From an optimization exercise on the open Yosys and OpenROAD flow, aimed at small area and a short achievable clock period; shortcuts taken in it are not production practice.
RTL that was checked went through simulation tests only; none was proved equivalent to the original.
Some runs may be left out. An edit can pass the tests and still lose a function that they never use.
For runs 8, 9, 14 and 15, only the layout was checked, not whether the RTL still works.

`flow/run.sh`:
```
#!/bin/bash
# synth_recipe.tcl (not shown) runs the flow's synth.tcl, then flattens the netlist and writes it again
# the make line also repeats each setting of config.mk as NAME=value (left out here)
make -C /OpenROAD-flow-scripts/flow DESIGN_CONFIG=/design/flow/config.mk WORK_HOME=/design/flow/orfs CLKGATE_MAP_FILE= SYNTH_SCRIPT=/design/flow/synth_recipe.tcl finish
```
`flow/config.mk`:
```
export PLATFORM = sky130hd
export DESIGN_NAME = LDL_crc32_dn_check
export DESIGN_NICKNAME = LDL_crc32_dn_check
export VERILOG_FILES = /design/flow/design.v
export SDC_FILE = /design/flow/constraint.sdc
export NUM_CORES = 4
export LEC_CHECK = 0
export CAP_MARGIN = 20
export CORE_MARGIN = 2
export CORE_UTILIZATION = 40
export SLEW_MARGIN = 20
```
`flow/constraint.sdc`:
```
create_clock -name core_clock -period 24.0 [get_ports {clk}]
set_input_delay 4.8000 -clock core_clock [delete_from_list [all_inputs] [get_ports {clk}]]
set_output_delay 4.8000 -clock core_clock [all_outputs]
set_load 0.01 [all_outputs]
```
`flow/design.v`:
```
module LDL_crc32_d8 (
  input      [ 7:0] data,
  input      [31:0] crc_in,
  output reg [31:0] crc_out
);
always @(*) begin
    crc_out[0] = crc_in[24] ^ crc_in[30] ^ data[0] ^ data[6];
    crc_out[1] = crc_in[24] ^ crc_in[25] ^ crc_in[30] ^ crc_in[31] ^ data[0] ^ data[1] ^ data[6] ^ data[7];
    crc_out[2] = crc_in[24] ^ crc_in[25] ^ crc_in[26] ^ crc_in[30] ^ crc_in[31] ^ data[0] ^ data[1] ^ data[2] ^ data[6] ^ data[7];
    crc_out[3] = crc_in[25] ^ crc_in[26] ^ crc_in[27] ^ crc_in[31] ^ data[1] ^ data[2] ^ data[3] ^ data[7];
    crc_out[4] = crc_in[24] ^ crc_in[26] ^ crc_in[27] ^ crc_in[28] ^ crc_in[30] ^ data[0] ^ data[2] ^ data[3] ^ data[4] ^ data[6];
    crc_out[5] = crc_in[24] ^ crc_in[25] ^ crc_in[27] ^ crc_in[28] ^ crc_in[29] ^ crc_in[30] ^ crc_in[31] ^ data[0] ^ data[1] ^ data[3] ^ data[4] ^ data[5] ^ data[6] ^ data[7];
    crc_out[6] = crc_in[25] ^ crc_in[26] ^ crc_in[28] ^ crc_in[29] ^ crc_in[30] ^ crc_in[31] ^ data[1] ^ data[2] ^ data[4] ^ data[5] ^ data[6] ^ data[7];
    crc_out[7] = crc_in[24] ^ crc_in[26] ^ crc_in[27] ^ crc_in[29] ^ crc_in[31] ^ data[0] ^ data[2] ^ data[3] ^ data[5] ^ data[7];
    crc_out[8] = crc_in[0] ^ crc_in[24] ^ crc_in[25] ^ crc_in[27] ^ crc_in[28] ^ data[0] ^ data[1] ^ data[3] ^ data[4];
    crc_out[9] = crc_in[1] ^ crc_in[25] ^ crc_in[26] ^ crc_in[28] ^ crc_in[29] ^ data[1] ^ data[2] ^ data[4] ^ data[5];
    crc_out[10] = crc_in[2] ^ crc_in[24] ^ crc_in[26] ^ crc_in[27] ^ crc_in[29] ^ data[0] ^ data[2] ^ data[3] ^ data[5];
    crc_out[11] = crc_in[3] ^ crc_in[24] ^ crc_in[25] ^ crc_in[27] ^ crc_in[28] ^ data[0] ^ data[1] ^ data[3] ^ data[4];
    crc_out[12] = crc_in[4] ^ crc_in[24] ^ crc_in[25] ^ crc_in[26] ^ crc_in[28] ^ crc_in[29] ^ crc_in[30] ^ data[0] ^ data[1] ^ data[2] ^ data[4] ^ data[5] ^ data[6];
    crc_out[13] = crc_in[5] ^ crc_in[25] ^ crc_in[26] ^ crc_in[27] ^ crc_in[29] ^ crc_in[30] ^ crc_in[31] ^ data[1] ^ data[2] ^ data[3] ^ data[5] ^ data[6] ^ data[7];
    crc_out[14] = crc_in[6] ^ crc_in[26] ^ crc_in[27] ^ crc_in[28] ^ crc_in[30] ^ crc_in[31] ^ data[2] ^ data[3] ^ data[4] ^ data[6] ^ data[7];
    crc_out[15] = crc_in[7] ^ crc_in[27] ^ crc_in[28] ^ crc_in[29] ^ crc_in[31] ^ data[3] ^ data[4] ^ data[5] ^ data[7];
    crc_out[16] = crc_in[8] ^ crc_in[24] ^ crc_in[28] ^ crc_in[29] ^ data[0] ^ data[4] ^ data[5];
    crc_out[17] = crc_in[9] ^ crc_in[25] ^ crc_in[29] ^ crc_in[30] ^ data[1] ^ data[5] ^ data[6];
    crc_out[18] = crc_in[10] ^ crc_in[26] ^ crc_in[30] ^ crc_in[31] ^ data[2] ^ data[6] ^ data[7];
    crc_out[19] = crc_in[11] ^ crc_in[27] ^ crc_in[31] ^ data[3] ^ data[7];
    crc_out[20] = crc_in[12] ^ crc_in[28] ^ data[4];
    crc_out[21] = crc_in[13] ^ crc_in[29] ^ data[5];
    crc_out[22] = crc_in[14] ^ crc_in[24] ^ data[0];
    crc_out[23] = crc_in[15] ^ crc_in[24] ^ crc_in[25] ^ crc_in[30] ^ data[0] ^ data[1] ^ data[6];
    crc_out[24] = crc_in[16] ^ crc_in[25] ^ crc_in[26] ^ crc_in[31] ^ data[1] ^ data[2] ^ data[7];
    crc_out[25] = crc_in[17] ^ crc_in[26] ^ crc_in[27] ^ data[2] ^ data[3];
    crc_out[26] = crc_in[18] ^ crc_in[24] ^ crc_in[27] ^ crc_in[28] ^ crc_in[30] ^ data[0] ^ data[3] ^ data[4] ^ data[6];
    crc_out[27] = crc_in[19] ^ crc_in[25] ^ crc_in[28] ^ crc_in[29] ^ crc_in[31] ^ data[1] ^ data[4] ^ data[5] ^ data[7];
    crc_out[28] = crc_in[20] ^ crc_in[26] ^ crc_in[29] ^ crc_in[30] ^ data[2] ^ data[5] ^ data[6];
    crc_out[29] = crc_in[21] ^ crc_in[27] ^ crc_in[30] ^ crc_in[31] ^ data[3] ^ data[6] ^ data[7];
    crc_out[30] = crc_in[22] ^ crc_in[28] ^ crc_in[31] ^ data[4] ^ data[7];
    crc_out[31] = crc_in[23] ^ crc_in[29] ^ data[5];
end  
endmodule  
module LDL_crc32_dn
#(parameter
  NUM = 4
)(
  input  [NUM -1:0][7:0] data ,
  input  [$clog2(NUM) -1:0]  bnum,  
  input  [31:0]          crc_in,
  output [31:0]          crc_out
);
wire [NUM-1:0][ 7:0]  d_inv;
wire [NUM  :0][31:0]  connect;
generate
    genvar i;
    for (i=0; i<NUM; i++) begin  
        assign  d_inv[i] = {data[i][0], data[i][1], data[i][2], data[i][3],
                            data[i][4], data[i][5], data[i][6], data[i][7]};
        LDL_crc32_d8  crc32_d8 (
            .data                   ( d_inv[i]               ),  
            .crc_in                 ( connect[i+1]           ),  
            .crc_out                ( connect[i]             )   
        );
    end
endgenerate
assign  connect[NUM] = crc_in;
wire [$clog2(NUM) -1:0]  sel = (bnum == 0) ? 0 : (NUM - bnum);
assign  crc_out = connect[sel];
endmodule  
module LDL_crc32_dn_check #(parameter NUM = 16)(
  input  [8*NUM -1:0]        data,  
  input  [$clog2(NUM) -1:0]  bnum,  
  input         valid,
  input         eof  ,
  output reg    err  ,
  input         rst_n,
  input         clk
);
reg  [31:0] s;       
wire [15:0] en;      
assign en[0] = 1'b1;
assign en[1] = !eof || (bnum == 4'd0) || (bnum > 4'd1);
assign en[2] = !eof || (bnum == 4'd0) || (bnum > 4'd2);
assign en[3] = !eof || (bnum == 4'd0) || (bnum > 4'd3);
assign en[4] = !eof || (bnum == 4'd0) || (bnum > 4'd4);
assign en[5] = !eof || (bnum == 4'd0) || (bnum > 4'd5);
assign en[6] = !eof || (bnum == 4'd0) || (bnum > 4'd6);
assign en[7] = !eof || (bnum == 4'd0) || (bnum > 4'd7);
assign en[8] = !eof || (bnum == 4'd0) || (bnum > 4'd8);
assign en[9] = !eof || (bnum == 4'd0) || (bnum > 4'd9);
assign en[10] = !eof || (bnum == 4'd0) || (bnum > 4'd10);
assign en[11] = !eof || (bnum == 4'd0) || (bnum > 4'd11);
assign en[12] = !eof || (bnum == 4'd0) || (bnum > 4'd12);
assign en[13] = !eof || (bnum == 4'd0) || (bnum > 4'd13);
assign en[14] = !eof || (bnum == 4'd0) || (bnum > 4'd14);
assign en[15] = !eof || (bnum == 4'd0) || (bnum > 4'd15);
wire [931:0] t;
assign t[0] = (data[120] & en[0]) ^ s[0];
assign t[1] = (data[121] & en[0]) ^ s[1];
assign t[2] = (data[122] & en[0]) ^ s[2];
assign t[3] = (data[123] & en[0]) ^ s[3];
assign t[4] = (data[124] & en[0]) ^ s[4];
assign t[5] = (data[125] & en[0]) ^ s[5];
assign t[6] = (data[126] & en[0]) ^ s[6];
assign t[7] = (data[127] & en[0]) ^ s[7];
assign t[8] = (data[112] & en[1]) ^ s[8];
assign t[9] = (data[113] & en[1]) ^ s[9];
assign t[10] = (data[114] & en[1]) ^ s[10];
assign t[11] = (data[115] & en[1]) ^ s[11];
assign t[12] = (data[116] & en[1]) ^ s[12];
assign t[13] = (data[117] & en[1]) ^ s[13];
assign t[14] = (data[118] & en[1]) ^ s[14];
assign t[15] = (data[119] & en[1]) ^ s[15];
assign t[16] = (data[104] & en[2]) ^ s[16];
assign t[17] = (data[105] & en[2]) ^ s[17];
assign t[18] = (data[106] & en[2]) ^ s[18];
assign t[19] = (data[107] & en[2]) ^ s[19];
assign t[20] = (data[108] & en[2]) ^ s[20];
assign t[21] = (data[109] & en[2]) ^ s[21];
assign t[22] = (data[110] & en[2]) ^ s[22];
assign t[23] = (data[111] & en[2]) ^ s[23];
assign t[24] = (data[96] & en[3]) ^ s[24];
assign t[25] = (data[97] & en[3]) ^ s[25];
assign t[26] = (data[98] & en[3]) ^ s[26];
assign t[27] = (data[99] & en[3]) ^ s[27];
assign t[28] = (data[100] & en[3]) ^ s[28];
assign t[29] = (data[101] & en[3]) ^ s[29];
assign t[30] = (data[102] & en[3]) ^ s[30];
assign t[31] = (data[103] & en[3]) ^ s[31];
assign t[32] = (data[88] & en[4]);
assign t[33] = (data[89] & en[4]);
assign t[34] = (data[90] & en[4]);
assign t[35] = (data[91] & en[4]);
assign t[36] = (data[92] & en[4]);
assign t[37] = (data[93] & en[4]);
assign t[38] = (data[94] & en[4]);
assign t[39] = (data[95] & en[4]);
assign t[40] = (data[80] & en[5]);
assign t[41] = (data[81] & en[5]);
assign t[42] = (data[82] & en[5]);
assign t[43] = (data[83] & en[5]);
assign t[44] = (data[84] & en[5]);
assign t[45] = (data[85] & en[5]);
assign t[46] = (data[86] & en[5]);
assign t[47] = (data[87] & en[5]);
assign t[48] = (data[72] & en[6]);
assign t[49] = (data[73] & en[6]);
assign t[50] = (data[74] & en[6]);
assign t[51] = (data[75] & en[6]);
assign t[52] = (data[76] & en[6]);
assign t[53] = (data[77] & en[6]);
assign t[54] = (data[78] & en[6]);
assign t[55] = (data[79] & en[6]);
assign t[56] = (data[64] & en[7]);
assign t[57] = (data[65] & en[7]);
assign t[58] = (data[66] & en[7]);
assign t[59] = (data[67] & en[7]);
assign t[60] = (data[68] & en[7]);
assign t[61] = (data[69] & en[7]);
assign t[62] = (data[70] & en[7]);
assign t[63] = (data[71] & en[7]);
assign t[64] = (data[56] & en[8]);
assign t[65] = (data[57] & en[8]);
assign t[66] = (data[58] & en[8]);
assign t[67] = (data[59] & en[8]);
assign t[68] = (data[60] & en[8]);
assign t[69] = (data[61] & en[8]);
assign t[70] = (data[62] & en[8]);
assign t[71] = (data[63] & en[8]);
assign t[72] = (data[48] & en[9]);
assign t[73] = (data[49] & en[9]);
assign t[74] = (data[50] & en[9]);
assign t[75] = (data[51] & en[9]);
assign t[76] = (data[52] & en[9]);
assign t[77] = (data[53] & en[9]);
assign t[78] = (data[54] & en[9]);
assign t[79] = (data[55] & en[9]);
assign t[80] = (data[40] & en[10]);
assign t[81] = (data[41] & en[10]);
assign t[82] = (data[42] & en[10]);
assign t[83] = (data[43] & en[10]);
assign t[84] = (data[44] & en[10]);
assign t[85] = (data[45] & en[10]);
assign t[86] = (data[46] & en[10]);
assign t[87] = (data[47] & en[10]);
assign t[88] = (data[32] & en[11]);
assign t[89] = (data[33] & en[11]);
assign t[90] = (data[34] & en[11]);
assign t[91] = (data[35] & en[11]);
assign t[92] = (data[36] & en[11]);
assign t[93] = (data[37] & en[11]);
assign t[94] = (data[38] & en[11]);
assign t[95] = (data[39] & en[11]);
assign t[96] = (data[24] & en[12]);
assign t[97] = (data[25] & en[12]);
assign t[98] = (data[26] & en[12]);
assign t[99] = (data[27] & en[12]);
assign t[100] = (data[28] & en[12]);
assign t[101] = (data[29] & en[12]);
assign t[102] = (data[30] & en[12]);
assign t[103] = (data[31] & en[12]);
assign t[104] = (data[16] & en[13]);
assign t[105] = (data[17] & en[13]);
assign t[106] = (data[18] & en[13]);
assign t[107] = (data[19] & en[13]);
assign t[108] = (data[20] & en[13]);
assign t[109] = (data[21] & en[13]);
assign t[110] = (data[22] & en[13]);
assign t[111] = (data[23] & en[13]);
assign t[112] = (data[8] & en[14]);
assign t[113] = (data[9] & en[14]);
assign t[114] = (data[10] & en[14]);
assign t[115] = (data[11] & en[14]);
assign t[116] = (data[12] & en[14]);
assign t[117] = (data[13] & en[14]);
assign t[118] = (data[14] & en[14]);
assign t[119] = (data[15] & en[14]);
assign t[120] = (data[0] & en[15]);
assign t[121] = (data[1] & en[15]);
assign t[122] = (data[2] & en[15]);
assign t[123] = (data[3] & en[15]);
assign t[124] = (data[4] & en[15]);
assign t[125] = (data[5] & en[15]);
assign t[126] = (data[6] & en[15]);
assign t[127] = (data[7] & en[15]);
assign t[128] = t[5] ^ t[14];
assign t[129] = t[4] ^ t[33];
assign t[130] = t[6] ^ t[44];
assign t[131] = t[29] ^ t[75];
assign t[132] = t[7] ^ t[22];
assign t[133] = t[8] ^ t[37];
assign t[134] = t[47] ^ t[77];
assign t[135] = t[3] ^ t[76];
assign t[136] = t[67] ^ t[72];
assign t[137] = t[10] ^ t[96];
assign t[138] = t[83] ^ t[103];
assign t[139] = t[48] ^ t[121];
assign t[140] = t[24] ^ t[80];
assign t[141] = t[30] ^ t[68];
assign t[142] = t[12] ^ t[98];
assign t[143] = t[34] ^ t[128];
assign t[144] = t[32] ^ t[99];
assign t[145] = t[23] ^ t[39];
assign t[146] = t[16] ^ t[69];
assign t[147] = t[11] ^ t[45];
assign t[148] = t[71] ^ t[100];
assign t[149] = t[2] ^ t[118];
assign t[150] = t[15] ^ t[120];
assign t[151] = t[28] ^ t[74];
assign t[152] = t[27] ^ t[43];
assign t[153] = t[35] ^ t[36];
assign t[154] = t[17] ^ t[70];
assign t[155] = t[20] ^ t[135];
assign t[156] = t[101] ^ t[129];
assign t[157] = t[57] ^ t[130];
assign t[158] = t[26] ^ t[42];
assign t[159] = t[38] ^ t[108];
assign t[160] = t[9] ^ t[95];
assign t[161] = t[40] ^ t[110];
assign t[162] = t[51] ^ t[124];
assign t[163] = t[41] ^ t[46];
assign t[164] = t[21] ^ t[58];
assign t[165] = t[54] ^ t[127];
assign t[166] = t[94] ^ t[119];
assign t[167] = t[53] ^ t[126];
assign t[168] = t[52] ^ t[125];
assign t[169] = t[73] ^ t[102];
assign t[170] = t[19] ^ t[56];
assign t[171] = t[50] ^ t[123];
assign t[172] = t[49] ^ t[122];
assign t[173] = t[78] ^ t[132];
assign t[174] = t[62] ^ t[82];
assign t[175] = t[25] ^ t[81];
assign t[176] = t[18] ^ t[59];
assign t[177] = t[13] ^ t[79];
assign t[178] = t[1] ^ t[85];
assign t[179] = t[91] ^ t[131];
assign t[180] = t[115] ^ t[138];
assign t[181] = t[107] ^ t[133];
assign t[182] = t[106] ^ t[134];
assign t[183] = t[65] ^ t[136];
assign t[184] = t[84] ^ t[104];
assign t[185] = t[64] ^ t[66];
assign t[186] = t[60] ^ t[89];
assign t[187] = t[0] ^ t[97];
assign t[188] = t[90] ^ t[117];
assign t[189] = t[109] ^ t[145];
assign t[190] = t[105] ^ t[144];
assign t[191] = t[111] ^ t[140];
assign t[192] = t[92] ^ t[142];
assign t[193] = t[113] ^ t[157];
assign t[194] = t[31] ^ t[156];
assign t[195] = t[63] ^ t[86];
assign t[196] = t[112] ^ t[137];
assign t[197] = t[150] ^ t[151];
assign t[198] = t[61] ^ t[158];
assign t[199] = t[141] ^ t[166];
assign t[200] = t[143] ^ t[155];
assign t[201] = t[153] ^ t[173];
assign t[202] = t[87] ^ t[116];
assign t[203] = t[114] ^ t[167];
assign t[204] = t[139] ^ t[146];
assign t[205] = t[161] ^ t[163];
assign t[206] = t[148] ^ t[170];
assign t[207] = t[93] ^ t[149];
assign t[208] = t[164] ^ t[172];
assign t[209] = t[48] ^ t[184];
assign t[210] = t[147] ^ t[187];
assign t[211] = t[88] ^ t[159];
assign t[212] = t[154] ^ t[168];
assign t[213] = t[162] ^ t[190];
assign t[214] = t[55] ^ t[63];
assign t[215] = t[21] ^ t[177];
assign t[216] = t[140] ^ t[152];
assign t[217] = t[165] ^ t[174];
assign t[218] = t[31] ^ t[175];
assign t[219] = t[171] ^ t[176];
assign t[220] = t[169] ^ t[191];
assign t[221] = t[133] ^ t[179];
assign t[222] = t[66] ^ t[189];
assign t[223] = t[6] ^ t[103];
assign t[224] = t[23] ^ t[119];
assign t[225] = t[7] ^ t[88];
assign t[226] = t[8] ^ t[43];
assign t[227] = t[16] ^ t[73];
assign t[228] = t[53] ^ t[70];
assign t[229] = t[13] ^ t[38];
assign t[230] = t[69] ^ t[94];
assign t[231] = t[178] ^ t[188];
assign t[232] = t[15] ^ t[154];
assign t[233] = t[46] ^ t[139];
assign t[234] = t[30] ^ t[160];
assign t[235] = t[56] ^ t[142];
assign t[236] = t[71] ^ t[168];
assign t[237] = t[141] ^ t[165];
assign t[238] = t[185] ^ t[197];
assign t[239] = t[0] ^ t[192];
assign t[240] = t[178] ^ t[183];
assign t[241] = t[93] ^ t[209];
assign t[242] = t[67] ^ t[199];
assign t[243] = t[76] ^ t[203];
assign t[244] = t[143] ^ t[211];
assign t[245] = t[198] ^ t[217];
assign t[246] = t[196] ^ t[218];
assign t[247] = t[14] ^ t[180];
assign t[248] = t[182] ^ t[195];
assign t[249] = t[131] ^ t[213];
assign t[250] = t[17] ^ t[194];
assign t[251] = t[40] ^ t[220];
assign t[252] = t[84] ^ t[193];
assign t[253] = t[186] ^ t[222];
assign t[254] = t[11] ^ t[32];
assign t[255] = t[42] ^ t[89];
assign t[256] = t[96] ^ t[120];
assign t[257] = t[22] ^ t[100];
assign t[258] = t[39] ^ t[92];
assign t[259] = t[55] ^ t[123];
assign t[260] = t[80] ^ t[118];
assign t[261] = t[19] ^ t[26];
assign t[262] = t[36] ^ t[77];
assign t[263] = t[74] ^ t[116];
assign t[264] = t[105] ^ t[114];
assign t[265] = t[20] ^ t[52];
assign t[266] = t[102] ^ t[104];
assign t[267] = t[29] ^ t[91];
assign t[268] = t[62] ^ t[78];
assign t[269] = t[90] ^ t[127];
assign t[270] = t[32] ^ t[54];
assign t[271] = t[68] ^ t[99];
assign t[272] = t[25] ^ t[45];
assign t[273] = t[18] ^ t[47];
assign t[274] = t[79] ^ t[101];
assign t[275] = t[152] ^ t[162];
assign t[276] = t[28] ^ t[159];
assign t[277] = t[5] ^ t[146];
assign t[278] = t[128] ^ t[149];
assign t[279] = t[59] ^ t[226];
assign t[280] = t[160] ^ t[223];
assign t[281] = t[87] ^ t[153];
assign t[282] = t[135] ^ t[224];
assign t[283] = t[65] ^ t[130];
assign t[284] = t[98] ^ t[202];
assign t[285] = t[129] ^ t[150];
assign t[286] = t[64] ^ t[134];
assign t[287] = t[35] ^ t[177];
assign t[288] = t[57] ^ t[147];
assign t[289] = t[61] ^ t[169];
assign t[290] = t[126] ^ t[186];
assign t[291] = t[51] ^ t[167];
assign t[292] = t[33] ^ t[210];
assign t[293] = t[181] ^ t[267];
assign t[294] = t[181] ^ t[254];
assign t[295] = t[85] ^ t[183];
assign t[296] = t[235] ^ t[268];
assign t[297] = t[75] ^ t[206];
assign t[298] = t[137] ^ t[208];
assign t[299] = t[81] ^ t[231];
assign t[300] = t[109] ^ t[212];
assign t[301] = t[106] ^ t[205];
assign t[302] = t[112] ^ t[275];
assign t[303] = t[82] ^ t[182];
assign t[304] = t[204] ^ t[216];
assign t[305] = t[148] ^ t[205];
assign t[306] = t[227] ^ t[237];
assign t[307] = t[27] ^ t[181];
assign t[308] = t[136] ^ t[215];
assign t[309] = t[157] ^ t[225];
assign t[310] = t[200] ^ t[236];
assign t[311] = t[107] ^ t[238];
assign t[312] = t[163] ^ t[242];
assign t[313] = t[111] ^ t[221];
assign t[314] = t[191] ^ t[305];
assign t[315] = t[233] ^ t[248];
assign t[316] = t[201] ^ t[244];
assign t[317] = t[29] ^ t[60];
assign t[318] = t[86] ^ t[115];
assign t[319] = t[13] ^ t[49];
assign t[320] = t[41] ^ t[61];
assign t[321] = t[113] ^ t[125];
assign t[322] = t[1] ^ t[44];
assign t[323] = t[7] ^ t[58];
assign t[324] = t[3] ^ t[9];
assign t[325] = t[42] ^ t[47];
assign t[326] = t[77] ^ t[121];
assign t[327] = t[19] ^ t[69];
assign t[328] = t[4] ^ t[59];
assign t[329] = t[38] ^ t[88];
assign t[330] = t[93] ^ t[101];
assign t[331] = t[6] ^ t[86];
assign t[332] = t[23] ^ t[87];
assign t[333] = t[10] ^ t[95];
assign t[334] = t[11] ^ t[67];
assign t[335] = t[1] ^ t[50];
assign t[336] = t[34] ^ t[103];
assign t[337] = t[108] ^ t[124];
assign t[338] = t[24] ^ t[72];
assign t[339] = t[8] ^ t[122];
assign t[340] = t[36] ^ t[52];
assign t[341] = t[2] ^ t[99];
assign t[342] = t[72] ^ t[110];
assign t[343] = t[50] ^ t[95];
assign t[344] = t[79] ^ t[83];
assign t[345] = t[35] ^ t[105];
assign t[346] = t[40] ^ t[113];
assign t[347] = t[12] ^ t[97];
assign t[348] = t[97] ^ t[171];
assign t[349] = t[161] ^ t[264];
assign t[350] = t[164] ^ t[334];
assign t[351] = t[214] ^ t[263];
assign t[352] = t[3] ^ t[228];
assign t[353] = t[147] ^ t[273];
assign t[354] = t[151] ^ t[188];
assign t[355] = t[18] ^ t[145];
assign t[356] = t[134] ^ t[255];
assign t[357] = t[169] ^ t[176];
assign t[358] = t[174] ^ t[323];
assign t[359] = t[73] ^ t[160];
assign t[360] = t[33] ^ t[262];
assign t[361] = t[195] ^ t[230];
assign t[362] = t[100] ^ t[266];
assign t[363] = t[16] ^ t[274];
assign t[364] = t[138] ^ t[265];
assign t[365] = t[28] ^ t[185];
assign t[366] = t[170] ^ t[345];
assign t[367] = t[132] ^ t[320];
assign t[368] = t[118] ^ t[139];
assign t[369] = t[175] ^ t[269];
assign t[370] = t[87] ^ t[270];
assign t[371] = t[76] ^ t[132];
assign t[372] = t[25] ^ t[151];
assign t[373] = t[144] ^ t[322];
assign t[374] = t[26] ^ t[230];
assign t[375] = t[111] ^ t[214];
assign t[376] = t[166] ^ t[344];
assign t[377] = t[114] ^ t[256];
assign t[378] = t[24] ^ t[288];
assign t[379] = t[207] ^ t[229];
assign t[380] = t[62] ^ t[203];
assign t[381] = t[208] ^ t[281];
assign t[382] = t[278] ^ t[332];
assign t[383] = t[232] ^ t[363];
assign t[384] = t[138] ^ t[179];
assign t[385] = t[192] ^ t[287];
assign t[386] = t[210] ^ t[234];
assign t[387] = t[51] ^ t[179];
assign t[388] = t[15] ^ t[199];
assign t[389] = t[161] ^ t[359];
assign t[390] = t[46] ^ t[207];
assign t[391] = t[180] ^ t[352];
assign t[392] = t[182] ^ t[188];
assign t[393] = t[80] ^ t[289];
assign t[394] = t[156] ^ t[347];
assign t[395] = t[286] ^ t[374];
assign t[396] = t[102] ^ t[284];
assign t[397] = t[71] ^ t[282];
assign t[398] = t[196] ^ t[360];
assign t[399] = t[172] ^ t[216];
assign t[400] = t[189] ^ t[198];
assign t[401] = t[215] ^ t[280];
assign t[402] = t[143] ^ t[257];
assign t[403] = t[212] ^ t[365];
assign t[404] = t[146] ^ t[209];
assign t[405] = t[155] ^ t[271];
assign t[406] = t[58] ^ t[219];
assign t[407] = t[155] ^ t[372];
assign t[408] = t[65] ^ t[351];
assign t[409] = t[41] ^ t[197];
assign t[410] = t[90] ^ t[276];
assign t[411] = t[279] ^ t[325];
assign t[412] = t[192] ^ t[349];
assign t[413] = t[258] ^ t[290];
assign t[414] = t[175] ^ t[190];
assign t[415] = t[145] ^ t[204];
assign t[416] = t[125] ^ t[309];
assign t[417] = t[18] ^ t[298];
assign t[418] = t[241] ^ t[260];
assign t[419] = t[246] ^ t[330];
assign t[420] = t[229] ^ t[239];
assign t[421] = t[60] ^ t[296];
assign t[422] = t[243] ^ t[306];
assign t[423] = t[194] ^ t[377];
assign t[424] = t[239] ^ t[240];
assign t[425] = t[297] ^ t[379];
assign t[426] = t[70] ^ t[245];
assign t[427] = t[300] ^ t[326];
assign t[428] = t[194] ^ t[404];
assign t[429] = t[172] ^ t[303];
assign t[430] = t[202] ^ t[213];
assign t[431] = t[240] ^ t[393];
assign t[432] = t[219] ^ t[396];
assign t[433] = t[201] ^ t[283];
assign t[434] = t[261] ^ t[295];
assign t[435] = t[183] ^ t[391];
assign t[436] = t[246] ^ t[292];
assign t[437] = t[158] ^ t[201];
assign t[438] = t[64] ^ t[304];
assign t[439] = t[200] ^ t[307];
assign t[440] = t[241] ^ t[299];
assign t[441] = t[141] ^ t[193];
assign t[442] = t[308] ^ t[386];
assign t[443] = t[301] ^ t[318];
assign t[444] = t[173] ^ t[380];
assign t[445] = t[17] ^ t[247];
assign t[446] = t[68] ^ t[193];
assign t[447] = t[98] ^ t[251];
assign t[448] = t[250] ^ t[446];
assign t[449] = t[137] ^ t[250];
assign t[450] = t[285] ^ t[314];
assign t[451] = t[131] ^ t[310];
assign t[452] = t[253] ^ t[418];
assign t[453] = t[78] ^ t[439];
assign t[454] = t[316] ^ t[401];
assign t[455] = t[117] ^ t[249];
assign t[456] = t[0] ^ t[311];
assign t[457] = t[149] ^ t[312];
assign t[458] = t[252] ^ t[291];
assign t[459] = t[315] ^ t[381];
assign t[460] = t[144] ^ t[313];
assign t[461] = t[252] ^ t[272];
assign t[462] = t[184] ^ t[273];
assign t[463] = t[324] ^ t[232];
assign t[464] = t[289] ^ t[373];
assign t[465] = t[462] ^ t[384];
assign t[466] = t[399] ^ t[402];
assign t[467] = t[408] ^ t[463];
assign t[468] = t[464] ^ t[421];
assign t[469] = t[436] ^ t[465];
assign t[470] = t[466] ^ t[467];
assign t[471] = t[457] ^ t[468];
assign t[472] = t[469] ^ t[470];
assign t[473] = t[471] ^ t[472];
assign t[474] = t[2] ^ t[46];
assign t[475] = t[63] ^ t[117];
assign t[476] = t[174] ^ t[178];
assign t[477] = t[333] ^ t[336];
assign t[478] = t[474] ^ t[475];
assign t[479] = t[198] ^ t[282];
assign t[480] = t[348] ^ t[353];
assign t[481] = t[476] ^ t[477];
assign t[482] = t[478] ^ t[238];
assign t[483] = t[297] ^ t[385];
assign t[484] = t[414] ^ t[479];
assign t[485] = t[480] ^ t[481];
assign t[486] = t[428] ^ t[441];
assign t[487] = t[482] ^ t[483];
assign t[488] = t[484] ^ t[485];
assign t[489] = t[486] ^ t[487];
assign t[490] = t[488] ^ t[489];
assign t[491] = t[83] ^ t[142];
assign t[492] = t[153] ^ t[154];
assign t[493] = t[319] ^ t[288];
assign t[494] = t[358] ^ t[362];
assign t[495] = t[491] ^ t[492];
assign t[496] = t[200] ^ t[248];
assign t[497] = t[390] ^ t[493];
assign t[498] = t[494] ^ t[495];
assign t[499] = t[249] ^ t[423];
assign t[500] = t[434] ^ t[438];
assign t[501] = t[496] ^ t[497];
assign t[502] = t[498] ^ t[499];
assign t[503] = t[500] ^ t[501];
assign t[504] = t[502] ^ t[503];
assign t[505] = t[13] ^ t[50];
assign t[506] = t[84] ^ t[148];
assign t[507] = t[505] ^ t[180];
assign t[508] = t[283] ^ t[357];
assign t[509] = t[506] ^ t[388];
assign t[510] = t[394] ^ t[403];
assign t[511] = t[414] ^ t[507];
assign t[512] = t[508] ^ t[509];
assign t[513] = t[510] ^ t[511];
assign t[514] = t[453] ^ t[459];
assign t[515] = t[512] ^ t[513];
assign t[516] = t[514] ^ t[515];
assign t[517] = t[37] ^ t[45];
assign t[518] = t[148] ^ t[317];
assign t[519] = t[517] ^ t[291];
assign t[520] = t[518] ^ t[519];
assign t[521] = t[428] ^ t[429];
assign t[522] = t[432] ^ t[434];
assign t[523] = t[520] ^ t[454];
assign t[524] = t[456] ^ t[521];
assign t[525] = t[522] ^ t[523];
assign t[526] = t[524] ^ t[525];
assign t[527] = t[19] ^ t[49];
assign t[528] = t[104] ^ t[137];
assign t[529] = t[171] ^ t[331];
assign t[530] = t[527] ^ t[233];
assign t[531] = t[237] ^ t[364];
assign t[532] = t[528] ^ t[529];
assign t[533] = t[307] ^ t[383];
assign t[534] = t[530] ^ t[531];
assign t[535] = t[532] ^ t[253];
assign t[536] = t[316] ^ t[431];
assign t[537] = t[533] ^ t[534];
assign t[538] = t[455] ^ t[535];
assign t[539] = t[536] ^ t[537];
assign t[540] = t[538] ^ t[539];
assign t[541] = t[21] ^ t[146];
assign t[542] = t[152] ^ t[195];
assign t[543] = t[228] ^ t[272];
assign t[544] = t[335] ^ t[196];
assign t[545] = t[235] ^ t[376];
assign t[546] = t[541] ^ t[542];
assign t[547] = t[543] ^ t[221];
assign t[548] = t[301] ^ t[410];
assign t[549] = t[544] ^ t[545];
assign t[550] = t[546] ^ t[253];
assign t[551] = t[310] ^ t[430];
assign t[552] = t[433] ^ t[547];
assign t[553] = t[548] ^ t[549];
assign t[554] = t[550] ^ t[551];
assign t[555] = t[552] ^ t[553];
assign t[556] = t[554] ^ t[555];
assign t[557] = t[54] ^ t[92];
assign t[558] = t[329] ^ t[341];
assign t[559] = t[557] ^ t[281];
assign t[560] = t[371] ^ t[558];
assign t[561] = t[293] ^ t[392];
assign t[562] = t[400] ^ t[403];
assign t[563] = t[559] ^ t[560];
assign t[564] = t[442] ^ t[561];
assign t[565] = t[562] ^ t[563];
assign t[566] = t[450] ^ t[458];
assign t[567] = t[564] ^ t[565];
assign t[568] = t[566] ^ t[567];
assign t[569] = t[45] ^ t[55];
assign t[570] = t[58] ^ t[152];
assign t[571] = t[324] ^ t[340];
assign t[572] = t[569] ^ t[355];
assign t[573] = t[356] ^ t[368];
assign t[574] = t[570] ^ t[571];
assign t[575] = t[244] ^ t[293];
assign t[576] = t[306] ^ t[572];
assign t[577] = t[573] ^ t[574];
assign t[578] = t[314] ^ t[419];
assign t[579] = t[424] ^ t[444];
assign t[580] = t[575] ^ t[576];
assign t[581] = t[577] ^ t[578];
assign t[582] = t[579] ^ t[580];
assign t[583] = t[581] ^ t[582];
assign t[584] = t[27] ^ t[45];
assign t[585] = t[96] ^ t[116];
assign t[586] = t[176] ^ t[327];
assign t[587] = t[331] ^ t[346];
assign t[588] = t[584] ^ t[585];
assign t[589] = t[156] ^ t[586];
assign t[590] = t[587] ^ t[588];
assign t[591] = t[245] ^ t[385];
assign t[592] = t[402] ^ t[410];
assign t[593] = t[589] ^ t[590];
assign t[594] = t[313] ^ t[435];
assign t[595] = t[591] ^ t[592];
assign t[596] = t[593] ^ t[452];
assign t[597] = t[594] ^ t[595];
assign t[598] = t[596] ^ t[597];
assign t[599] = t[103] ^ t[122];
assign t[600] = t[599] ^ t[231];
assign t[601] = t[353] ^ t[370];
assign t[602] = t[222] ^ t[407];
assign t[603] = t[412] ^ t[600];
assign t[604] = t[601] ^ t[425];
assign t[605] = t[433] ^ t[602];
assign t[606] = t[603] ^ t[449];
assign t[607] = t[604] ^ t[605];
assign t[608] = t[606] ^ t[607];
assign t[609] = t[48] ^ t[66];
assign t[610] = t[166] ^ t[225];
assign t[611] = t[259] ^ t[261];
assign t[612] = t[262] ^ t[266];
assign t[613] = t[609] ^ t[207];
assign t[614] = t[355] ^ t[610];
assign t[615] = t[611] ^ t[612];
assign t[616] = t[200] ^ t[308];
assign t[617] = t[378] ^ t[394];
assign t[618] = t[613] ^ t[614];
assign t[619] = t[615] ^ t[443];
assign t[620] = t[616] ^ t[617];
assign t[621] = t[618] ^ t[460];
assign t[622] = t[619] ^ t[620];
assign t[623] = t[621] ^ t[622];
assign t[624] = t[25] ^ t[49];
assign t[625] = t[112] ^ t[124];
assign t[626] = t[164] ^ t[202];
assign t[627] = t[257] ^ t[624];
assign t[628] = t[625] ^ t[280];
assign t[629] = t[285] ^ t[356];
assign t[630] = t[366] ^ t[626];
assign t[631] = t[627] ^ t[628];
assign t[632] = t[629] ^ t[630];
assign t[633] = t[251] ^ t[312];
assign t[634] = t[420] ^ t[631];
assign t[635] = t[632] ^ t[453];
assign t[636] = t[633] ^ t[634];
assign t[637] = t[635] ^ t[636];
assign t[638] = t[20] ^ t[43];
assign t[639] = t[57] ^ t[104];
assign t[640] = t[158] ^ t[271];
assign t[641] = t[321] ^ t[328];
assign t[642] = t[335] ^ t[638];
assign t[643] = t[639] ^ t[640];
assign t[644] = t[641] ^ t[642];
assign t[645] = t[392] ^ t[409];
assign t[646] = t[415] ^ t[643];
assign t[647] = t[644] ^ t[419];
assign t[648] = t[645] ^ t[646];
assign t[649] = t[454] ^ t[647];
assign t[650] = t[648] ^ t[649];
assign t[651] = t[79] ^ t[82];
assign t[652] = t[94] ^ t[97];
assign t[653] = t[130] ^ t[264];
assign t[654] = t[346] ^ t[651];
assign t[655] = t[652] ^ t[189];
assign t[656] = t[232] ^ t[278];
assign t[657] = t[290] ^ t[362];
assign t[658] = t[653] ^ t[654];
assign t[659] = t[294] ^ t[298];
assign t[660] = t[304] ^ t[387];
assign t[661] = t[655] ^ t[656];
assign t[662] = t[657] ^ t[658];
assign t[663] = t[437] ^ t[659];
assign t[664] = t[660] ^ t[661];
assign t[665] = t[662] ^ t[663];
assign t[666] = t[664] ^ t[665];
assign t[667] = t[106] ^ t[130];
assign t[668] = t[133] ^ t[340];
assign t[669] = t[180] ^ t[219];
assign t[670] = t[234] ^ t[276];
assign t[671] = t[367] ^ t[369];
assign t[672] = t[667] ^ t[668];
assign t[673] = t[292] ^ t[383];
assign t[674] = t[397] ^ t[399];
assign t[675] = t[412] ^ t[669];
assign t[676] = t[670] ^ t[671];
assign t[677] = t[672] ^ t[673];
assign t[678] = t[674] ^ t[675];
assign t[679] = t[676] ^ t[677];
assign t[680] = t[678] ^ t[679];
assign t[681] = t[128] ^ t[129];
assign t[682] = t[227] ^ t[173];
assign t[683] = t[197] ^ t[199];
assign t[684] = t[348] ^ t[375];
assign t[685] = t[681] ^ t[294];
assign t[686] = t[302] ^ t[400];
assign t[687] = t[682] ^ t[683];
assign t[688] = t[684] ^ t[425];
assign t[689] = t[429] ^ t[435];
assign t[690] = t[685] ^ t[686];
assign t[691] = t[687] ^ t[688];
assign t[692] = t[689] ^ t[690];
assign t[693] = t[691] ^ t[692];
assign t[694] = t[8] ^ t[54];
assign t[695] = t[116] ^ t[159];
assign t[696] = t[171] ^ t[184];
assign t[697] = t[338] ^ t[694];
assign t[698] = t[376] ^ t[695];
assign t[699] = t[696] ^ t[697];
assign t[700] = t[296] ^ t[302];
assign t[701] = t[389] ^ t[415];
assign t[702] = t[698] ^ t[699];
assign t[703] = t[311] ^ t[700];
assign t[704] = t[701] ^ t[702];
assign t[705] = t[448] ^ t[451];
assign t[706] = t[703] ^ t[704];
assign t[707] = t[705] ^ t[706];
assign t[708] = t[4] ^ t[7];
assign t[709] = t[34] ^ t[39];
assign t[710] = t[108] ^ t[214];
assign t[711] = t[708] ^ t[709];
assign t[712] = t[234] ^ t[277];
assign t[713] = t[287] ^ t[710];
assign t[714] = t[711] ^ t[243];
assign t[715] = t[295] ^ t[409];
assign t[716] = t[712] ^ t[713];
assign t[717] = t[251] ^ t[417];
assign t[718] = t[427] ^ t[714];
assign t[719] = t[715] ^ t[716];
assign t[720] = t[455] ^ t[461];
assign t[721] = t[717] ^ t[718];
assign t[722] = t[719] ^ t[720];
assign t[723] = t[721] ^ t[722];
assign t[724] = t[74] ^ t[85];
assign t[725] = t[128] ^ t[131];
assign t[726] = t[185] ^ t[223];
assign t[727] = t[260] ^ t[339];
assign t[728] = t[724] ^ t[206];
assign t[729] = t[725] ^ t[726];
assign t[730] = t[727] ^ t[406];
assign t[731] = t[728] ^ t[729];
assign t[732] = t[422] ^ t[427];
assign t[733] = t[436] ^ t[437];
assign t[734] = t[443] ^ t[730];
assign t[735] = t[731] ^ t[732];
assign t[736] = t[733] ^ t[734];
assign t[737] = t[735] ^ t[736];
assign t[738] = t[49] ^ t[59];
assign t[739] = t[123] ^ t[132];
assign t[740] = t[162] ^ t[167];
assign t[741] = t[274] ^ t[342];
assign t[742] = t[738] ^ t[180];
assign t[743] = t[206] ^ t[361];
assign t[744] = t[739] ^ t[740];
assign t[745] = t[741] ^ t[220];
assign t[746] = t[293] ^ t[382];
assign t[747] = t[398] ^ t[405];
assign t[748] = t[742] ^ t[743];
assign t[749] = t[744] ^ t[426];
assign t[750] = t[745] ^ t[746];
assign t[751] = t[747] ^ t[748];
assign t[752] = t[461] ^ t[749];
assign t[753] = t[750] ^ t[751];
assign t[754] = t[752] ^ t[753];
assign t[755] = t[20] ^ t[56];
assign t[756] = t[114] ^ t[124];
assign t[757] = t[165] ^ t[343];
assign t[758] = t[755] ^ t[756];
assign t[759] = t[211] ^ t[236];
assign t[760] = t[367] ^ t[757];
assign t[761] = t[758] ^ t[382];
assign t[762] = t[395] ^ t[759];
assign t[763] = t[760] ^ t[417];
assign t[764] = t[424] ^ t[761];
assign t[765] = t[762] ^ t[448];
assign t[766] = t[460] ^ t[763];
assign t[767] = t[764] ^ t[765];
assign t[768] = t[766] ^ t[767];
assign t[769] = t[61] ^ t[136];
assign t[770] = t[163] ^ t[170];
assign t[771] = t[171] ^ t[263];
assign t[772] = t[333] ^ t[208];
assign t[773] = t[218] ^ t[361];
assign t[774] = t[769] ^ t[770];
assign t[775] = t[771] ^ t[243];
assign t[776] = t[387] ^ t[411];
assign t[777] = t[772] ^ t[773];
assign t[778] = t[774] ^ t[416];
assign t[779] = t[420] ^ t[445];
assign t[780] = t[775] ^ t[776];
assign t[781] = t[777] ^ t[452];
assign t[782] = t[778] ^ t[779];
assign t[783] = t[780] ^ t[781];
assign t[784] = t[782] ^ t[783];
assign t[785] = t[14] ^ t[15];
assign t[786] = t[44] ^ t[75];
assign t[787] = t[96] ^ t[115];
assign t[788] = t[226] ^ t[265];
assign t[789] = t[319] ^ t[785];
assign t[790] = t[786] ^ t[787];
assign t[791] = t[286] ^ t[371];
assign t[792] = t[788] ^ t[789];
assign t[793] = t[790] ^ t[242];
assign t[794] = t[378] ^ t[389];
assign t[795] = t[406] ^ t[413];
assign t[796] = t[791] ^ t[792];
assign t[797] = t[426] ^ t[430];
assign t[798] = t[440] ^ t[793];
assign t[799] = t[794] ^ t[795];
assign t[800] = t[796] ^ t[797];
assign t[801] = t[798] ^ t[799];
assign t[802] = t[800] ^ t[801];
assign t[803] = t[22] ^ t[30];
assign t[804] = t[53] ^ t[86];
assign t[805] = t[88] ^ t[112];
assign t[806] = t[120] ^ t[127];
assign t[807] = t[170] ^ t[176];
assign t[808] = t[336] ^ t[339];
assign t[809] = t[343] ^ t[803];
assign t[810] = t[804] ^ t[805];
assign t[811] = t[806] ^ t[212];
assign t[812] = t[277] ^ t[350];
assign t[813] = t[807] ^ t[808];
assign t[814] = t[809] ^ t[810];
assign t[815] = t[303] ^ t[397];
assign t[816] = t[811] ^ t[812];
assign t[817] = t[813] ^ t[814];
assign t[818] = t[249] ^ t[440];
assign t[819] = t[815] ^ t[816];
assign t[820] = t[817] ^ t[447];
assign t[821] = t[818] ^ t[819];
assign t[822] = t[820] ^ t[821];
assign t[823] = t[10] ^ t[89];
assign t[824] = t[107] ^ t[122];
assign t[825] = t[150] ^ t[152];
assign t[826] = t[174] ^ t[224];
assign t[827] = t[259] ^ t[270];
assign t[828] = t[328] ^ t[823];
assign t[829] = t[824] ^ t[210];
assign t[830] = t[284] ^ t[366];
assign t[831] = t[825] ^ t[826];
assign t[832] = t[827] ^ t[828];
assign t[833] = t[829] ^ t[830];
assign t[834] = t[831] ^ t[832];
assign t[835] = t[315] ^ t[431];
assign t[836] = t[833] ^ t[834];
assign t[837] = t[451] ^ t[458];
assign t[838] = t[835] ^ t[836];
assign t[839] = t[837] ^ t[838];
assign t[840] = t[5] ^ t[129];
assign t[841] = t[147] ^ t[259];
assign t[842] = t[337] ^ t[338];
assign t[843] = t[341] ^ t[364];
assign t[844] = t[840] ^ t[841];
assign t[845] = t[842] ^ t[299];
assign t[846] = t[309] ^ t[843];
assign t[847] = t[844] ^ t[421];
assign t[848] = t[422] ^ t[845];
assign t[849] = t[846] ^ t[456];
assign t[850] = t[459] ^ t[847];
assign t[851] = t[848] ^ t[849];
assign t[852] = t[850] ^ t[851];
assign t[853] = t[9] ^ t[41];
assign t[854] = t[81] ^ t[86];
assign t[855] = t[109] ^ t[164];
assign t[856] = t[177] ^ t[186];
assign t[857] = t[187] ^ t[228];
assign t[858] = t[337] ^ t[853];
assign t[859] = t[854] ^ t[217];
assign t[860] = t[855] ^ t[856];
assign t[861] = t[857] ^ t[858];
assign t[862] = t[247] ^ t[294];
assign t[863] = t[388] ^ t[398];
assign t[864] = t[859] ^ t[860];
assign t[865] = t[861] ^ t[416];
assign t[866] = t[432] ^ t[438];
assign t[867] = t[862] ^ t[863];
assign t[868] = t[864] ^ t[865];
assign t[869] = t[866] ^ t[867];
assign t[870] = t[868] ^ t[869];
assign t[871] = t[3] ^ t[24];
assign t[872] = t[47] ^ t[95];
assign t[873] = t[109] ^ t[110];
assign t[874] = t[126] ^ t[255];
assign t[875] = t[256] ^ t[321];
assign t[876] = t[871] ^ t[872];
assign t[877] = t[873] ^ t[206];
assign t[878] = t[211] ^ t[277];
assign t[879] = t[354] ^ t[357];
assign t[880] = t[358] ^ t[370];
assign t[881] = t[874] ^ t[875];
assign t[882] = t[876] ^ t[221];
assign t[883] = t[302] ^ t[877];
assign t[884] = t[878] ^ t[879];
assign t[885] = t[880] ^ t[881];
assign t[886] = t[882] ^ t[883];
assign t[887] = t[884] ^ t[885];
assign t[888] = t[457] ^ t[886];
assign t[889] = t[887] ^ t[888];
assign t[890] = t[119] ^ t[160];
assign t[891] = t[187] ^ t[269];
assign t[892] = t[327] ^ t[329];
assign t[893] = t[342] ^ t[368];
assign t[894] = t[375] ^ t[890];
assign t[895] = t[891] ^ t[892];
assign t[896] = t[300] ^ t[384];
assign t[897] = t[407] ^ t[411];
assign t[898] = t[413] ^ t[893];
assign t[899] = t[894] ^ t[895];
assign t[900] = t[423] ^ t[441];
assign t[901] = t[896] ^ t[897];
assign t[902] = t[898] ^ t[899];
assign t[903] = t[900] ^ t[901];
assign t[904] = t[902] ^ t[903];
assign t[905] = t[12] ^ t[27];
assign t[906] = t[89] ^ t[139];
assign t[907] = t[258] ^ t[905];
assign t[908] = t[207] ^ t[350];
assign t[909] = t[369] ^ t[906];
assign t[910] = t[907] ^ t[395];
assign t[911] = t[405] ^ t[408];
assign t[912] = t[908] ^ t[909];
assign t[913] = t[444] ^ t[445];
assign t[914] = t[910] ^ t[911];
assign t[915] = t[912] ^ t[450];
assign t[916] = t[913] ^ t[914];
assign t[917] = t[915] ^ t[916];
assign t[918] = t[23] ^ t[55];
assign t[919] = t[77] ^ t[185];
assign t[920] = t[317] ^ t[918];
assign t[921] = t[204] ^ t[279];
assign t[922] = t[354] ^ t[373];
assign t[923] = t[919] ^ t[920];
assign t[924] = t[245] ^ t[247];
assign t[925] = t[390] ^ t[921];
assign t[926] = t[922] ^ t[923];
assign t[927] = t[442] ^ t[924];
assign t[928] = t[925] ^ t[926];
assign t[929] = t[447] ^ t[449];
assign t[930] = t[927] ^ t[928];
assign t[931] = t[929] ^ t[930];
wire [31:0] y = {t[931], t[917], t[904], t[889], t[870], t[852], t[839], t[822], t[802], t[784], t[768], t[754], t[737], t[723], t[707], t[693], t[680], t[666], t[650], t[637], t[623], t[608], t[598], t[583], t[568], t[556], t[540], t[526], t[516], t[504], t[490], t[473]};
reg [31:0] kres;    
always @(*) begin
    case (bnum)
    4'd1: kres = 32'h25f73690;
    4'd2: kres = 32'h98e430b2;
    4'd3: kres = 32'h36100e42;
    4'd4: kres = 32'h1344b4aa;
    4'd5: kres = 32'h282cfc18;
    4'd6: kres = 32'h2e448638;
    4'd7: kres = 32'hf08bb97d;
    4'd8: kres = 32'h842a3990;
    4'd9: kres = 32'h94784e13;
    4'd10: kres = 32'h1c759789;
    4'd11: kres = 32'h19f6eb51;
    4'd12: kres = 32'h9add2096;
    4'd13: kres = 32'h62932081;
    4'd14: kres = 32'h4e3d5e5c;
    4'd15: kres = 32'h39dd08e2;
    default: kres = 32'hdebb20e3;
    endcase
end
always @(posedge clk) begin
    if (!rst_n) begin
        s   <= '1;
        err <= 1'b0;
    end else if (valid) begin
        s   <= eof ? '1 : y;
        err <= eof && (y != kres);
    end else
        err <= 1'b0;
end
endmodule
```
Fig. 1: run 1, routed metal, one colour a layer
(3 px per um)
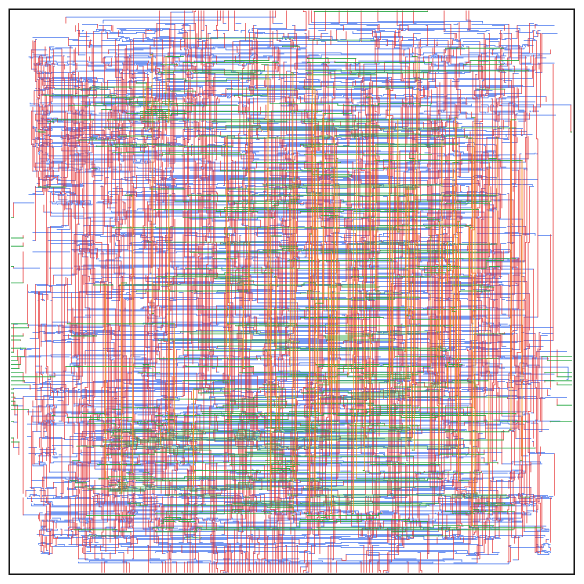
- met1: blue (wire length 30.2 mm)
- met4: orange (wire length 4140 um)
- met2: red (wire length 30.9 mm)
- met3: green (wire length 8560 um)

Fig. 2: run 1, nets reached from selected ports
(2 px per um)
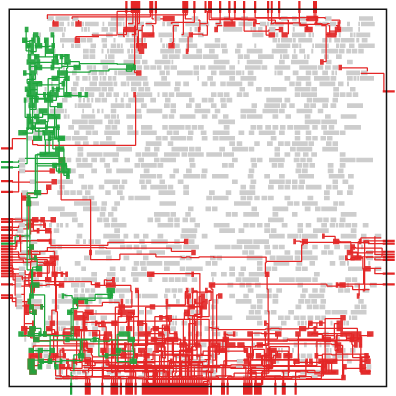
- data: red (bits 128; direction input; edge 67 south, 27 north, 25 west, 9 east; end cells 266; buffers 128; wire 7270 um)
- bnum: green (bits 4; direction input; edge 3 west, 1 south; end cells 147; buffers 6; wire 1460 um)

Fig. 3: run 1, clock nets
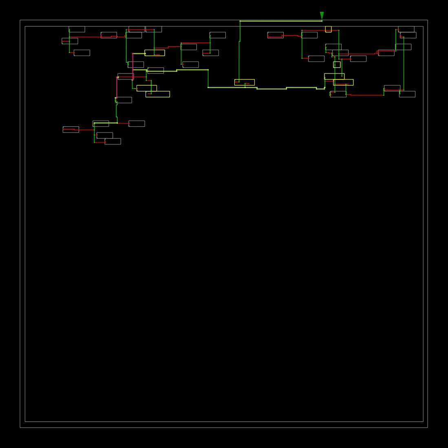
maximum clock skew at final layout: 0.00560 ns
count of flip-flops and latches: 33
number of sinks on the clock net: 33
latest clock arrival within the worst-skew pair: 0.30 ns

==> out/summary.md, run 1 <==
The via count of the first global-routing pass was 11500. The share of final-layout standard cells stronger than drive strength 1 is 0.0624. The run gives 0.504 ns as the worst hold margin. The tools report the number of detailed-route iterations in the first pass as 5. The critical path starts at bnum[1].

Setup repair after global routing left no endpoint under its margin. 137 I/O pins were placed. The number of combinational gates with multiple inputs was 1332; the highest achievable clock rate was 87.7 MHz. The H-tree was split into 2 levels.

The final cell utilization of the core was 0.466. The floorplan step set the die height to 188 um. In the post-synthesis netlist, the cell with the most instances is xnor2_1. The layer flagged by global routing as most heavily used is met2. The adder-cell share of the synthesized area works out to 0.00555.

The number of warnings printed during yosys synthesis came out at 1. Average cell area after synthesis: 9.12 um2. The reg-to-reg setup timing slack is 18.74 ns. For this block, the initial DRC count from the detailed router was 1834. The run finished with no timing, DRC or antenna violations.

In this design, the stage delay of the slowest critical-path cell is 1.12 ns. The number of buffers and inverters on the critical path is 4. Flip-flop cell with the highest count after synthesis: dfxtp_1. The sum of negative setup slack is 0 ns, and the number of hold violations in the final report is 0. The area enclosed by the die boundary came out at 35300 um2.

Traced cell by cell, the critical path runs through clkdlybuf4s50_1, inv_1, ha_1, buf_4, or3b_1, buf_4, a31oi_1, xnor2_1, xor3_1, xor3_1, xnor3_1, xnor3_1, xnor2_1, nor4b_2, nand4_1, nor4_1, a41oi_1. Once detailed placement completed, the half-perimeter wirelength came to 63800 um. The met3 usage is 0.107.

The logs give 92 for the pin count of the biggest net entering global routing and 0.143 for the worst slew margin relative to its limit. The non-clock buffer total of the final layout was 181. The post-CTS clock slew at the launch and capture registers of the worst setup and hold paths was 0.06 ns; the final weighted congestion in routability-driven placement was 1.11. The biggest cell category by area in the final layout is multi-input combinational cells. The critical path class is in -> reg. The largest fanout of any net on the critical path is 34. Wires add up to 73800 um. The area share of the leading cell type in the synthesized netlist came out at 0.277. The area of combinational cells with multiple inputs is 12400 um2.

In the final layout, the registers with the most flip-flops are s x32, err x1. For the critical path data arrival time, the log shows 11.55 ns. The met3 wirelength from detailed routing is 8560 um. The number of register bits inferred by synthesis works out to 33.

The launching element type of the critical path was an input pin.
==> run 2: a larger rewrite; changed files in full <==
==> flow/design.v <==
module LDL_crc32_d8 (
  input      [ 7:0] data,
  input      [31:0] crc_in,
  output reg [31:0] crc_out
);
always @(*) begin
    crc_out[0] = crc_in[24] ^ crc_in[30] ^ data[0] ^ data[6];
    crc_out[1] = crc_in[24] ^ crc_in[25] ^ crc_in[30] ^ crc_in[31] ^ data[0] ^ data[1] ^ data[6] ^ data[7];
    crc_out[2] = crc_in[24] ^ crc_in[25] ^ crc_in[26] ^ crc_in[30] ^ crc_in[31] ^ data[0] ^ data[1] ^ data[2] ^ data[6] ^ data[7];
    crc_out[3] = crc_in[25] ^ crc_in[26] ^ crc_in[27] ^ crc_in[31] ^ data[1] ^ data[2] ^ data[3] ^ data[7];
    crc_out[4] = crc_in[24] ^ crc_in[26] ^ crc_in[27] ^ crc_in[28] ^ crc_in[30] ^ data[0] ^ data[2] ^ data[3] ^ data[4] ^ data[6];
    crc_out[5] = crc_in[24] ^ crc_in[25] ^ crc_in[27] ^ crc_in[28] ^ crc_in[29] ^ crc_in[30] ^ crc_in[31] ^ data[0] ^ data[1] ^ data[3] ^ data[4] ^ data[5] ^ data[6] ^ data[7];
    crc_out[6] = crc_in[25] ^ crc_in[26] ^ crc_in[28] ^ crc_in[29] ^ crc_in[30] ^ crc_in[31] ^ data[1] ^ data[2] ^ data[4] ^ data[5] ^ data[6] ^ data[7];
    crc_out[7] = crc_in[24] ^ crc_in[26] ^ crc_in[27] ^ crc_in[29] ^ crc_in[31] ^ data[0] ^ data[2] ^ data[3] ^ data[5] ^ data[7];
    crc_out[8] = crc_in[0] ^ crc_in[24] ^ crc_in[25] ^ crc_in[27] ^ crc_in[28] ^ data[0] ^ data[1] ^ data[3] ^ data[4];
    crc_out[9] = crc_in[1] ^ crc_in[25] ^ crc_in[26] ^ crc_in[28] ^ crc_in[29] ^ data[1] ^ data[2] ^ data[4] ^ data[5];
    crc_out[10] = crc_in[2] ^ crc_in[24] ^ crc_in[26] ^ crc_in[27] ^ crc_in[29] ^ data[0] ^ data[2] ^ data[3] ^ data[5];
    crc_out[11] = crc_in[3] ^ crc_in[24] ^ crc_in[25] ^ crc_in[27] ^ crc_in[28] ^ data[0] ^ data[1] ^ data[3] ^ data[4];
    crc_out[12] = crc_in[4] ^ crc_in[24] ^ crc_in[25] ^ crc_in[26] ^ crc_in[28] ^ crc_in[29] ^ crc_in[30] ^ data[0] ^ data[1] ^ data[2] ^ data[4] ^ data[5] ^ data[6];
    crc_out[13] = crc_in[5] ^ crc_in[25] ^ crc_in[26] ^ crc_in[27] ^ crc_in[29] ^ crc_in[30] ^ crc_in[31] ^ data[1] ^ data[2] ^ data[3] ^ data[5] ^ data[6] ^ data[7];
    crc_out[14] = crc_in[6] ^ crc_in[26] ^ crc_in[27] ^ crc_in[28] ^ crc_in[30] ^ crc_in[31] ^ data[2] ^ data[3] ^ data[4] ^ data[6] ^ data[7];
    crc_out[15] = crc_in[7] ^ crc_in[27] ^ crc_in[28] ^ crc_in[29] ^ crc_in[31] ^ data[3] ^ data[4] ^ data[5] ^ data[7];
    crc_out[16] = crc_in[8] ^ crc_in[24] ^ crc_in[28] ^ crc_in[29] ^ data[0] ^ data[4] ^ data[5];
    crc_out[17] = crc_in[9] ^ crc_in[25] ^ crc_in[29] ^ crc_in[30] ^ data[1] ^ data[5] ^ data[6];
    crc_out[18] = crc_in[10] ^ crc_in[26] ^ crc_in[30] ^ crc_in[31] ^ data[2] ^ data[6] ^ data[7];
    crc_out[19] = crc_in[11] ^ crc_in[27] ^ crc_in[31] ^ data[3] ^ data[7];
    crc_out[20] = crc_in[12] ^ crc_in[28] ^ data[4];
    crc_out[21] = crc_in[13] ^ crc_in[29] ^ data[5];
    crc_out[22] = crc_in[14] ^ crc_in[24] ^ data[0];
    crc_out[23] = crc_in[15] ^ crc_in[24] ^ crc_in[25] ^ crc_in[30] ^ data[0] ^ data[1] ^ data[6];
    crc_out[24] = crc_in[16] ^ crc_in[25] ^ crc_in[26] ^ crc_in[31] ^ data[1] ^ data[2] ^ data[7];
    crc_out[25] = crc_in[17] ^ crc_in[26] ^ crc_in[27] ^ data[2] ^ data[3];
    crc_out[26] = crc_in[18] ^ crc_in[24] ^ crc_in[27] ^ crc_in[28] ^ crc_in[30] ^ data[0] ^ data[3] ^ data[4] ^ data[6];
    crc_out[27] = crc_in[19] ^ crc_in[25] ^ crc_in[28] ^ crc_in[29] ^ crc_in[31] ^ data[1] ^ data[4] ^ data[5] ^ data[7];
    crc_out[28] = crc_in[20] ^ crc_in[26] ^ crc_in[29] ^ crc_in[30] ^ data[2] ^ data[5] ^ data[6];
    crc_out[29] = crc_in[21] ^ crc_in[27] ^ crc_in[30] ^ crc_in[31] ^ data[3] ^ data[6] ^ data[7];
    crc_out[30] = crc_in[22] ^ crc_in[28] ^ crc_in[31] ^ data[4] ^ data[7];
    crc_out[31] = crc_in[23] ^ crc_in[29] ^ data[5];
end  
endmodule  
module LDL_crc32_dn
#(parameter
  NUM = 4
)(
  input  [NUM -1:0][7:0] data ,
  input  [$clog2(NUM) -1:0]  bnum,  
  input  [31:0]          crc_in,
  output [31:0]          crc_out
);
wire [NUM-1:0][ 7:0]  d_inv;
wire [NUM  :0][31:0]  connect;
generate
    genvar i;
    for (i=0; i<NUM; i++) begin  
        assign  d_inv[i] = {data[i][0], data[i][1], data[i][2], data[i][3],
                            data[i][4], data[i][5], data[i][6], data[i][7]};
        LDL_crc32_d8  crc32_d8 (
            .data                   ( d_inv[i]               ),  
            .crc_in                 ( connect[i+1]           ),  
            .crc_out                ( connect[i]             )   
        );
    end
endgenerate
assign  connect[NUM] = crc_in;
wire [$clog2(NUM) -1:0]  sel = (bnum == 0) ? 0 : (NUM - bnum);
assign  crc_out = connect[sel];
endmodule  
module LDL_crc32_dn_check #(parameter NUM = 16)(
  input  [8*NUM -1:0]        data,  
  input  [$clog2(NUM) -1:0]  bnum,  
  input         valid,
  input         eof  ,
  output reg    err  ,
  input         rst_n,
  input         clk
);
reg  [31:0] s;       
wire [15:1] en;
assign en[1] = !eof || (bnum == 4'd0) || (bnum > 4'd1);
assign en[2] = !eof || (bnum == 4'd0) || (bnum > 4'd2);
assign en[3] = !eof || (bnum == 4'd0) || (bnum > 4'd3);
assign en[4] = !eof || (bnum == 4'd0) || (bnum > 4'd4);
assign en[5] = !eof || (bnum == 4'd0) || (bnum > 4'd5);
assign en[6] = !eof || (bnum == 4'd0) || (bnum > 4'd6);
assign en[7] = !eof || (bnum == 4'd0) || (bnum > 4'd7);
assign en[8] = !eof || (bnum == 4'd0) || (bnum > 4'd8);
assign en[9] = !eof || (bnum == 4'd0) || (bnum > 4'd9);
assign en[10] = !eof || (bnum == 4'd0) || (bnum > 4'd10);
assign en[11] = !eof || (bnum == 4'd0) || (bnum > 4'd11);
assign en[12] = !eof || (bnum == 4'd0) || (bnum > 4'd12);
assign en[13] = !eof || (bnum == 4'd0) || (bnum > 4'd13);
assign en[14] = !eof || (bnum == 4'd0) || (bnum > 4'd14);
assign en[15] = !eof || (bnum == 4'd0) || (bnum > 4'd15);
wire [976:0] t;
assign t[0] = data[120] ^ s[0];
assign t[1] = data[121] ^ s[1];
assign t[2] = data[122] ^ s[2];
assign t[3] = data[123] ^ s[3];
assign t[4] = data[124] ^ s[4];
assign t[5] = data[125] ^ s[5];
assign t[6] = data[126] ^ s[6];
assign t[7] = data[127] ^ s[7];
assign t[8] = ~(data[112] & en[1]) ^ s[8];
assign t[9] = ~(data[113] & en[1]) ^ s[9];
assign t[10] = ~(data[114] & en[1]) ^ s[10];
assign t[11] = ~(data[115] & en[1]) ^ s[11];
assign t[12] = ~(data[116] & en[1]) ^ s[12];
assign t[13] = ~(data[117] & en[1]) ^ s[13];
assign t[14] = ~(data[118] & en[1]) ^ s[14];
assign t[15] = ~(data[119] & en[1]) ^ s[15];
assign t[16] = ~(data[104] & en[2]) ^ s[16];
assign t[17] = ~(data[105] & en[2]) ^ s[17];
assign t[18] = ~(data[106] & en[2]) ^ s[18];
assign t[19] = ~(data[107] & en[2]) ^ s[19];
assign t[20] = ~(data[108] & en[2]) ^ s[20];
assign t[21] = ~(data[109] & en[2]) ^ s[21];
assign t[22] = ~(data[110] & en[2]) ^ s[22];
assign t[23] = ~(data[111] & en[2]) ^ s[23];
assign t[24] = ~(data[96] & en[3]) ^ s[24];
assign t[25] = ~(data[97] & en[3]) ^ s[25];
assign t[26] = ~(data[98] & en[3]) ^ s[26];
assign t[27] = ~(data[99] & en[3]) ^ s[27];
assign t[28] = ~(data[100] & en[3]) ^ s[28];
assign t[29] = ~(data[101] & en[3]) ^ s[29];
assign t[30] = ~(data[102] & en[3]) ^ s[30];
assign t[31] = ~(data[103] & en[3]) ^ s[31];
assign t[32] = ~(data[88] & en[4]);
assign t[33] = ~(data[89] & en[4]);
assign t[34] = ~(data[90] & en[4]);
assign t[35] = ~(data[91] & en[4]);
assign t[36] = ~(data[92] & en[4]);
assign t[37] = ~(data[93] & en[4]);
assign t[38] = ~(data[94] & en[4]);
assign t[39] = ~(data[95] & en[4]);
assign t[40] = ~(data[80] & en[5]);
assign t[41] = ~(data[81] & en[5]);
assign t[42] = ~(data[82] & en[5]);
assign t[43] = ~(data[83] & en[5]);
assign t[44] = ~(data[84] & en[5]);
assign t[45] = ~(data[85] & en[5]);
assign t[46] = ~(data[86] & en[5]);
assign t[47] = ~(data[87] & en[5]);
assign t[48] = ~(data[72] & en[6]);
assign t[49] = ~(data[73] & en[6]);
assign t[50] = ~(data[74] & en[6]);
assign t[51] = ~(data[75] & en[6]);
assign t[52] = ~(data[76] & en[6]);
assign t[53] = ~(data[77] & en[6]);
assign t[54] = ~(data[78] & en[6]);
assign t[55] = ~(data[79] & en[6]);
assign t[56] = ~(data[64] & en[7]);
assign t[57] = ~(data[65] & en[7]);
assign t[58] = ~(data[66] & en[7]);
assign t[59] = ~(data[67] & en[7]);
assign t[60] = ~(data[68] & en[7]);
assign t[61] = ~(data[69] & en[7]);
assign t[62] = ~(data[70] & en[7]);
assign t[63] = ~(data[71] & en[7]);
assign t[64] = ~(data[56] & en[8]);
assign t[65] = ~(data[57] & en[8]);
assign t[66] = ~(data[58] & en[8]);
assign t[67] = ~(data[59] & en[8]);
assign t[68] = ~(data[60] & en[8]);
assign t[69] = ~(data[61] & en[8]);
assign t[70] = ~(data[62] & en[8]);
assign t[71] = ~(data[63] & en[8]);
assign t[72] = ~(data[48] & en[9]);
assign t[73] = ~(data[49] & en[9]);
assign t[74] = ~(data[50] & en[9]);
assign t[75] = ~(data[51] & en[9]);
assign t[76] = ~(data[52] & en[9]);
assign t[77] = ~(data[53] & en[9]);
assign t[78] = ~(data[54] & en[9]);
assign t[79] = ~(data[55] & en[9]);
assign t[80] = ~(data[40] & en[10]);
assign t[81] = ~(data[41] & en[10]);
assign t[82] = ~(data[42] & en[10]);
assign t[83] = ~(data[43] & en[10]);
assign t[84] = ~(data[44] & en[10]);
assign t[85] = ~(data[45] & en[10]);
assign t[86] = ~(data[46] & en[10]);
assign t[87] = ~(data[47] & en[10]);
assign t[88] = ~(data[32] & en[11]);
assign t[89] = ~(data[33] & en[11]);
assign t[90] = ~(data[34] & en[11]);
assign t[91] = ~(data[35] & en[11]);
assign t[92] = ~(data[36] & en[11]);
assign t[93] = ~(data[37] & en[11]);
assign t[94] = ~(data[38] & en[11]);
assign t[95] = ~(data[39] & en[11]);
assign t[96] = ~(data[24] & en[12]);
assign t[97] = ~(data[25] & en[12]);
assign t[98] = ~(data[26] & en[12]);
assign t[99] = ~(data[27] & en[12]);
assign t[100] = ~(data[28] & en[12]);
assign t[101] = ~(data[29] & en[12]);
assign t[102] = ~(data[30] & en[12]);
assign t[103] = ~(data[31] & en[12]);
assign t[104] = ~(data[16] & en[13]);
assign t[105] = ~(data[17] & en[13]);
assign t[106] = ~(data[18] & en[13]);
assign t[107] = ~(data[19] & en[13]);
assign t[108] = ~(data[20] & en[13]);
assign t[109] = ~(data[21] & en[13]);
assign t[110] = ~(data[22] & en[13]);
assign t[111] = ~(data[23] & en[13]);
assign t[112] = ~(data[8] & en[14]);
assign t[113] = ~(data[9] & en[14]);
assign t[114] = ~(data[10] & en[14]);
assign t[115] = ~(data[11] & en[14]);
assign t[116] = ~(data[12] & en[14]);
assign t[117] = ~(data[13] & en[14]);
assign t[118] = ~(data[14] & en[14]);
assign t[119] = ~(data[15] & en[14]);
assign t[120] = ~(data[0] & en[15]);
assign t[121] = ~(data[1] & en[15]);
assign t[122] = ~(data[2] & en[15]);
assign t[123] = ~(data[3] & en[15]);
assign t[124] = ~(data[4] & en[15]);
assign t[125] = ~(data[5] & en[15]);
assign t[126] = ~(data[6] & en[15]);
assign t[127] = ~(data[7] & en[15]);
reg  [31:0] kres;    
always @(*) begin
    case (bnum)
    4'd1: kres = 32'h25f73690;
    4'd2: kres = 32'h98e430b2;
    4'd3: kres = 32'h36100e42;
    4'd4: kres = 32'h1344b4aa;
    4'd5: kres = 32'h282cfc18;
    4'd6: kres = 32'h2e448638;
    4'd7: kres = 32'hf08bb97d;
    4'd8: kres = 32'h842a3990;
    4'd9: kres = 32'h94784e13;
    4'd10: kres = 32'h1c759789;
    4'd11: kres = 32'h19f6eb51;
    4'd12: kres = 32'h9add2096;
    4'd13: kres = 32'h62932081;
    4'd14: kres = 32'h4e3d5e5c;
    4'd15: kres = 32'h39dd08e2;
    default: kres = 32'hdebb20e3;
    endcase
end
wire [31:0] kx = (eof ? kres : 32'h0) ^ 32'hde79b498;
crc_x2 g0 (.a(t[5]), .b(t[14]), .y(t[128]));
crc_x2 g1 (.a(t[33]), .b(t[103]), .y(t[129]));
crc_x2 g2 (.a(t[6]), .b(t[44]), .y(t[130]));
crc_x2 g3 (.a(t[29]), .b(t[75]), .y(t[131]));
crc_x2 g4 (.a(t[7]), .b(t[36]), .y(t[132]));
crc_x2 g5 (.a(t[8]), .b(t[37]), .y(t[133]));
crc_x2 g6 (.a(t[47]), .b(t[77]), .y(t[134]));
crc_x2 g7 (.a(t[3]), .b(t[76]), .y(t[135]));
crc_x2 g8 (.a(t[48]), .b(t[69]), .y(t[136]));
crc_x2 g9 (.a(t[67]), .b(t[72]), .y(t[137]));
crc_x2 g10 (.a(t[4]), .b(t[120]), .y(t[138]));
crc_x2 g11 (.a(t[30]), .b(t[73]), .y(t[139]));
crc_x2 g12 (.a(t[24]), .b(t[80]), .y(t[140]));
crc_x2 g13 (.a(t[22]), .b(t[23]), .y(t[141]));
crc_x2 g14 (.a(t[12]), .b(t[98]), .y(t[142]));
crc_x2 g15 (.a(t[10]), .b(t[96]), .y(t[143]));
crc_x2 g16 (.a(t[34]), .b(t[128]), .y(t[144]));
crc_x2 g17 (.a(t[32]), .b(t[99]), .y(t[145]));
crc_x2 g18 (.a(t[11]), .b(t[45]), .y(t[146]));
crc_x2 g19 (.a(t[15]), .b(t[68]), .y(t[147]));
crc_x2 g20 (.a(t[70]), .b(t[83]), .y(t[148]));
crc_x2 g21 (.a(t[56]), .b(t[71]), .y(t[149]));
crc_x2 g22 (.a(t[39]), .b(t[40]), .y(t[150]));
crc_x2 g23 (.a(t[100]), .b(t[118]), .y(t[151]));
crc_x2 g24 (.a(t[27]), .b(t[43]), .y(t[152]));
crc_x2 g25 (.a(t[16]), .b(t[79]), .y(t[153]));
crc_x2 g26 (.a(t[28]), .b(t[38]), .y(t[154]));
crc_x2 g27 (.a(t[20]), .b(t[135]), .y(t[155]));
crc_x2 g28 (.a(t[57]), .b(t[130]), .y(t[156]));
crc_x2 g29 (.a(t[17]), .b(t[131]), .y(t[157]));
crc_x2 g30 (.a(t[35]), .b(t[78]), .y(t[158]));
crc_x2 g31 (.a(t[52]), .b(t[125]), .y(t[159]));
crc_x2 g32 (.a(t[49]), .b(t[122]), .y(t[160]));
crc_x2 g33 (.a(t[50]), .b(t[123]), .y(t[161]));
crc_x2 g34 (.a(t[54]), .b(t[62]), .y(t[162]));
crc_x2 g35 (.a(t[94]), .b(t[119]), .y(t[163]));
crc_x2 g36 (.a(t[51]), .b(t[124]), .y(t[164]));
crc_x2 g37 (.a(t[53]), .b(t[126]), .y(t[165]));
crc_x2 g38 (.a(t[41]), .b(t[46]), .y(t[166]));
crc_x2 g39 (.a(t[74]), .b(t[129]), .y(t[167]));
crc_x2 g40 (.a(t[31]), .b(t[101]), .y(t[168]));
crc_x2 g41 (.a(t[13]), .b(t[26]), .y(t[169]));
crc_x2 g42 (.a(t[21]), .b(t[58]), .y(t[170]));
crc_x2 g43 (.a(t[9]), .b(t[95]), .y(t[171]));
crc_x2 g44 (.a(t[133]), .b(t[141]), .y(t[172]));
crc_x2 g45 (.a(t[59]), .b(t[127]), .y(t[173]));
crc_x2 g46 (.a(t[82]), .b(t[102]), .y(t[174]));
crc_x2 g47 (.a(t[106]), .b(t[134]), .y(t[175]));
crc_x2 g48 (.a(t[104]), .b(t[136]), .y(t[176]));
crc_x2 g49 (.a(t[65]), .b(t[137]), .y(t[177]));
crc_x2 g50 (.a(t[1]), .b(t[85]), .y(t[178]));
crc_x2 g51 (.a(t[25]), .b(t[63]), .y(t[179]));
crc_x2 g52 (.a(t[19]), .b(t[42]), .y(t[180]));
crc_x2 g53 (.a(t[18]), .b(t[81]), .y(t[181]));
crc_x2 g54 (.a(t[132]), .b(t[143]), .y(t[182]));
crc_x2 g55 (.a(t[90]), .b(t[117]), .y(t[183]));
crc_x2 g56 (.a(t[89]), .b(t[109]), .y(t[184]));
crc_x2 g57 (.a(t[114]), .b(t[121]), .y(t[185]));
crc_x2 g58 (.a(t[66]), .b(t[86]), .y(t[186]));
crc_x2 g59 (.a(t[88]), .b(t[108]), .y(t[187]));
crc_x2 g60 (.a(t[87]), .b(t[107]), .y(t[188]));
crc_x2 g61 (.a(t[61]), .b(t[84]), .y(t[189]));
crc_x2 g62 (.a(t[2]), .b(t[151]), .y(t[190]));
crc_x2 g63 (.a(t[105]), .b(t[145]), .y(t[191]));
crc_x2 g64 (.a(t[0]), .b(t[97]), .y(t[192]));
crc_x2 g65 (.a(t[110]), .b(t[150]), .y(t[193]));
crc_x2 g66 (.a(t[111]), .b(t[140]), .y(t[194]));
crc_x2 g67 (.a(t[113]), .b(t[156]), .y(t[195]));
crc_x2 g68 (.a(t[92]), .b(t[142]), .y(t[196]));
crc_x2 g69 (.a(t[93]), .b(t[115]), .y(t[197]));
crc_x2 g70 (.a(t[60]), .b(t[116]), .y(t[198]));
crc_x2 g71 (.a(t[112]), .b(t[163]), .y(t[199]));
crc_x2 g72 (.a(t[91]), .b(t[166]), .y(t[200]));
crc_x2 g73 (.a(t[138]), .b(t[175]), .y(t[201]));
crc_x2 g74 (.a(t[139]), .b(t[147]), .y(t[202]));
crc_x2 g75 (.a(t[64]), .b(t[146]), .y(t[203]));
crc_x2 g76 (.a(t[144]), .b(t[155]), .y(t[204]));
crc_x2 g77 (.a(t[149]), .b(t[164]), .y(t[205]));
crc_x2 g78 (.a(t[55]), .b(t[167]), .y(t[206]));
crc_x2 g79 (.a(t[152]), .b(t[199]), .y(t[207]));
crc_x2 g80 (.a(t[153]), .b(t[161]), .y(t[208]));
crc_x2 g81 (.a(t[154]), .b(t[171]), .y(t[209]));
crc_x2 g82 (.a(t[160]), .b(t[170]), .y(t[210]));
crc_x2 g83 (.a(t[158]), .b(t[182]), .y(t[211]));
crc_x2 g84 (.a(t[159]), .b(t[195]), .y(t[212]));
crc_x2 g85 (.a(t[148]), .b(t[172]), .y(t[213]));
crc_x2 g86 (.a(t[165]), .b(t[185]), .y(t[214]));
crc_x2 g87 (.a(t[86]), .b(t[174]), .y(t[215]));
crc_x2 g88 (.a(t[162]), .b(t[173]), .y(t[216]));
crc_x2 g89 (.a(t[48]), .b(t[178]), .y(t[217]));
crc_x2 g90 (.a(t[66]), .b(t[168]), .y(t[218]));
crc_x2 g91 (.a(t[169]), .b(t[176]), .y(t[219]));
crc_x2 g92 (.a(t[8]), .b(t[157]), .y(t[220]));
crc_x2 g93 (.a(t[68]), .b(t[110]), .y(t[221]));
crc_x2 g94 (.a(t[46]), .b(t[121]), .y(t[222]));
crc_x2 g95 (.a(t[70]), .b(t[76]), .y(t[223]));
crc_x2 g96 (.a(t[115]), .b(t[129]), .y(t[224]));
crc_x2 g97 (.a(t[158]), .b(t[188]), .y(t[225]));
crc_x2 g98 (.a(t[7]), .b(t[197]), .y(t[226]));
crc_x2 g99 (.a(t[42]), .b(t[183]), .y(t[227]));
crc_x2 g100 (.a(t[184]), .b(t[198]), .y(t[228]));
crc_x2 g101 (.a(t[0]), .b(t[38]), .y(t[229]));
crc_x2 g102 (.a(t[35]), .b(t[189]), .y(t[230]));
crc_x2 g103 (.a(t[51]), .b(t[165]), .y(t[231]));
crc_x2 g104 (.a(t[80]), .b(t[186]), .y(t[232]));
crc_x2 g105 (.a(t[89]), .b(t[134]), .y(t[233]));
crc_x2 g106 (.a(t[127]), .b(t[187]), .y(t[234]));
crc_x2 g107 (.a(t[193]), .b(t[200]), .y(t[235]));
crc_x2 g108 (.a(t[4]), .b(t[18]), .y(t[236]));
crc_x2 g109 (.a(t[30]), .b(t[192]), .y(t[237]));
crc_x2 g110 (.a(t[26]), .b(t[94]), .y(t[238]));
crc_x2 g111 (.a(t[17]), .b(t[71]), .y(t[239]));
crc_x2 g112 (.a(t[19]), .b(t[177]), .y(t[240]));
crc_x2 g113 (.a(t[22]), .b(t[67]), .y(t[241]));
crc_x2 g114 (.a(t[164]), .b(t[191]), .y(t[242]));
crc_x2 g115 (.a(t[16]), .b(t[58]), .y(t[243]));
crc_x2 g116 (.a(t[32]), .b(t[190]), .y(t[244]));
crc_x2 g117 (.a(t[47]), .b(t[179]), .y(t[245]));
crc_x2 g118 (.a(t[63]), .b(t[201]), .y(t[246]));
crc_x2 g119 (.a(t[52]), .b(t[217]), .y(t[247]));
crc_x2 g120 (.a(t[180]), .b(t[221]), .y(t[248]));
crc_x2 g121 (.a(t[2]), .b(t[203]), .y(t[249]));
crc_x2 g122 (.a(t[139]), .b(t[194]), .y(t[250]));
crc_x2 g123 (.a(t[180]), .b(t[196]), .y(t[251]));
crc_x2 g124 (.a(t[205]), .b(t[207]), .y(t[252]));
crc_x2 g125 (.a(t[6]), .b(t[144]), .y(t[253]));
crc_x2 g126 (.a(t[102]), .b(t[202]), .y(t[254]));
crc_x2 g127 (.a(t[101]), .b(t[213]), .y(t[255]));
crc_x2 g128 (.a(t[88]), .b(t[118]), .y(t[256]));
crc_x2 g129 (.a(t[39]), .b(t[43]), .y(t[257]));
crc_x2 g130 (.a(t[78]), .b(t[107]), .y(t[258]));
crc_x2 g131 (.a(t[74]), .b(t[125]), .y(t[259]));
crc_x2 g132 (.a(t[90]), .b(t[108]), .y(t[260]));
crc_x2 g133 (.a(t[96]), .b(t[126]), .y(t[261]));
crc_x2 g134 (.a(t[45]), .b(t[69]), .y(t[262]));
crc_x2 g135 (.a(t[75]), .b(t[82]), .y(t[263]));
crc_x2 g136 (.a(t[81]), .b(t[99]), .y(t[264]));
crc_x2 g137 (.a(t[64]), .b(t[84]), .y(t[265]));
crc_x2 g138 (.a(t[91]), .b(t[111]), .y(t[266]));
crc_x2 g139 (.a(t[54]), .b(t[109]), .y(t[267]));
crc_x2 g140 (.a(t[93]), .b(t[112]), .y(t[268]));
crc_x2 g141 (.a(t[60]), .b(t[184]), .y(t[269]));
crc_x2 g142 (.a(t[122]), .b(t[149]), .y(t[270]));
crc_x2 g143 (.a(t[5]), .b(t[183]), .y(t[271]));
crc_x2 g144 (.a(t[40]), .b(t[173]), .y(t[272]));
crc_x2 g145 (.a(t[59]), .b(t[187]), .y(t[273]));
crc_x2 g146 (.a(t[50]), .b(t[159]), .y(t[274]));
crc_x2 g147 (.a(t[191]), .b(t[274]), .y(t[275]));
crc_x2 g148 (.a(t[95]), .b(t[178]), .y(t[276]));
crc_x2 g149 (.a(t[188]), .b(t[215]), .y(t[277]));
crc_x2 g150 (.a(t[23]), .b(t[83]), .y(t[278]));
crc_x2 g151 (.a(t[21]), .b(t[29]), .y(t[279]));
crc_x2 g152 (.a(t[14]), .b(t[226]), .y(t[280]));
crc_x2 g153 (.a(t[62]), .b(t[190]), .y(t[281]));
crc_x2 g154 (.a(t[33]), .b(t[132]), .y(t[282]));
crc_x2 g155 (.a(t[20]), .b(t[234]), .y(t[283]));
crc_x2 g156 (.a(t[100]), .b(t[225]), .y(t[284]));
crc_x2 g157 (.a(t[53]), .b(t[228]), .y(t[285]));
crc_x2 g158 (.a(t[3]), .b(t[177]), .y(t[286]));
crc_x2 g159 (.a(t[119]), .b(t[135]), .y(t[287]));
crc_x2 g160 (.a(t[24]), .b(t[162]), .y(t[288]));
crc_x2 g161 (.a(t[105]), .b(t[130]), .y(t[289]));
crc_x2 g162 (.a(t[15]), .b(t[231]), .y(t[290]));
crc_x2 g163 (.a(t[116]), .b(t[138]), .y(t[291]));
crc_x2 g164 (.a(t[77]), .b(t[216]), .y(t[292]));
crc_x2 g165 (.a(t[25]), .b(t[181]), .y(t[293]));
crc_x2 g166 (.a(t[87]), .b(t[154]), .y(t[294]));
crc_x2 g167 (.a(t[121]), .b(t[147]), .y(t[295]));
crc_x2 g168 (.a(t[11]), .b(t[170]), .y(t[296]));
crc_x2 g169 (.a(t[140]), .b(t[148]), .y(t[297]));
crc_x2 g170 (.a(t[233]), .b(t[241]), .y(t[298]));
crc_x2 g171 (.a(t[65]), .b(t[179]), .y(t[299]));
crc_x2 g172 (.a(t[1]), .b(t[153]), .y(t[300]));
crc_x2 g173 (.a(t[49]), .b(t[242]), .y(t[301]));
crc_x2 g174 (.a(t[128]), .b(t[238]), .y(t[302]));
crc_x2 g175 (.a(t[143]), .b(t[145]), .y(t[303]));
crc_x2 g176 (.a(t[13]), .b(t[133]), .y(t[304]));
crc_x2 g177 (.a(t[137]), .b(t[169]), .y(t[305]));
crc_x2 g178 (.a(t[136]), .b(t[206]), .y(t[306]));
crc_x2 g179 (.a(t[167]), .b(t[218]), .y(t[307]));
crc_x2 g180 (.a(t[208]), .b(t[209]), .y(t[308]));
crc_x2 g181 (.a(t[157]), .b(t[210]), .y(t[309]));
crc_x2 g182 (.a(t[114]), .b(t[196]), .y(t[310]));
crc_x2 g183 (.a(t[131]), .b(t[204]), .y(t[311]));
crc_x2 g184 (.a(t[219]), .b(t[253]), .y(t[312]));
crc_x2 g185 (.a(t[28]), .b(t[249]), .y(t[313]));
crc_x2 g186 (.a(t[27]), .b(t[254]), .y(t[314]));
crc_x2 g187 (.a(t[176]), .b(t[220]), .y(t[315]));
crc_x2 g188 (.a(t[34]), .b(t[117]), .y(t[316]));
crc_x2 g189 (.a(t[73]), .b(t[123]), .y(t[317]));
crc_x2 g190 (.a(t[55]), .b(t[77]), .y(t[318]));
crc_x2 g191 (.a(t[41]), .b(t[64]), .y(t[319]));
crc_x2 g192 (.a(t[43]), .b(t[44]), .y(t[320]));
crc_x2 g193 (.a(t[97]), .b(t[111]), .y(t[321]));
crc_x2 g194 (.a(t[74]), .b(t[108]), .y(t[322]));
crc_x2 g195 (.a(t[35]), .b(t[85]), .y(t[323]));
crc_x2 g196 (.a(t[48]), .b(t[101]), .y(t[324]));
crc_x2 g197 (.a(t[39]), .b(t[61]), .y(t[325]));
crc_x2 g198 (.a(t[45]), .b(t[71]), .y(t[326]));
crc_x2 g199 (.a(t[32]), .b(t[98]), .y(t[327]));
crc_x2 g200 (.a(t[56]), .b(t[124]), .y(t[328]));
crc_x2 g201 (.a(t[61]), .b(t[118]), .y(t[329]));
crc_x2 g202 (.a(t[57]), .b(t[104]), .y(t[330]));
crc_x2 g203 (.a(t[67]), .b(t[120]), .y(t[331]));
crc_x2 g204 (.a(t[79]), .b(t[99]), .y(t[332]));
crc_x2 g205 (.a(t[90]), .b(t[92]), .y(t[333]));
crc_x2 g206 (.a(t[186]), .b(t[324]), .y(t[334]));
crc_x2 g207 (.a(t[95]), .b(t[259]), .y(t[335]));
crc_x2 g208 (.a(t[160]), .b(t[198]), .y(t[336]));
crc_x2 g209 (.a(t[163]), .b(t[330]), .y(t[337]));
crc_x2 g210 (.a(t[103]), .b(t[268]), .y(t[338]));
crc_x2 g211 (.a(t[79]), .b(t[197]), .y(t[339]));
crc_x2 g212 (.a(t[83]), .b(t[264]), .y(t[340]));
crc_x2 g213 (.a(t[161]), .b(t[189]), .y(t[341]));
crc_x2 g214 (.a(t[98]), .b(t[174]), .y(t[342]));
crc_x2 g215 (.a(t[113]), .b(t[150]), .y(t[343]));
crc_x2 g216 (.a(t[4]), .b(t[222]), .y(t[344]));
crc_x2 g217 (.a(t[6]), .b(t[166]), .y(t[345]));
crc_x2 g218 (.a(t[223]), .b(t[267]), .y(t[346]));
crc_x2 g219 (.a(t[124]), .b(t[319]), .y(t[347]));
crc_x2 g220 (.a(t[256]), .b(t[257]), .y(t[348]));
crc_x2 g221 (.a(t[55]), .b(t[162]), .y(t[349]));
crc_x2 g222 (.a(t[7]), .b(t[69]), .y(t[350]));
crc_x2 g223 (.a(t[106]), .b(t[260]), .y(t[351]));
crc_x2 g224 (.a(t[102]), .b(t[318]), .y(t[352]));
crc_x2 g225 (.a(t[3]), .b(t[200]), .y(t[353]));
crc_x2 g226 (.a(t[15]), .b(t[41]), .y(t[354]));
crc_x2 g227 (.a(t[100]), .b(t[230]), .y(t[355]));
crc_x2 g228 (.a(t[24]), .b(t[337]), .y(t[356]));
crc_x2 g229 (.a(t[20]), .b(t[227]), .y(t[357]));
crc_x2 g230 (.a(t[271]), .b(t[331]), .y(t[358]));
crc_x2 g231 (.a(t[68]), .b(t[229]), .y(t[359]));
crc_x2 g232 (.a(t[31]), .b(t[192]), .y(t[360]));
crc_x2 g233 (.a(t[0]), .b(t[132]), .y(t[361]));
crc_x2 g234 (.a(t[185]), .b(t[269]), .y(t[362]));
crc_x2 g235 (.a(t[151]), .b(t[214]), .y(t[363]));
crc_x2 g236 (.a(t[22]), .b(t[85]), .y(t[364]));
crc_x2 g237 (.a(t[10]), .b(t[23]), .y(t[365]));
crc_x2 g238 (.a(t[12]), .b(t[334]), .y(t[366]));
crc_x2 g239 (.a(t[18]), .b(t[273]), .y(t[367]));
crc_x2 g240 (.a(t[16]), .b(t[53]), .y(t[368]));
crc_x2 g241 (.a(t[8]), .b(t[320]), .y(t[369]));
crc_x2 g242 (.a(t[138]), .b(t[316]), .y(t[370]));
crc_x2 g243 (.a(t[103]), .b(t[232]), .y(t[371]));
crc_x2 g244 (.a(t[214]), .b(t[340]), .y(t[372]));
crc_x2 g245 (.a(t[276]), .b(t[287]), .y(t[373]));
crc_x2 g246 (.a(t[222]), .b(t[240]), .y(t[374]));
crc_x2 g247 (.a(t[201]), .b(t[279]), .y(t[375]));
crc_x2 g248 (.a(t[140]), .b(t[152]), .y(t[376]));
crc_x2 g249 (.a(t[40]), .b(t[171]), .y(t[377]));
crc_x2 g250 (.a(t[2]), .b(t[236]), .y(t[378]));
crc_x2 g251 (.a(t[97]), .b(t[181]), .y(t[379]));
crc_x2 g252 (.a(t[11]), .b(t[244]), .y(t[380]));
crc_x2 g253 (.a(t[142]), .b(t[281]), .y(t[381]));
crc_x2 g254 (.a(t[142]), .b(t[186]), .y(t[382]));
crc_x2 g255 (.a(t[277]), .b(t[327]), .y(t[383]));
crc_x2 g256 (.a(t[21]), .b(t[235]), .y(t[384]));
crc_x2 g257 (.a(t[130]), .b(t[275]), .y(t[385]));
crc_x2 g258 (.a(t[193]), .b(t[291]), .y(t[386]));
crc_x2 g259 (.a(t[76]), .b(t[156]), .y(t[387]));
crc_x2 g260 (.a(t[54]), .b(t[283]), .y(t[388]));
crc_x2 g261 (.a(t[168]), .b(t[359]), .y(t[389]));
crc_x2 g262 (.a(t[141]), .b(t[338]), .y(t[390]));
crc_x2 g263 (.a(t[237]), .b(t[239]), .y(t[391]));
crc_x2 g264 (.a(t[154]), .b(t[286]), .y(t[392]));
crc_x2 g265 (.a(t[57]), .b(t[168]), .y(t[393]));
crc_x2 g266 (.a(t[152]), .b(t[243]), .y(t[394]));
crc_x2 g267 (.a(t[169]), .b(t[263]), .y(t[395]));
crc_x2 g268 (.a(t[47]), .b(t[244]), .y(t[396]));
crc_x2 g269 (.a(t[146]), .b(t[270]), .y(t[397]));
crc_x2 g270 (.a(t[14]), .b(t[292]), .y(t[398]));
crc_x2 g271 (.a(t[72]), .b(t[155]), .y(t[399]));
crc_x2 g272 (.a(t[72]), .b(t[288]), .y(t[400]));
crc_x2 g273 (.a(t[179]), .b(t[262]), .y(t[401]));
crc_x2 g274 (.a(t[139]), .b(t[243]), .y(t[402]));
crc_x2 g275 (.a(t[265]), .b(t[284]), .y(t[403]));
crc_x2 g276 (.a(t[128]), .b(t[161]), .y(t[404]));
crc_x2 g277 (.a(t[280]), .b(t[341]), .y(t[405]));
crc_x2 g278 (.a(t[9]), .b(t[181]), .y(t[406]));
crc_x2 g279 (.a(t[171]), .b(t[223]), .y(t[407]));
crc_x2 g280 (.a(t[289]), .b(t[376]), .y(t[408]));
crc_x2 g281 (.a(t[297]), .b(t[381]), .y(t[409]));
crc_x2 g282 (.a(t[247]), .b(t[301]), .y(t[410]));
crc_x2 g283 (.a(t[46]), .b(t[219]), .y(t[411]));
crc_x2 g284 (.a(t[293]), .b(t[363]), .y(t[412]));
crc_x2 g285 (.a(t[207]), .b(t[406]), .y(t[413]));
crc_x2 g286 (.a(t[239]), .b(t[299]), .y(t[414]));
crc_x2 g287 (.a(t[306]), .b(t[333]), .y(t[415]));
crc_x2 g288 (.a(t[202]), .b(t[206]), .y(t[416]));
crc_x2 g289 (.a(t[59]), .b(t[210]), .y(t[417]));
crc_x2 g290 (.a(t[194]), .b(t[298]), .y(t[418]));
crc_x2 g291 (.a(t[172]), .b(t[389]), .y(t[419]));
crc_x2 g292 (.a(t[290]), .b(t[375]), .y(t[420]));
crc_x2 g293 (.a(t[303]), .b(t[329]), .y(t[421]));
crc_x2 g294 (.a(t[294]), .b(t[396]), .y(t[422]));
crc_x2 g295 (.a(t[248]), .b(t[261]), .y(t[423]));
crc_x2 g296 (.a(t[282]), .b(t[305]), .y(t[424]));
crc_x2 g297 (.a(t[194]), .b(t[332]), .y(t[425]));
crc_x2 g298 (.a(t[224]), .b(t[304]), .y(t[426]));
crc_x2 g299 (.a(t[245]), .b(t[348]), .y(t[427]));
crc_x2 g300 (.a(t[104]), .b(t[157]), .y(t[428]));
crc_x2 g301 (.a(t[218]), .b(t[278]), .y(t[429]));
crc_x2 g302 (.a(t[29]), .b(t[182]), .y(t[430]));
crc_x2 g303 (.a(t[91]), .b(t[302]), .y(t[431]));
crc_x2 g304 (.a(t[112]), .b(t[248]), .y(t[432]));
crc_x2 g305 (.a(t[177]), .b(t[309]), .y(t[433]));
crc_x2 g306 (.a(t[212]), .b(t[266]), .y(t[434]));
crc_x2 g307 (.a(t[213]), .b(t[252]), .y(t[435]));
crc_x2 g308 (.a(t[84]), .b(t[250]), .y(t[436]));
crc_x2 g309 (.a(t[212]), .b(t[322]), .y(t[437]));
crc_x2 g310 (.a(t[246]), .b(t[416]), .y(t[438]));
crc_x2 g311 (.a(t[229]), .b(t[251]), .y(t[439]));
crc_x2 g312 (.a(t[25]), .b(t[211]), .y(t[440]));
crc_x2 g313 (.a(t[107]), .b(t[211]), .y(t[441]));
crc_x2 g314 (.a(t[224]), .b(t[255]), .y(t[442]));
crc_x2 g315 (.a(t[60]), .b(t[313]), .y(t[443]));
crc_x2 g316 (.a(t[204]), .b(t[314]), .y(t[444]));
crc_x2 g317 (.a(t[311]), .b(t[384]), .y(t[445]));
crc_x2 g318 (.a(t[44]), .b(t[56]), .y(t[446]));
crc_x2 g319 (.a(t[65]), .b(t[78]), .y(t[447]));
crc_x2 g320 (.a(t[1]), .b(t[189]), .y(t[448]));
crc_x2 g321 (.a(t[446]), .b(t[447]), .y(t[449]));
crc_x2 g322 (.a(t[336]), .b(kx[0]), .y(t[450]));
crc_x2 g323 (.a(t[448]), .b(t[449]), .y(t[451]));
crc_x2 g324 (.a(t[146]), .b(t[206]), .y(t[452]));
crc_x2 g325 (.a(t[241]), .b(t[353]), .y(t[453]));
crc_x2 g326 (.a(t[360]), .b(t[450]), .y(t[454]));
crc_x2 g327 (.a(t[451]), .b(t[144]), .y(t[455]));
crc_x2 g328 (.a(t[245]), .b(t[303]), .y(t[456]));
crc_x2 g329 (.a(t[452]), .b(t[453]), .y(t[457]));
crc_x2 g330 (.a(t[454]), .b(t[254]), .y(t[458]));
crc_x2 g331 (.a(t[409]), .b(t[413]), .y(t[459]));
crc_x2 g332 (.a(t[428]), .b(t[455]), .y(t[460]));
crc_x2 g333 (.a(t[456]), .b(t[457]), .y(t[461]));
crc_x2 g334 (.a(t[458]), .b(t[459]), .y(t[462]));
crc_x2 g335 (.a(t[460]), .b(t[461]), .y(t[463]));
crc_x2 g336 (.a(t[462]), .b(t[463]), .y(t[464]));
crc_x2 g337 (.a(t[62]), .b(t[149]), .y(t[465]));
crc_x2 g338 (.a(t[263]), .b(t[30]), .y(t[466]));
crc_x2 g339 (.a(t[191]), .b(kx[1]), .y(t[467]));
crc_x2 g340 (.a(t[465]), .b(t[147]), .y(t[468]));
crc_x2 g341 (.a(t[355]), .b(t[365]), .y(t[469]));
crc_x2 g342 (.a(t[370]), .b(t[466]), .y(t[470]));
crc_x2 g343 (.a(t[467]), .b(t[195]), .y(t[471]));
crc_x2 g344 (.a(t[208]), .b(t[245]), .y(t[472]));
crc_x2 g345 (.a(t[373]), .b(t[379]), .y(t[473]));
crc_x2 g346 (.a(t[468]), .b(t[469]), .y(t[474]));
crc_x2 g347 (.a(t[470]), .b(t[251]), .y(t[475]));
crc_x2 g348 (.a(t[307]), .b(t[411]), .y(t[476]));
crc_x2 g349 (.a(t[471]), .b(t[472]), .y(t[477]));
crc_x2 g350 (.a(t[473]), .b(t[474]), .y(t[478]));
crc_x2 g351 (.a(t[313]), .b(t[475]), .y(t[479]));
crc_x2 g352 (.a(t[476]), .b(t[477]), .y(t[480]));
crc_x2 g353 (.a(t[478]), .b(t[479]), .y(t[481]));
crc_x2 g354 (.a(t[480]), .b(t[481]), .y(t[482]));
crc_x2 g355 (.a(t[93]), .b(t[96]), .y(t[483]));
crc_x2 g356 (.a(t[185]), .b(t[323]), .y(t[484]));
crc_x2 g357 (.a(t[483]), .b(t[215]), .y(t[485]));
crc_x2 g358 (.a(kx[2]), .b(t[484]), .y(t[486]));
crc_x2 g359 (.a(t[240]), .b(t[282]), .y(t[487]));
crc_x2 g360 (.a(t[485]), .b(t[486]), .y(t[488]));
crc_x2 g361 (.a(t[157]), .b(t[203]), .y(t[489]));
crc_x2 g362 (.a(t[246]), .b(t[301]), .y(t[490]));
crc_x2 g363 (.a(t[393]), .b(t[394]), .y(t[491]));
crc_x2 g364 (.a(t[487]), .b(t[488]), .y(t[492]));
crc_x2 g365 (.a(t[204]), .b(t[409]), .y(t[493]));
crc_x2 g366 (.a(t[411]), .b(t[489]), .y(t[494]));
crc_x2 g367 (.a(t[490]), .b(t[491]), .y(t[495]));
crc_x2 g368 (.a(t[492]), .b(t[493]), .y(t[496]));
crc_x2 g369 (.a(t[494]), .b(t[495]), .y(t[497]));
crc_x2 g370 (.a(t[496]), .b(t[497]), .y(t[498]));
crc_x2 g371 (.a(t[36]), .b(t[148]), .y(t[499]));
crc_x2 g372 (.a(t[163]), .b(t[28]), .y(t[500]));
crc_x2 g373 (.a(t[175]), .b(t[344]), .y(t[501]));
crc_x2 g374 (.a(kx[3]), .b(t[499]), .y(t[502]));
crc_x2 g375 (.a(t[366]), .b(t[500]), .y(t[503]));
crc_x2 g376 (.a(t[501]), .b(t[502]), .y(t[504]));
crc_x2 g377 (.a(t[379]), .b(t[385]), .y(t[505]));
crc_x2 g378 (.a(t[403]), .b(t[503]), .y(t[506]));
crc_x2 g379 (.a(t[504]), .b(t[414]), .y(t[507]));
crc_x2 g380 (.a(t[417]), .b(t[426]), .y(t[508]));
crc_x2 g381 (.a(t[505]), .b(t[506]), .y(t[509]));
crc_x2 g382 (.a(t[507]), .b(t[508]), .y(t[510]));
crc_x2 g383 (.a(t[509]), .b(t[444]), .y(t[511]));
crc_x2 g384 (.a(t[510]), .b(t[511]), .y(t[512]));
crc_x2 g385 (.a(t[37]), .b(t[326]), .y(t[513]));
crc_x2 g386 (.a(t[336]), .b(t[342]), .y(t[514]));
crc_x2 g387 (.a(kx[4]), .b(t[513]), .y(t[515]));
crc_x2 g388 (.a(t[240]), .b(t[361]), .y(t[516]));
crc_x2 g389 (.a(t[364]), .b(t[367]), .y(t[517]));
crc_x2 g390 (.a(t[514]), .b(t[515]), .y(t[518]));
crc_x2 g391 (.a(t[403]), .b(t[516]), .y(t[519]));
crc_x2 g392 (.a(t[517]), .b(t[518]), .y(t[520]));
crc_x2 g393 (.a(t[307]), .b(t[308]), .y(t[521]));
crc_x2 g394 (.a(t[420]), .b(t[519]), .y(t[522]));
crc_x2 g395 (.a(t[520]), .b(t[312]), .y(t[523]));
crc_x2 g396 (.a(t[521]), .b(t[522]), .y(t[524]));
crc_x2 g397 (.a(t[523]), .b(t[524]), .y(t[525]));
crc_x2 g398 (.a(t[38]), .b(t[117]), .y(t[526]));
crc_x2 g399 (.a(t[325]), .b(t[526]), .y(t[527]));
crc_x2 g400 (.a(t[269]), .b(kx[5]), .y(t[528]));
crc_x2 g401 (.a(t[527]), .b(t[371]), .y(t[529]));
crc_x2 g402 (.a(t[528]), .b(t[208]), .y(t[530]));
crc_x2 g403 (.a(t[374]), .b(t[388]), .y(t[531]));
crc_x2 g404 (.a(t[529]), .b(t[253]), .y(t[532]));
crc_x2 g405 (.a(t[410]), .b(t[428]), .y(t[533]));
crc_x2 g406 (.a(t[530]), .b(t[531]), .y(t[534]));
crc_x2 g407 (.a(t[255]), .b(t[314]), .y(t[535]));
crc_x2 g408 (.a(t[441]), .b(t[532]), .y(t[536]));
crc_x2 g409 (.a(t[533]), .b(t[534]), .y(t[537]));
crc_x2 g410 (.a(t[535]), .b(t[536]), .y(t[538]));
crc_x2 g411 (.a(t[537]), .b(t[538]), .y(t[539]));
crc_x2 g412 (.a(t[262]), .b(t[351]), .y(t[540]));
crc_x2 g413 (.a(kx[6]), .b(t[285]), .y(t[541]));
crc_x2 g414 (.a(t[540]), .b(t[294]), .y(t[542]));
crc_x2 g415 (.a(t[299]), .b(t[300]), .y(t[543]));
crc_x2 g416 (.a(t[382]), .b(t[385]), .y(t[544]));
crc_x2 g417 (.a(t[541]), .b(t[211]), .y(t[545]));
crc_x2 g418 (.a(t[542]), .b(t[543]), .y(t[546]));
crc_x2 g419 (.a(t[544]), .b(t[435]), .y(t[547]));
crc_x2 g420 (.a(t[545]), .b(t[546]), .y(t[548]));
crc_x2 g421 (.a(t[445]), .b(t[547]), .y(t[549]));
crc_x2 g422 (.a(t[548]), .b(t[549]), .y(t[550]));
crc_x2 g423 (.a(t[66]), .b(t[88]), .y(t[551]));
crc_x2 g424 (.a(t[92]), .b(t[188]), .y(t[552]));
crc_x2 g425 (.a(t[551]), .b(t[227]), .y(t[553]));
crc_x2 g426 (.a(t[346]), .b(kx[7]), .y(t[554]));
crc_x2 g427 (.a(t[552]), .b(t[235]), .y(t[555]));
crc_x2 g428 (.a(t[355]), .b(t[553]), .y(t[556]));
crc_x2 g429 (.a(t[554]), .b(t[172]), .y(t[557]));
crc_x2 g430 (.a(t[209]), .b(t[391]), .y(t[558]));
crc_x2 g431 (.a(t[555]), .b(t[556]), .y(t[559]));
crc_x2 g432 (.a(t[212]), .b(t[249]), .y(t[560]));
crc_x2 g433 (.a(t[420]), .b(t[424]), .y(t[561]));
crc_x2 g434 (.a(t[425]), .b(t[557]), .y(t[562]));
crc_x2 g435 (.a(t[558]), .b(t[559]), .y(t[563]));
crc_x2 g436 (.a(t[560]), .b(t[561]), .y(t[564]));
crc_x2 g437 (.a(t[562]), .b(t[563]), .y(t[565]));
crc_x2 g438 (.a(t[564]), .b(t[565]), .y(t[566]));
crc_x2 g439 (.a(t[42]), .b(t[258]), .y(t[567]));
crc_x2 g440 (.a(t[268]), .b(t[326]), .y(t[568]));
crc_x2 g441 (.a(t[9]), .b(t[233]), .y(t[569]));
crc_x2 g442 (.a(t[234]), .b(t[349]), .y(t[570]));
crc_x2 g443 (.a(kx[8]), .b(t[567]), .y(t[571]));
crc_x2 g444 (.a(t[568]), .b(t[235]), .y(t[572]));
crc_x2 g445 (.a(t[286]), .b(t[569]), .y(t[573]));
crc_x2 g446 (.a(t[570]), .b(t[571]), .y(t[574]));
crc_x2 g447 (.a(t[144]), .b(t[196]), .y(t[575]));
crc_x2 g448 (.a(t[247]), .b(t[394]), .y(t[576]));
crc_x2 g449 (.a(t[572]), .b(t[573]), .y(t[577]));
crc_x2 g450 (.a(t[574]), .b(t[250]), .y(t[578]));
crc_x2 g451 (.a(t[412]), .b(t[419]), .y(t[579]));
crc_x2 g452 (.a(t[430]), .b(t[575]), .y(t[580]));
crc_x2 g453 (.a(t[576]), .b(t[577]), .y(t[581]));
crc_x2 g454 (.a(t[578]), .b(t[579]), .y(t[582]));
crc_x2 g455 (.a(t[580]), .b(t[581]), .y(t[583]));
crc_x2 g456 (.a(t[582]), .b(t[583]), .y(t[584]));
crc_x2 g457 (.a(t[45]), .b(t[82]), .y(t[585]));
crc_x2 g458 (.a(t[96]), .b(t[129]), .y(t[586]));
crc_x2 g459 (.a(t[151]), .b(t[260]), .y(t[587]));
crc_x2 g460 (.a(t[266]), .b(t[585]), .y(t[588]));
crc_x2 g461 (.a(t[27]), .b(t[216]), .y(t[589]));
crc_x2 g462 (.a(t[230]), .b(t[232]), .y(t[590]));
crc_x2 g463 (.a(t[339]), .b(t[343]), .y(t[591]));
crc_x2 g464 (.a(kx[9]), .b(t[586]), .y(t[592]));
crc_x2 g465 (.a(t[587]), .b(t[588]), .y(t[593]));
crc_x2 g466 (.a(t[131]), .b(t[236]), .y(t[594]));
crc_x2 g467 (.a(t[285]), .b(t[589]), .y(t[595]));
crc_x2 g468 (.a(t[590]), .b(t[591]), .y(t[596]));
crc_x2 g469 (.a(t[592]), .b(t[593]), .y(t[597]));
crc_x2 g470 (.a(t[392]), .b(t[594]), .y(t[598]));
crc_x2 g471 (.a(t[595]), .b(t[596]), .y(t[599]));
crc_x2 g472 (.a(t[597]), .b(t[251]), .y(t[600]));
crc_x2 g473 (.a(t[598]), .b(t[599]), .y(t[601]));
crc_x2 g474 (.a(t[255]), .b(t[312]), .y(t[602]));
crc_x2 g475 (.a(t[600]), .b(t[601]), .y(t[603]));
crc_x2 g476 (.a(t[602]), .b(t[603]), .y(t[604]));
crc_x2 g477 (.a(t[65]), .b(t[75]), .y(t[605]));
crc_x2 g478 (.a(t[93]), .b(t[183]), .y(t[606]));
crc_x2 g479 (.a(t[267]), .b(t[605]), .y(t[607]));
crc_x2 g480 (.a(t[13]), .b(t[17]), .y(t[608]));
crc_x2 g481 (.a(t[19]), .b(t[178]), .y(t[609]));
crc_x2 g482 (.a(t[193]), .b(kx[10]), .y(t[610]));
crc_x2 g483 (.a(t[606]), .b(t[607]), .y(t[611]));
crc_x2 g484 (.a(t[141]), .b(t[155]), .y(t[612]));
crc_x2 g485 (.a(t[236]), .b(t[289]), .y(t[613]));
crc_x2 g486 (.a(t[608]), .b(t[609]), .y(t[614]));
crc_x2 g487 (.a(t[610]), .b(t[611]), .y(t[615]));
crc_x2 g488 (.a(t[397]), .b(t[612]), .y(t[616]));
crc_x2 g489 (.a(t[613]), .b(t[614]), .y(t[617]));
crc_x2 g490 (.a(t[615]), .b(t[307]), .y(t[618]));
crc_x2 g491 (.a(t[310]), .b(t[422]), .y(t[619]));
crc_x2 g492 (.a(t[616]), .b(t[617]), .y(t[620]));
crc_x2 g493 (.a(t[440]), .b(t[618]), .y(t[621]));
crc_x2 g494 (.a(t[619]), .b(t[620]), .y(t[622]));
crc_x2 g495 (.a(t[621]), .b(t[622]), .y(t[623]));
crc_x2 g496 (.a(t[106]), .b(t[123]), .y(t[624]));
crc_x2 g497 (.a(t[145]), .b(t[256]), .y(t[625]));
crc_x2 g498 (.a(t[321]), .b(t[624]), .y(t[626]));
crc_x2 g499 (.a(t[19]), .b(t[23]), .y(t[627]));
crc_x2 g500 (.a(t[339]), .b(t[352]), .y(t[628]));
crc_x2 g501 (.a(kx[11]), .b(t[625]), .y(t[629]));
crc_x2 g502 (.a(t[626]), .b(t[133]), .y(t[630]));
crc_x2 g503 (.a(t[146]), .b(t[356]), .y(t[631]));
crc_x2 g504 (.a(t[366]), .b(t[627]), .y(t[632]));
crc_x2 g505 (.a(t[628]), .b(t[629]), .y(t[633]));
crc_x2 g506 (.a(t[378]), .b(t[630]), .y(t[634]));
crc_x2 g507 (.a(t[631]), .b(t[632]), .y(t[635]));
crc_x2 g508 (.a(t[633]), .b(t[424]), .y(t[636]));
crc_x2 g509 (.a(t[634]), .b(t[635]), .y(t[637]));
crc_x2 g510 (.a(t[636]), .b(t[637]), .y(t[638]));
crc_x2 g511 (.a(t[445]), .b(t[638]), .y(t[639]));
crc_x2 g512 (.a(t[49]), .b(t[105]), .y(t[640]));
crc_x2 g513 (.a(t[129]), .b(t[328]), .y(t[641]));
crc_x2 g514 (.a(t[640]), .b(t[25]), .y(t[642]));
crc_x2 g515 (.a(t[199]), .b(t[345]), .y(t[643]));
crc_x2 g516 (.a(kx[12]), .b(t[641]), .y(t[644]));
crc_x2 g517 (.a(t[170]), .b(t[284]), .y(t[645]));
crc_x2 g518 (.a(t[291]), .b(t[642]), .y(t[646]));
crc_x2 g519 (.a(t[643]), .b(t[644]), .y(t[647]));
crc_x2 g520 (.a(t[304]), .b(t[377]), .y(t[648]));
crc_x2 g521 (.a(t[645]), .b(t[646]), .y(t[649]));
crc_x2 g522 (.a(t[647]), .b(t[418]), .y(t[650]));
crc_x2 g523 (.a(t[648]), .b(t[649]), .y(t[651]));
crc_x2 g524 (.a(t[439]), .b(t[650]), .y(t[652]));
crc_x2 g525 (.a(t[651]), .b(t[444]), .y(t[653]));
crc_x2 g526 (.a(t[652]), .b(t[653]), .y(t[654]));
crc_x2 g527 (.a(t[41]), .b(t[50]), .y(t[655]));
crc_x2 g528 (.a(t[113]), .b(t[257]), .y(t[656]));
crc_x2 g529 (.a(t[259]), .b(t[264]), .y(t[657]));
crc_x2 g530 (.a(t[655]), .b(t[21]), .y(t[658]));
crc_x2 g531 (.a(t[273]), .b(kx[13]), .y(t[659]));
crc_x2 g532 (.a(t[656]), .b(t[657]), .y(t[660]));
crc_x2 g533 (.a(t[201]), .b(t[357]), .y(t[661]));
crc_x2 g534 (.a(t[658]), .b(t[659]), .y(t[662]));
crc_x2 g535 (.a(t[660]), .b(t[209]), .y(t[663]));
crc_x2 g536 (.a(t[295]), .b(t[300]), .y(t[664]));
crc_x2 g537 (.a(t[390]), .b(t[393]), .y(t[665]));
crc_x2 g538 (.a(t[661]), .b(t[662]), .y(t[666]));
crc_x2 g539 (.a(t[663]), .b(t[664]), .y(t[667]));
crc_x2 g540 (.a(t[665]), .b(t[666]), .y(t[668]));
crc_x2 g541 (.a(t[312]), .b(t[440]), .y(t[669]));
crc_x2 g542 (.a(t[667]), .b(t[668]), .y(t[670]));
crc_x2 g543 (.a(t[669]), .b(t[670]), .y(t[671]));
crc_x2 g544 (.a(t[42]), .b(t[51]), .y(t[672]));
crc_x2 g545 (.a(t[70]), .b(t[97]), .y(t[673]));
crc_x2 g546 (.a(t[126]), .b(t[174]), .y(t[674]));
crc_x2 g547 (.a(t[672]), .b(t[673]), .y(t[675]));
crc_x2 g548 (.a(t[15]), .b(t[176]), .y(t[676]));
crc_x2 g549 (.a(t[343]), .b(kx[14]), .y(t[677]));
crc_x2 g550 (.a(t[674]), .b(t[675]), .y(t[678]));
crc_x2 g551 (.a(t[153]), .b(t[362]), .y(t[679]));
crc_x2 g552 (.a(t[676]), .b(t[677]), .y(t[680]));
crc_x2 g553 (.a(t[678]), .b(t[172]), .y(t[681]));
crc_x2 g554 (.a(t[380]), .b(t[679]), .y(t[682]));
crc_x2 g555 (.a(t[680]), .b(t[309]), .y(t[683]));
crc_x2 g556 (.a(t[408]), .b(t[431]), .y(t[684]));
crc_x2 g557 (.a(t[681]), .b(t[682]), .y(t[685]));
crc_x2 g558 (.a(t[441]), .b(t[683]), .y(t[686]));
crc_x2 g559 (.a(t[684]), .b(t[685]), .y(t[687]));
crc_x2 g560 (.a(t[686]), .b(t[687]), .y(t[688]));
crc_x2 g561 (.a(t[52]), .b(t[61]), .y(t[689]));
crc_x2 g562 (.a(t[110]), .b(t[160]), .y(t[690]));
crc_x2 g563 (.a(t[689]), .b(t[132]), .y(t[691]));
crc_x2 g564 (.a(t[272]), .b(t[351]), .y(t[692]));
crc_x2 g565 (.a(kx[15]), .b(t[690]), .y(t[693]));
crc_x2 g566 (.a(t[146]), .b(t[287]), .y(t[694]));
crc_x2 g567 (.a(t[354]), .b(t[691]), .y(t[695]));
crc_x2 g568 (.a(t[692]), .b(t[693]), .y(t[696]));
crc_x2 g569 (.a(t[293]), .b(t[391]), .y(t[697]));
crc_x2 g570 (.a(t[694]), .b(t[695]), .y(t[698]));
crc_x2 g571 (.a(t[696]), .b(t[308]), .y(t[699]));
crc_x2 g572 (.a(t[310]), .b(t[408]), .y(t[700]));
crc_x2 g573 (.a(t[697]), .b(t[698]), .y(t[701]));
crc_x2 g574 (.a(t[699]), .b(t[700]), .y(t[702]));
crc_x2 g575 (.a(t[701]), .b(t[442]), .y(t[703]));
crc_x2 g576 (.a(t[702]), .b(t[703]), .y(t[704]));
crc_x2 g577 (.a(t[109]), .b(t[160]), .y(t[705]));
crc_x2 g578 (.a(t[258]), .b(t[321]), .y(t[706]));
crc_x2 g579 (.a(t[325]), .b(t[226]), .y(t[707]));
crc_x2 g580 (.a(kx[16]), .b(t[705]), .y(t[708]));
crc_x2 g581 (.a(t[706]), .b(t[180]), .y(t[709]));
crc_x2 g582 (.a(t[368]), .b(t[707]), .y(t[710]));
crc_x2 g583 (.a(t[708]), .b(t[380]), .y(t[711]));
crc_x2 g584 (.a(t[392]), .b(t[395]), .y(t[712]));
crc_x2 g585 (.a(t[404]), .b(t[709]), .y(t[713]));
crc_x2 g586 (.a(t[710]), .b(t[711]), .y(t[714]));
crc_x2 g587 (.a(t[712]), .b(t[713]), .y(t[715]));
crc_x2 g588 (.a(t[435]), .b(t[438]), .y(t[716]));
crc_x2 g589 (.a(t[714]), .b(t[715]), .y(t[717]));
crc_x2 g590 (.a(t[716]), .b(t[717]), .y(t[718]));
crc_x2 g591 (.a(t[33]), .b(t[73]), .y(t[719]));
crc_x2 g592 (.a(t[258]), .b(t[265]), .y(t[720]));
crc_x2 g593 (.a(t[719]), .b(kx[17]), .y(t[721]));
crc_x2 g594 (.a(t[720]), .b(t[142]), .y(t[722]));
crc_x2 g595 (.a(t[721]), .b(t[295]), .y(t[723]));
crc_x2 g596 (.a(t[386]), .b(t[400]), .y(t[724]));
crc_x2 g597 (.a(t[722]), .b(t[204]), .y(t[725]));
crc_x2 g598 (.a(t[252]), .b(t[308]), .y(t[726]));
crc_x2 g599 (.a(t[429]), .b(t[723]), .y(t[727]));
crc_x2 g600 (.a(t[724]), .b(t[315]), .y(t[728]));
crc_x2 g601 (.a(t[437]), .b(t[725]), .y(t[729]));
crc_x2 g602 (.a(t[726]), .b(t[727]), .y(t[730]));
crc_x2 g603 (.a(t[728]), .b(t[729]), .y(t[731]));
crc_x2 g604 (.a(t[730]), .b(t[731]), .y(t[732]));
crc_x2 g605 (.a(t[109]), .b(t[5]), .y(t[733]));
crc_x2 g606 (.a(t[7]), .b(t[150]), .y(t[734]));
crc_x2 g607 (.a(t[323]), .b(t[13]), .y(t[735]));
crc_x2 g608 (.a(t[18]), .b(t[28]), .y(t[736]));
crc_x2 g609 (.a(t[214]), .b(t[352]), .y(t[737]));
crc_x2 g610 (.a(kx[18]), .b(t[733]), .y(t[738]));
crc_x2 g611 (.a(t[734]), .b(t[143]), .y(t[739]));
crc_x2 g612 (.a(t[153]), .b(t[242]), .y(t[740]));
crc_x2 g613 (.a(t[354]), .b(t[370]), .y(t[741]));
crc_x2 g614 (.a(t[735]), .b(t[736]), .y(t[742]));
crc_x2 g615 (.a(t[737]), .b(t[738]), .y(t[743]));
crc_x2 g616 (.a(t[401]), .b(t[407]), .y(t[744]));
crc_x2 g617 (.a(t[739]), .b(t[740]), .y(t[745]));
crc_x2 g618 (.a(t[741]), .b(t[742]), .y(t[746]));
crc_x2 g619 (.a(t[743]), .b(t[744]), .y(t[747]));
crc_x2 g620 (.a(t[745]), .b(t[746]), .y(t[748]));
crc_x2 g621 (.a(t[433]), .b(t[436]), .y(t[749]));
crc_x2 g622 (.a(t[437]), .b(t[747]), .y(t[750]));
crc_x2 g623 (.a(t[748]), .b(t[749]), .y(t[751]));
crc_x2 g624 (.a(t[750]), .b(t[751]), .y(t[752]));
crc_x2 g625 (.a(t[77]), .b(t[106]), .y(t[753]));
crc_x2 g626 (.a(t[115]), .b(t[159]), .y(t[754]));
crc_x2 g627 (.a(t[753]), .b(t[26]), .y(t[755]));
crc_x2 g628 (.a(t[167]), .b(t[232]), .y(t[756]));
crc_x2 g629 (.a(t[270]), .b(t[272]), .y(t[757]));
crc_x2 g630 (.a(t[345]), .b(t[346]), .y(t[758]));
crc_x2 g631 (.a(kx[19]), .b(t[754]), .y(t[759]));
crc_x2 g632 (.a(t[360]), .b(t[364]), .y(t[760]));
crc_x2 g633 (.a(t[755]), .b(t[756]), .y(t[761]));
crc_x2 g634 (.a(t[757]), .b(t[758]), .y(t[762]));
crc_x2 g635 (.a(t[759]), .b(t[203]), .y(t[763]));
crc_x2 g636 (.a(t[402]), .b(t[404]), .y(t[764]));
crc_x2 g637 (.a(t[760]), .b(t[761]), .y(t[765]));
crc_x2 g638 (.a(t[762]), .b(t[211]), .y(t[766]));
crc_x2 g639 (.a(t[220]), .b(t[412]), .y(t[767]));
crc_x2 g640 (.a(t[432]), .b(t[763]), .y(t[768]));
crc_x2 g641 (.a(t[764]), .b(t[765]), .y(t[769]));
crc_x2 g642 (.a(t[766]), .b(t[767]), .y(t[770]));
crc_x2 g643 (.a(t[768]), .b(t[769]), .y(t[771]));
crc_x2 g644 (.a(t[770]), .b(t[771]), .y(t[772]));
crc_x2 g645 (.a(t[49]), .b(t[165]), .y(t[773]));
crc_x2 g646 (.a(t[189]), .b(t[317]), .y(t[774]));
crc_x2 g647 (.a(t[190]), .b(t[205]), .y(t[775]));
crc_x2 g648 (.a(kx[20]), .b(t[773]), .y(t[776]));
crc_x2 g649 (.a(t[774]), .b(t[277]), .y(t[777]));
crc_x2 g650 (.a(t[292]), .b(t[775]), .y(t[778]));
crc_x2 g651 (.a(t[776]), .b(t[195]), .y(t[779]));
crc_x2 g652 (.a(t[399]), .b(t[401]), .y(t[780]));
crc_x2 g653 (.a(t[777]), .b(t[778]), .y(t[781]));
crc_x2 g654 (.a(t[425]), .b(t[430]), .y(t[782]));
crc_x2 g655 (.a(t[431]), .b(t[432]), .y(t[783]));
crc_x2 g656 (.a(t[779]), .b(t[780]), .y(t[784]));
crc_x2 g657 (.a(t[781]), .b(t[782]), .y(t[785]));
crc_x2 g658 (.a(t[783]), .b(t[784]), .y(t[786]));
crc_x2 g659 (.a(t[442]), .b(t[785]), .y(t[787]));
crc_x2 g660 (.a(t[786]), .b(t[787]), .y(t[788]));
crc_x2 g661 (.a(t[33]), .b(t[50]), .y(t[789]));
crc_x2 g662 (.a(t[87]), .b(t[134]), .y(t[790]));
crc_x2 g663 (.a(t[149]), .b(t[789]), .y(t[791]));
crc_x2 g664 (.a(t[347]), .b(t[350]), .y(t[792]));
crc_x2 g665 (.a(kx[21]), .b(t[790]), .y(t[793]));
crc_x2 g666 (.a(t[791]), .b(t[276]), .y(t[794]));
crc_x2 g667 (.a(t[792]), .b(t[793]), .y(t[795]));
crc_x2 g668 (.a(t[302]), .b(t[378]), .y(t[796]));
crc_x2 g669 (.a(t[388]), .b(t[794]), .y(t[797]));
crc_x2 g670 (.a(t[795]), .b(t[310]), .y(t[798]));
crc_x2 g671 (.a(t[419]), .b(t[421]), .y(t[799]));
crc_x2 g672 (.a(t[796]), .b(t[797]), .y(t[800]));
crc_x2 g673 (.a(t[433]), .b(t[434]), .y(t[801]));
crc_x2 g674 (.a(t[798]), .b(t[799]), .y(t[802]));
crc_x2 g675 (.a(t[800]), .b(t[801]), .y(t[803]));
crc_x2 g676 (.a(t[802]), .b(t[803]), .y(t[804]));
crc_x2 g677 (.a(t[56]), .b(t[81]), .y(t[805]));
crc_x2 g678 (.a(t[94]), .b(t[114]), .y(t[806]));
crc_x2 g679 (.a(t[137]), .b(t[805]), .y(t[807]));
crc_x2 g680 (.a(t[806]), .b(t[10]), .y(t[808]));
crc_x2 g681 (.a(t[13]), .b(t[31]), .y(t[809]));
crc_x2 g682 (.a(t[200]), .b(t[228]), .y(t[810]));
crc_x2 g683 (.a(t[231]), .b(t[335]), .y(t[811]));
crc_x2 g684 (.a(kx[22]), .b(t[807]), .y(t[812]));
crc_x2 g685 (.a(t[278]), .b(t[371]), .y(t[813]));
crc_x2 g686 (.a(t[808]), .b(t[809]), .y(t[814]));
crc_x2 g687 (.a(t[810]), .b(t[811]), .y(t[815]));
crc_x2 g688 (.a(t[812]), .b(t[387]), .y(t[816]));
crc_x2 g689 (.a(t[405]), .b(t[813]), .y(t[817]));
crc_x2 g690 (.a(t[814]), .b(t[815]), .y(t[818]));
crc_x2 g691 (.a(t[417]), .b(t[427]), .y(t[819]));
crc_x2 g692 (.a(t[816]), .b(t[817]), .y(t[820]));
crc_x2 g693 (.a(t[818]), .b(t[315]), .y(t[821]));
crc_x2 g694 (.a(t[439]), .b(t[819]), .y(t[822]));
crc_x2 g695 (.a(t[820]), .b(t[821]), .y(t[823]));
crc_x2 g696 (.a(t[822]), .b(t[823]), .y(t[824]));
crc_x2 g697 (.a(t[58]), .b(t[87]), .y(t[825]));
crc_x2 g698 (.a(t[92]), .b(t[198]), .y(t[826]));
crc_x2 g699 (.a(t[261]), .b(t[825]), .y(t[827]));
crc_x2 g700 (.a(t[193]), .b(t[216]), .y(t[828]));
crc_x2 g701 (.a(kx[23]), .b(t[826]), .y(t[829]));
crc_x2 g702 (.a(t[827]), .b(t[181]), .y(t[830]));
crc_x2 g703 (.a(t[356]), .b(t[357]), .y(t[831]));
crc_x2 g704 (.a(t[369]), .b(t[828]), .y(t[832]));
crc_x2 g705 (.a(t[829]), .b(t[202]), .y(t[833]));
crc_x2 g706 (.a(t[203]), .b(t[298]), .y(t[834]));
crc_x2 g707 (.a(t[395]), .b(t[405]), .y(t[835]));
crc_x2 g708 (.a(t[407]), .b(t[830]), .y(t[836]));
crc_x2 g709 (.a(t[831]), .b(t[832]), .y(t[837]));
crc_x2 g710 (.a(t[410]), .b(t[833]), .y(t[838]));
crc_x2 g711 (.a(t[834]), .b(t[835]), .y(t[839]));
crc_x2 g712 (.a(t[836]), .b(t[837]), .y(t[840]));
crc_x2 g713 (.a(t[838]), .b(t[839]), .y(t[841]));
crc_x2 g714 (.a(t[840]), .b(t[841]), .y(t[842]));
crc_x2 g715 (.a(t[34]), .b(t[70]), .y(t[843]));
crc_x2 g716 (.a(t[88]), .b(t[98]), .y(t[844]));
crc_x2 g717 (.a(t[122]), .b(t[843]), .y(t[845]));
crc_x2 g718 (.a(t[844]), .b(t[19]), .y(t[846]));
crc_x2 g719 (.a(t[175]), .b(t[205]), .y(t[847]));
crc_x2 g720 (.a(t[215]), .b(t[272]), .y(t[848]));
crc_x2 g721 (.a(kx[24]), .b(t[845]), .y(t[849]));
crc_x2 g722 (.a(t[181]), .b(t[275]), .y(t[850]));
crc_x2 g723 (.a(t[358]), .b(t[368]), .y(t[851]));
crc_x2 g724 (.a(t[846]), .b(t[847]), .y(t[852]));
crc_x2 g725 (.a(t[848]), .b(t[849]), .y(t[853]));
crc_x2 g726 (.a(t[296]), .b(t[373]), .y(t[854]));
crc_x2 g727 (.a(t[390]), .b(t[850]), .y(t[855]));
crc_x2 g728 (.a(t[851]), .b(t[852]), .y(t[856]));
crc_x2 g729 (.a(t[853]), .b(t[854]), .y(t[857]));
crc_x2 g730 (.a(t[855]), .b(t[856]), .y(t[858]));
crc_x2 g731 (.a(t[315]), .b(t[436]), .y(t[859]));
crc_x2 g732 (.a(t[857]), .b(t[858]), .y(t[860]));
crc_x2 g733 (.a(t[859]), .b(t[860]), .y(t[861]));
crc_x2 g734 (.a(t[59]), .b(t[80]), .y(t[862]));
crc_x2 g735 (.a(t[89]), .b(t[105]), .y(t[863]));
crc_x2 g736 (.a(t[116]), .b(t[119]), .y(t[864]));
crc_x2 g737 (.a(t[317]), .b(t[862]), .y(t[865]));
crc_x2 g738 (.a(t[863]), .b(t[864]), .y(t[866]));
crc_x2 g739 (.a(t[192]), .b(t[230]), .y(t[867]));
crc_x2 g740 (.a(t[349]), .b(kx[25]), .y(t[868]));
crc_x2 g741 (.a(t[865]), .b(t[866]), .y(t[869]));
crc_x2 g742 (.a(t[152]), .b(t[217]), .y(t[870]));
crc_x2 g743 (.a(t[290]), .b(t[365]), .y(t[871]));
crc_x2 g744 (.a(t[867]), .b(t[868]), .y(t[872]));
crc_x2 g745 (.a(t[869]), .b(t[246]), .y(t[873]));
crc_x2 g746 (.a(t[374]), .b(t[383]), .y(t[874]));
crc_x2 g747 (.a(t[397]), .b(t[870]), .y(t[875]));
crc_x2 g748 (.a(t[871]), .b(t[872]), .y(t[876]));
crc_x2 g749 (.a(t[212]), .b(t[873]), .y(t[877]));
crc_x2 g750 (.a(t[874]), .b(t[875]), .y(t[878]));
crc_x2 g751 (.a(t[876]), .b(t[311]), .y(t[879]));
crc_x2 g752 (.a(t[877]), .b(t[878]), .y(t[880]));
crc_x2 g753 (.a(t[879]), .b(t[880]), .y(t[881]));
crc_x2 g754 (.a(t[46]), .b(t[123]), .y(t[882]));
crc_x2 g755 (.a(t[328]), .b(t[882]), .y(t[883]));
crc_x2 g756 (.a(t[16]), .b(t[225]), .y(t[884]));
crc_x2 g757 (.a(t[271]), .b(kx[26]), .y(t[885]));
crc_x2 g758 (.a(t[883]), .b(t[283]), .y(t[886]));
crc_x2 g759 (.a(t[361]), .b(t[372]), .y(t[887]));
crc_x2 g760 (.a(t[884]), .b(t[885]), .y(t[888]));
crc_x2 g761 (.a(t[210]), .b(t[247]), .y(t[889]));
crc_x2 g762 (.a(t[382]), .b(t[387]), .y(t[890]));
crc_x2 g763 (.a(t[400]), .b(t[886]), .y(t[891]));
crc_x2 g764 (.a(t[887]), .b(t[888]), .y(t[892]));
crc_x2 g765 (.a(t[889]), .b(t[890]), .y(t[893]));
crc_x2 g766 (.a(t[891]), .b(t[892]), .y(t[894]));
crc_x2 g767 (.a(t[438]), .b(t[893]), .y(t[895]));
crc_x2 g768 (.a(t[894]), .b(t[443]), .y(t[896]));
crc_x2 g769 (.a(t[895]), .b(t[896]), .y(t[897]));
crc_x2 g770 (.a(t[125]), .b(t[136]), .y(t[898]));
crc_x2 g771 (.a(t[187]), .b(t[347]), .y(t[899]));
crc_x2 g772 (.a(kx[27]), .b(t[898]), .y(t[900]));
crc_x2 g773 (.a(t[156]), .b(t[237]), .y(t[901]));
crc_x2 g774 (.a(t[285]), .b(t[899]), .y(t[902]));
crc_x2 g775 (.a(t[900]), .b(t[182]), .y(t[903]));
crc_x2 g776 (.a(t[208]), .b(t[295]), .y(t[904]));
crc_x2 g777 (.a(t[296]), .b(t[297]), .y(t[905]));
crc_x2 g778 (.a(t[383]), .b(t[398]), .y(t[906]));
crc_x2 g779 (.a(t[901]), .b(t[902]), .y(t[907]));
crc_x2 g780 (.a(t[413]), .b(t[426]), .y(t[908]));
crc_x2 g781 (.a(t[903]), .b(t[904]), .y(t[909]));
crc_x2 g782 (.a(t[905]), .b(t[906]), .y(t[910]));
crc_x2 g783 (.a(t[907]), .b(t[908]), .y(t[911]));
crc_x2 g784 (.a(t[909]), .b(t[910]), .y(t[912]));
crc_x2 g785 (.a(t[911]), .b(t[912]), .y(t[913]));
crc_x2 g786 (.a(t[113]), .b(t[174]), .y(t[914]));
crc_x2 g787 (.a(t[184]), .b(t[335]), .y(t[915]));
crc_x2 g788 (.a(t[350]), .b(kx[28]), .y(t[916]));
crc_x2 g789 (.a(t[914]), .b(t[131]), .y(t[917]));
crc_x2 g790 (.a(t[133]), .b(t[288]), .y(t[918]));
crc_x2 g791 (.a(t[353]), .b(t[358]), .y(t[919]));
crc_x2 g792 (.a(t[367]), .b(t[915]), .y(t[920]));
crc_x2 g793 (.a(t[916]), .b(t[402]), .y(t[921]));
crc_x2 g794 (.a(t[917]), .b(t[918]), .y(t[922]));
crc_x2 g795 (.a(t[919]), .b(t[920]), .y(t[923]));
crc_x2 g796 (.a(t[252]), .b(t[422]), .y(t[924]));
crc_x2 g797 (.a(t[423]), .b(t[921]), .y(t[925]));
crc_x2 g798 (.a(t[922]), .b(t[923]), .y(t[926]));
crc_x2 g799 (.a(t[924]), .b(t[925]), .y(t[927]));
crc_x2 g800 (.a(t[926]), .b(t[927]), .y(t[928]));
crc_x2 g801 (.a(t[119]), .b(t[148]), .y(t[929]));
crc_x2 g802 (.a(t[173]), .b(t[138]), .y(t[930]));
crc_x2 g803 (.a(kx[29]), .b(t[929]), .y(t[931]));
crc_x2 g804 (.a(t[168]), .b(t[237]), .y(t[932]));
crc_x2 g805 (.a(t[362]), .b(t[930]), .y(t[933]));
crc_x2 g806 (.a(t[931]), .b(t[209]), .y(t[934]));
crc_x2 g807 (.a(t[399]), .b(t[932]), .y(t[935]));
crc_x2 g808 (.a(t[933]), .b(t[220]), .y(t[936]));
crc_x2 g809 (.a(t[415]), .b(t[423]), .y(t[937]));
crc_x2 g810 (.a(t[427]), .b(t[934]), .y(t[938]));
crc_x2 g811 (.a(t[935]), .b(t[434]), .y(t[939]));
crc_x2 g812 (.a(t[936]), .b(t[937]), .y(t[940]));
crc_x2 g813 (.a(t[938]), .b(t[939]), .y(t[941]));
crc_x2 g814 (.a(t[940]), .b(t[941]), .y(t[942]));
crc_x2 g815 (.a(t[64]), .b(t[78]), .y(t[943]));
crc_x2 g816 (.a(t[127]), .b(t[166]), .y(t[944]));
crc_x2 g817 (.a(t[943]), .b(t[12]), .y(t[945]));
crc_x2 g818 (.a(t[27]), .b(kx[30]), .y(t[946]));
crc_x2 g819 (.a(t[944]), .b(t[147]), .y(t[947]));
crc_x2 g820 (.a(t[155]), .b(t[238]), .y(t[948]));
crc_x2 g821 (.a(t[280]), .b(t[281]), .y(t[949]));
crc_x2 g822 (.a(t[372]), .b(t[945]), .y(t[950]));
crc_x2 g823 (.a(t[946]), .b(t[296]), .y(t[951]));
crc_x2 g824 (.a(t[386]), .b(t[947]), .y(t[952]));
crc_x2 g825 (.a(t[948]), .b(t[949]), .y(t[953]));
crc_x2 g826 (.a(t[950]), .b(t[414]), .y(t[954]));
crc_x2 g827 (.a(t[415]), .b(t[418]), .y(t[955]));
crc_x2 g828 (.a(t[951]), .b(t[952]), .y(t[956]));
crc_x2 g829 (.a(t[953]), .b(t[954]), .y(t[957]));
crc_x2 g830 (.a(t[955]), .b(t[956]), .y(t[958]));
crc_x2 g831 (.a(t[957]), .b(t[958]), .y(t[959]));
crc_x2 g832 (.a(t[197]), .b(t[17]), .y(t[960]));
crc_x2 g833 (.a(t[192]), .b(t[227]), .y(t[961]));
crc_x2 g834 (.a(t[342]), .b(t[344]), .y(t[962]));
crc_x2 g835 (.a(kx[31]), .b(t[279]), .y(t[963]));
crc_x2 g836 (.a(t[369]), .b(t[960]), .y(t[964]));
crc_x2 g837 (.a(t[961]), .b(t[962]), .y(t[965]));
crc_x2 g838 (.a(t[300]), .b(t[305]), .y(t[966]));
crc_x2 g839 (.a(t[306]), .b(t[377]), .y(t[967]));
crc_x2 g840 (.a(t[398]), .b(t[963]), .y(t[968]));
crc_x2 g841 (.a(t[964]), .b(t[965]), .y(t[969]));
crc_x2 g842 (.a(t[250]), .b(t[421]), .y(t[970]));
crc_x2 g843 (.a(t[429]), .b(t[966]), .y(t[971]));
crc_x2 g844 (.a(t[967]), .b(t[968]), .y(t[972]));
crc_x2 g845 (.a(t[969]), .b(t[970]), .y(t[973]));
crc_x2 g846 (.a(t[971]), .b(t[972]), .y(t[974]));
crc_x2 g847 (.a(t[443]), .b(t[973]), .y(t[975]));
crc_x2 g848 (.a(t[974]), .b(t[975]), .y(t[976]));
wire [31:0] z = {t[976], t[959], t[942], t[928], t[913], t[897], t[881], t[861], t[842], t[824], t[804], t[788], t[772], t[752], t[732], t[718], t[704], t[688], t[671], t[654], t[639], t[623], t[604], t[584], t[566], t[550], t[539], t[525], t[512], t[498], t[482], t[464]};
always @(posedge clk) begin
    if (!rst_n) begin
        s   <= '1;
        err <= 1'b0;
    end else if (valid) begin
        s   <= eof ? '1 : z;
        err <= eof && (z != 32'h0);
    end else
        err <= 1'b0;
end
endmodule
module crc_x2 (input a, input b, output y);
assign y = a ^ b;
endmodule
==> flow/config.mk <==
export PLATFORM = sky130hd
export DESIGN_NAME = LDL_crc32_dn_check
export DESIGN_NICKNAME = LDL_crc32_dn_check
export VERILOG_FILES = /design/flow/design.v
export SDC_FILE = /design/flow/constraint.sdc
export NUM_CORES = 4
export LEC_CHECK = 0
export CAP_MARGIN = 60
export CORE_MARGIN = 2
export CORE_UTILIZATION = 70
export SLEW_MARGIN = 60
export SYNTH_HIERARCHICAL = 1
export SYNTH_MINIMUM_KEEP_SIZE = 0
==> run 2 against run 1 <==
The flow now stops in global routing (5_1_grt). Synthesized cell count shrank 13%. Synthesized area decreased by 23%.
==> out/summary.md, run 2 <==
For the met1 global-route usage, the log shows 0.736. The number of enable flip-flop cells after synthesis is 0 (unchanged). Buffer depth of the longest clock path: 2 (unchanged). It got as far as global routing (5_1_grt) and failed there. Highest-utilization routing layer at the global route stage: met2. The y dimension of the die was 126 um (was 188 um). The main combinational cell family by area after synthesis is XOR/XNOR gates (unchanged). Post-placement worst setup slack: 12.72 ns (was 12.59 ns). The post-detailed-placement half-perimeter wirelength was 39500 um (was 63800 um); the number of core rows was 44 (was 67).

Number of buffers created by CTS: 5 (unchanged). The run gives 0 (unchanged) as the setup fix buffers added after clock tree synthesis. The flow did not finish. Entering global routing, the biggest net connects 46 pins. The fraction of the mapped netlist area in compound gates is 0.0786 (was 0.123).

The flip-flop cell with the highest count after synthesis is dfxtp_1 (unchanged). The met2 track demand over resource in global routing is 0.890, and the area of the mapped netlist is 10400 um2 (was 13500 um2). The adder-cell share of the synthesized area is 0.00959 (was 0.00555), and the xor-xnor portion of the synthesized cell area is 0.740 (was 0.679). The async set-reset flop share out of synthesis was 0 (unchanged); the number of register bits inferred by synthesis was 33 (unchanged).

The master cell of the clock root buffer is clkbuf_16 (unchanged). The area share of the leading cell type in the synthesized netlist was 0.739 (was 0.277); the number of warnings printed during yosys synthesis was 7 (was 1). The count of buffers inserted at the top-level ports works out to 136 (unchanged). The most numerous cell in the Yosys netlist was xor2_1 (was xnor2_1). Global routing finished with a remaining overflow of 4. The tools report the number of instances in the synthesized netlist as 1291 (was 1482).

Clock sink count: 33 (unchanged). The tool reported: "[ERROR GRT-0232] Routing congestion too high. Check the congestion heatmap in the GUI". The fraction of the mapped netlist area in simple logic gates was 0.0837 (was 0.0969). The cell area after placement was 12300 um2 (was 15400 um2).

The met3 usage was 0.567. For the count of cell types in the netlist, the log shows 53 (was 79). The width of the die was 126 um (was 188 um); the total of hold buffers inserted after clock tree synthesis was 0 (unchanged). Total nets after synthesis: 1435 (was 1624). The average cell area after synthesis is 8.08 um2 (was 9.12 um2).

Multiplexer fraction of the synthesized cell area: 0.00515 (was 0.00972). The cell type with the largest total area after synthesis is xor2_1 (was xnor2_1). The run gives 1.33 (was 1.11) as the final weighted congestion in routability-driven placement.

The starting utilization of the core area came out at 0.718 (was 0.404). The number of gates resized after CTS was 0 (unchanged); the total global routing track utilization was 0.717. The run gives 1591 (was 2027) as the placed cell count.

The register area share after synthesis is 0.0633 (was 0.0489). The tools report the count of H-tree levels built during CTS as 2 (unchanged). For the number of primary I/O pins, the log shows 137 (unchanged). Top post-synthesis cells by count: 881 x xor2_1, 141 x nand2_1, 33 x dfxtp_1 (was 428 x xnor2_1, 198 x xor2_1, 140 x nand2_1). Biggest area contributors in the synthesized netlist: xor2_1 74%, dfxtp_1 6.3%, nand2_1 5.1% (was xnor2_1 28%, xnor3_1 21%, xor2_1 13%).
==> run 2 -> run 3 <==
--- a/flow/config.mk
+++ b/flow/config.mk
@@ -6,8 +6,9 @@
 export NUM_CORES = 4
 export LEC_CHECK = 0
-export CAP_MARGIN = 60
+export ABC_CLOCK_PERIOD_IN_PS = 1500
+export CAP_MARGIN = 20
 export CORE_MARGIN = 2
-export CORE_UTILIZATION = 70
-export SLEW_MARGIN = 60
+export CORE_UTILIZATION = 50
+export SLEW_MARGIN = 20
 export SYNTH_HIERARCHICAL = 1
 export SYNTH_MINIMUM_KEEP_SIZE = 0
Fig. 4: run 3, clock nets
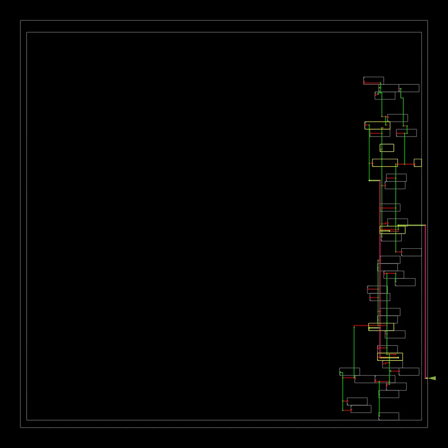
maximum clock skew at final layout: 0.00264 ns
CLK BUF: 6
total CTS buffers: 5

Fig. 5: run 3, clock wires, drivers and flops
(4 px per um)
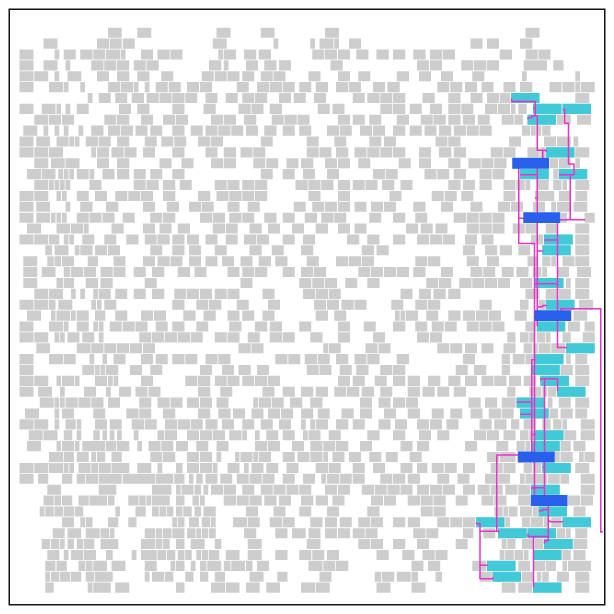
- clock wires: magenta (length 522 um)
- cells driving clock nets: blue (count 5)
- flip-flops: cyan (count 33)
- routed clock nets: 6
- flops lie: a column on the right

==> run 3 against run 2 <==
The run now finishes clean. Synthesized cell count did not move. Synthesized area did not move.
==> out/summary.md, run 3 <==
The flow ran to the end and the layout has no timing, DRC or antenna violations. The largest incremental delay on the critical path works out to 0.74 ns. In the final layout, the registers with the most flip-flops are s x32, err x1.

Final hold analysis gives a worst-case slack of 0.506 ns. The total of hold buffers inserted after clock tree synthesis came out at 0 (unchanged). Global routing finished with a remaining overflow of 0. The fraction of the mapped netlist area in compound gates was 0.0786 (unchanged); the worst slew margin relative to its limit was 0.161. The run gives 0.28 ns as the latest clock arrival within the worst-skew pair. The pin count of the biggest net entering global routing was 46; the async set-reset flop share out of synthesis was 0 (unchanged).

STA classifies the critical path startpoint as an input pin. The detailed router finished its first iteration with 1343 violations. The average cell area after synthesis was 8.08 um2 (unchanged).

The count of cell types in the netlist was 53 (unchanged); the adder-cell share of the synthesized area was 0.00959 (unchanged). After detailed routing, the met3 layer carries 6040 um of wire. The run gives 10200 as the via count of the first global-routing pass. Total nets after synthesis: 1435 (unchanged). The y dimension of the die is 148 um (was 126 um). The critical path goes through clkdlybuf4s50_1, inv_1, ha_1, or3b_1, o211ai_1, nand2_1, xor2_1, xor2_1, xor2_1, xor2_1, xor2_1, xor2_1, xor2_1, xor2_1, nor4_1, nand4_1, o2111a_1.

The number of warnings printed during yosys synthesis was 7 (unchanged). Along the worst path, the maximum fanout reaches 16. Flip-flop cell with the highest count after synthesis: dfxtp_1 (unchanged). After routing, the total negative slack on setup checks comes to 0 ns. Fraction of the mapped netlist area in simple logic gates: 0.0837 (unchanged).

The multiplexer fraction of the synthesized cell area was 0.00515 (unchanged); the area of combinational cells with multiple inputs was 9600 um2. The cell area after placement was 12100 um2 (was 12300 um2); the number of buffers and inverters on the critical path was 2. The register cell area after layout was 661 um2; the xor-xnor portion of the synthesized cell area was 0.740 (unchanged). After clock tree synthesis, the clock-pin slew on the worst setup and hold paths is 0.05 ns.

The register area share after synthesis was 0.0633 (unchanged). Biggest cell category by area in the final layout: multi-input combinational cells. The setup fix buffers added after clock tree synthesis came out at 0 (unchanged). The critical path starts at bnum[0]. For the met2 track demand over resource in global routing, the log shows 0.721. For flop-to-flop paths, the worst setup slack is 18.58 ns. Non-clock buffers in the final layout number 155. Number of instances in the synthesized netlist: 1291 (unchanged). For the starting utilization of the core area, the log shows 0.513 (was 0.718). The number of register bits inferred by synthesis came out at 33 (unchanged).

Biggest area contributors in the synthesized netlist: xor2_1 74%, dfxtp_1 6.3%, nand2_1 5.1% (unchanged). The number of combinational gates with multiple inputs is 1213. Top post-synthesis cells by count: 881 x xor2_1, 141 x nand2_1, 33 x dfxtp_1 (unchanged). The run gives 10400 um2 (unchanged) as the area of the mapped netlist. The highest-utilization routing layer at the global route stage was met2.

The buffer depth of the longest clock path is 2 (unchanged), and the met3 usage is 0.122. Number of enable flip-flop cells after synthesis: 0 (unchanged). The final cell utilization of the core is 0.602. The cell type with the largest total area after synthesis was xor2_1 (unchanged). The run gives 1678 (was 1591) as the placed cell count.

The main combinational cell family by area after synthesis was XOR/XNOR gates (unchanged). For the clock sink count, the log shows 33 (unchanged). The post-placement worst setup slack was 12.29 ns (was 12.72 ns).

The master cell of the clock root buffer was clkbuf_16 (unchanged). The run gives 0 (unchanged) as the number of gates resized after CTS. The share of final-layout standard cells stronger than drive strength 1 was 0.0339. For the number of core rows, the log shows 52 (was 44).

The worst setup path is of the in -> reg kind. The logs give 11.80 ns for the critical path data arrival time and 86.0 MHz for the highest achievable clock rate.

The pre-antenna-repair detailed-routing pass consisted of 6 iterations. The logs give 0.568 for the met1 global-route usage and 33 for the layout sequential cell count. The width of the die was 148 um (was 126 um). The tools report the number of primary I/O pins as 137 (unchanged). Setup repair after global routing left no endpoint under its margin. Area share of the leading cell type in the synthesized netlist: 0.739 (unchanged).
Fig. 6: run 3, routed metal, one colour a layer
(4 px per um)
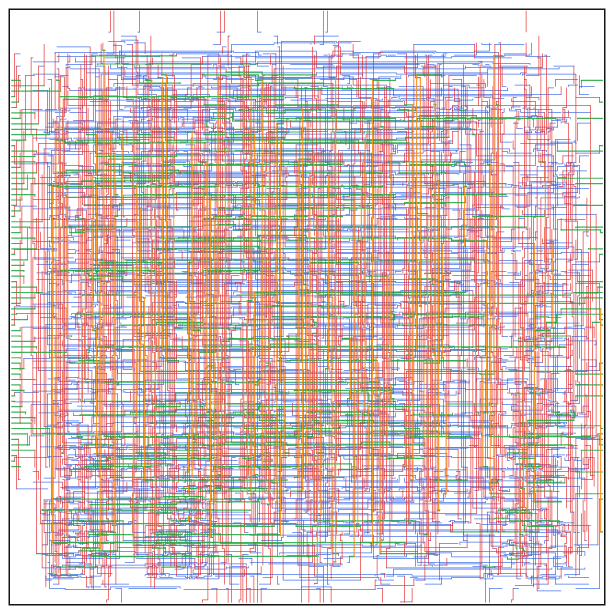
- met4: orange (wire length 5610 um)
- met3: green (wire length 6040 um)
- met1: blue (wire length 19700 um)
- met2: red (wire length 22.1 mm)
All-Layer GR Usage: 0.479
Routed Wire Length: 53500 um
routed wirelength normalized by instance count: 31.7 um
vias after detailed routing: 10100

==> run 3 -> run 4 <==
--- a/flow/config.mk
+++ b/flow/config.mk
@@ -6,9 +6,8 @@
 export NUM_CORES = 4
 export LEC_CHECK = 0
-export ABC_CLOCK_PERIOD_IN_PS = 1500
-export CAP_MARGIN = 20
+export CAP_MARGIN = 70
 export CORE_MARGIN = 2
 export CORE_UTILIZATION = 50
-export SLEW_MARGIN = 20
+export SLEW_MARGIN = 70
 export SYNTH_HIERARCHICAL = 1
 export SYNTH_MINIMUM_KEEP_SIZE = 0
Fig. 7: run 4, clock nets
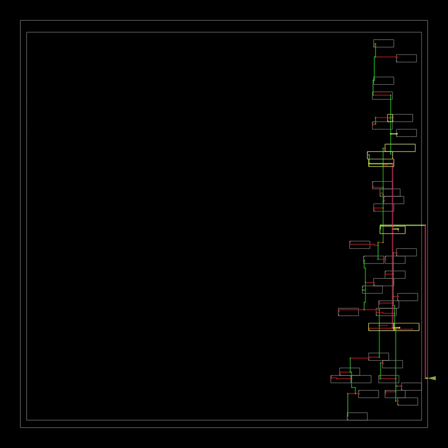
maximum clock skew at final layout: 0.00660 ns
latest clock arrival within the worst-skew pair: 0.28 ns
CLK BUF: 5

Fig. 8: run 4, cell sizes after repair
(2 px per um)
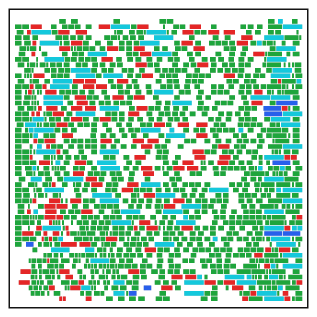
- drive 1 or less: green (cells 1168)
- drive 6 and up: blue (cells 9)
- drive 2: red (cells 151)
- drive 3 to 4: cyan (cells 102)
Area growth, synth to finish: 39.5%
layout buffer count excluding clock buffers: 170

==> run 4 against run 3 <==
Worst setup slack improved by 1.1 ns. Register-to-register slack improved by 1.2 ns. Worst hold slack improved by 0.010 ns. Still clean. Highest routed layer unchanged.
==> out/summary.md, run 4 <==
The number of gates resized after CTS is 0 (unchanged), and the xor-xnor portion of the synthesized cell area is 0.740 (unchanged). The run gives 10.68 ns (was 11.80 ns) as the critical path data arrival time. The well tap count is 270 (unchanged). The capture point of the worst reg-to-reg path is err$_SDFF_PN0_ (unchanged).

The number of buffers and inverters on the critical path works out to 3 (was 2). The number of instances in the synthesized netlist is 1291 (unchanged), and the fraction of the mapped netlist area in compound gates is 0.0786 (unchanged). The met3 wirelength from detailed routing was 6310 um (was 6040 um); the routed wire length per instance was 32.1 um (was 31.7 um).

For the final weighted congestion in routability-driven placement, the log shows 1.20 (unchanged). The sum of routed wire length over all layers is 54600 um (was 53500 um). The violation count after the first detailed-routing iteration came out at 1395 (was 1343). The master cell of the clock root buffer is clkbuf_16 (unchanged). The run gives 47700 um (was 46200 um) as the post-detailed-placement half-perimeter wirelength. The worst slew margin relative to its limit was 0.647 (was 0.161); the count of buffers inserted at the top-level ports was 136 (unchanged).

Registers with the most flip-flops: s x32, err x1 (unchanged). The net count reported at finish came out at 1574 (was 1559). The main combinational cell family by area after synthesis was XOR/XNOR gates (unchanged).

The share of final-layout standard cells stronger than drive strength 1 was 0.183 (was 0.0339); the largest incremental delay on the critical path was 0.59 ns (was 0.74 ns). Register name with the most flops: s (unchanged). Reg-to-reg setup timing slack: 19.78 ns (was 18.58 ns). The via count of the first global-routing pass was 10500 (was 10200). The run gives 52 (unchanged) as the number of core rows. The flow ran to the end and the layout has no timing, DRC or antenna violations.

The post-route clock period utilization was 0.438 (was 0.485). Fraction of area in clock buffers and inverters: 0.0110 (was 0.0119). The number of detailed-route iterations in the first pass is 6 (unchanged).

Highest achievable clock rate: 95.2 MHz (was 86.0 MHz). The cell type with the largest total area after synthesis is xor2_1 (unchanged). The adder-cell share of the synthesized area was 0.00959 (unchanged); the count of unresolved DRC violations after routing was 0 (unchanged).

The tools report the launching element type of the critical path as an input pin (unchanged). The highest-utilization routing layer at the global route stage was met2 (unchanged). Clock sink count: 33 (unchanged).

Layout sequential cell count: 33 (unchanged). Met2 track demand over resource in global routing: 0.737 (was 0.721). The flip-flop cell with the highest count after synthesis is dfxtp_1 (unchanged). The largest delay contributor family on the critical path is XOR/XNOR gates (unchanged). The launch point of the critical path was bnum[0] (unchanged). The startpoint of the worst hold path is s[18]$_SDFFE_PN1P_ (was s[25]$_SDFFE_PN1P_). Most numerous cell in the Yosys netlist: xor2_1 (unchanged). The largest fanout of any net on the critical path came out at 16 (unchanged). The area enclosed by the die boundary is 22000 um2 (unchanged). Number of enable flip-flop cells after synthesis: 0 (unchanged).

Post-CTS clock slew at the launch and capture registers of the worst setup and hold paths: 0.06 ns (was 0.05 ns). Biggest area contributors in the synthesized netlist: xor2_1 74%, dfxtp_1 6.3%, nand2_1 5.1% (unchanged). The total overflow reported by the global router came out at 0 (unchanged). For the total nets after synthesis, the log shows 1435 (unchanged). The run gives 11800 um2 (was 9600 um2) as the area of combinational cells with multiple inputs.

Top post-synthesis cells by count: 881 x xor2_1, 141 x nand2_1, 33 x dfxtp_1 (unchanged). The async set-reset flop share out of synthesis was 0 (unchanged). The total non-filler cell area in the finished layout is 14600 um2 (was 12300 um2), and the starting utilization of the core area is 0.513 (unchanged). For the count of H-tree levels built during CTS, the log shows 2 (unchanged).

The register cell area after layout was 661 um2 (unchanged); the average cell area after synthesis was 8.08 um2 (unchanged). The tools report the total number of vias as 10300 (was 10100). The met1 global-route usage was 0.590 (was 0.568). The number of register bits inferred by synthesis is 33 (unchanged). Fraction of the mapped netlist area in simple logic gates: 0.0837 (unchanged). The tools report the number of hold violations in the final report as 0 (unchanged).

The run gives 46 (unchanged) as the pin count of the biggest net entering global routing. The logs give 53 (unchanged) for the count of cell types in the netlist and 1213 (unchanged) for the number of combinational gates with multiple inputs. Placed cell count: 1688 (was 1678).

For the global-route wire length before repair, the log shows 74400 um (was 73100 um). The final cell utilization of the core was 0.715 (was 0.602); the cell area after placement was 14100 um2 (was 12100 um2). The fraction of area in multi-input gates is 0.810 (was 0.782), and the max-capacitance violation count is 0 (unchanged).

The number of buffers created by CTS was 5 (unchanged). The buffer depth of the longest clock path was 2 (unchanged); the setup fix buffers added after clock tree synthesis was 0 (unchanged). The diode insertion count for antenna repair is 0 (unchanged), and the area share of the leading cell type in the synthesized netlist is 0.739 (unchanged).

The area of the placeable core was 20400 um2 (unchanged); the met3 usage was 0.108 (was 0.122). Setup repair after global routing left no endpoint under its margin. The run gives 0.0633 (unchanged) as the register area share after synthesis. Cells along the critical path: buf_2, inv_1, ha_1, or3b_1, o211ai_1, buf_1, nand2_1, xor2_4, xor2_4, xor2_2, xor2_1, xor2_1, xor2_1, xor2_1, xor2_1, nor4_1, nand4_1, o2111a_1 (was clkdlybuf4s50_1, inv_1, ha_1, or3b_1, o211ai_1, nand2_1, xor2_1, xor2_1, xor2_1, xor2_1, xor2_1, xor2_1, xor2_1, xor2_1, nor4_1, nand4_1, o2111a_1). Post-placement worst setup slack: 13.10 ns (was 12.29 ns).

The total global routing track utilization was 0.491 (was 0.479). Multiplexer fraction of the synthesized cell area: 0.00515 (unchanged). The total of hold buffers inserted after clock tree synthesis came out at 0 (unchanged). Critical path class: in -> reg (unchanged). The tools report the critical path capture point as err$_SDFF_PN0_ (unchanged). For the initial antenna violation count, the log shows 0 (unchanged). The number of warnings printed during yosys synthesis is 7 (unchanged). The residual antenna-violating net count after detailed routing was 0 (unchanged). The sum of negative setup slack was 0 ns (unchanged). The biggest cell category by area in the final layout was multi-input combinational cells (unchanged). The area of the mapped netlist is 10400 um2 (unchanged).

The worst hold margin came out at 0.516 ns (was 0.506 ns).
Fig. 9: run 4, finished layout with every layer on
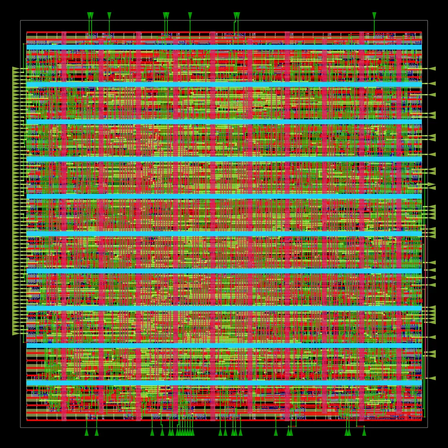
final cell count without fillers: 1700
I/O pin count: 137
Die Width: 148 um

==> run 4 -> run 5 <==
==> flow/flow/run.sh (new file) <==
#!/bin/bash
set -euo pipefail
bash standard.sh SETUP_SLACK_MARGIN=17 finish > make_finish.log 2>&1
==> flow/standard.sh (new file) <==
#!/bin/bash
# synth_recipe.tcl (not shown) runs the flow's synth.tcl, then flattens the netlist and writes it again
# the make line also repeats each setting of config.mk as NAME=value (left out here)
make -C /OpenROAD-flow-scripts/flow DESIGN_CONFIG=/design/flow/config.mk WORK_HOME=/design/flow/orfs CLKGATE_MAP_FILE= SYNTH_SCRIPT=/design/flow/synth_recipe.tcl "${@:-finish}"
--- a/flow/config.mk
+++ b/flow/config.mk
@@ -6,8 +6,9 @@
 export NUM_CORES = 4
 export LEC_CHECK = 0
-export CAP_MARGIN = 70
+export ABC_CLOCK_PERIOD_IN_PS = 1500
+export CAP_MARGIN = 20
 export CORE_MARGIN = 2
 export CORE_UTILIZATION = 50
-export SLEW_MARGIN = 70
+export SLEW_MARGIN = 20
 export SYNTH_HIERARCHICAL = 1
 export SYNTH_MINIMUM_KEEP_SIZE = 0
removed: flow/run.sh
==> run 5 against run 4 <==
Synthesized cell count did not move. The run now fails in global routing (5_1_grt). Synthesized area unchanged.
==> out/summary.md, run 5 <==
The flow did not finish. The run ended at global routing (5_1_grt). The tool reported: "[ERROR GRT-0116] Global routing finished with congestion. Check the congestion regions in the DRC Viewer". The number of warnings printed during yosys synthesis is 7 (unchanged), and the register area share after synthesis is 0.0633 (unchanged). Entering global routing, the biggest net connects 36 pins.

Number of register bits inferred by synthesis: 33 (unchanged). The met2 track demand over resource in global routing came out at 0.912. Main combinational cell family by area after synthesis: XOR/XNOR gates (unchanged). The async set-reset flop share out of synthesis came out at 0 (unchanged). Area of the mapped netlist: 10400 um2 (unchanged). The most numerous cell in the Yosys netlist was xor2_1 (unchanged). The flip-flop cell with the highest count after synthesis is dfxtp_1 (unchanged).

The width of the die was 148 um (unchanged). For the met1 global-route usage, the log shows 0.742. The tools report the number of buffers created by CTS as 5 (unchanged). The adder-cell share of the synthesized area is 0.00959 (unchanged). The number of core rows is 52 (unchanged). Biggest area contributors in the synthesized netlist: xor2_1 74%, dfxtp_1 6.3%, nand2_1 5.1% (unchanged). The tools report the post-placement worst setup slack as 12.73 ns (was 13.10 ns). For the total nets after synthesis, the log shows 1435 (unchanged).

The count of buffers inserted at the top-level ports came out at 136 (unchanged). The area share of the leading cell type in the synthesized netlist works out to 0.739 (unchanged). The run gives 2 (unchanged) as the count of H-tree levels built during CTS. Via count of the first global-routing pass: 15400. Highest-utilization routing layer at the global route stage: met2. Top post-synthesis cells by count: 881 x xor2_1, 141 x nand2_1, 33 x dfxtp_1 (unchanged).

The tools report the master cell of the clock root buffer as clkbuf_16 (unchanged). For the cell area after placement, the log shows 12700 um2 (was 14100 um2). The post-detailed-placement half-perimeter wirelength is 45100 um (was 47700 um), and the multiplexer fraction of the synthesized cell area is 0.00515 (unchanged).

The setup fix buffers added after clock tree synthesis is 234 (was 0). The fraction of the mapped netlist area in compound gates was 0.0786 (unchanged); the placed cell count was 1675 (was 1688). The tools report the final weighted congestion in routability-driven placement as 1.17 (was 1.20). The number of enable flip-flop cells after synthesis was 0 (unchanged); the average cell area after synthesis was 8.08 um2 (unchanged). The logs give 2 (unchanged) for the buffer depth of the longest clock path and 546 (was 0) for the number of gates resized after CTS.

The fraction of the mapped netlist area in simple logic gates was 0.0837 (unchanged). The first global-routing pass estimated 116000 um of wire. The run gives 0.580 as the met3 usage.

For the starting utilization of the core area, the log shows 0.513 (unchanged). The total global routing track utilization came out at 0.742. The total overflow reported by the global router was 42. The cell type with the largest total area after synthesis was xor2_1 (unchanged). The logs give 1291 (unchanged) for the number of instances in the synthesized netlist and 137 (unchanged) for the number of primary I/O pins. The count of cell types in the netlist is 53 (unchanged), and the clock sink count is 33 (unchanged). The y dimension of the die came out at 148 um (unchanged). Xor-xnor portion of the synthesized cell area: 0.740 (unchanged). For the total of hold buffers inserted after clock tree synthesis, the log shows 0 (unchanged).
==> run 5 -> run 6 <==
==> flow/flow/run.sh (replaced) <==
#!/bin/bash
set -euo pipefail
bash standard.sh SETUP_SLACK_MARGIN=14 finish > make_finish.log 2>&1
Fig. 10: run 6, routed metal, one colour a layer
(4 px per um)
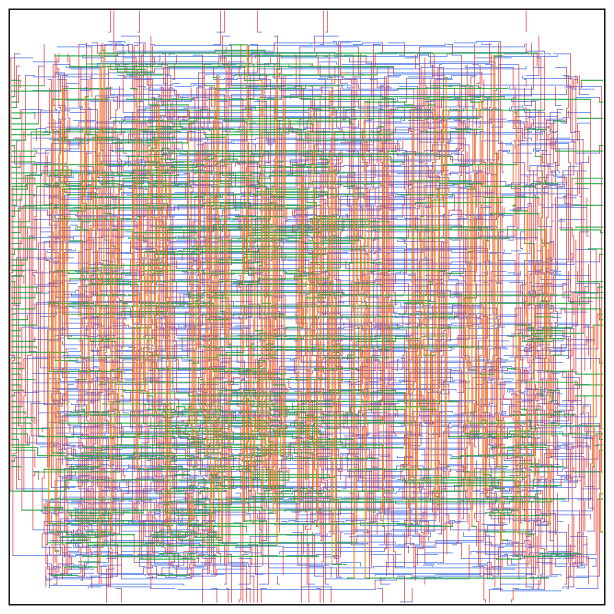
Routed Wire Length: 55900 um
All-Layer GR Usage: 0.505
vias after detailed routing: 10400
routed wirelength normalized by instance count: 32.9 um

Fig. 11: run 6, clock wires, drivers and flops
(4 px per um)
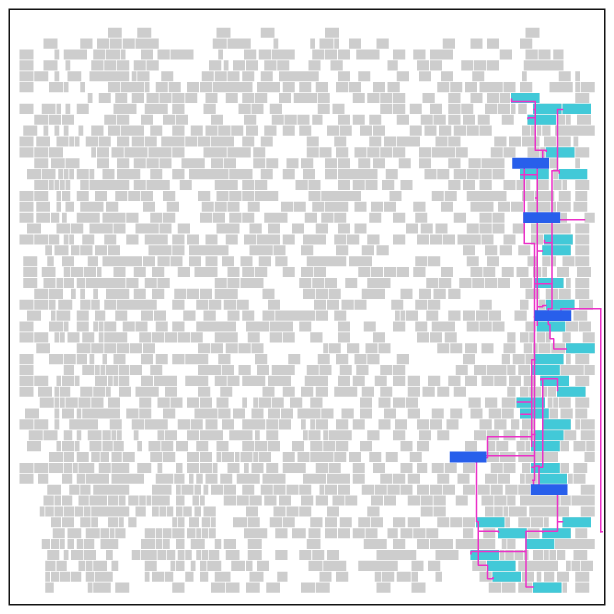
maximum clock skew at final layout: 0.00257 ns

==> run 6 against run 5 <==
Now clean on timing, DRC and antenna. Synthesized cell count unchanged. Synthesized area did not move.
==> out/summary.md, run 6 <==
The cell type with the largest total area after synthesis is xor2_1 (unchanged). The adder-cell share of the synthesized area came out at 0.00959 (unchanged). The pin count of the biggest net entering global routing was 47; the final-layout clock buffer total was 6. The register area share after synthesis is 0.0633 (unchanged), and the setup fix buffers added after clock tree synthesis is 11 (was 234).

Final cell utilization of the core: 0.670. There are 33 flip-flops and latches. Cell area after placement: 12100 um2 (was 12700 um2).

The multiplexer fraction of the synthesized cell area was 0.00515 (unchanged). 0 antenna diodes ended up in the layout.

Max-cap violations in this run came to 0. The final layout contains 1575 nets. The tools report the starting utilization of the core area as 0.513 (unchanged). The multi-input combinational cells in the finished layout cover a total of 10800 um2. The layout contains a multi-input combinational cell count of 1214. Number of enable flip-flop cells after synthesis: 0 (unchanged). The post-detailed-placement half-perimeter wirelength came out at 46200 um (was 45100 um).

The run finished with no timing, DRC or antenna violations. The count of cell types in the netlist came out at 53 (unchanged). The tools report the master cell of the clock root buffer as clkbuf_16 (unchanged). For this run, the slowest stage of the critical path takes 0.89 ns. The run gives 0 as the number of hold violations in the final report.

Biggest area contributors in the synthesized netlist: xor2_1 74%, dfxtp_1 6.3%, nand2_1 5.1% (unchanged). The share of final-layout standard cells stronger than drive strength 1 works out to 0.138. Setup repair after global routing left no endpoint under its margin.

The critical path starts at bnum[1]. The post-CTS clock slew at the launch and capture registers of the worst setup and hold paths was 0.05 ns. The number of buffers and inverters on the critical path works out to 2. Average cell area after synthesis: 8.08 um2 (unchanged). Met2 track demand over resource in global routing: 0.755. The via count of the first global-routing pass is 10400, and the number of primary I/O pins is 137 (unchanged).

The violation count after the first detailed-routing iteration was 1437. Launching element type of the critical path: an input pin. The highest-utilization routing layer at the global route stage is met2. The area share of the leading cell type in the synthesized netlist works out to 0.739 (unchanged). The largest registers in the layout are s x32, err x1. The critical path goes through clkdlybuf4s15_1, inv_1, ha_4, nand2b_1, xnor2_2, o21ai_0, xor2_2, xor2_1, xor2_1, xor2_1, xor2_1, xor2_1, xor2_1, nor4_1, nand4_1, o2111a_1. The layout-stage area growth over the synthesis result was 30.7%.

The flip-flop cell with the highest count after synthesis is dfxtp_1 (unchanged). The sequential cells in the finished layout cover a total of 661 um2. The buffer depth of the longest clock path was 2 (unchanged); the total overflow reported by the global router was 0. Fraction of area in multi-input gates: 0.795. The post-route clock period utilization came out at 0.419. The global-route wire length before repair came out at 76400 um. The residual antenna-violating net count after detailed routing was 0. For the number of buffers created by CTS, the log shows 5 (unchanged). The tools report the final weighted congestion in routability-driven placement as 1.20 (was 1.17). Timing would allow up to 99.5 MHz.

The async set-reset flop share out of synthesis is 0 (unchanged). The critical path is of the in -> reg type. The tools report the initial antenna violation count as 0.

Number of detailed-route iterations in the first pass: 6. Across the placement rows, the number of tap cells is 270. After routing the design area is 13600 um2. Final hold analysis gives a worst-case slack of 0.504 ns. For the worst slew margin relative to its limit, the log shows 0.285. The most numerous cell in the Yosys netlist was xor2_1 (unchanged). Leaving out the clock tree, the finished layout contains a buffer count of 170. The area of the placeable core is 20400 um2.

The number of warnings printed during yosys synthesis was 7 (unchanged). The floorplan step defined a die boundary enclosing 22000 um2. The area of the mapped netlist is 10400 um2 (unchanged).

The fraction of the mapped netlist area in simple logic gates is 0.0837 (unchanged). The placed cell count came out at 1678 (was 1675). In this run the most critical hold path is launched from s[25]$_SDFFE_PN1P_.

Number of core rows: 52 (unchanged). The worst register-to-register path ends at err$_SDFF_PN0_. The fraction of area in clock buffers and inverters works out to 0.0107.
Fig. 12: run 6, nets reached from selected ports
(3 px per um)
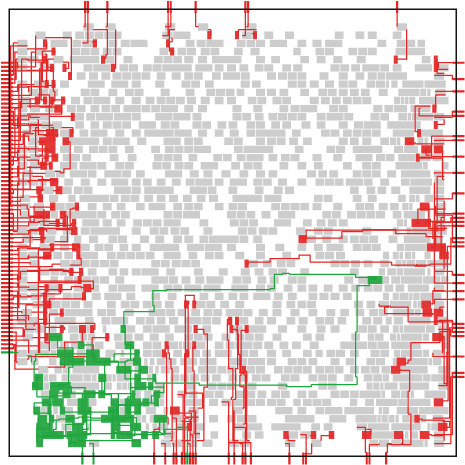
- data: red (bits 128; direction input; edge 71 west, 28 east, 20 south, 9 north; end cells 128; buffers 128; wire 3350 um)
- bnum: green (bits 4; direction input; edge 3 south, 1 west; end cells 82; buffers 6; wire 946 um)
quantity of I/O buffers inserted on ports: 136

==> run 6 -> run 7 <==
==> flow/run.sh (new file) <==
#!/bin/bash
# synth_recipe.tcl (not shown) runs the flow's synth.tcl, then flattens the netlist and writes it again
# the make line also repeats each setting of config.mk as NAME=value (left out here)
make -C /OpenROAD-flow-scripts/flow DESIGN_CONFIG=/design/flow/config.mk WORK_HOME=/design/flow/orfs CLKGATE_MAP_FILE= SYNTH_SCRIPT=/design/flow/synth_recipe.tcl finish
--- a/flow/config.mk
+++ b/flow/config.mk
@@ -6,8 +6,7 @@
 export NUM_CORES = 4
 export LEC_CHECK = 0
-export ABC_CLOCK_PERIOD_IN_PS = 1500
 export CAP_MARGIN = 20
 export CORE_MARGIN = 2
-export CORE_UTILIZATION = 50
+export CORE_UTILIZATION = 40
 export SLEW_MARGIN = 20
 export SYNTH_HIERARCHICAL = 1
removed: flow/flow/run.sh
removed: flow/standard.sh
Fig. 13: run 7, routed metal, one colour a layer
(3 px per um)
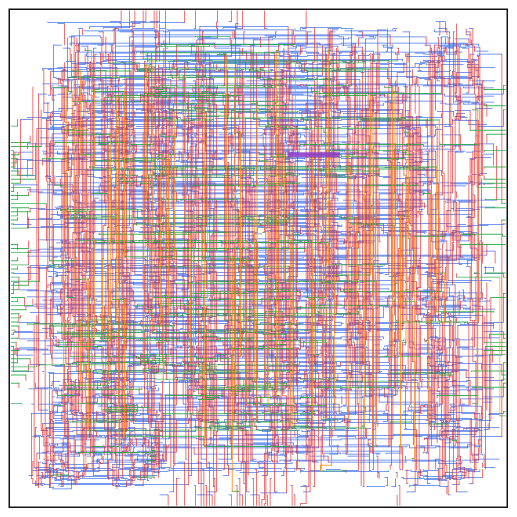
- met2: red (wire length 24.9 mm)
- met3: green (wire length 4940 um)
- met1: blue (wire length 22.8 mm)
- met5: purple (wire length 15.6 um)
- met4: orange (wire length 5520 um)
vias after detailed routing: 9989
Routed Wire Length: 58200 um

Fig. 14: run 7, finished layout with every layer on
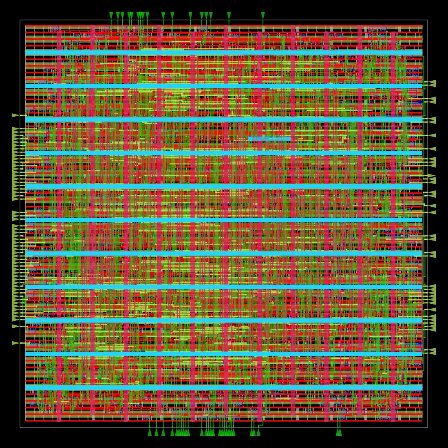
Die Width: 166 um
die height: 166 um
final cell utilization of the core: 0.481

==> run 7 against run 6 <==
Still clean on timing, DRC and antenna. Maximum frequency decreased by 15%. Clock skew increased by 0.0049 ns. Via count decreased by 3.9%. Global-route usage decreased by 8.2 points. Clock-buffer cell count decreased by 1. First-iteration DRC count decreased by 13%. Non-clock buffer count decreased by 8. Critical path depth unchanged. Routed wire length increased by 4.0%.
==> out/summary.md, run 7 <==
The run finished with no timing, DRC or antenna violations. The critical path capture point was err$_SDFF_PN0_ (unchanged). The residual antenna-violating net count after detailed routing was 0 (unchanged); the initial antenna violation count was 1 (was 0). The tools report the launching element type of the critical path as an input pin (unchanged). Registers with the most flip-flops: s x32, err x1 (unchanged).

The sum of negative setup slack was 0 ns (unchanged); the global-route wire length before repair was 77700 um (was 76400 um). The largest fanout of any net on the critical path is 24 (was 12). The routed wire length per instance came out at 33.1 um (was 32.9 um). The clock sink count is 33 (unchanged). For the met1 global-route usage, the log shows 0.515 (was 0.595). The run gives 0 (unchanged) as the total of hold buffers inserted after clock tree synthesis. The startpoint of the worst hold path is s[28]$_SDFFE_PN1P_ (was s[25]$_SDFFE_PN1P_). The starting utilization of the core area was 0.404 (was 0.513); the worst hold margin was 0.512 ns (was 0.504 ns). Setup repair after global routing left no endpoint under its margin. The number of hold violations in the final report is 0 (unchanged). The largest incremental delay on the critical path was 0.82 ns (was 0.89 ns); the max-capacitance violation count was 0 (unchanged). The most numerous cell in the Yosys netlist is xor2_1 (unchanged). Via count of the first global-routing pass: 9927 (was 10400).

The fraction of area in clock buffers and inverters is 0.0138 (was 0.0107), and the adder-cell share of the synthesized area is 0.00959 (unchanged). The final weighted congestion in routability-driven placement is 1.15 (was 1.20). Main combinational cell family by area after synthesis: XOR/XNOR gates (unchanged). The non-clock buffer total of the final layout is 162 (was 170). The run gives 1750 (was 1678) as the placed cell count. The share of final-layout standard cells stronger than drive strength 1 is 0.0394 (was 0.138), and the area enclosed by the die boundary is 27400 um2 (was 22000 um2). The number of gates resized after CTS was 0 (was 143); the multiplexer fraction of the synthesized cell area was 0.00515 (unchanged).

The net count reported at finish came out at 1566 (was 1575). The worst slew margin relative to its limit is 0.215 (was 0.285). The layout-stage area growth over the synthesis result came out at 19.0% (was 30.7%). Flip-flop cell with the highest count after synthesis: dfxtp_1 (unchanged). The run gives 12300 um2 (was 12100 um2) as the cell area after placement.

The count of H-tree levels built during CTS is 2 (unchanged), and the number of register bits inferred by synthesis is 33 (unchanged).
Fig. 15: run 7, nets reached from selected ports
(3 px per um)
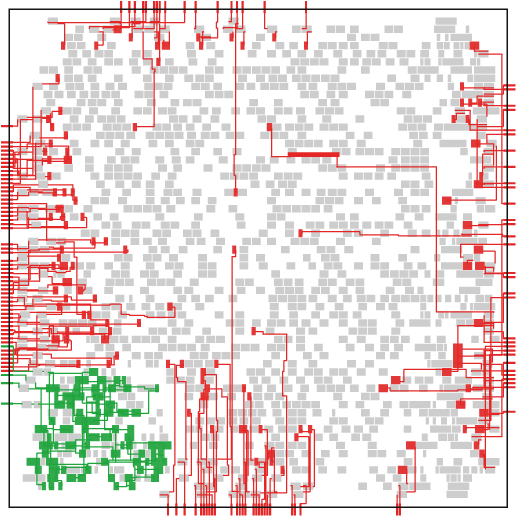
- data: red (bits 128; direction input; edge 53 west, 31 east, 27 south, 17 north; end cells 128; buffers 128; wire 3850 um)
- bnum: green (bits 4; direction input; edge west; end cells 81; buffers 6; wire 724 um)

==> run 8: too many edits to list; what changed since run 7 <==
flow/design.v: 1108 -> 1392 lines; modules unchanged: 3
  LDL_crc32_dn_check: edited, 1038 -> 1291 lines
  crc_lanes: new, 25 lines
  crc_nand2: new, 3 lines
  crc_nor2: new, 3 lines
==> module crc_lanes as of run 8 <==
module crc_lanes (input eof, input [3:0] bnum, output [15:1] en, output [15:1] dis);
reg  [15:1] keep;
always @(*) begin
    case (bnum)
    4'd1: keep = 15'h0000;
    4'd2: keep = 15'h0001;
    4'd3: keep = 15'h0003;
    4'd4: keep = 15'h0007;
    4'd5: keep = 15'h000f;
    4'd6: keep = 15'h001f;
    4'd7: keep = 15'h003f;
    4'd8: keep = 15'h007f;
    4'd9: keep = 15'h00ff;
    4'd10: keep = 15'h01ff;
    4'd11: keep = 15'h03ff;
    4'd12: keep = 15'h07ff;
    4'd13: keep = 15'h0fff;
    4'd14: keep = 15'h1fff;
    4'd15: keep = 15'h3fff;
    default: keep = 15'h7fff;
    endcase
end
assign en  = keep | {15{!eof}};
assign dis = ~en;
endmodule
==> module crc_nor2 as of run 8 <==
module crc_nor2 (input a, input b, output y);
assign y = ~(a | b);
endmodule
==> module crc_nand2 as of run 8 <==
module crc_nand2 (input a, input b, output y);
assign y = ~(a & b);
endmodule
==> flow/flow/run.sh (new file) <==
#!/bin/bash
set -euo pipefail
export BUFFER_PORTS_ARGS="-buffer_cell sky130_fd_sc_hd__buf_1"
bash standard.sh SETUP_SLACK_MARGIN=14 finish > make_finish.log 2>&1
==> flow/standard.sh (new file) <==
#!/bin/bash
# synth_recipe.tcl (not shown) runs the flow's synth.tcl, then flattens the netlist and writes it again
# the make line also repeats each setting of config.mk as NAME=value (left out here)
make -C /OpenROAD-flow-scripts/flow DESIGN_CONFIG=/design/flow/config.mk WORK_HOME=/design/flow/orfs CLKGATE_MAP_FILE= SYNTH_SCRIPT=/design/flow/synth_recipe.tcl "${@:-finish}"
--- a/flow/config.mk
+++ b/flow/config.mk
@@ -6,7 +6,8 @@
 export NUM_CORES = 4
 export LEC_CHECK = 0
+export ABC_CLOCK_PERIOD_IN_PS = 1500
 export CAP_MARGIN = 20
 export CORE_MARGIN = 2
-export CORE_UTILIZATION = 40
+export CORE_UTILIZATION = 50
 export SLEW_MARGIN = 20
 export SYNTH_HIERARCHICAL = 1
removed: flow/run.sh
Fig. 16: run 8, clock nets
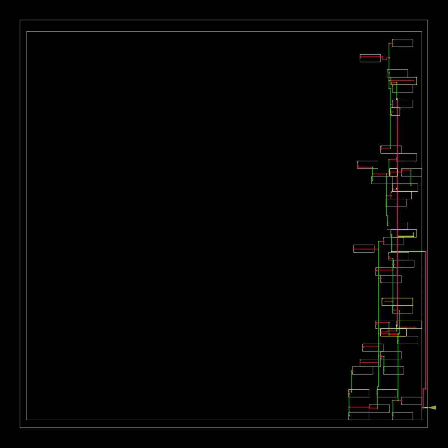
latest clock arrival within the worst-skew pair: 0.29 ns
maximum clock skew at final layout: 0.00925 ns

Fig. 17: run 8, finished layout with every layer on
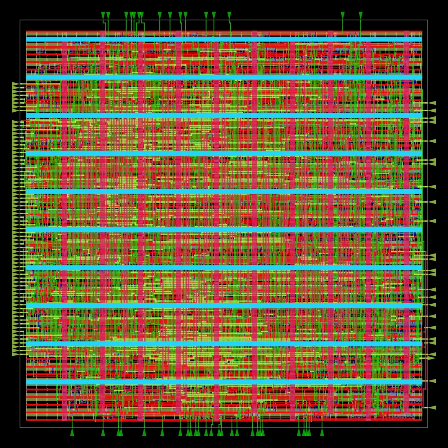
FP Rows: 51
Die Width: 146 um
Routed Wire Length: 52000 um

==> run 8 against run 7 <==
Cell area fell by 9.5%. Routed wire length fell by 11%. Worst setup slack improved by 1.9 ns. Via count fell by 6.5%. Register-to-register slack improved by 0.50 ns. Largest cell class unchanged.
==> out/summary.md, run 8 <==
The flow ran to the end and the layout has no timing, DRC or antenna violations. Async set-reset flop share out of synthesis: 0 (unchanged). The highest achievable clock rate came out at 99.9 MHz (was 84.2 MHz). The biggest cell category by area in the final layout was multi-input combinational cells (unchanged). The via count of the first global-routing pass came out at 9416 (was 9927). The run gives 0 (unchanged) as the total of hold buffers inserted after clock tree synthesis.

The tools report the launching element type of the critical path as an input pin (unchanged). For the area of combinational cells with multiple inputs, the log shows 9370 um2 (was 9590 um2). The number of warnings printed during yosys synthesis is 8 (was 7), and the reg-to-reg setup timing slack is 19.41 ns (was 18.91 ns). The tools report the pin count of the biggest net entering global routing as 36 (was 46). The area of the mapped netlist was 10000 um2 (was 10400 um2).

The global-route wire length before repair was 70100 um (was 77700 um); the sum of negative setup slack was 0 ns (unchanged). The setup fix buffers added after clock tree synthesis was 0 (unchanged). Cells along the critical path: buf_1, inv_1, ha_1, a21oi_2, o21a_1, nor2_1, xor2_2, xor2_1, xor2_1, xor2_1, xor2_1, xor2_1, xor2_1, xor2_1, nor4bb_1, nand4_1, o2111a_1 (was clkdlybuf4s50_1, inv_1, ha_1, or4b_4, o21ai_2, xor2_1, xor2_1, xor2_1, xor2_1, xor2_1, xor2_1, xor2_1, xor2_1, nor4_1, nand4_1, o2111a_1). The fraction of area in multi-input gates came out at 0.833 (was 0.772). The post-placement worst setup slack came out at 13.47 ns (was 11.99 ns). The final-layout clock buffer total came out at 5 (unchanged).

The most numerous cell in the Yosys netlist was xor2_1 (unchanged). The post-CTS clock slew at the launch and capture registers of the worst setup and hold paths was 0.06 ns (about the same); the number of enable flip-flop cells after synthesis was 0 (unchanged). The count of placed standard cells in the final layout, fillers left out is 1626 (was 1758). Registers with the most flip-flops: s x32, err x1 (unchanged).

The initial antenna violation count is 0 (was 1). Layout-stage area growth over the synthesis result: 12.2% (was 19.0%). Clock sink count: 33 (unchanged). The final cell utilization of the core was 0.574 (was 0.481); the average cell area after synthesis was 8.29 um2 (was 8.08 um2). The register name with the most flops was s (unchanged). For the max-capacitance violation count, the log shows 0 (unchanged). The total non-filler cell area in the finished layout came out at 11200 um2 (was 12400 um2). The adder-cell share of the synthesized area is 0.00499 (was 0.00959).

The xor-xnor portion of the synthesized cell area came out at 0.799 (was 0.740). The tools report the startpoint of the worst hold path as s[2]$_SDFFE_PN1P_ (was s[28]$_SDFFE_PN1P_). The post-route clock period utilization is 0.417 (was 0.495), and the total number of vias is 9340 (was 9989).

The net count reported at finish was 1500 (was 1566); the final weighted congestion in routability-driven placement was 1.19 (was 1.15). The master cell of the clock root buffer is clkbuf_16 (unchanged). The number of gates resized after CTS was 3 (was 0).

The count of cell types in the netlist is 36 (was 53), and the starting utilization of the core area is 0.512 (was 0.404). The share of final-layout standard cells stronger than drive strength 1 is 0.0448 (was 0.0394), and the register cell area after layout is 661 um2 (unchanged). Setup repair after global routing left no endpoint under its margin. The fraction of area in clock buffers and inverters was 0.0152 (was 0.0138); the routed wire length per instance was 32.0 um (was 33.1 um).

Main combinational cell family by area after synthesis: XOR/XNOR gates (unchanged). The met3 wirelength from detailed routing was 5470 um (was 4940 um); the number of register bits inferred by synthesis was 33 (unchanged). The run gives 1209 (was 1291) as the number of instances in the synthesized netlist. The flip-flop cell with the highest count after synthesis was dfxtp_1 (unchanged). The logs give 19600 um2 (was 25800 um2) for the area of the placeable core and 45700 um (was 50900 um) for the post-detailed-placement half-perimeter wirelength. Met1 global-route usage: 0.587 (was 0.515).

The tools report the worst hold margin as 0.491 ns (was 0.512 ns). Buffer depth of the longest clock path: 2 (unchanged). For the number of buffers created by CTS, the log shows 5 (unchanged). The area share of the leading cell type in the synthesized netlist was 0.792 (was 0.739); the total overflow reported by the global router was 0 (unchanged). The well tap count is 265 (was 335). The number of buffers and inverters on the critical path is 2 (unchanged). For the number of hold violations in the final report, the log shows 0 (unchanged). The cell type with the largest total area after synthesis was xor2_1 (unchanged).

The placed cell count was 1618 (was 1750); the largest fanout of any net on the critical path was 8 (was 24). The diode insertion count for antenna repair came out at 0 (unchanged). The area enclosed by the die boundary is 21200 um2 (was 27400 um2), and the register area share after synthesis is 0.0659 (was 0.0633).

The met2 track demand over resource in global routing is 0.729 (was 0.654). The largest incremental delay on the critical path was 0.64 ns (was 0.82 ns). The run gives 0 (unchanged) as the residual antenna-violating net count after detailed routing.
Fig. 18: run 8, clock wires, drivers and flops
(4 px per um)
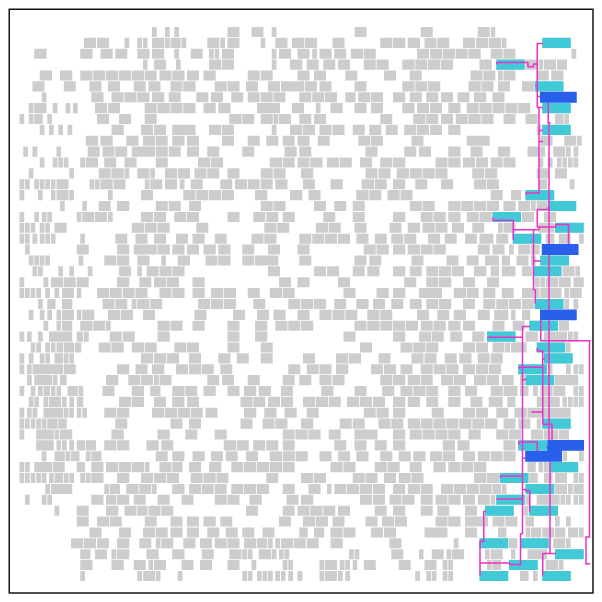
- clock wires: magenta (length 527 um)
- cells driving clock nets: blue (count 5)
- flip-flops: cyan (count 33)
- flops lie: a column on the right

==> run 8 -> run 9 <==
==> flow/flow/run.sh (replaced) <==
#!/bin/bash
set -euo pipefail
export BUFFER_PORTS_ARGS="-buffer_cell sky130_fd_sc_hd__buf_1"
bash standard.sh SETUP_SLACK_MARGIN=16 finish > make_finish.log 2>&1
==> run 9 against run 8 <==
The run now fails in global routing (5_1_grt). Synthesized area unchanged. Synthesized cell count unchanged.
==> out/summary.md, run 9 <==
The flow did not finish. The flow stopped in global routing (5_1_grt). The first error in the log reads "[ERROR GRT-0232] Routing congestion too high. Check the congestion heatmap in the GUI". The last worst endpoint in the global-route repair_timing was err$_SDFF_PN0_/D. The y dimension of the die came out at 146 um (unchanged). The flip-flop cell with the highest count after synthesis is dfxtp_1 (unchanged). The final weighted congestion in routability-driven placement was 1.21 (was 1.19). The xor-xnor portion of the synthesized cell area is 0.799 (unchanged). The run gives 33 (unchanged) as the clock sink count.

The tools report the area of the mapped netlist as 10000 um2 (unchanged). For the post-placement worst setup slack, the log shows 13.87 ns (was 13.47 ns). After global routing the overflow that remains totals 180.

The setup fix buffers added after clock tree synthesis is 172 (was 0), and the number of warnings printed during yosys synthesis is 8 (unchanged). For the register area share after synthesis, the log shows 0.0659 (unchanged). Main combinational cell family by area after synthesis: XOR/XNOR gates (unchanged). The run gives 0.723 as the met1 global-route usage. Number of register bits inferred by synthesis: 33 (unchanged). The number of gates resized after CTS came out at 395 (was 3). The average cell area after synthesis was 8.29 um2 (unchanged). The number of instances in the synthesized netlist was 1209 (unchanged). The master cell of the clock root buffer was clkbuf_16 (unchanged). The multiplexer fraction of the synthesized cell area is 0 (unchanged). The cell type with the largest total area after synthesis was xor2_1 (unchanged). The async set-reset flop share out of synthesis came out at 0 (unchanged). The starting utilization of the core area is 0.512 (unchanged). The number of primary I/O pins was 137 (unchanged). Biggest area contributors in the synthesized netlist: xor2_1 79%, dfxtp_1 6.6%, nand2_1 3.3% (unchanged). The buffer depth of the longest clock path is 2 (unchanged). The cell area after placement was 11600 um2 (was 10900 um2); the width of the die was 146 um (unchanged). The met2 track demand over resource in global routing was 0.918. The fraction of the mapped netlist area in simple logic gates was 0.0798 (unchanged). The run gives 1608 (was 1618) as the placed cell count.

Number of buffers created by CTS: 5 (unchanged). The category of the worst endpoint was a register input. The total nets after synthesis is 1349 (unchanged). Highest-utilization routing layer at the global route stage: met2. The area share of the leading cell type in the synthesized netlist is 0.792 (unchanged), and the fraction of the mapped netlist area in compound gates is 0.0366 (unchanged). The count of H-tree levels built during CTS was 2 (unchanged).

The most numerous cell in the Yosys netlist is xor2_1 (unchanged). The number of enable flip-flop cells after synthesis is 0 (unchanged). For the count of cell types in the netlist, the log shows 36 (unchanged). The run gives 51 (unchanged) as the number of core rows. The count of buffers inserted at the top-level ports works out to 136 (unchanged).

Total global routing track utilization: 0.709. The run gives 0 (unchanged) as the total of hold buffers inserted after clock tree synthesis. Top post-synthesis cells by count: 906 x xor2_1, 87 x nand2_1, 77 x nor2_1 (unchanged). The logs give 0.479 for the met3 usage and 46100 um (was 45700 um) for the post-detailed-placement half-perimeter wirelength. Entering global routing, the biggest net connects 36 pins. The adder-cell share of the synthesized area was 0.00499 (unchanged).
==> run 9 -> run 10 <==
--- a/flow/design.v
+++ b/flow/design.v
@@ -1358,27 +1358,79 @@
 endmodule
 module crc_lanes (input eof, input [3:0] bnum, output [15:1] en, output [15:1] dis);
-reg  [15:1] keep;
-always @(*) begin
-    case (bnum)
-    4'd1: keep = 15'h0000;
-    4'd2: keep = 15'h0001;
-    4'd3: keep = 15'h0003;
-    4'd4: keep = 15'h0007;
-    4'd5: keep = 15'h000f;
-    4'd6: keep = 15'h001f;
-    4'd7: keep = 15'h003f;
-    4'd8: keep = 15'h007f;
-    4'd9: keep = 15'h00ff;
-    4'd10: keep = 15'h01ff;
-    4'd11: keep = 15'h03ff;
-    4'd12: keep = 15'h07ff;
-    4'd13: keep = 15'h0fff;
-    4'd14: keep = 15'h1fff;
-    4'd15: keep = 15'h3fff;
-    default: keep = 15'h7fff;
-    endcase
-end
-assign en  = keep | {15{!eof}};
-assign dis = ~en;
+crc_lane1 u1 (.eof(eof), .bnum(bnum), .en(en[1]), .dis(dis[1]));
+crc_lane2 u2 (.eof(eof), .bnum(bnum), .en(en[2]), .dis(dis[2]));
+crc_lane3 u3 (.eof(eof), .bnum(bnum), .en(en[3]), .dis(dis[3]));
+crc_lane4 u4 (.eof(eof), .bnum(bnum), .en(en[4]), .dis(dis[4]));
+crc_lane5 u5 (.eof(eof), .bnum(bnum), .en(en[5]), .dis(dis[5]));
+crc_lane6 u6 (.eof(eof), .bnum(bnum), .en(en[6]), .dis(dis[6]));
+crc_lane7 u7 (.eof(eof), .bnum(bnum), .en(en[7]), .dis(dis[7]));
+crc_lane8 u8 (.eof(eof), .bnum(bnum), .en(en[8]), .dis(dis[8]));
+crc_lane9 u9 (.eof(eof), .bnum(bnum), .en(en[9]), .dis(dis[9]));
+crc_lane10 u10 (.eof(eof), .bnum(bnum), .en(en[10]), .dis(dis[10]));
+crc_lane11 u11 (.eof(eof), .bnum(bnum), .en(en[11]), .dis(dis[11]));
+crc_lane12 u12 (.eof(eof), .bnum(bnum), .en(en[12]), .dis(dis[12]));
+crc_lane13 u13 (.eof(eof), .bnum(bnum), .en(en[13]), .dis(dis[13]));
+crc_lane14 u14 (.eof(eof), .bnum(bnum), .en(en[14]), .dis(dis[14]));
+crc_lane15 u15 (.eof(eof), .bnum(bnum), .en(en[15]), .dis(dis[15]));
+endmodule
+module crc_lane1 (input eof, input [3:0] bnum, output en, output dis);
+assign dis = eof && (bnum != 4'd0) && (bnum <= 4'd1);
+assign en  = !dis;
+endmodule
+module crc_lane2 (input eof, input [3:0] bnum, output en, output dis);
+assign dis = eof && (bnum != 4'd0) && (bnum <= 4'd2);
+assign en  = !dis;
+endmodule
+module crc_lane3 (input eof, input [3:0] bnum, output en, output dis);
+assign dis = eof && (bnum != 4'd0) && (bnum <= 4'd3);
+assign en  = !dis;
+endmodule
+module crc_lane4 (input eof, input [3:0] bnum, output en, output dis);
+assign dis = eof && (bnum != 4'd0) && (bnum <= 4'd4);
+assign en  = !dis;
+endmodule
+module crc_lane5 (input eof, input [3:0] bnum, output en, output dis);
+assign dis = eof && (bnum != 4'd0) && (bnum <= 4'd5);
+assign en  = !dis;
+endmodule
+module crc_lane6 (input eof, input [3:0] bnum, output en, output dis);
+assign dis = eof && (bnum != 4'd0) && (bnum <= 4'd6);
+assign en  = !dis;
+endmodule
+module crc_lane7 (input eof, input [3:0] bnum, output en, output dis);
+assign dis = eof && (bnum != 4'd0) && (bnum <= 4'd7);
+assign en  = !dis;
+endmodule
+module crc_lane8 (input eof, input [3:0] bnum, output en, output dis);
+assign dis = eof && (bnum != 4'd0) && (bnum <= 4'd8);
+assign en  = !dis;
+endmodule
+module crc_lane9 (input eof, input [3:0] bnum, output en, output dis);
+assign dis = eof && (bnum != 4'd0) && (bnum <= 4'd9);
+assign en  = !dis;
+endmodule
+module crc_lane10 (input eof, input [3:0] bnum, output en, output dis);
+assign dis = eof && (bnum != 4'd0) && (bnum <= 4'd10);
+assign en  = !dis;
+endmodule
+module crc_lane11 (input eof, input [3:0] bnum, output en, output dis);
+assign dis = eof && (bnum != 4'd0) && (bnum <= 4'd11);
+assign en  = !dis;
+endmodule
+module crc_lane12 (input eof, input [3:0] bnum, output en, output dis);
+assign dis = eof && (bnum != 4'd0) && (bnum <= 4'd12);
+assign en  = !dis;
+endmodule
+module crc_lane13 (input eof, input [3:0] bnum, output en, output dis);
+assign dis = eof && (bnum != 4'd0) && (bnum <= 4'd13);
+assign en  = !dis;
+endmodule
+module crc_lane14 (input eof, input [3:0] bnum, output en, output dis);
+assign dis = eof && (bnum != 4'd0) && (bnum <= 4'd14);
+assign en  = !dis;
+endmodule
+module crc_lane15 (input eof, input [3:0] bnum, output en, output dis);
+assign dis = eof && (bnum != 4'd0) && (bnum <= 4'd15);
+assign en  = !dis;
 endmodule
 module crc_nand2 (input a, input b, output y);
==> flow/flow/run.sh (replaced) <==
#!/bin/bash
set -euo pipefail
export BUFFER_PORTS_ARGS="-buffer_cell sky130_fd_sc_hd__buf_1"
bash standard.sh SETUP_SLACK_MARGIN=14 finish > make_finish.log 2>&1
Fig. 19: run 10, clock wires, drivers and flops
(4 px per um)
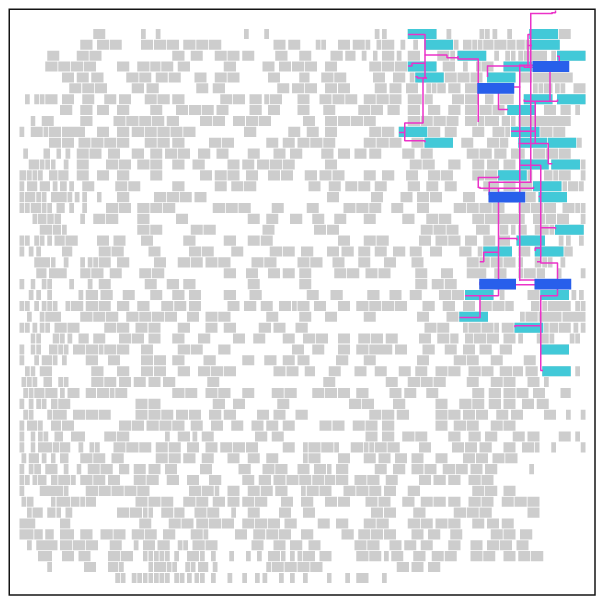
- cells driving clock nets: blue (count 5)
- flip-flops: cyan (count 33)
- clock wires: magenta (length 493 um)
- routed clock nets: 6
maximum clock skew at final layout: 0.00396 ns

Fig. 20: run 10, routed metal, one colour a layer
(4 px per um)
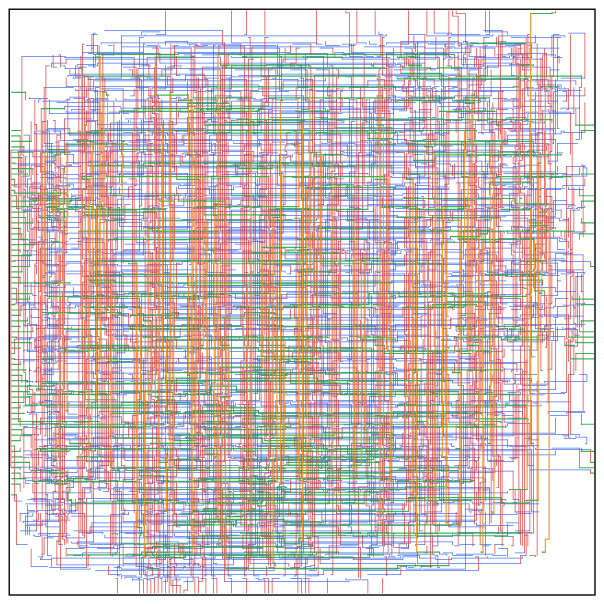
All-Layer GR Usage: 0.474
vias after detailed routing: 9625
routed wirelength normalized by instance count: 32.1 um

==> run 10 against run 9 <==
Now clean on timing, DRC and antenna. Synthesized area is 0.70% higher. Synthesized cell count grew 0.33%.
==> out/summary.md, run 10 <==
The share of final-layout standard cells stronger than drive strength 1 was 0.0407; the well tap count was 265. The fraction of the mapped netlist area in compound gates is 0.0342 (was 0.0366), and the adder-cell share of the synthesized area is 0 (was 0.00499). The clock sink count is 33 (unchanged), and the multiplexer fraction of the synthesized cell area is 0.00248 (was 0).

Broken down by cell family, the worst path's largest delay share belongs to XOR/XNOR gates. The met3 usage came out at 0.128. The launch point of the critical path is bnum[1]. In the routed design, unresolved DRC markers number 0. The critical path class was in -> reg. Top post-synthesis cells by count: 907 x xor2_1, 84 x nand2_1, 72 x nor2_1 (was 906 x xor2_1, 87 x nand2_1, 77 x nor2_1). The met2 track demand over resource in global routing was 0.688; the global-route wire length before repair was 70500 um. The starting utilization of the core area came out at 0.513 (was 0.512). The area of the placeable core was 19700 um2; the diode insertion count for antenna repair was 0. The pre-antenna-repair detailed-routing pass consisted of 5 iterations. The total overflow reported by the global router is 0. The width of the die was 146 um (about the same). The critical path contains buffers and inverters numbering 2 combined.

The biggest cell category by area in the final layout is multi-input combinational cells. For the layout sequential cell count, the log shows 33. The run gives 0.577 as the final cell utilization of the core. The number of primary I/O pins was 137 (unchanged); the mean number of vias per cell was 5.87.

Biggest area contributors in the synthesized netlist: xor2_1 79%, dfxtp_1 6.5%, nand2_1 3.1% (was xor2_1 79%, dfxtp_1 6.6%, nand2_1 3.3%). The tools report the met3 wirelength from detailed routing as 6200 um. Max-cap violations in this run came to 0. The layout-stage area growth over the synthesis result was 12.3%. The largest registers in the layout are s x32, err x1. The main combinational cell family by area after synthesis was XOR/XNOR gates (unchanged). The register area share after synthesis was 0.0655 (was 0.0659).

The initial antenna violation count is 0, and the largest fanout of any net on the critical path is 27. The count of H-tree levels built during CTS came out at 2 (unchanged). The floorplan step defined a die boundary enclosing 21300 um2. The cell area after placement is 11100 um2 (was 11600 um2). The final layout contains 1510 nets.

The launching element type of the critical path was an input pin. The final layout contains routed wiring with a total length of 52700 um. Y dimension of the die: 146 um (about the same). The critical path ends at err$_SDFF_PN0_. The master cell of the clock root buffer is clkbuf_16 (unchanged). The flip-flop cell with the highest count after synthesis was dfxtp_1 (unchanged). The sum of negative setup slack was 0 ns. The async set-reset flop share out of synthesis was 0 (unchanged); the post-placement worst setup slack was 13.66 ns (was 13.87 ns). Hold timing on the final database bottoms out at a slack of 0.500 ns. Summing all multi-input logic gate instances after layout gives 9450 um2. Fraction of area in multi-input gates: 0.834. The post-route clock period utilization came out at 0.417. The logs give 46100 um (about the same) for the post-detailed-placement half-perimeter wirelength and 1213 (was 1209) for the number of instances in the synthesized netlist.

The count of cell types in the netlist came out at 40 (was 36). For the number of hold violations in the final report, the log shows 0. The average cell area after synthesis works out to 8.32 um2 (was 8.29 um2). The finished layout holds 1640 standard cells, fillers aside. Once layout is done, the placed cells without fillers occupy 11300 um2. In this run the most critical hold path is launched from s[25]$_SDFFE_PN1P_.

The highest achievable clock rate is 99.9 MHz, and the fraction of area in clock buffers and inverters is 0.0126. The tools report the worst slew margin relative to its limit as 0.311. Cell type with the largest total area after synthesis: xor2_1 (unchanged). Count of buffers inserted at the top-level ports: 136 (unchanged).

The register with the most flip-flops in the final layout is s. The tools report the residual antenna-violating net count after detailed routing as 0. For this run, the slowest stage of the critical path takes 0.67 ns. Highest-utilization routing layer at the global route stage: met2.

The number of enable flip-flop cells after synthesis is 0 (unchanged), and the pin count of the biggest net entering global routing is 36. The reg-to-reg setup timing slack was 19.30 ns. The fraction of the mapped netlist area in simple logic gates was 0.0951 (was 0.0798).

Setup repair after global routing left no endpoint under its margin. The latest clock arrival within the worst-skew pair is 0.28 ns. Traced cell by cell, the critical path runs through buf_1, buf_4, xor2_1, and3_1, nor2_1, xor2_1, xor2_1, xor2_1, xor2_1, xor2_1, xor2_1, xor2_1, xor2_1, nor4bb_1, nand4_1, o2111a_1. The xor-xnor portion of the synthesized cell area was 0.794 (was 0.799); the number of register bits inferred by synthesis was 33 (unchanged). The flow ran to the end and the layout has no timing, DRC or antenna violations. The buffer depth of the longest clock path came out at 2 (unchanged).

For the area of the mapped netlist, the log shows 10100 um2 (was 10000 um2).
Fig. 21: run 10, nets reached from selected ports
(3 px per um)
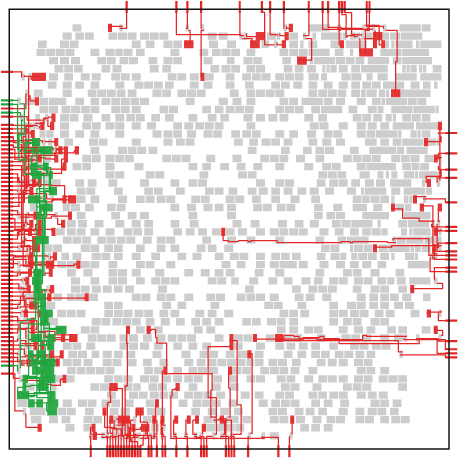
- data: red (bits 128; direction input; edge 63 west, 31 south, 18 east, 16 north; end cells 128; buffers 128; wire 2510 um)
- bnum: green (bits 4; direction input; edge west; end cells 41; buffers 9; wire 716 um)

==> run 10 -> run 11 <==
--- a/flow/config.mk
+++ b/flow/config.mk
@@ -9,5 +9,6 @@
 export CAP_MARGIN = 20
 export CORE_MARGIN = 2
-export CORE_UTILIZATION = 50
+export CORE_UTILIZATION = 60
+export PLACE_DENSITY = 0.7
 export SLEW_MARGIN = 20
 export SYNTH_HIERARCHICAL = 1
Fig. 22: run 11, clock nets
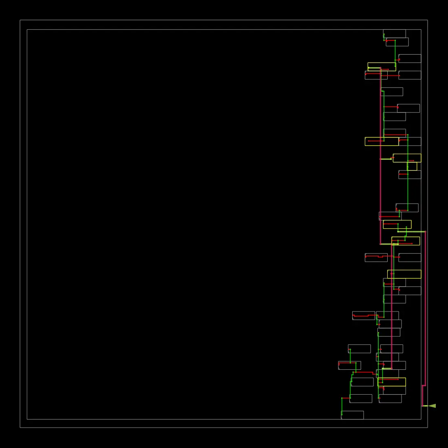
maximum clock skew at final layout: 0.00279 ns

Fig. 23: run 11, cell sizes after repair
(3 px per um)
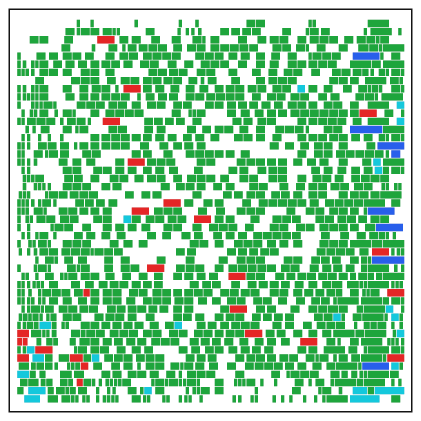
- drive 3 to 4: cyan (cells 23)
- drive 2: red (cells 25)
- drive 6 and up: blue (cells 8)
- drive 1 or less: green (cells 1304)

==> run 11 against run 10 <==
Utilization increased by 11 points. Global-route usage increased by 6.4 points. Routed wire length decreased by 7.8%. Worst hold slack got worse by 0.010 ns. Critical endpoint unchanged. Largest cell class unchanged.
==> out/summary.md, run 11 <==
The tools report the critical path capture point as err$_SDFF_PN0_ (unchanged). The tools report the post-placement worst setup slack as 12.88 ns (was 13.66 ns). The flip-flop cell with the highest count after synthesis is dfxtp_1 (unchanged).

The final cell utilization of the core was 0.684 (was 0.577); the width of the die was 134 um (was 146 um). The share of final-layout standard cells stronger than drive strength 1 is 0.0412 (was 0.0407), and the number of detailed-route iterations in the first pass is 11 (was 5). The tools report the total non-filler cell area in the finished layout as 11300 um2 (about the same). The y dimension of the die is 134 um (was 146 um). The number of warnings printed during yosys synthesis is 7 (unchanged), and the post-detailed-placement half-perimeter wirelength is 41900 um (was 46100 um). The register area share after synthesis was 0.0655 (unchanged). The logs give 661 um2 (unchanged) for the register cell area after layout and 0.775 (was 0.688) for the met2 track demand over resource in global routing.

The final weighted congestion in routability-driven placement was 1.23 (was 1.16); the layout sequential cell count was 33 (unchanged). The startpoint of the worst hold path was s[2]$_SDFFE_PN1P_ (was s[25]$_SDFFE_PN1P_). Global-route wire length before repair: 66400 um (was 70500 um). The tools report the launch point of the critical path as bnum[2] (was bnum[1]). The highest achievable clock rate was 100 MHz (was 99.9 MHz); the number of combinational gates with multiple inputs was 1166 (unchanged).

The layout-stage area growth over the synthesis result is 11.9% (was 12.3%). The highest-utilization routing layer at the global route stage is met2 (unchanged). Master cell of the clock root buffer: clkbuf_16 (unchanged). The total of hold buffers inserted after clock tree synthesis was 0 (unchanged); the xor-xnor portion of the synthesized cell area was 0.794 (unchanged).

Cells along the critical path: clkdlybuf4s15_2, or4_4, and3_1, nor2_1, xor2_1, xor2_1, xor2_1, xor2_1, xor2_1, xor2_1, nor4bb_1, nand4_1, o2111a_1 (was buf_1, buf_4, xor2_1, and3_1, nor2_1, xor2_1, xor2_1, xor2_1, xor2_1, xor2_1, xor2_1, xor2_1, xor2_1, nor4bb_1, nand4_1, o2111a_1). The met3 wirelength from detailed routing is 6850 um (was 6200 um), and the number of gates resized after CTS is 15 (was 2). The number of primary I/O pins is 137 (unchanged), and the pin count of the biggest net entering global routing is 36 (unchanged).

The run finished with no timing, DRC or antenna violations. The post-route clock period utilization was 0.416 (was 0.417); the initial antenna violation count was 0 (unchanged). Setup repair after global routing left no endpoint under its margin.

The fraction of area in multi-input gates is 0.843 (was 0.834). The total nets after synthesis came out at 1349 (unchanged). The tools report the area of the placeable core as 16500 um2 (was 19700 um2). The buffer depth of the longest clock path was 2 (unchanged); the average cell area after synthesis was 8.32 um2 (unchanged). The post-CTS clock slew at the launch and capture registers of the worst setup and hold paths is 0.05 ns (about the same), and the count of cell types in the netlist is 40 (unchanged). The tools report the via count of the first global-routing pass as 9360 (was 9289).

The starting utilization of the core area is 0.611 (was 0.513), and the async set-reset flop share out of synthesis is 0 (unchanged). The launching element type of the critical path was an input pin (unchanged). Capture point of the worst reg-to-reg path: err$_SDFF_PN0_ (unchanged).

The fraction of the mapped netlist area in compound gates came out at 0.0342 (unchanged). The setup fix buffers added after clock tree synthesis was 0 (unchanged). The run gives 0 (unchanged) as the total overflow reported by the global router. The tools report the count of H-tree levels built during CTS as 2 (unchanged). The cell type with the largest total area after synthesis is xor2_1 (unchanged).

The non-clock buffer total of the final layout is 151 (was 166). For the met1 global-route usage, the log shows 0.634 (was 0.591). Number of register bits inferred by synthesis: 33 (unchanged). The register name with the most flops is s (unchanged). The mean number of vias per cell is 6.09 (was 5.87). The sum of negative setup slack is 0 ns (unchanged), and the area share of the leading cell type in the synthesized netlist is 0.787 (unchanged). Top post-synthesis cells by count: 907 x xor2_1, 84 x nand2_1, 72 x nor2_1 (unchanged). The worst hold margin was 0.490 ns (was 0.500 ns); the number of instances in the synthesized netlist was 1213 (unchanged). The count of buffers inserted at the top-level ports was 136 (unchanged). The diode insertion count for antenna repair was 0 (unchanged); the area enclosed by the die boundary was 17900 um2 (was 21300 um2). The fraction of area in clock buffers and inverters is 0.0172 (was 0.0126).

The critical path class was in -> reg (unchanged). The tools report the latest clock arrival within the worst-skew pair as 0.29 ns (was 0.28 ns). The number of enable flip-flop cells after synthesis is 0 (unchanged), and the critical path data arrival time is 10.17 ns (about the same). The area of combinational cells with multiple inputs is 9520 um2 (was 9450 um2). The tools report the area of the mapped netlist as 10100 um2 (unchanged).

The number of hold violations in the final report is 0 (unchanged). The main combinational cell family by area after synthesis was XOR/XNOR gates (unchanged). The residual antenna-violating net count after detailed routing is 0 (unchanged), and the worst slew margin relative to its limit is 0.288 (was 0.311). The largest incremental delay on the critical path works out to 0.72 ns (was 0.67 ns).
Fig. 24: run 11, routed metal, one colour a layer
(4 px per um)
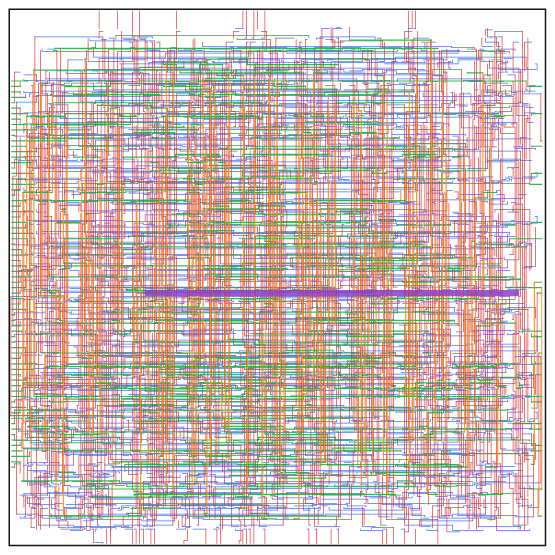
- met3: green (wire length 6850 um)
- met1: blue (wire length 17100 um)
- met2: red (wire length 19400 um)
- met4: orange (wire length 5170 um)
- met5: purple (wire length 92.0 um)
vias after detailed routing: 9620
All-Layer GR Usage: 0.538
Routed Wire Length: 48600 um
routed wirelength normalized by instance count: 30.7 um

==> run 11 -> run 12 <==
--- a/flow/config.mk
+++ b/flow/config.mk
@@ -9,6 +9,6 @@
 export CAP_MARGIN = 20
 export CORE_MARGIN = 2
-export CORE_UTILIZATION = 60
-export PLACE_DENSITY = 0.7
+export CORE_UTILIZATION = 50
+export PLACE_DENSITY = 0.75
 export SLEW_MARGIN = 20
 export SYNTH_HIERARCHICAL = 1
Fig. 25: run 12, clock wires, drivers and flops
(4 px per um)
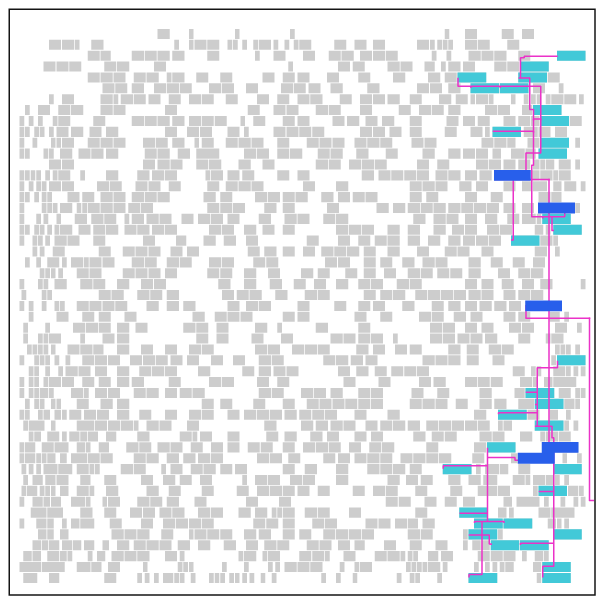
maximum clock skew at final layout: 0.00419 ns
latest clock arrival within the worst-skew pair: 0.28 ns

Fig. 26: run 12, finished layout with every layer on
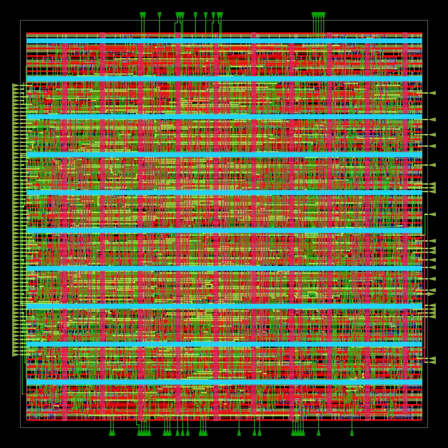
Die Width: 146 um
final cell count without fillers: 1635
die height: 146 um
Routed Wire Length: 50700 um

==> run 12 against run 11 <==
Register-to-register slack worse by 0.41 ns. Synthesized area unchanged. Maximum frequency up 1.2%. Utilization down 11 points. Via count down 1.8%. Critical endpoint unchanged.
==> out/summary.md, run 12 <==
The average cell area after synthesis is 8.32 um2 (unchanged), and the count of cell types in the netlist is 40 (unchanged). The met1 global-route usage came out at 0.605 (was 0.634). The total of hold buffers inserted after clock tree synthesis was 0 (unchanged); the total non-filler cell area in the finished layout was 11200 um2 (was 11300 um2). The main combinational cell family by area after synthesis was XOR/XNOR gates (unchanged).

Setup repair after global routing left no endpoint under its margin. The fraction of area in clock buffers and inverters was 0.0127 (was 0.0172). The run gives 1289 (was 1360) as the violation count after the first detailed-routing iteration.

The mean number of vias per cell works out to 5.78 (was 6.09). The number of core rows is 51 (was 47). The highest achievable clock rate came out at 101 MHz (was 100 MHz). The number of detailed-route iterations in the first pass came out at 6 (was 11). The flow ran to the end and the layout has no timing, DRC or antenna violations.

The worst hold margin is 0.486 ns (was 0.490 ns), and the number of warnings printed during yosys synthesis is 7 (unchanged). The fraction of the mapped netlist area in simple logic gates works out to 0.0951 (unchanged). The biggest cell category by area in the final layout was multi-input combinational cells (unchanged). The number of combinational gates with multiple inputs was 1166 (unchanged); the largest fanout of any net on the critical path was 27 (unchanged).

The layout-stage area growth over the synthesis result works out to 11.2% (was 11.9%). The worst slew margin relative to its limit was 0.201 (was 0.288). The register area share after synthesis is 0.0655 (unchanged), and the area of the placeable core is 19700 um2 (was 16500 um2). The run gives 1.20 (was 1.23) as the final weighted congestion in routability-driven placement. The well tap count was 265 (was 220); the post-route clock period utilization was 0.411 (was 0.416). The highest-utilization routing layer at the global route stage was met2 (unchanged). The number of enable flip-flop cells after synthesis came out at 0 (unchanged). The flip-flop cell with the highest count after synthesis is dfxtp_1 (unchanged).

The count of buffers inserted at the top-level ports was 136 (unchanged). The diode insertion count for antenna repair is 0 (unchanged), and the total nets after synthesis is 1349 (unchanged). Most numerous cell in the Yosys netlist: xor2_1 (unchanged). The residual antenna-violating net count after detailed routing is 0 (unchanged).

The global-route wire length before repair came out at 68900 um (was 66400 um). Cell type with the largest total area after synthesis: xor2_1 (unchanged). The count of unresolved DRC violations after routing came out at 0 (unchanged).

Capture point of the worst reg-to-reg path: err$_SDFF_PN0_ (unchanged). The logs give 0 (unchanged) for the number of hold violations in the final report and 33 (unchanged) for the clock sink count. The met3 wirelength from detailed routing is 5210 um (was 6850 um). The final cell utilization of the core is 0.571 (was 0.684). The async set-reset flop share out of synthesis works out to 0 (unchanged). The critical path data arrival time was 10.04 ns (was 10.17 ns).

Critical path capture point: err$_SDFF_PN0_ (unchanged). The launch point of the critical path was bnum[2] (unchanged). For the met3 usage, the log shows 0.0763 (was 0.176).

Startpoint of the worst hold path: s[0]$_SDFFE_PN1P_ (was s[2]$_SDFFE_PN1P_). The tools report the starting utilization of the core area as 0.513 (was 0.611). The run gives 44700 um (was 41900 um) as the post-detailed-placement half-perimeter wirelength.

The met2 track demand over resource in global routing was 0.680 (was 0.775); the number of primary I/O pins was 137 (unchanged). The total overflow reported by the global router was 0 (unchanged); the initial antenna violation count was 0 (unchanged). The register cell area after layout is 661 um2 (unchanged), and the area share of the leading cell type in the synthesized netlist is 0.787 (unchanged).
Fig. 27: run 12, cell sizes after repair
(2 px per um)
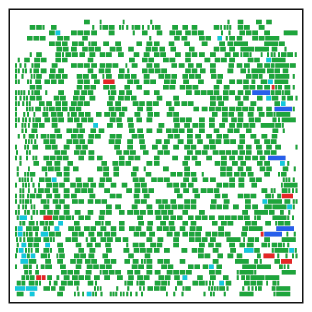
- drive 3 to 4: cyan (cells 32)
- drive 6 and up: blue (cells 5)
- drive 1 or less: green (cells 1324)
- drive 2: red (cells 9)

==> run 12 -> run 13 <==
==> flow/flow/run.sh (replaced) <==
#!/bin/bash
set -euo pipefail
export BUFFER_PORTS_ARGS="-buffer_cell sky130_fd_sc_hd__buf_1"
bash standard.sh SETUP_SLACK_MARGIN=15 finish > make_finish.log 2>&1
--- a/flow/config.mk
+++ b/flow/config.mk
@@ -10,5 +10,4 @@
 export CORE_MARGIN = 2
 export CORE_UTILIZATION = 50
-export PLACE_DENSITY = 0.75
 export SLEW_MARGIN = 20
 export SYNTH_HIERARCHICAL = 1
Fig. 28: run 13, nets reached from selected ports
(3 px per um)
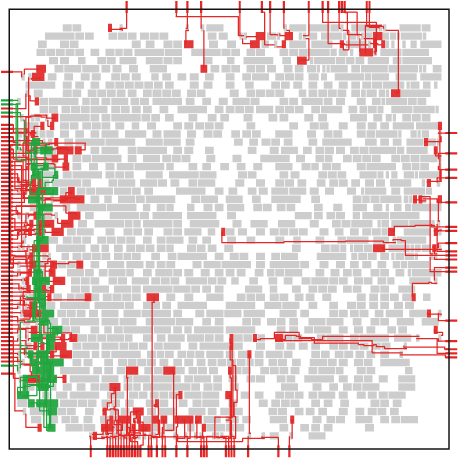
- bnum: green (bits 4; direction input; edge west; end cells 41; buffers 9; wire 753 um)
- data: red (bits 128; direction input; edge 63 west, 31 south, 18 east, 16 north; end cells 128; buffers 128; wire 2670 um)

Fig. 29: run 13, cell sizes after repair
(2 px per um)
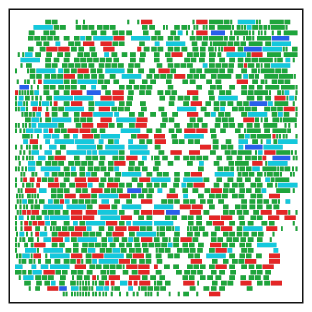
- drive 6 and up: blue (cells 11)
- drive 3 to 4: cyan (cells 170)
- drive 1 or less: green (cells 1083)
- drive 2: red (cells 158)

==> run 13 against run 12 <==
Still clean on timing, DRC and antenna. Routed wire length up 8.2%. Non-clock buffer count up 52. Critical path type unchanged.
==> out/summary.md, run 13 <==
The flow ran to the end and the layout has no timing, DRC or antenna violations. The post-placement worst setup slack was 13.66 ns (was 13.77 ns); the post-detailed-placement half-perimeter wirelength was 46100 um (was 44700 um). The area share of the leading cell type in the synthesized netlist was 0.787 (unchanged). The startpoint of the worst hold path is s[25]$_SDFFE_PN1P_ (was s[0]$_SDFFE_PN1P_). The tools report the number of instances in the synthesized netlist as 1213 (unchanged). Largest delay contributor family on the critical path: XOR/XNOR gates (unchanged).

The cell area after placement was 11100 um2 (was 11000 um2). Cells along the critical path: buf_1, buf_4, nor3_4, mux2_4, nor2_4, xor2_1, xor2_1, xor2_1, xor2_1, xor2_1, xor2_1, xor2_1, nor4bb_1, nand4_1, o2111a_1 (was buf_1, buf_4, or3_1, and4b_1, nor2_1, xor2_1, xor2_1, xor2_2, xor2_1, xor2_1, xor2_1, xor2_1, xor2_1, nor4bb_1, nand4_1, o2111a_1). The post-CTS clock slew at the launch and capture registers of the worst setup and hold paths was 0.05 ns (was 0.06 ns); the number of register bits inferred by synthesis was 33 (unchanged).

The net count reported at finish came out at 1557 (was 1505). Launching element type of the critical path: an input pin (unchanged). The starting utilization of the core area was 0.513 (unchanged); the clock sink count was 33 (unchanged).

The count of cell types in the netlist was 40 (unchanged). The buffer depth of the longest clock path came out at 2 (unchanged). The number of primary I/O pins was 137 (unchanged). The fraction of area in clock buffers and inverters was 0.0101 (was 0.0127); the critical path data arrival time was 9.36 ns (was 10.04 ns).

The initial antenna violation count was 0 (unchanged). Registers with the most flip-flops: s x32, err x1 (unchanged).

The total of hold buffers inserted after clock tree synthesis is 0 (unchanged). Largest incremental delay on the critical path: 0.52 ns (was 0.49 ns). The post-route clock period utilization is 0.383 (was 0.411), and the fraction of the mapped netlist area in simple logic gates is 0.0951 (unchanged).

Number of buffers created by CTS: 5 (unchanged). For the met1 global-route usage, the log shows 0.605 (about the same). The non-clock buffer total of the final layout is 213 (was 161). Total nets after synthesis: 1349 (unchanged). The final weighted congestion in routability-driven placement was 1.16 (was 1.20).

Critical path capture point: err$_SDFF_PN0_ (unchanged). For the placed cell count, the log shows 1632 (was 1627). The well tap count is 265 (unchanged). The tools report the max-capacitance violation count as 0 (unchanged). The tools report the launch point of the critical path as bnum[1] (was bnum[2]). The reg-to-reg setup timing slack is 19.77 ns (was 19.14 ns). The clock skew after layout is 0.00402 ns (was 0.00419 ns), and the number of core rows is 51 (unchanged). The diode insertion count for antenna repair was 0 (unchanged). The count of placed standard cells in the final layout, fillers left out is 1687 (was 1635). The violation count after the first detailed-routing iteration came out at 1319 (was 1289). The multiplexer fraction of the synthesized cell area is 0.00248 (unchanged). Critical path class: in -> reg (unchanged). Layout sequential cell count: 33 (unchanged). Biggest area contributors in the synthesized netlist: xor2_1 79%, dfxtp_1 6.5%, nand2_1 3.1% (unchanged).

The adder-cell share of the synthesized area was 0 (unchanged). The run gives 19700 um2 (unchanged) as the area of the placeable core. The run gives 9753 (was 9281) as the via count of the first global-routing pass.

The area enclosed by the die boundary was 21300 um2 (unchanged); the number of warnings printed during yosys synthesis was 7 (unchanged). The share of final-layout standard cells stronger than drive strength 1 is 0.238 (was 0.0336). The global-route wire length before repair was 73100 um (was 68900 um); the mean number of vias per cell was 6.01 (was 5.78).

Most numerous cell in the Yosys netlist: xor2_1 (unchanged). For the final cell utilization of the core, the log shows 0.715 (was 0.571).
Fig. 30: run 13, routed metal, one colour a layer
(4 px per um)
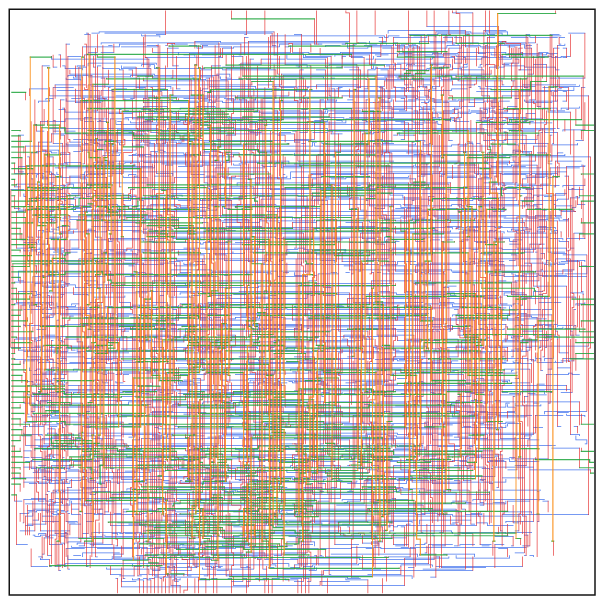
- met2: red (wire length 22.0 mm)
- met4: orange (wire length 6200 um)
- met3: green (wire length 7450 um)
- met1: blue (wire length 19200 um)
vias after detailed routing: 10100
Routed Wire Length: 54800 um
All-Layer GR Usage: 0.493
routed wirelength normalized by instance count: 32.5 um

==> run 13 -> run 14 <==
--- a/flow/design.v
+++ b/flow/design.v
@@ -1358,79 +1358,84 @@
 endmodule
 module crc_lanes (input eof, input [3:0] bnum, output [15:1] en, output [15:1] dis);
-crc_lane1 u1 (.eof(eof), .bnum(bnum), .en(en[1]), .dis(dis[1]));
-crc_lane2 u2 (.eof(eof), .bnum(bnum), .en(en[2]), .dis(dis[2]));
-crc_lane3 u3 (.eof(eof), .bnum(bnum), .en(en[3]), .dis(dis[3]));
-crc_lane4 u4 (.eof(eof), .bnum(bnum), .en(en[4]), .dis(dis[4]));
-crc_lane5 u5 (.eof(eof), .bnum(bnum), .en(en[5]), .dis(dis[5]));
-crc_lane6 u6 (.eof(eof), .bnum(bnum), .en(en[6]), .dis(dis[6]));
-crc_lane7 u7 (.eof(eof), .bnum(bnum), .en(en[7]), .dis(dis[7]));
-crc_lane8 u8 (.eof(eof), .bnum(bnum), .en(en[8]), .dis(dis[8]));
-crc_lane9 u9 (.eof(eof), .bnum(bnum), .en(en[9]), .dis(dis[9]));
-crc_lane10 u10 (.eof(eof), .bnum(bnum), .en(en[10]), .dis(dis[10]));
-crc_lane11 u11 (.eof(eof), .bnum(bnum), .en(en[11]), .dis(dis[11]));
-crc_lane12 u12 (.eof(eof), .bnum(bnum), .en(en[12]), .dis(dis[12]));
-crc_lane13 u13 (.eof(eof), .bnum(bnum), .en(en[13]), .dis(dis[13]));
-crc_lane14 u14 (.eof(eof), .bnum(bnum), .en(en[14]), .dis(dis[14]));
-crc_lane15 u15 (.eof(eof), .bnum(bnum), .en(en[15]), .dis(dis[15]));
-endmodule
-module crc_lane1 (input eof, input [3:0] bnum, output en, output dis);
-assign dis = eof && (bnum != 4'd0) && (bnum <= 4'd1);
-assign en  = !dis;
-endmodule
-module crc_lane2 (input eof, input [3:0] bnum, output en, output dis);
-assign dis = eof && (bnum != 4'd0) && (bnum <= 4'd2);
-assign en  = !dis;
-endmodule
-module crc_lane3 (input eof, input [3:0] bnum, output en, output dis);
-assign dis = eof && (bnum != 4'd0) && (bnum <= 4'd3);
-assign en  = !dis;
-endmodule
-module crc_lane4 (input eof, input [3:0] bnum, output en, output dis);
-assign dis = eof && (bnum != 4'd0) && (bnum <= 4'd4);
-assign en  = !dis;
-endmodule
-module crc_lane5 (input eof, input [3:0] bnum, output en, output dis);
-assign dis = eof && (bnum != 4'd0) && (bnum <= 4'd5);
-assign en  = !dis;
-endmodule
-module crc_lane6 (input eof, input [3:0] bnum, output en, output dis);
-assign dis = eof && (bnum != 4'd0) && (bnum <= 4'd6);
-assign en  = !dis;
-endmodule
-module crc_lane7 (input eof, input [3:0] bnum, output en, output dis);
-assign dis = eof && (bnum != 4'd0) && (bnum <= 4'd7);
-assign en  = !dis;
-endmodule
-module crc_lane8 (input eof, input [3:0] bnum, output en, output dis);
-assign dis = eof && (bnum != 4'd0) && (bnum <= 4'd8);
-assign en  = !dis;
-endmodule
-module crc_lane9 (input eof, input [3:0] bnum, output en, output dis);
-assign dis = eof && (bnum != 4'd0) && (bnum <= 4'd9);
-assign en  = !dis;
-endmodule
-module crc_lane10 (input eof, input [3:0] bnum, output en, output dis);
-assign dis = eof && (bnum != 4'd0) && (bnum <= 4'd10);
-assign en  = !dis;
-endmodule
-module crc_lane11 (input eof, input [3:0] bnum, output en, output dis);
-assign dis = eof && (bnum != 4'd0) && (bnum <= 4'd11);
-assign en  = !dis;
-endmodule
-module crc_lane12 (input eof, input [3:0] bnum, output en, output dis);
-assign dis = eof && (bnum != 4'd0) && (bnum <= 4'd12);
-assign en  = !dis;
-endmodule
-module crc_lane13 (input eof, input [3:0] bnum, output en, output dis);
-assign dis = eof && (bnum != 4'd0) && (bnum <= 4'd13);
-assign en  = !dis;
-endmodule
-module crc_lane14 (input eof, input [3:0] bnum, output en, output dis);
-assign dis = eof && (bnum != 4'd0) && (bnum <= 4'd14);
-assign en  = !dis;
-endmodule
-module crc_lane15 (input eof, input [3:0] bnum, output en, output dis);
-assign dis = eof && (bnum != 4'd0) && (bnum <= 4'd15);
-assign en  = !dis;
+wire [3:0] b = bnum;
+wire q, p, nb3, w10, w21, w210, x10;
+crc_fn_q  u_q  (.b(b), .e(eof), .y(q));           
+crc_fn_p  u_p  (.b(b), .e(eof), .y(p));           
+crc_fn_or2 u_w10 (.a(b[1]), .b(b[0]), .y(w10));
+crc_fn_or2 u_w21 (.a(b[2]), .b(b[1]), .y(w21));
+crc_fn_or3 u_w210 (.a(b[2]), .b(b[1]), .c(b[0]), .y(w210));
+crc_fn_a21o u_x10 (.a1(b[1]), .a2(b[0]), .b1(b[2]), .y(x10));
+crc_fn_nor3  u_d1  (.a(p), .b(b[2]), .c(b[1]), .y(dis[1]));
+crc_fn_a211oi u_d2 (.a1(b[1]), .a2(b[0]), .b1(b[2]), .c1(p), .y(dis[2]));
+crc_fn_nor2  u_d3  (.a(p), .b(b[2]), .y(dis[3]));
+crc_fn_a21oi u_d4  (.a1(b[2]), .a2(w10), .b1(p), .y(dis[4]));
+crc_fn_a21oi u_d5  (.a1(b[2]), .a2(b[1]), .b1(p), .y(dis[5]));
+crc_fn_a31oi u_d6  (.a1(b[2]), .a2(b[1]), .a3(b[0]), .b1(p), .y(dis[6]));
+crc_fn_d7    u_d7  (.b(b), .e(eof), .y(dis[7]));   
+crc_fn_a21oi u_d8  (.a1(b[3]), .a2(w210), .b1(q), .y(dis[8]));
+crc_fn_a21oi u_d9  (.a1(b[3]), .a2(w21), .b1(q), .y(dis[9]));
+crc_fn_a21oi u_d10 (.a1(b[3]), .a2(x10), .b1(q), .y(dis[10]));
+crc_fn_a21oi u_d11 (.a1(b[3]), .a2(b[2]), .b1(q), .y(dis[11]));
+crc_fn_a31oi u_d12 (.a1(b[3]), .a2(b[2]), .a3(w10), .b1(q), .y(dis[12]));
+crc_fn_a31oi u_d13 (.a1(b[3]), .a2(b[2]), .a3(b[1]), .b1(q), .y(dis[13]));
+crc_fn_a41oi u_d14 (.a1(b[3]), .a2(b[2]), .a3(b[1]), .a4(b[0]), .b1(q), .y(dis[14]));
+crc_fn_d15   u_d15 (.b(b), .e(eof), .y(dis[15]));  
+crc_fn_inv u_e1 (.a(dis[1]), .y(en[1]));
+crc_fn_inv u_e2 (.a(dis[2]), .y(en[2]));
+crc_fn_inv u_e3 (.a(dis[3]), .y(en[3]));
+crc_fn_inv u_e4 (.a(dis[4]), .y(en[4]));
+crc_fn_inv u_e5 (.a(dis[5]), .y(en[5]));
+crc_fn_inv u_e6 (.a(dis[6]), .y(en[6]));
+crc_fn_inv u_e7 (.a(dis[7]), .y(en[7]));
+crc_fn_inv u_e8 (.a(dis[8]), .y(en[8]));
+crc_fn_inv u_e9 (.a(dis[9]), .y(en[9]));
+crc_fn_inv u_e10 (.a(dis[10]), .y(en[10]));
+crc_fn_inv u_e11 (.a(dis[11]), .y(en[11]));
+crc_fn_inv u_e12 (.a(dis[12]), .y(en[12]));
+crc_fn_inv u_e13 (.a(dis[13]), .y(en[13]));
+crc_fn_inv u_e14 (.a(dis[14]), .y(en[14]));
+crc_fn_inv u_e15 (.a(dis[15]), .y(en[15]));
+endmodule
+module crc_fn_q (input [3:0] b, input e, output y);
+assign y = ~(e & (b[3] | b[2] | b[1] | b[0]));
+endmodule
+module crc_fn_p (input [3:0] b, input e, output y);
+assign y = ~(e & ~b[3] & (b[2] | b[1] | b[0]));
+endmodule
+module crc_fn_d7 (input [3:0] b, input e, output y);
+assign y = e & ~b[3] & (b[2] | b[1] | b[0]);
+endmodule
+module crc_fn_d15 (input [3:0] b, input e, output y);
+assign y = e & (b[3] | b[2] | b[1] | b[0]);
+endmodule
+module crc_fn_or2 (input a, input b, output y);
+assign y = a | b;
+endmodule
+module crc_fn_or3 (input a, input b, input c, output y);
+assign y = a | b | c;
+endmodule
+module crc_fn_nor2 (input a, input b, output y);
+assign y = ~(a | b);
+endmodule
+module crc_fn_nor3 (input a, input b, input c, output y);
+assign y = ~(a | b | c);
+endmodule
+module crc_fn_a21o (input a1, input a2, input b1, output y);
+assign y = (a1 & a2) | b1;
+endmodule
+module crc_fn_a21oi (input a1, input a2, input b1, output y);
+assign y = ~((a1 & a2) | b1);
+endmodule
+module crc_fn_a31oi (input a1, input a2, input a3, input b1, output y);
+assign y = ~((a1 & a2 & a3) | b1);
+endmodule
+module crc_fn_a41oi (input a1, input a2, input a3, input a4, input b1, output y);
+assign y = ~((a1 & a2 & a3 & a4) | b1);
+endmodule
+module crc_fn_a211oi (input a1, input a2, input b1, input c1, output y);
+assign y = ~((a1 & a2) | b1 | c1);
+endmodule
+module crc_fn_inv (input a, output y);
+assign y = ~a;
 endmodule
 module crc_nand2 (input a, input b, output y);
==> flow/flow/run.sh (replaced) <==
#!/bin/bash
set -euo pipefail
export BUFFER_PORTS_ARGS="-buffer_cell sky130_fd_sc_hd__buf_1"
bash standard.sh SETUP_SLACK_MARGIN=14 finish > make_finish.log 2>&1
--- a/flow/config.mk
+++ b/flow/config.mk
@@ -10,4 +10,5 @@
 export CORE_MARGIN = 2
 export CORE_UTILIZATION = 50
+export PLACE_DENSITY = 0.75
 export SLEW_MARGIN = 20
 export SYNTH_HIERARCHICAL = 1
Fig. 31: run 14, nets reached from selected ports
(3 px per um)
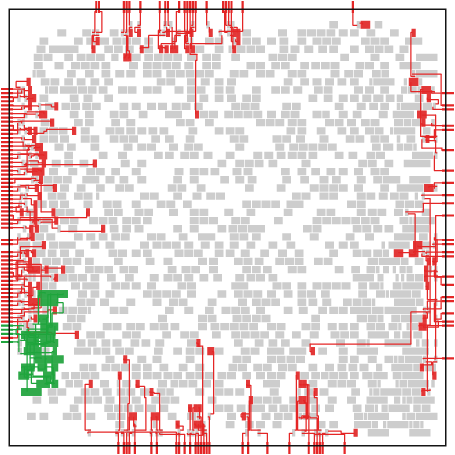
- data: red (bits 128; direction input; edge 56 west, 27 south, 23 east, 22 north; end cells 128; buffers 128; wire 2130 um)
- bnum: green (bits 4; direction input; edge west; end cells 23; buffers 4; wire 310 um)

Fig. 32: run 14, clock nets
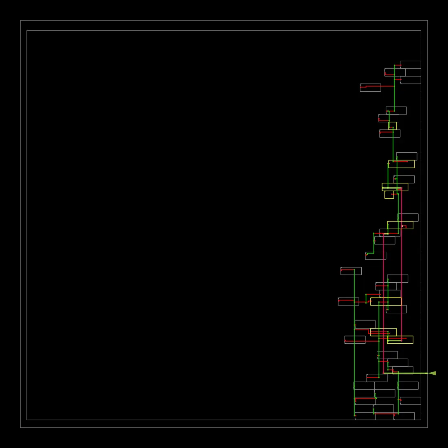
maximum clock skew at final layout: 0.00889 ns

==> run 14 against run 13 <==
First-iteration DRC count down 25%. Cell count fell by 4.1%. Cell area decreased by 20%. Clock skew grew 0.0049 ns. Clock-buffer cell count did not move. Critical path type unchanged.
==> out/summary.md, run 14 <==
The run finished with no timing, DRC or antenna violations. Cells along the critical path: clkdlybuf4s15_2, o311ai_4, a21oi_2, nor2_1, xor2_1, xor2_1, xor2_1, xor2_1, xor2_1, xor2_1, xor2_1, xor2_1, and4b_1, nand4_1, o2111a_1 (was buf_1, buf_4, nor3_4, mux2_4, nor2_4, xor2_1, xor2_1, xor2_1, xor2_1, xor2_1, xor2_1, xor2_1, nor4bb_1, nand4_1, o2111a_1). The number of instances in the synthesized netlist was 1194 (was 1213); the logic depth of the worst register-to-register path was 12 (was 11). The post-route clock period utilization is 0.418 (was 0.383), and the async set-reset flop share out of synthesis is 0 (unchanged). The met1 global-route usage was 0.572 (was 0.605); the number of register bits inferred by synthesis was 33 (unchanged). The final-layout clock buffer total is 5 (unchanged). The tools report the clock sink count as 33 (unchanged). The reg-to-reg setup timing slack was 19.30 ns (was 19.77 ns). The number of primary I/O pins was 137 (unchanged). The layout-stage area growth over the synthesis result was 13.7% (was 39.4%).

The biggest cell category by area in the final layout is multi-input combinational cells (unchanged). The count of buffers inserted at the top-level ports works out to 136 (unchanged). The number of buffers and inverters on the critical path is 1 (was 2).

The cell area after placement came out at 10900 um2 (was 11100 um2). Biggest area contributors in the synthesized netlist: xor2_1 80%, dfxtp_1 6.6%, nand2_1 3.1% (was xor2_1 79%, dfxtp_1 6.5%, nand2_1 3.1%). The total of hold buffers inserted after clock tree synthesis is 0 (unchanged), and the number of gates resized after CTS is 21 (was 198).

The total overflow reported by the global router was 0 (unchanged). The total non-filler cell area in the finished layout came out at 11300 um2 (was 14100 um2). Top post-synthesis cells by count: 906 x xor2_1, 81 x nand2_1, 72 x nor2_1 (was 907 x xor2_1, 84 x nand2_1, 72 x nor2_1). Global-route wire length before repair: 67500 um (was 73100 um). The logs give 33 (unchanged) for the layout sequential cell count and 0.689 (was 0.704) for the met2 track demand over resource in global routing. The critical path capture point is err$_SDFF_PN0_ (unchanged). The y dimension of the die is 145 um (was 146 um), and the width of the die is 145 um (was 146 um).

Startpoint of the worst hold path: s[2]$_SDFFE_PN1P_ (was s[25]$_SDFFE_PN1P_). The run gives 0.28 ns (about the same) as the latest clock arrival within the worst-skew pair. The cell type with the largest total area after synthesis was xor2_1 (unchanged). The number of core rows is 51 (unchanged), and the net count reported at finish is 1488 (was 1557). The logs give 1133 (was 1166) for the number of combinational gates with multiple inputs and 0.493 ns (was 0.504 ns) for the worst hold margin. The critical path class is in -> reg (unchanged). For the met3 usage, the log shows 0.115 (was 0.163). The tools report the count of placed standard cells in the final layout, fillers left out as 1618 (was 1687). Flip-flop cell with the highest count after synthesis: dfxtp_1 (unchanged).

The placed cell count came out at 1607 (was 1632). The capture point of the worst reg-to-reg path is err$_SDFF_PN0_ (unchanged). The register name with the most flops was s (unchanged). The non-clock buffer total of the final layout is 163 (was 213), and the well tap count is 265 (unchanged).

Met3 wirelength from detailed routing: 5680 um (was 7450 um). The run gives 9350 um2 (was 11800 um2) as the area of combinational cells with multiple inputs. The xor-xnor portion of the synthesized cell area came out at 0.805 (was 0.794). The fraction of area in clock buffers and inverters works out to 0.0152 (was 0.0101).

The launching element type of the critical path was an input pin (unchanged). The max-capacitance violation count was 0 (unchanged). For the area of the mapped netlist, the log shows 9940 um2 (was 10100 um2).

The count of H-tree levels built during CTS was 2 (unchanged). The buffer depth of the longest clock path was 2 (unchanged); the area share of the leading cell type in the synthesized netlist was 0.798 (was 0.787). The area of the placeable core was 19500 um2 (was 19700 um2). The master cell of the clock root buffer is clkbuf_16 (unchanged). The post-CTS clock slew at the launch and capture registers of the worst setup and hold paths is 0.06 ns (was 0.05 ns).

The register area share after synthesis was 0.0665 (was 0.0655). The number of buffers created by CTS was 5 (unchanged). The logs give 0 (unchanged) for the diode insertion count for antenna repair and 0 (was 13) for the setup fix buffers added after clock tree synthesis. For the register cell area after layout, the log shows 661 um2 (unchanged).

The main combinational cell family by area after synthesis was XOR/XNOR gates (unchanged). The logs give 1330 (was 1349) for the total nets after synthesis and 0 (unchanged) for the count of unresolved DRC violations after routing. The tools report the critical path data arrival time as 10.21 ns (was 9.36 ns). The starting utilization of the core area is 0.511 (was 0.513). The largest delay contributor family on the critical path is XOR/XNOR gates (unchanged). The tools report the post-placement worst setup slack as 13.08 ns (was 13.66 ns). The initial antenna violation count was 0 (unchanged). Registers with the most flip-flops: s x32, err x1 (unchanged).

The total stage count of the critical path was 15 (unchanged). The run gives 44300 um (was 46100 um) as the post-detailed-placement half-perimeter wirelength. Mean number of vias per cell: 5.53 (was 6.01). The via count of the first global-routing pass is 8810 (was 9753), and the largest incremental delay on the critical path is 0.64 ns (was 0.52 ns). Fraction of the mapped netlist area in simple logic gates: 0.0740 (was 0.0951). The tools report the final cell utilization of the core as 0.581 (was 0.715). The share of final-layout standard cells stronger than drive strength 1 is 0.0554 (was 0.238).

The average cell area after synthesis came out at 8.33 um2 (was 8.32 um2). The sum of negative setup slack is 0 ns (unchanged). The number of warnings printed during yosys synthesis is 7 (unchanged). The flip-flop count of the largest register after layout works out to 32 (unchanged). The number of detailed-route iterations in the first pass is 7 (was 6). For the highest achievable clock rate, the log shows 99.6 MHz (was 109 MHz). The largest fanout of any net on the critical path was 10 (was 27); the residual antenna-violating net count after detailed routing was 0 (unchanged). The number of enable flip-flop cells after synthesis was 0 (unchanged); the final weighted congestion in routability-driven placement was 1.23 (was 1.16).

Beginning of the worst register-to-register path: s[4]$_SDFFE_PN1P_ (was s[0]$_SDFFE_PN1P_). The fraction of area in multi-input gates is 0.827 (was 0.837). The most numerous cell in the Yosys netlist was xor2_1 (unchanged). The count of cell types in the netlist was 31 (was 40).

For the worst slew margin relative to its limit, the log shows 0.237 (was 0.117). The multiplexer fraction of the synthesized cell area came out at 0 (was 0.00248). The tools report the launch point of the critical path as eof (was bnum[1]).

Number of hold violations in the final report: 0 (unchanged).
Fig. 33: run 14, routed metal, one colour a layer
(4 px per um)
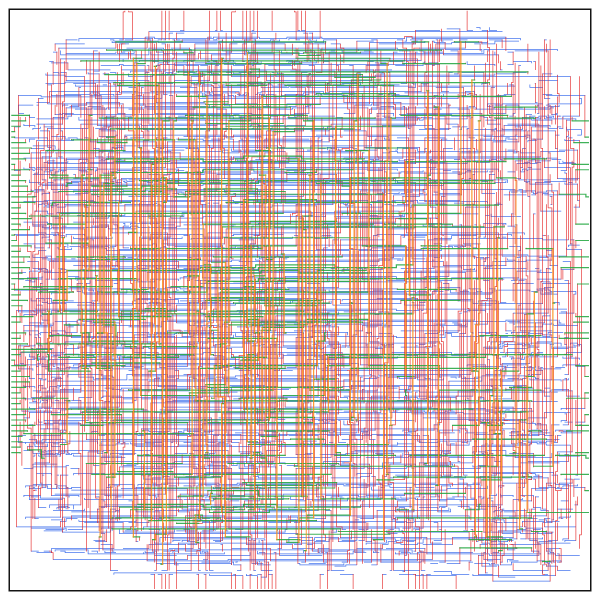
- met4: orange (wire length 4840 um)
- met1: blue (wire length 19000 um)
- met3: green (wire length 5680 um)
- met2: red (wire length 20.6 mm)
vias after detailed routing: 8940
Routed Wire Length: 50100 um
routed wirelength normalized by instance count: 31.0 um
All-Layer GR Usage: 0.463

==> run 14 -> run 15 <==
==> flow/flow/run.sh (replaced) <==
#!/bin/bash
# Layout: the standard ORFS flow (standard.sh), unchanged synthesis, with these changes
# to how the rest of the layout is made:
#  - port buffers are sky130_fd_sc_hd__buf_1 cells (buffer_ports -buffer_cell) instead of
#    the delay-buffer cells buffer_ports picks by default;
#  - the delay cells (clkdlybuf4s*, dlygate*, dlymetal*) are not used by placement and
#    repair (added to DONT_USE_CELLS after synthesis);
set -euo pipefail
bash standard.sh synth > make_synth.log 2>&1
export BUFFER_PORTS_ARGS="-buffer_cell sky130_fd_sc_hd__buf_1"
export DONT_USE_CELLS="sky130_fd_sc_hd__clkdlybuf4s15_1 sky130_fd_sc_hd__clkdlybuf4s15_2 sky130_fd_sc_hd__clkdlybuf4s18_1 sky130_fd_sc_hd__clkdlybuf4s18_2 sky130_fd_sc_hd__clkdlybuf4s25_1 sky130_fd_sc_hd__clkdlybuf4s25_2 sky130_fd_sc_hd__clkdlybuf4s50_1 sky130_fd_sc_hd__clkdlybuf4s50_2 sky130_fd_sc_hd__dlygate4sd1_1 sky130_fd_sc_hd__dlygate4sd2_1 sky130_fd_sc_hd__dlygate4sd3_1 sky130_fd_sc_hd__dlymetal6s2s_1 sky130_fd_sc_hd__dlymetal6s4s_1 sky130_fd_sc_hd__dlymetal6s6s_1"
bash standard.sh SETUP_SLACK_MARGIN=14 finish > make_finish.log 2>&1
Fig. 34: run 15, finished layout with every layer on
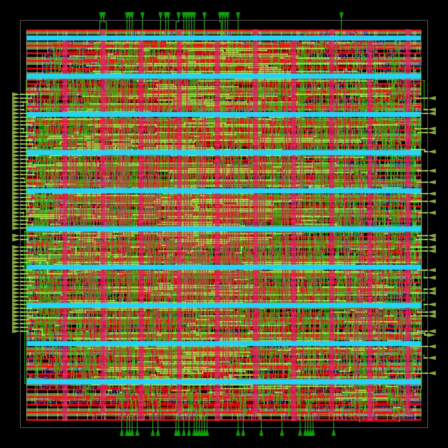
die height: 145 um
Die Width: 145 um
overall die area: 21000 um2
final cell count without fillers: 1618

Fig. 35: run 15, clock wires, drivers and flops
(4 px per um)
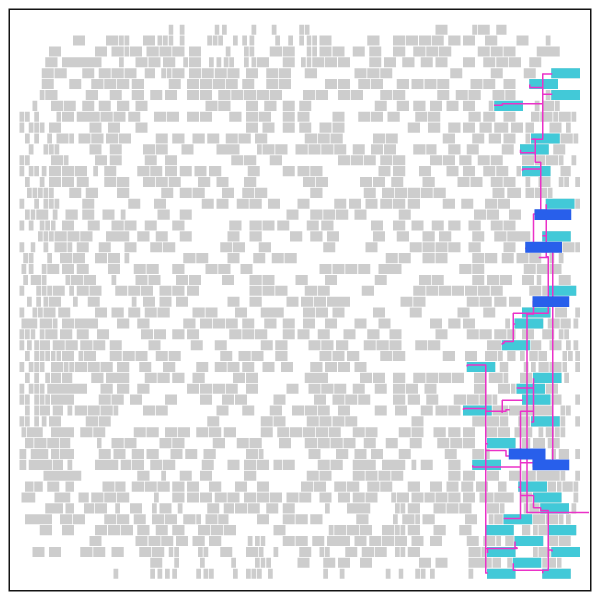
- cells driving clock nets: blue (count 5)
- clock wires: magenta (length 496 um)
- flip-flops: cyan (count 33)
- flops lie: a column on the right
- routed clock nets: 6

==> run 15 against run 14 <==
Die area is the same. Still clean. Routed wire length is the same. Critical path type unchanged. Cell count is the same.
==> out/summary.md, run 15 <==
The fraction of area in multi-input gates was 0.827 (unchanged); the area of the mapped netlist was 9940 um2 (unchanged). The run gives 0 (unchanged) as the total overflow reported by the global router. The met1 global-route usage is 0.572 (unchanged). The number of register bits inferred by synthesis was 33 (unchanged); the register cell area after layout was 661 um2 (unchanged). Largest delay contributor family on the critical path: XOR/XNOR gates (unchanged). Fraction of the mapped netlist area in simple logic gates: 0.0740 (unchanged). Largest incremental delay on the critical path: 0.64 ns (about the same).

Highest-utilization routing layer at the global route stage: met2 (unchanged). Biggest cell category by area in the final layout: multi-input combinational cells (unchanged). The end point of the worst hold path is s[2]$_SDFFE_PN1P_ (unchanged). Count of unresolved DRC violations after routing: 0 (unchanged). The startpoint of the worst hold path is s[2]$_SDFFE_PN1P_ (unchanged). The flip-flop count of the largest register after layout was 32 (unchanged); the initial antenna violation count was 0 (unchanged). The beginning of the worst register-to-register path is s[4]$_SDFFE_PN1P_ (unchanged).

Total stage count of the critical path: 15 (unchanged). Async set-reset flop share out of synthesis: 0 (unchanged). The total nets after synthesis was 1330 (unchanged).

The number of warnings printed during yosys synthesis is 7 (unchanged). Well tap count: 265 (unchanged). The post-placement worst setup slack was 13.08 ns (unchanged); the register area share after synthesis was 0.0665 (unchanged). The layout-stage area growth over the synthesis result is 13.7% (unchanged), and the routed wire length per instance is 31.0 um (unchanged). The launching element type of the critical path was an input pin (unchanged).

The pin count of the biggest net entering global routing was 36 (unchanged). The tools report the placed cell count as 1607 (unchanged). The logs give 0.463 (unchanged) for the total global routing track utilization and 0.115 (unchanged) for the met3 usage. The tools report the total of hold buffers inserted after clock tree synthesis as 0 (unchanged). The critical path data arrival time is 10.21 ns (about the same). The adder-cell share of the synthesized area was 0 (unchanged); the worst hold margin was 0.493 ns (unchanged). The fraction of area in clock buffers and inverters came out at 0.0152 (unchanged).

The average cell area after synthesis was 8.33 um2 (unchanged); the post-detailed-placement half-perimeter wirelength was 44300 um (unchanged). The latest clock arrival within the worst-skew pair is 0.28 ns (about the same), and the total number of vias is 8940 (unchanged). The number of combinational gates with multiple inputs was 1133 (unchanged); the non-clock buffer total of the final layout was 163 (unchanged). Number of enable flip-flop cells after synthesis: 0 (unchanged). The run gives 10900 um2 (unchanged) as the cell area after placement. Top post-synthesis cells by count: 906 x xor2_1, 81 x nand2_1, 72 x nor2_1 (unchanged). The logic depth of the worst register-to-register path came out at 12 (unchanged). The global-route wire length before repair is 67500 um (unchanged), and the total non-filler cell area in the finished layout is 11300 um2 (unchanged). The number of gates resized after CTS was 21 (unchanged); the multiplexer fraction of the synthesized cell area was 0 (unchanged). The tools report the layout sequential cell count as 33 (unchanged). The number of buffers and inverters on the critical path came out at 1 (unchanged).

The critical path class is in -> reg (unchanged). The fraction of the mapped netlist area in compound gates is 0.0403 (unchanged). The clock sink count came out at 33 (unchanged). The count of H-tree levels built during CTS came out at 2 (unchanged).

The mean number of vias per cell is 5.53 (unchanged), and the number of primary I/O pins is 137 (unchanged). The master cell of the clock root buffer is clkbuf_16 (unchanged). Setup fix buffers added after clock tree synthesis: 0 (unchanged). The xor-xnor portion of the synthesized cell area is 0.805 (unchanged), and the sum of negative setup slack is 0 ns (unchanged). The run gives 31 (unchanged) as the count of cell types in the netlist. Setup repair after global routing left no endpoint under its margin.

The post-CTS clock slew at the launch and capture registers of the worst setup and hold paths came out at 0.06 ns (about the same). The met3 wirelength from detailed routing came out at 5680 um (unchanged). The area of combinational cells with multiple inputs is 9350 um2 (unchanged), and the area share of the leading cell type in the synthesized netlist is 0.798 (unchanged). Capture point of the worst reg-to-reg path: err$_SDFF_PN0_ (unchanged). The run gives 0.511 (unchanged) as the starting utilization of the core area. Biggest area contributors in the synthesized netlist: xor2_1 80%, dfxtp_1 6.6%, nand2_1 3.1% (unchanged).

The met2 track demand over resource in global routing is 0.689 (unchanged). The main combinational cell family by area after synthesis was XOR/XNOR gates (unchanged). Reg-to-reg setup timing slack: 19.30 ns (about the same).

The tools report the worst slew margin relative to its limit as 0.237 (unchanged). Most numerous cell in the Yosys netlist: xor2_1 (unchanged). The max-capacitance violation count was 0 (unchanged). The register name with the most flops is s (unchanged).

The highest achievable clock rate was 99.6 MHz (unchanged). The sum of routed wire length over all layers was 50100 um (unchanged). The number of instances in the synthesized netlist is 1194 (unchanged), and the final weighted congestion in routability-driven placement is 1.23 (unchanged). Count of buffers inserted at the top-level ports: 136 (unchanged). Number of detailed-route iterations in the first pass: 7 (unchanged).

Final cell utilization of the core: 0.581 (unchanged). The run finished with no timing, DRC or antenna violations. Cells along the critical path: clkdlybuf4s15_2, o311ai_4, a21oi_2, nor2_1, xor2_1, xor2_1, xor2_1, xor2_1, xor2_1, xor2_1, xor2_1, xor2_1, and4b_1, nand4_1, o2111a_1 (unchanged).

Buffer depth of the longest clock path: 2 (unchanged). The logs give 5 (unchanged) for the number of buffers created by CTS and 1488 (unchanged) for the net count reported at finish. Diode insertion count for antenna repair: 0 (unchanged). Flip-flop cell with the highest count after synthesis: dfxtp_1 (unchanged).

The number of hold violations in the final report was 0 (unchanged). The share of final-layout standard cells stronger than drive strength 1 is 0.0554 (unchanged). Registers with the most flip-flops: s x32, err x1 (unchanged). The residual antenna-violating net count after detailed routing is 0 (unchanged). The post-route clock period utilization works out to 0.418 (unchanged). The tools report the area of the placeable core as 19500 um2 (unchanged).
Fig. 36: run 15, cell sizes after repair
(2 px per um)
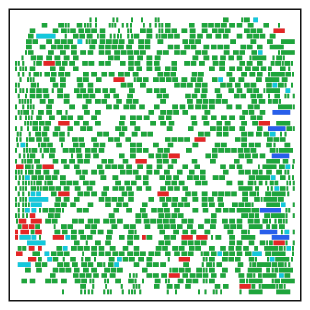
- drive 6 and up: blue (cells 6)
- drive 2: red (cells 33)
- drive 1 or less: green (cells 1278)
- drive 3 to 4: cyan (cells 36)

==> run 16: too many edits to list; what changed since run 15 <==
flow/design.v: 1449 -> 1428 lines; modules unchanged: 20
  LDL_crc32_dn_check: edited, 1291 -> 1270 lines
==> flow/flow/run.sh (replaced) <==
#!/bin/bash
# Layout: the standard ORFS flow (standard.sh) with the standard synthesis, and these
# changes to how the rest of the layout is made:
#  - port buffers are sky130_fd_sc_hd__buf_1 cells (buffer_ports -buffer_cell) instead of
#    the delay-buffer cells buffer_ports picks by default;
#  - after synthesis, the delay cells (clkdlybuf4s*, dlygate*, dlymetal*) join the
#    platform's DONT_USE_CELLS, so placement and repair do not use them;
set -euo pipefail
bash standard.sh synth > make_synth.log 2>&1
export BUFFER_PORTS_ARGS="-buffer_cell sky130_fd_sc_hd__buf_1"
DU="sky130_fd_sc_hd__probe_p_8 sky130_fd_sc_hd__probec_p_8 sky130_fd_sc_hd__lpflow_bleeder_1 sky130_fd_sc_hd__lpflow_clkbufkapwr_1 sky130_fd_sc_hd__lpflow_clkbufkapwr_16 sky130_fd_sc_hd__lpflow_clkbufkapwr_2 sky130_fd_sc_hd__lpflow_clkbufkapwr_4 sky130_fd_sc_hd__lpflow_clkbufkapwr_8 sky130_fd_sc_hd__lpflow_clkinvkapwr_1 sky130_fd_sc_hd__lpflow_clkinvkapwr_16 sky130_fd_sc_hd__lpflow_clkinvkapwr_2 sky130_fd_sc_hd__lpflow_clkinvkapwr_4 sky130_fd_sc_hd__lpflow_clkinvkapwr_8 sky130_fd_sc_hd__lpflow_decapkapwr_12 sky130_fd_sc_hd__lpflow_decapkapwr_3 sky130_fd_sc_hd__lpflow_decapkapwr_4 sky130_fd_sc_hd__lpflow_decapkapwr_6 sky130_fd_sc_hd__lpflow_decapkapwr_8 sky130_fd_sc_hd__lpflow_inputiso0n_1 sky130_fd_sc_hd__lpflow_inputiso0p_1 sky130_fd_sc_hd__lpflow_inputiso1n_1 sky130_fd_sc_hd__lpflow_inputiso1p_1 sky130_fd_sc_hd__lpflow_inputisolatch_1 sky130_fd_sc_hd__lpflow_isobufsrc_1 sky130_fd_sc_hd__lpflow_isobufsrc_16 sky130_fd_sc_hd__lpflow_isobufsrc_2 sky130_fd_sc_hd__lpflow_isobufsrc_4 sky130_fd_sc_hd__lpflow_isobufsrc_8 sky130_fd_sc_hd__lpflow_isobufsrckapwr_16 sky130_fd_sc_hd__lpflow_lsbuf_lh_hl_isowell_tap_1 sky130_fd_sc_hd__lpflow_lsbuf_lh_hl_isowell_tap_2 sky130_fd_sc_hd__lpflow_lsbuf_lh_hl_isowell_tap_4 sky130_fd_sc_hd__lpflow_lsbuf_lh_isowell_4 sky130_fd_sc_hd__lpflow_lsbuf_lh_isowell_tap_1 sky130_fd_sc_hd__lpflow_lsbuf_lh_isowell_tap_2 sky130_fd_sc_hd__lpflow_lsbuf_lh_isowell_tap_4"
DU="$DU sky130_fd_sc_hd__clkdlybuf4s15_1 sky130_fd_sc_hd__clkdlybuf4s15_2 sky130_fd_sc_hd__clkdlybuf4s18_1 sky130_fd_sc_hd__clkdlybuf4s18_2 sky130_fd_sc_hd__clkdlybuf4s25_1 sky130_fd_sc_hd__clkdlybuf4s25_2 sky130_fd_sc_hd__clkdlybuf4s50_1 sky130_fd_sc_hd__clkdlybuf4s50_2 sky130_fd_sc_hd__dlygate4sd1_1 sky130_fd_sc_hd__dlygate4sd2_1 sky130_fd_sc_hd__dlygate4sd3_1 sky130_fd_sc_hd__dlymetal6s2s_1 sky130_fd_sc_hd__dlymetal6s4s_1 sky130_fd_sc_hd__dlymetal6s6s_1"
bash standard.sh "DONT_USE_CELLS=$DU" SETUP_SLACK_MARGIN=14 finish > make_finish.log 2>&1
Fig. 37: run 16, finished layout with every layer on
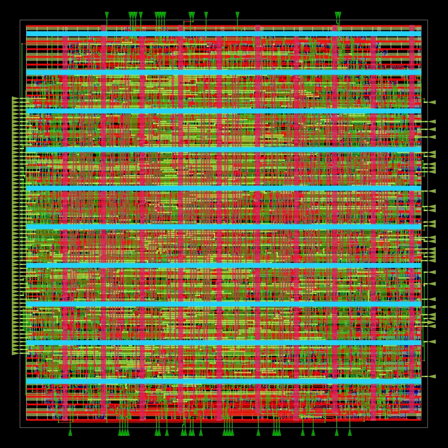
overall die area: 20600 um2
die height: 144 um
final cell utilization of the core: 0.575

Fig. 38: run 16, clock nets
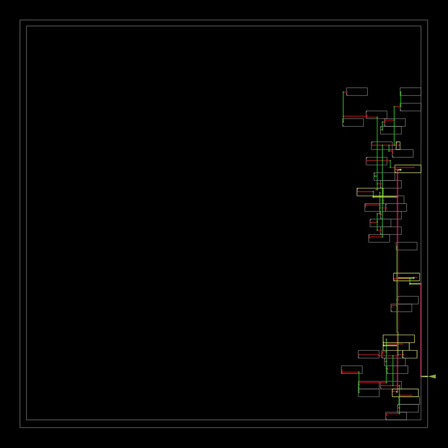
maximum clock skew at final layout: 0.00755 ns

==> run 16 against run 15 <==
Register-to-register slack got worse by 0.14 ns. Utilization fell by 0.61 points. Maximum frequency fell by 0.66%. Via count rose by 2.0%. Die area fell by 2.0%. Worst setup slack got worse by 0.066 ns. Worst hold slack improved by 0.0022 ns. Synthesized area fell by 2.0%. Global-route usage rose by 3.5 points. Routed wire length rose by 3.3%. Synthesized cell count fell by 1.5%. Critical endpoint unchanged. Largest cell class unchanged.
==> out/summary.md, run 16 <==
The sum of negative setup slack is 0 ns (unchanged), and the area share of the leading cell type in the synthesized netlist is 0.797 (was 0.798). The startpoint of the worst hold path is s[1]$_SDFFE_PN1P_ (was s[2]$_SDFFE_PN1P_). The number of register bits inferred by synthesis works out to 33 (unchanged). Biggest cell category by area in the final layout: multi-input combinational cells (unchanged).

The count of placed standard cells in the final layout, fillers left out is 1595 (was 1618). Biggest area contributors in the synthesized netlist: xor2_1 80%, dfxtp_1 6.8%, nand2_1 3.2% (was xor2_1 80%, dfxtp_1 6.6%, nand2_1 3.1%). For the critical path data arrival time, the log shows 10.25 ns (was 10.21 ns).

The initial antenna violation count is 0 (unchanged), and the setup fix buffers added after clock tree synthesis is 0 (unchanged). The logs give 5 (unchanged) for the number of buffers created by CTS and 27 (was 36) for the pin count of the biggest net entering global routing. The main combinational cell family by area after synthesis was XOR/XNOR gates (unchanged). The logic depth of the worst register-to-register path is 15 (was 12), and the clock sink count is 33 (unchanged). The post-placement worst setup slack was 12.63 ns (was 13.08 ns); the largest fanout of any net on the critical path was 17 (was 10).

The count of unresolved DRC violations after routing was 0 (unchanged); the fraction of area in clock buffers and inverters was 0.0156 (was 0.0152). The critical path capture point was err$_SDFF_PN0_ (unchanged). For the starting utilization of the core area, the log shows 0.505 (was 0.511). Largest incremental delay on the critical path: 0.78 ns (was 0.64 ns).

The fraction of the mapped netlist area in compound gates works out to 0.0406 (was 0.0403). Setup repair after global routing left no endpoint under its margin. For the number of detailed-route iterations in the first pass, the log shows 5 (was 7).

For the via count of the first global-routing pass, the log shows 8982 (was 8810). The count of buffers inserted at the top-level ports is 136 (unchanged). For the total number of vias, the log shows 9118 (was 8940).

Most numerous cell in the Yosys netlist: xor2_1 (unchanged). Highest achievable clock rate: 99.0 MHz (was 99.6 MHz). The async set-reset flop share out of synthesis works out to 0 (unchanged).

Worst slew margin relative to its limit: 0.233 (was 0.237). The number of enable flip-flop cells after synthesis is 0 (unchanged). The total of hold buffers inserted after clock tree synthesis came out at 0 (unchanged).

The final weighted congestion in routability-driven placement came out at 1.19 (was 1.23). Flip-flop cell with the highest count after synthesis: dfxtp_1 (unchanged). The critical path class was in -> reg (unchanged).

The share of final-layout standard cells stronger than drive strength 1 is 0.0519 (was 0.0554), and the diode insertion count for antenna repair is 0 (unchanged). The largest delay contributor family on the critical path was XOR/XNOR gates (unchanged). The tools report the buffer depth of the longest clock path as 2 (unchanged). The logs give 19.16 ns (was 19.30 ns) for the reg-to-reg setup timing slack and 51 (unchanged) for the number of core rows.

The net count reported at finish was 1465 (was 1488); the latest clock arrival within the worst-skew pair was 0.28 ns (about the same). The fraction of area in multi-input gates is 0.834 (was 0.827), and the global-route wire length before repair is 68900 um (was 67500 um). For the area of the mapped netlist, the log shows 9740 um2 (was 9940 um2).

The launch point of the critical path was bnum[2] (was eof). The run gives 0.625 (was 0.572) as the met1 global-route usage. The total overflow reported by the global router is 0 (unchanged), and the register cell area after layout is 661 um2 (unchanged). The flow ran to the end and the layout has no timing, DRC or antenna violations. The tools report the cell area after placement as 10600 um2 (was 10900 um2). The number of primary I/O pins was 137 (unchanged).

The run gives 0.742 (was 0.689) as the met2 track demand over resource in global routing. Final-layout clock buffer total: 7 (was 5). Number of combinational gates with multiple inputs: 1115 (was 1133).

The tools report the area of the placeable core as 19300 um2 (was 19500 um2). The layout-stage area growth over the synthesis result is 13.7% (about the same). Worst hold margin: 0.495 ns (was 0.493 ns). For the met3 wirelength from detailed routing, the log shows 5760 um (was 5680 um). The tools report the number of instances in the synthesized netlist as 1176 (was 1194).

The number of buffers and inverters on the critical path is 2 (was 1). The tools report the total nets after synthesis as 1312 (was 1330). Flip-flop count of the largest register after layout: 32 (unchanged).

The non-clock buffer total of the final layout was 158 (was 163); the register area share after synthesis was 0.0678 (was 0.0665). Beginning of the worst register-to-register path: s[7]$_SDFFE_PN1P_ (was s[4]$_SDFFE_PN1P_). The fraction of the mapped netlist area in simple logic gates was 0.0761 (was 0.0740).

The register name with the most flops was s (unchanged). Multiplexer fraction of the synthesized cell area: 0 (unchanged). The cell type with the largest total area after synthesis is xor2_1 (unchanged). The launching element type of the critical path is an input pin (unchanged).

The adder-cell share of the synthesized area was 0 (unchanged). The number of warnings printed during yosys synthesis was 7 (unchanged). The tools report the end point of the worst hold path as s[1]$_SDFFE_PN1P_ (was s[2]$_SDFFE_PN1P_). The logs give 33 (unchanged) for the layout sequential cell count and 0 (unchanged) for the number of hold violations in the final report. The max-capacitance violation count was 0 (unchanged). Total stage count of the critical path: 14 (was 15). The width of the die came out at 144 um (was 145 um). Registers with the most flip-flops: s x32, err x1 (unchanged).

The capture point of the worst reg-to-reg path was err$_SDFF_PN0_ (unchanged). The post-CTS clock slew at the launch and capture registers of the worst setup and hold paths works out to 0.06 ns (about the same). For the violation count after the first detailed-routing iteration, the log shows 1177 (was 986). The average cell area after synthesis is 8.28 um2 (was 8.33 um2). The tools report the master cell of the clock root buffer as clkbuf_16 (unchanged). The well tap count came out at 265 (unchanged).

The highest-utilization routing layer at the global route stage was met2 (unchanged).
Fig. 39: run 16, routed metal, one colour a layer
(4 px per um)
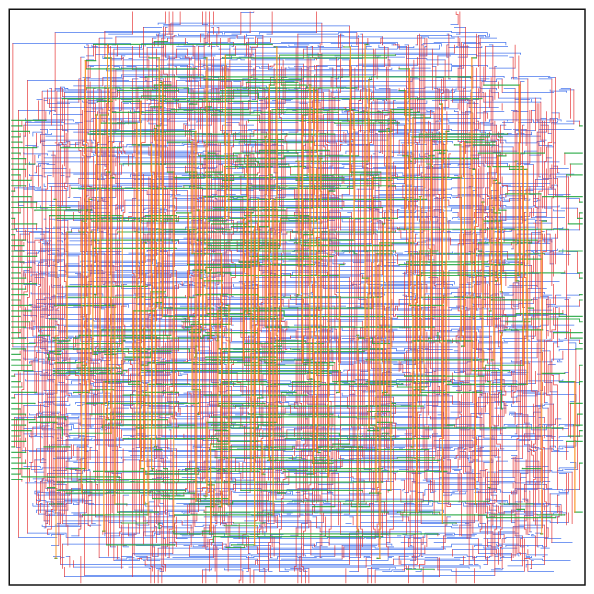
routed wirelength normalized by instance count: 32.5 um
All-Layer GR Usage: 0.498


==> gallery <==
Finished layout with every layer on.
panel A
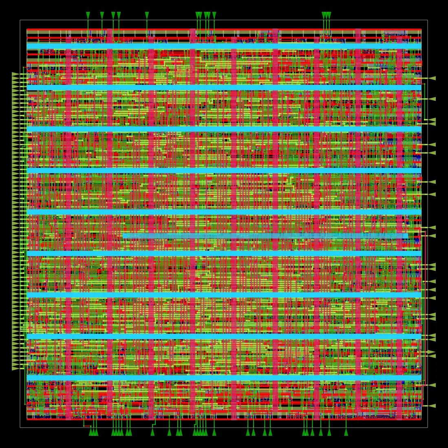
panel B
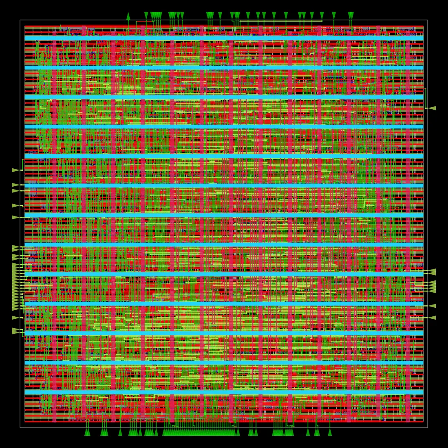
panel C
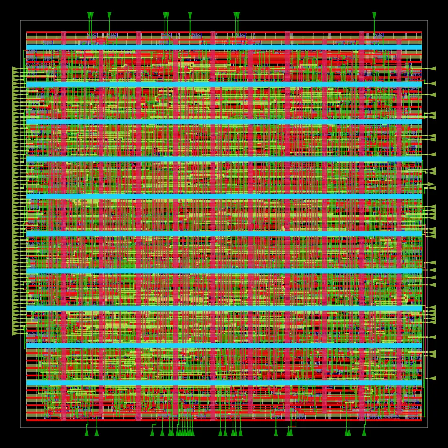
panel D
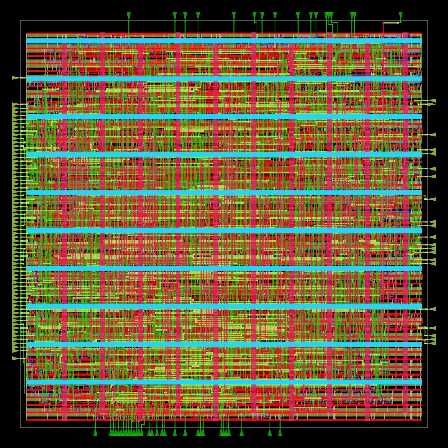
- run 1 = panel B
- run 10 = panel D
- run 3 = panel C
- run 11 = panel A
The one with the smallest die is panel A.


==> layout pictures side by side <==
Nets reached from selected ports.
image #1
(3 px per um)
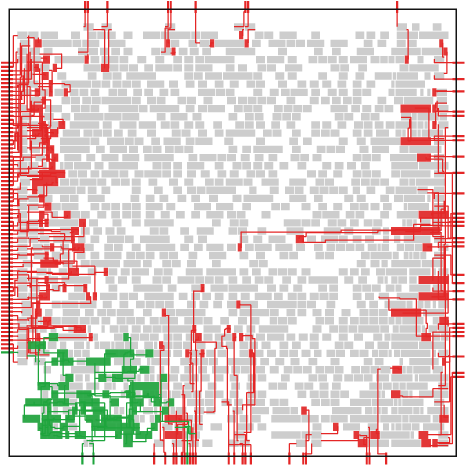
image #2
(3 px per um)
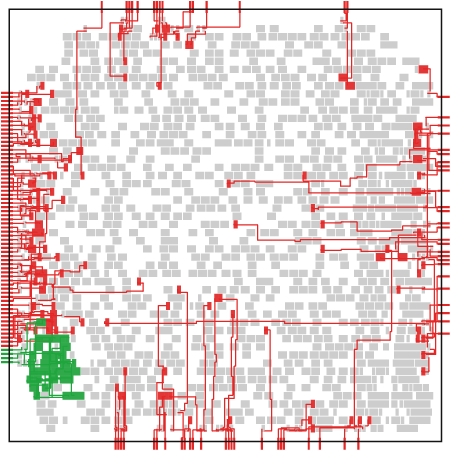
image #3
(3 px per um)
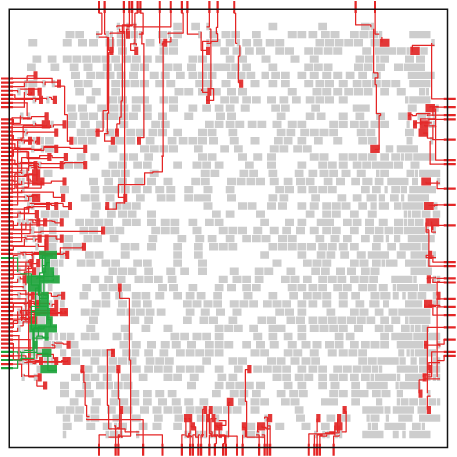
image #4
(4 px per um)
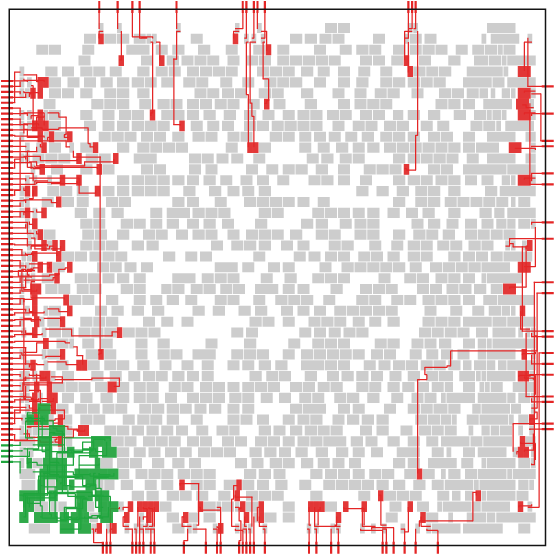
Image #1 is run 4.
Image #2 is run 16.
Image #4 is run 11.
Image #3 is run 8.
- smallest die: image #4

## re-timing with driven ports
In the flow no input, the clock included, has a driving cell. The finished layouts below were timed again as built, in two steps.
Step 1: set_driving_cell puts a clkbuf_16 on clk and a buf_2 on each other input, an assumption about the parent block.
Step 2 moves the port delays by t, midway between the first and last clock arrival at a register: inputs arrive t later, outputs are due t later. That takes back most of the time a late clock gives input paths.
Slacks: no drivers / after step 1 / after step 2; pairs: no drivers / after step 1.
run | t, ns | slack for setup (ns) | worst setup path after step 2
run 1 | 0.324 | 12.600 / 12.608 / 12.284 | input to register
run 3 | 0.316 | 12.368 / 12.377 / 12.061 | input to register
run 4 | 0.311 | 13.491 / 13.507 / 13.196 | input to register
run 6 | 0.317 | 13.945 / 13.957 / 13.640 | input to register
run 7 | 0.323 | 12.127 / 12.135 / 11.812 | input to register
run 8 | 0.316 | 13.988 / 13.996 / 13.681 | input to register
run 10 | 0.312 | 13.994 / 13.991 / 13.679 | input to register
run 11 | 0.321 | 14.012 / 14.025 / 13.705 | input to register
run 12 | 0.310 | 14.132 / 14.142 / 13.832 | input to register
run 13 | 0.314 | 14.809 / 14.812 / 14.498 | input to register
run 14 | 0.312 | 13.965 / 13.976 / 13.664 | input to register
run 15 | 0.312 | 13.965 / 13.976 / 13.664 | input to register
run 16 | 0.310 | 13.899 / 13.908 / 13.598 | input to register
After both steps setup and hold are still met in every run listed. The setup slack of run 1, which loses most, moves by +0.008 ns with the drivers and by -0.316 ns with both steps.
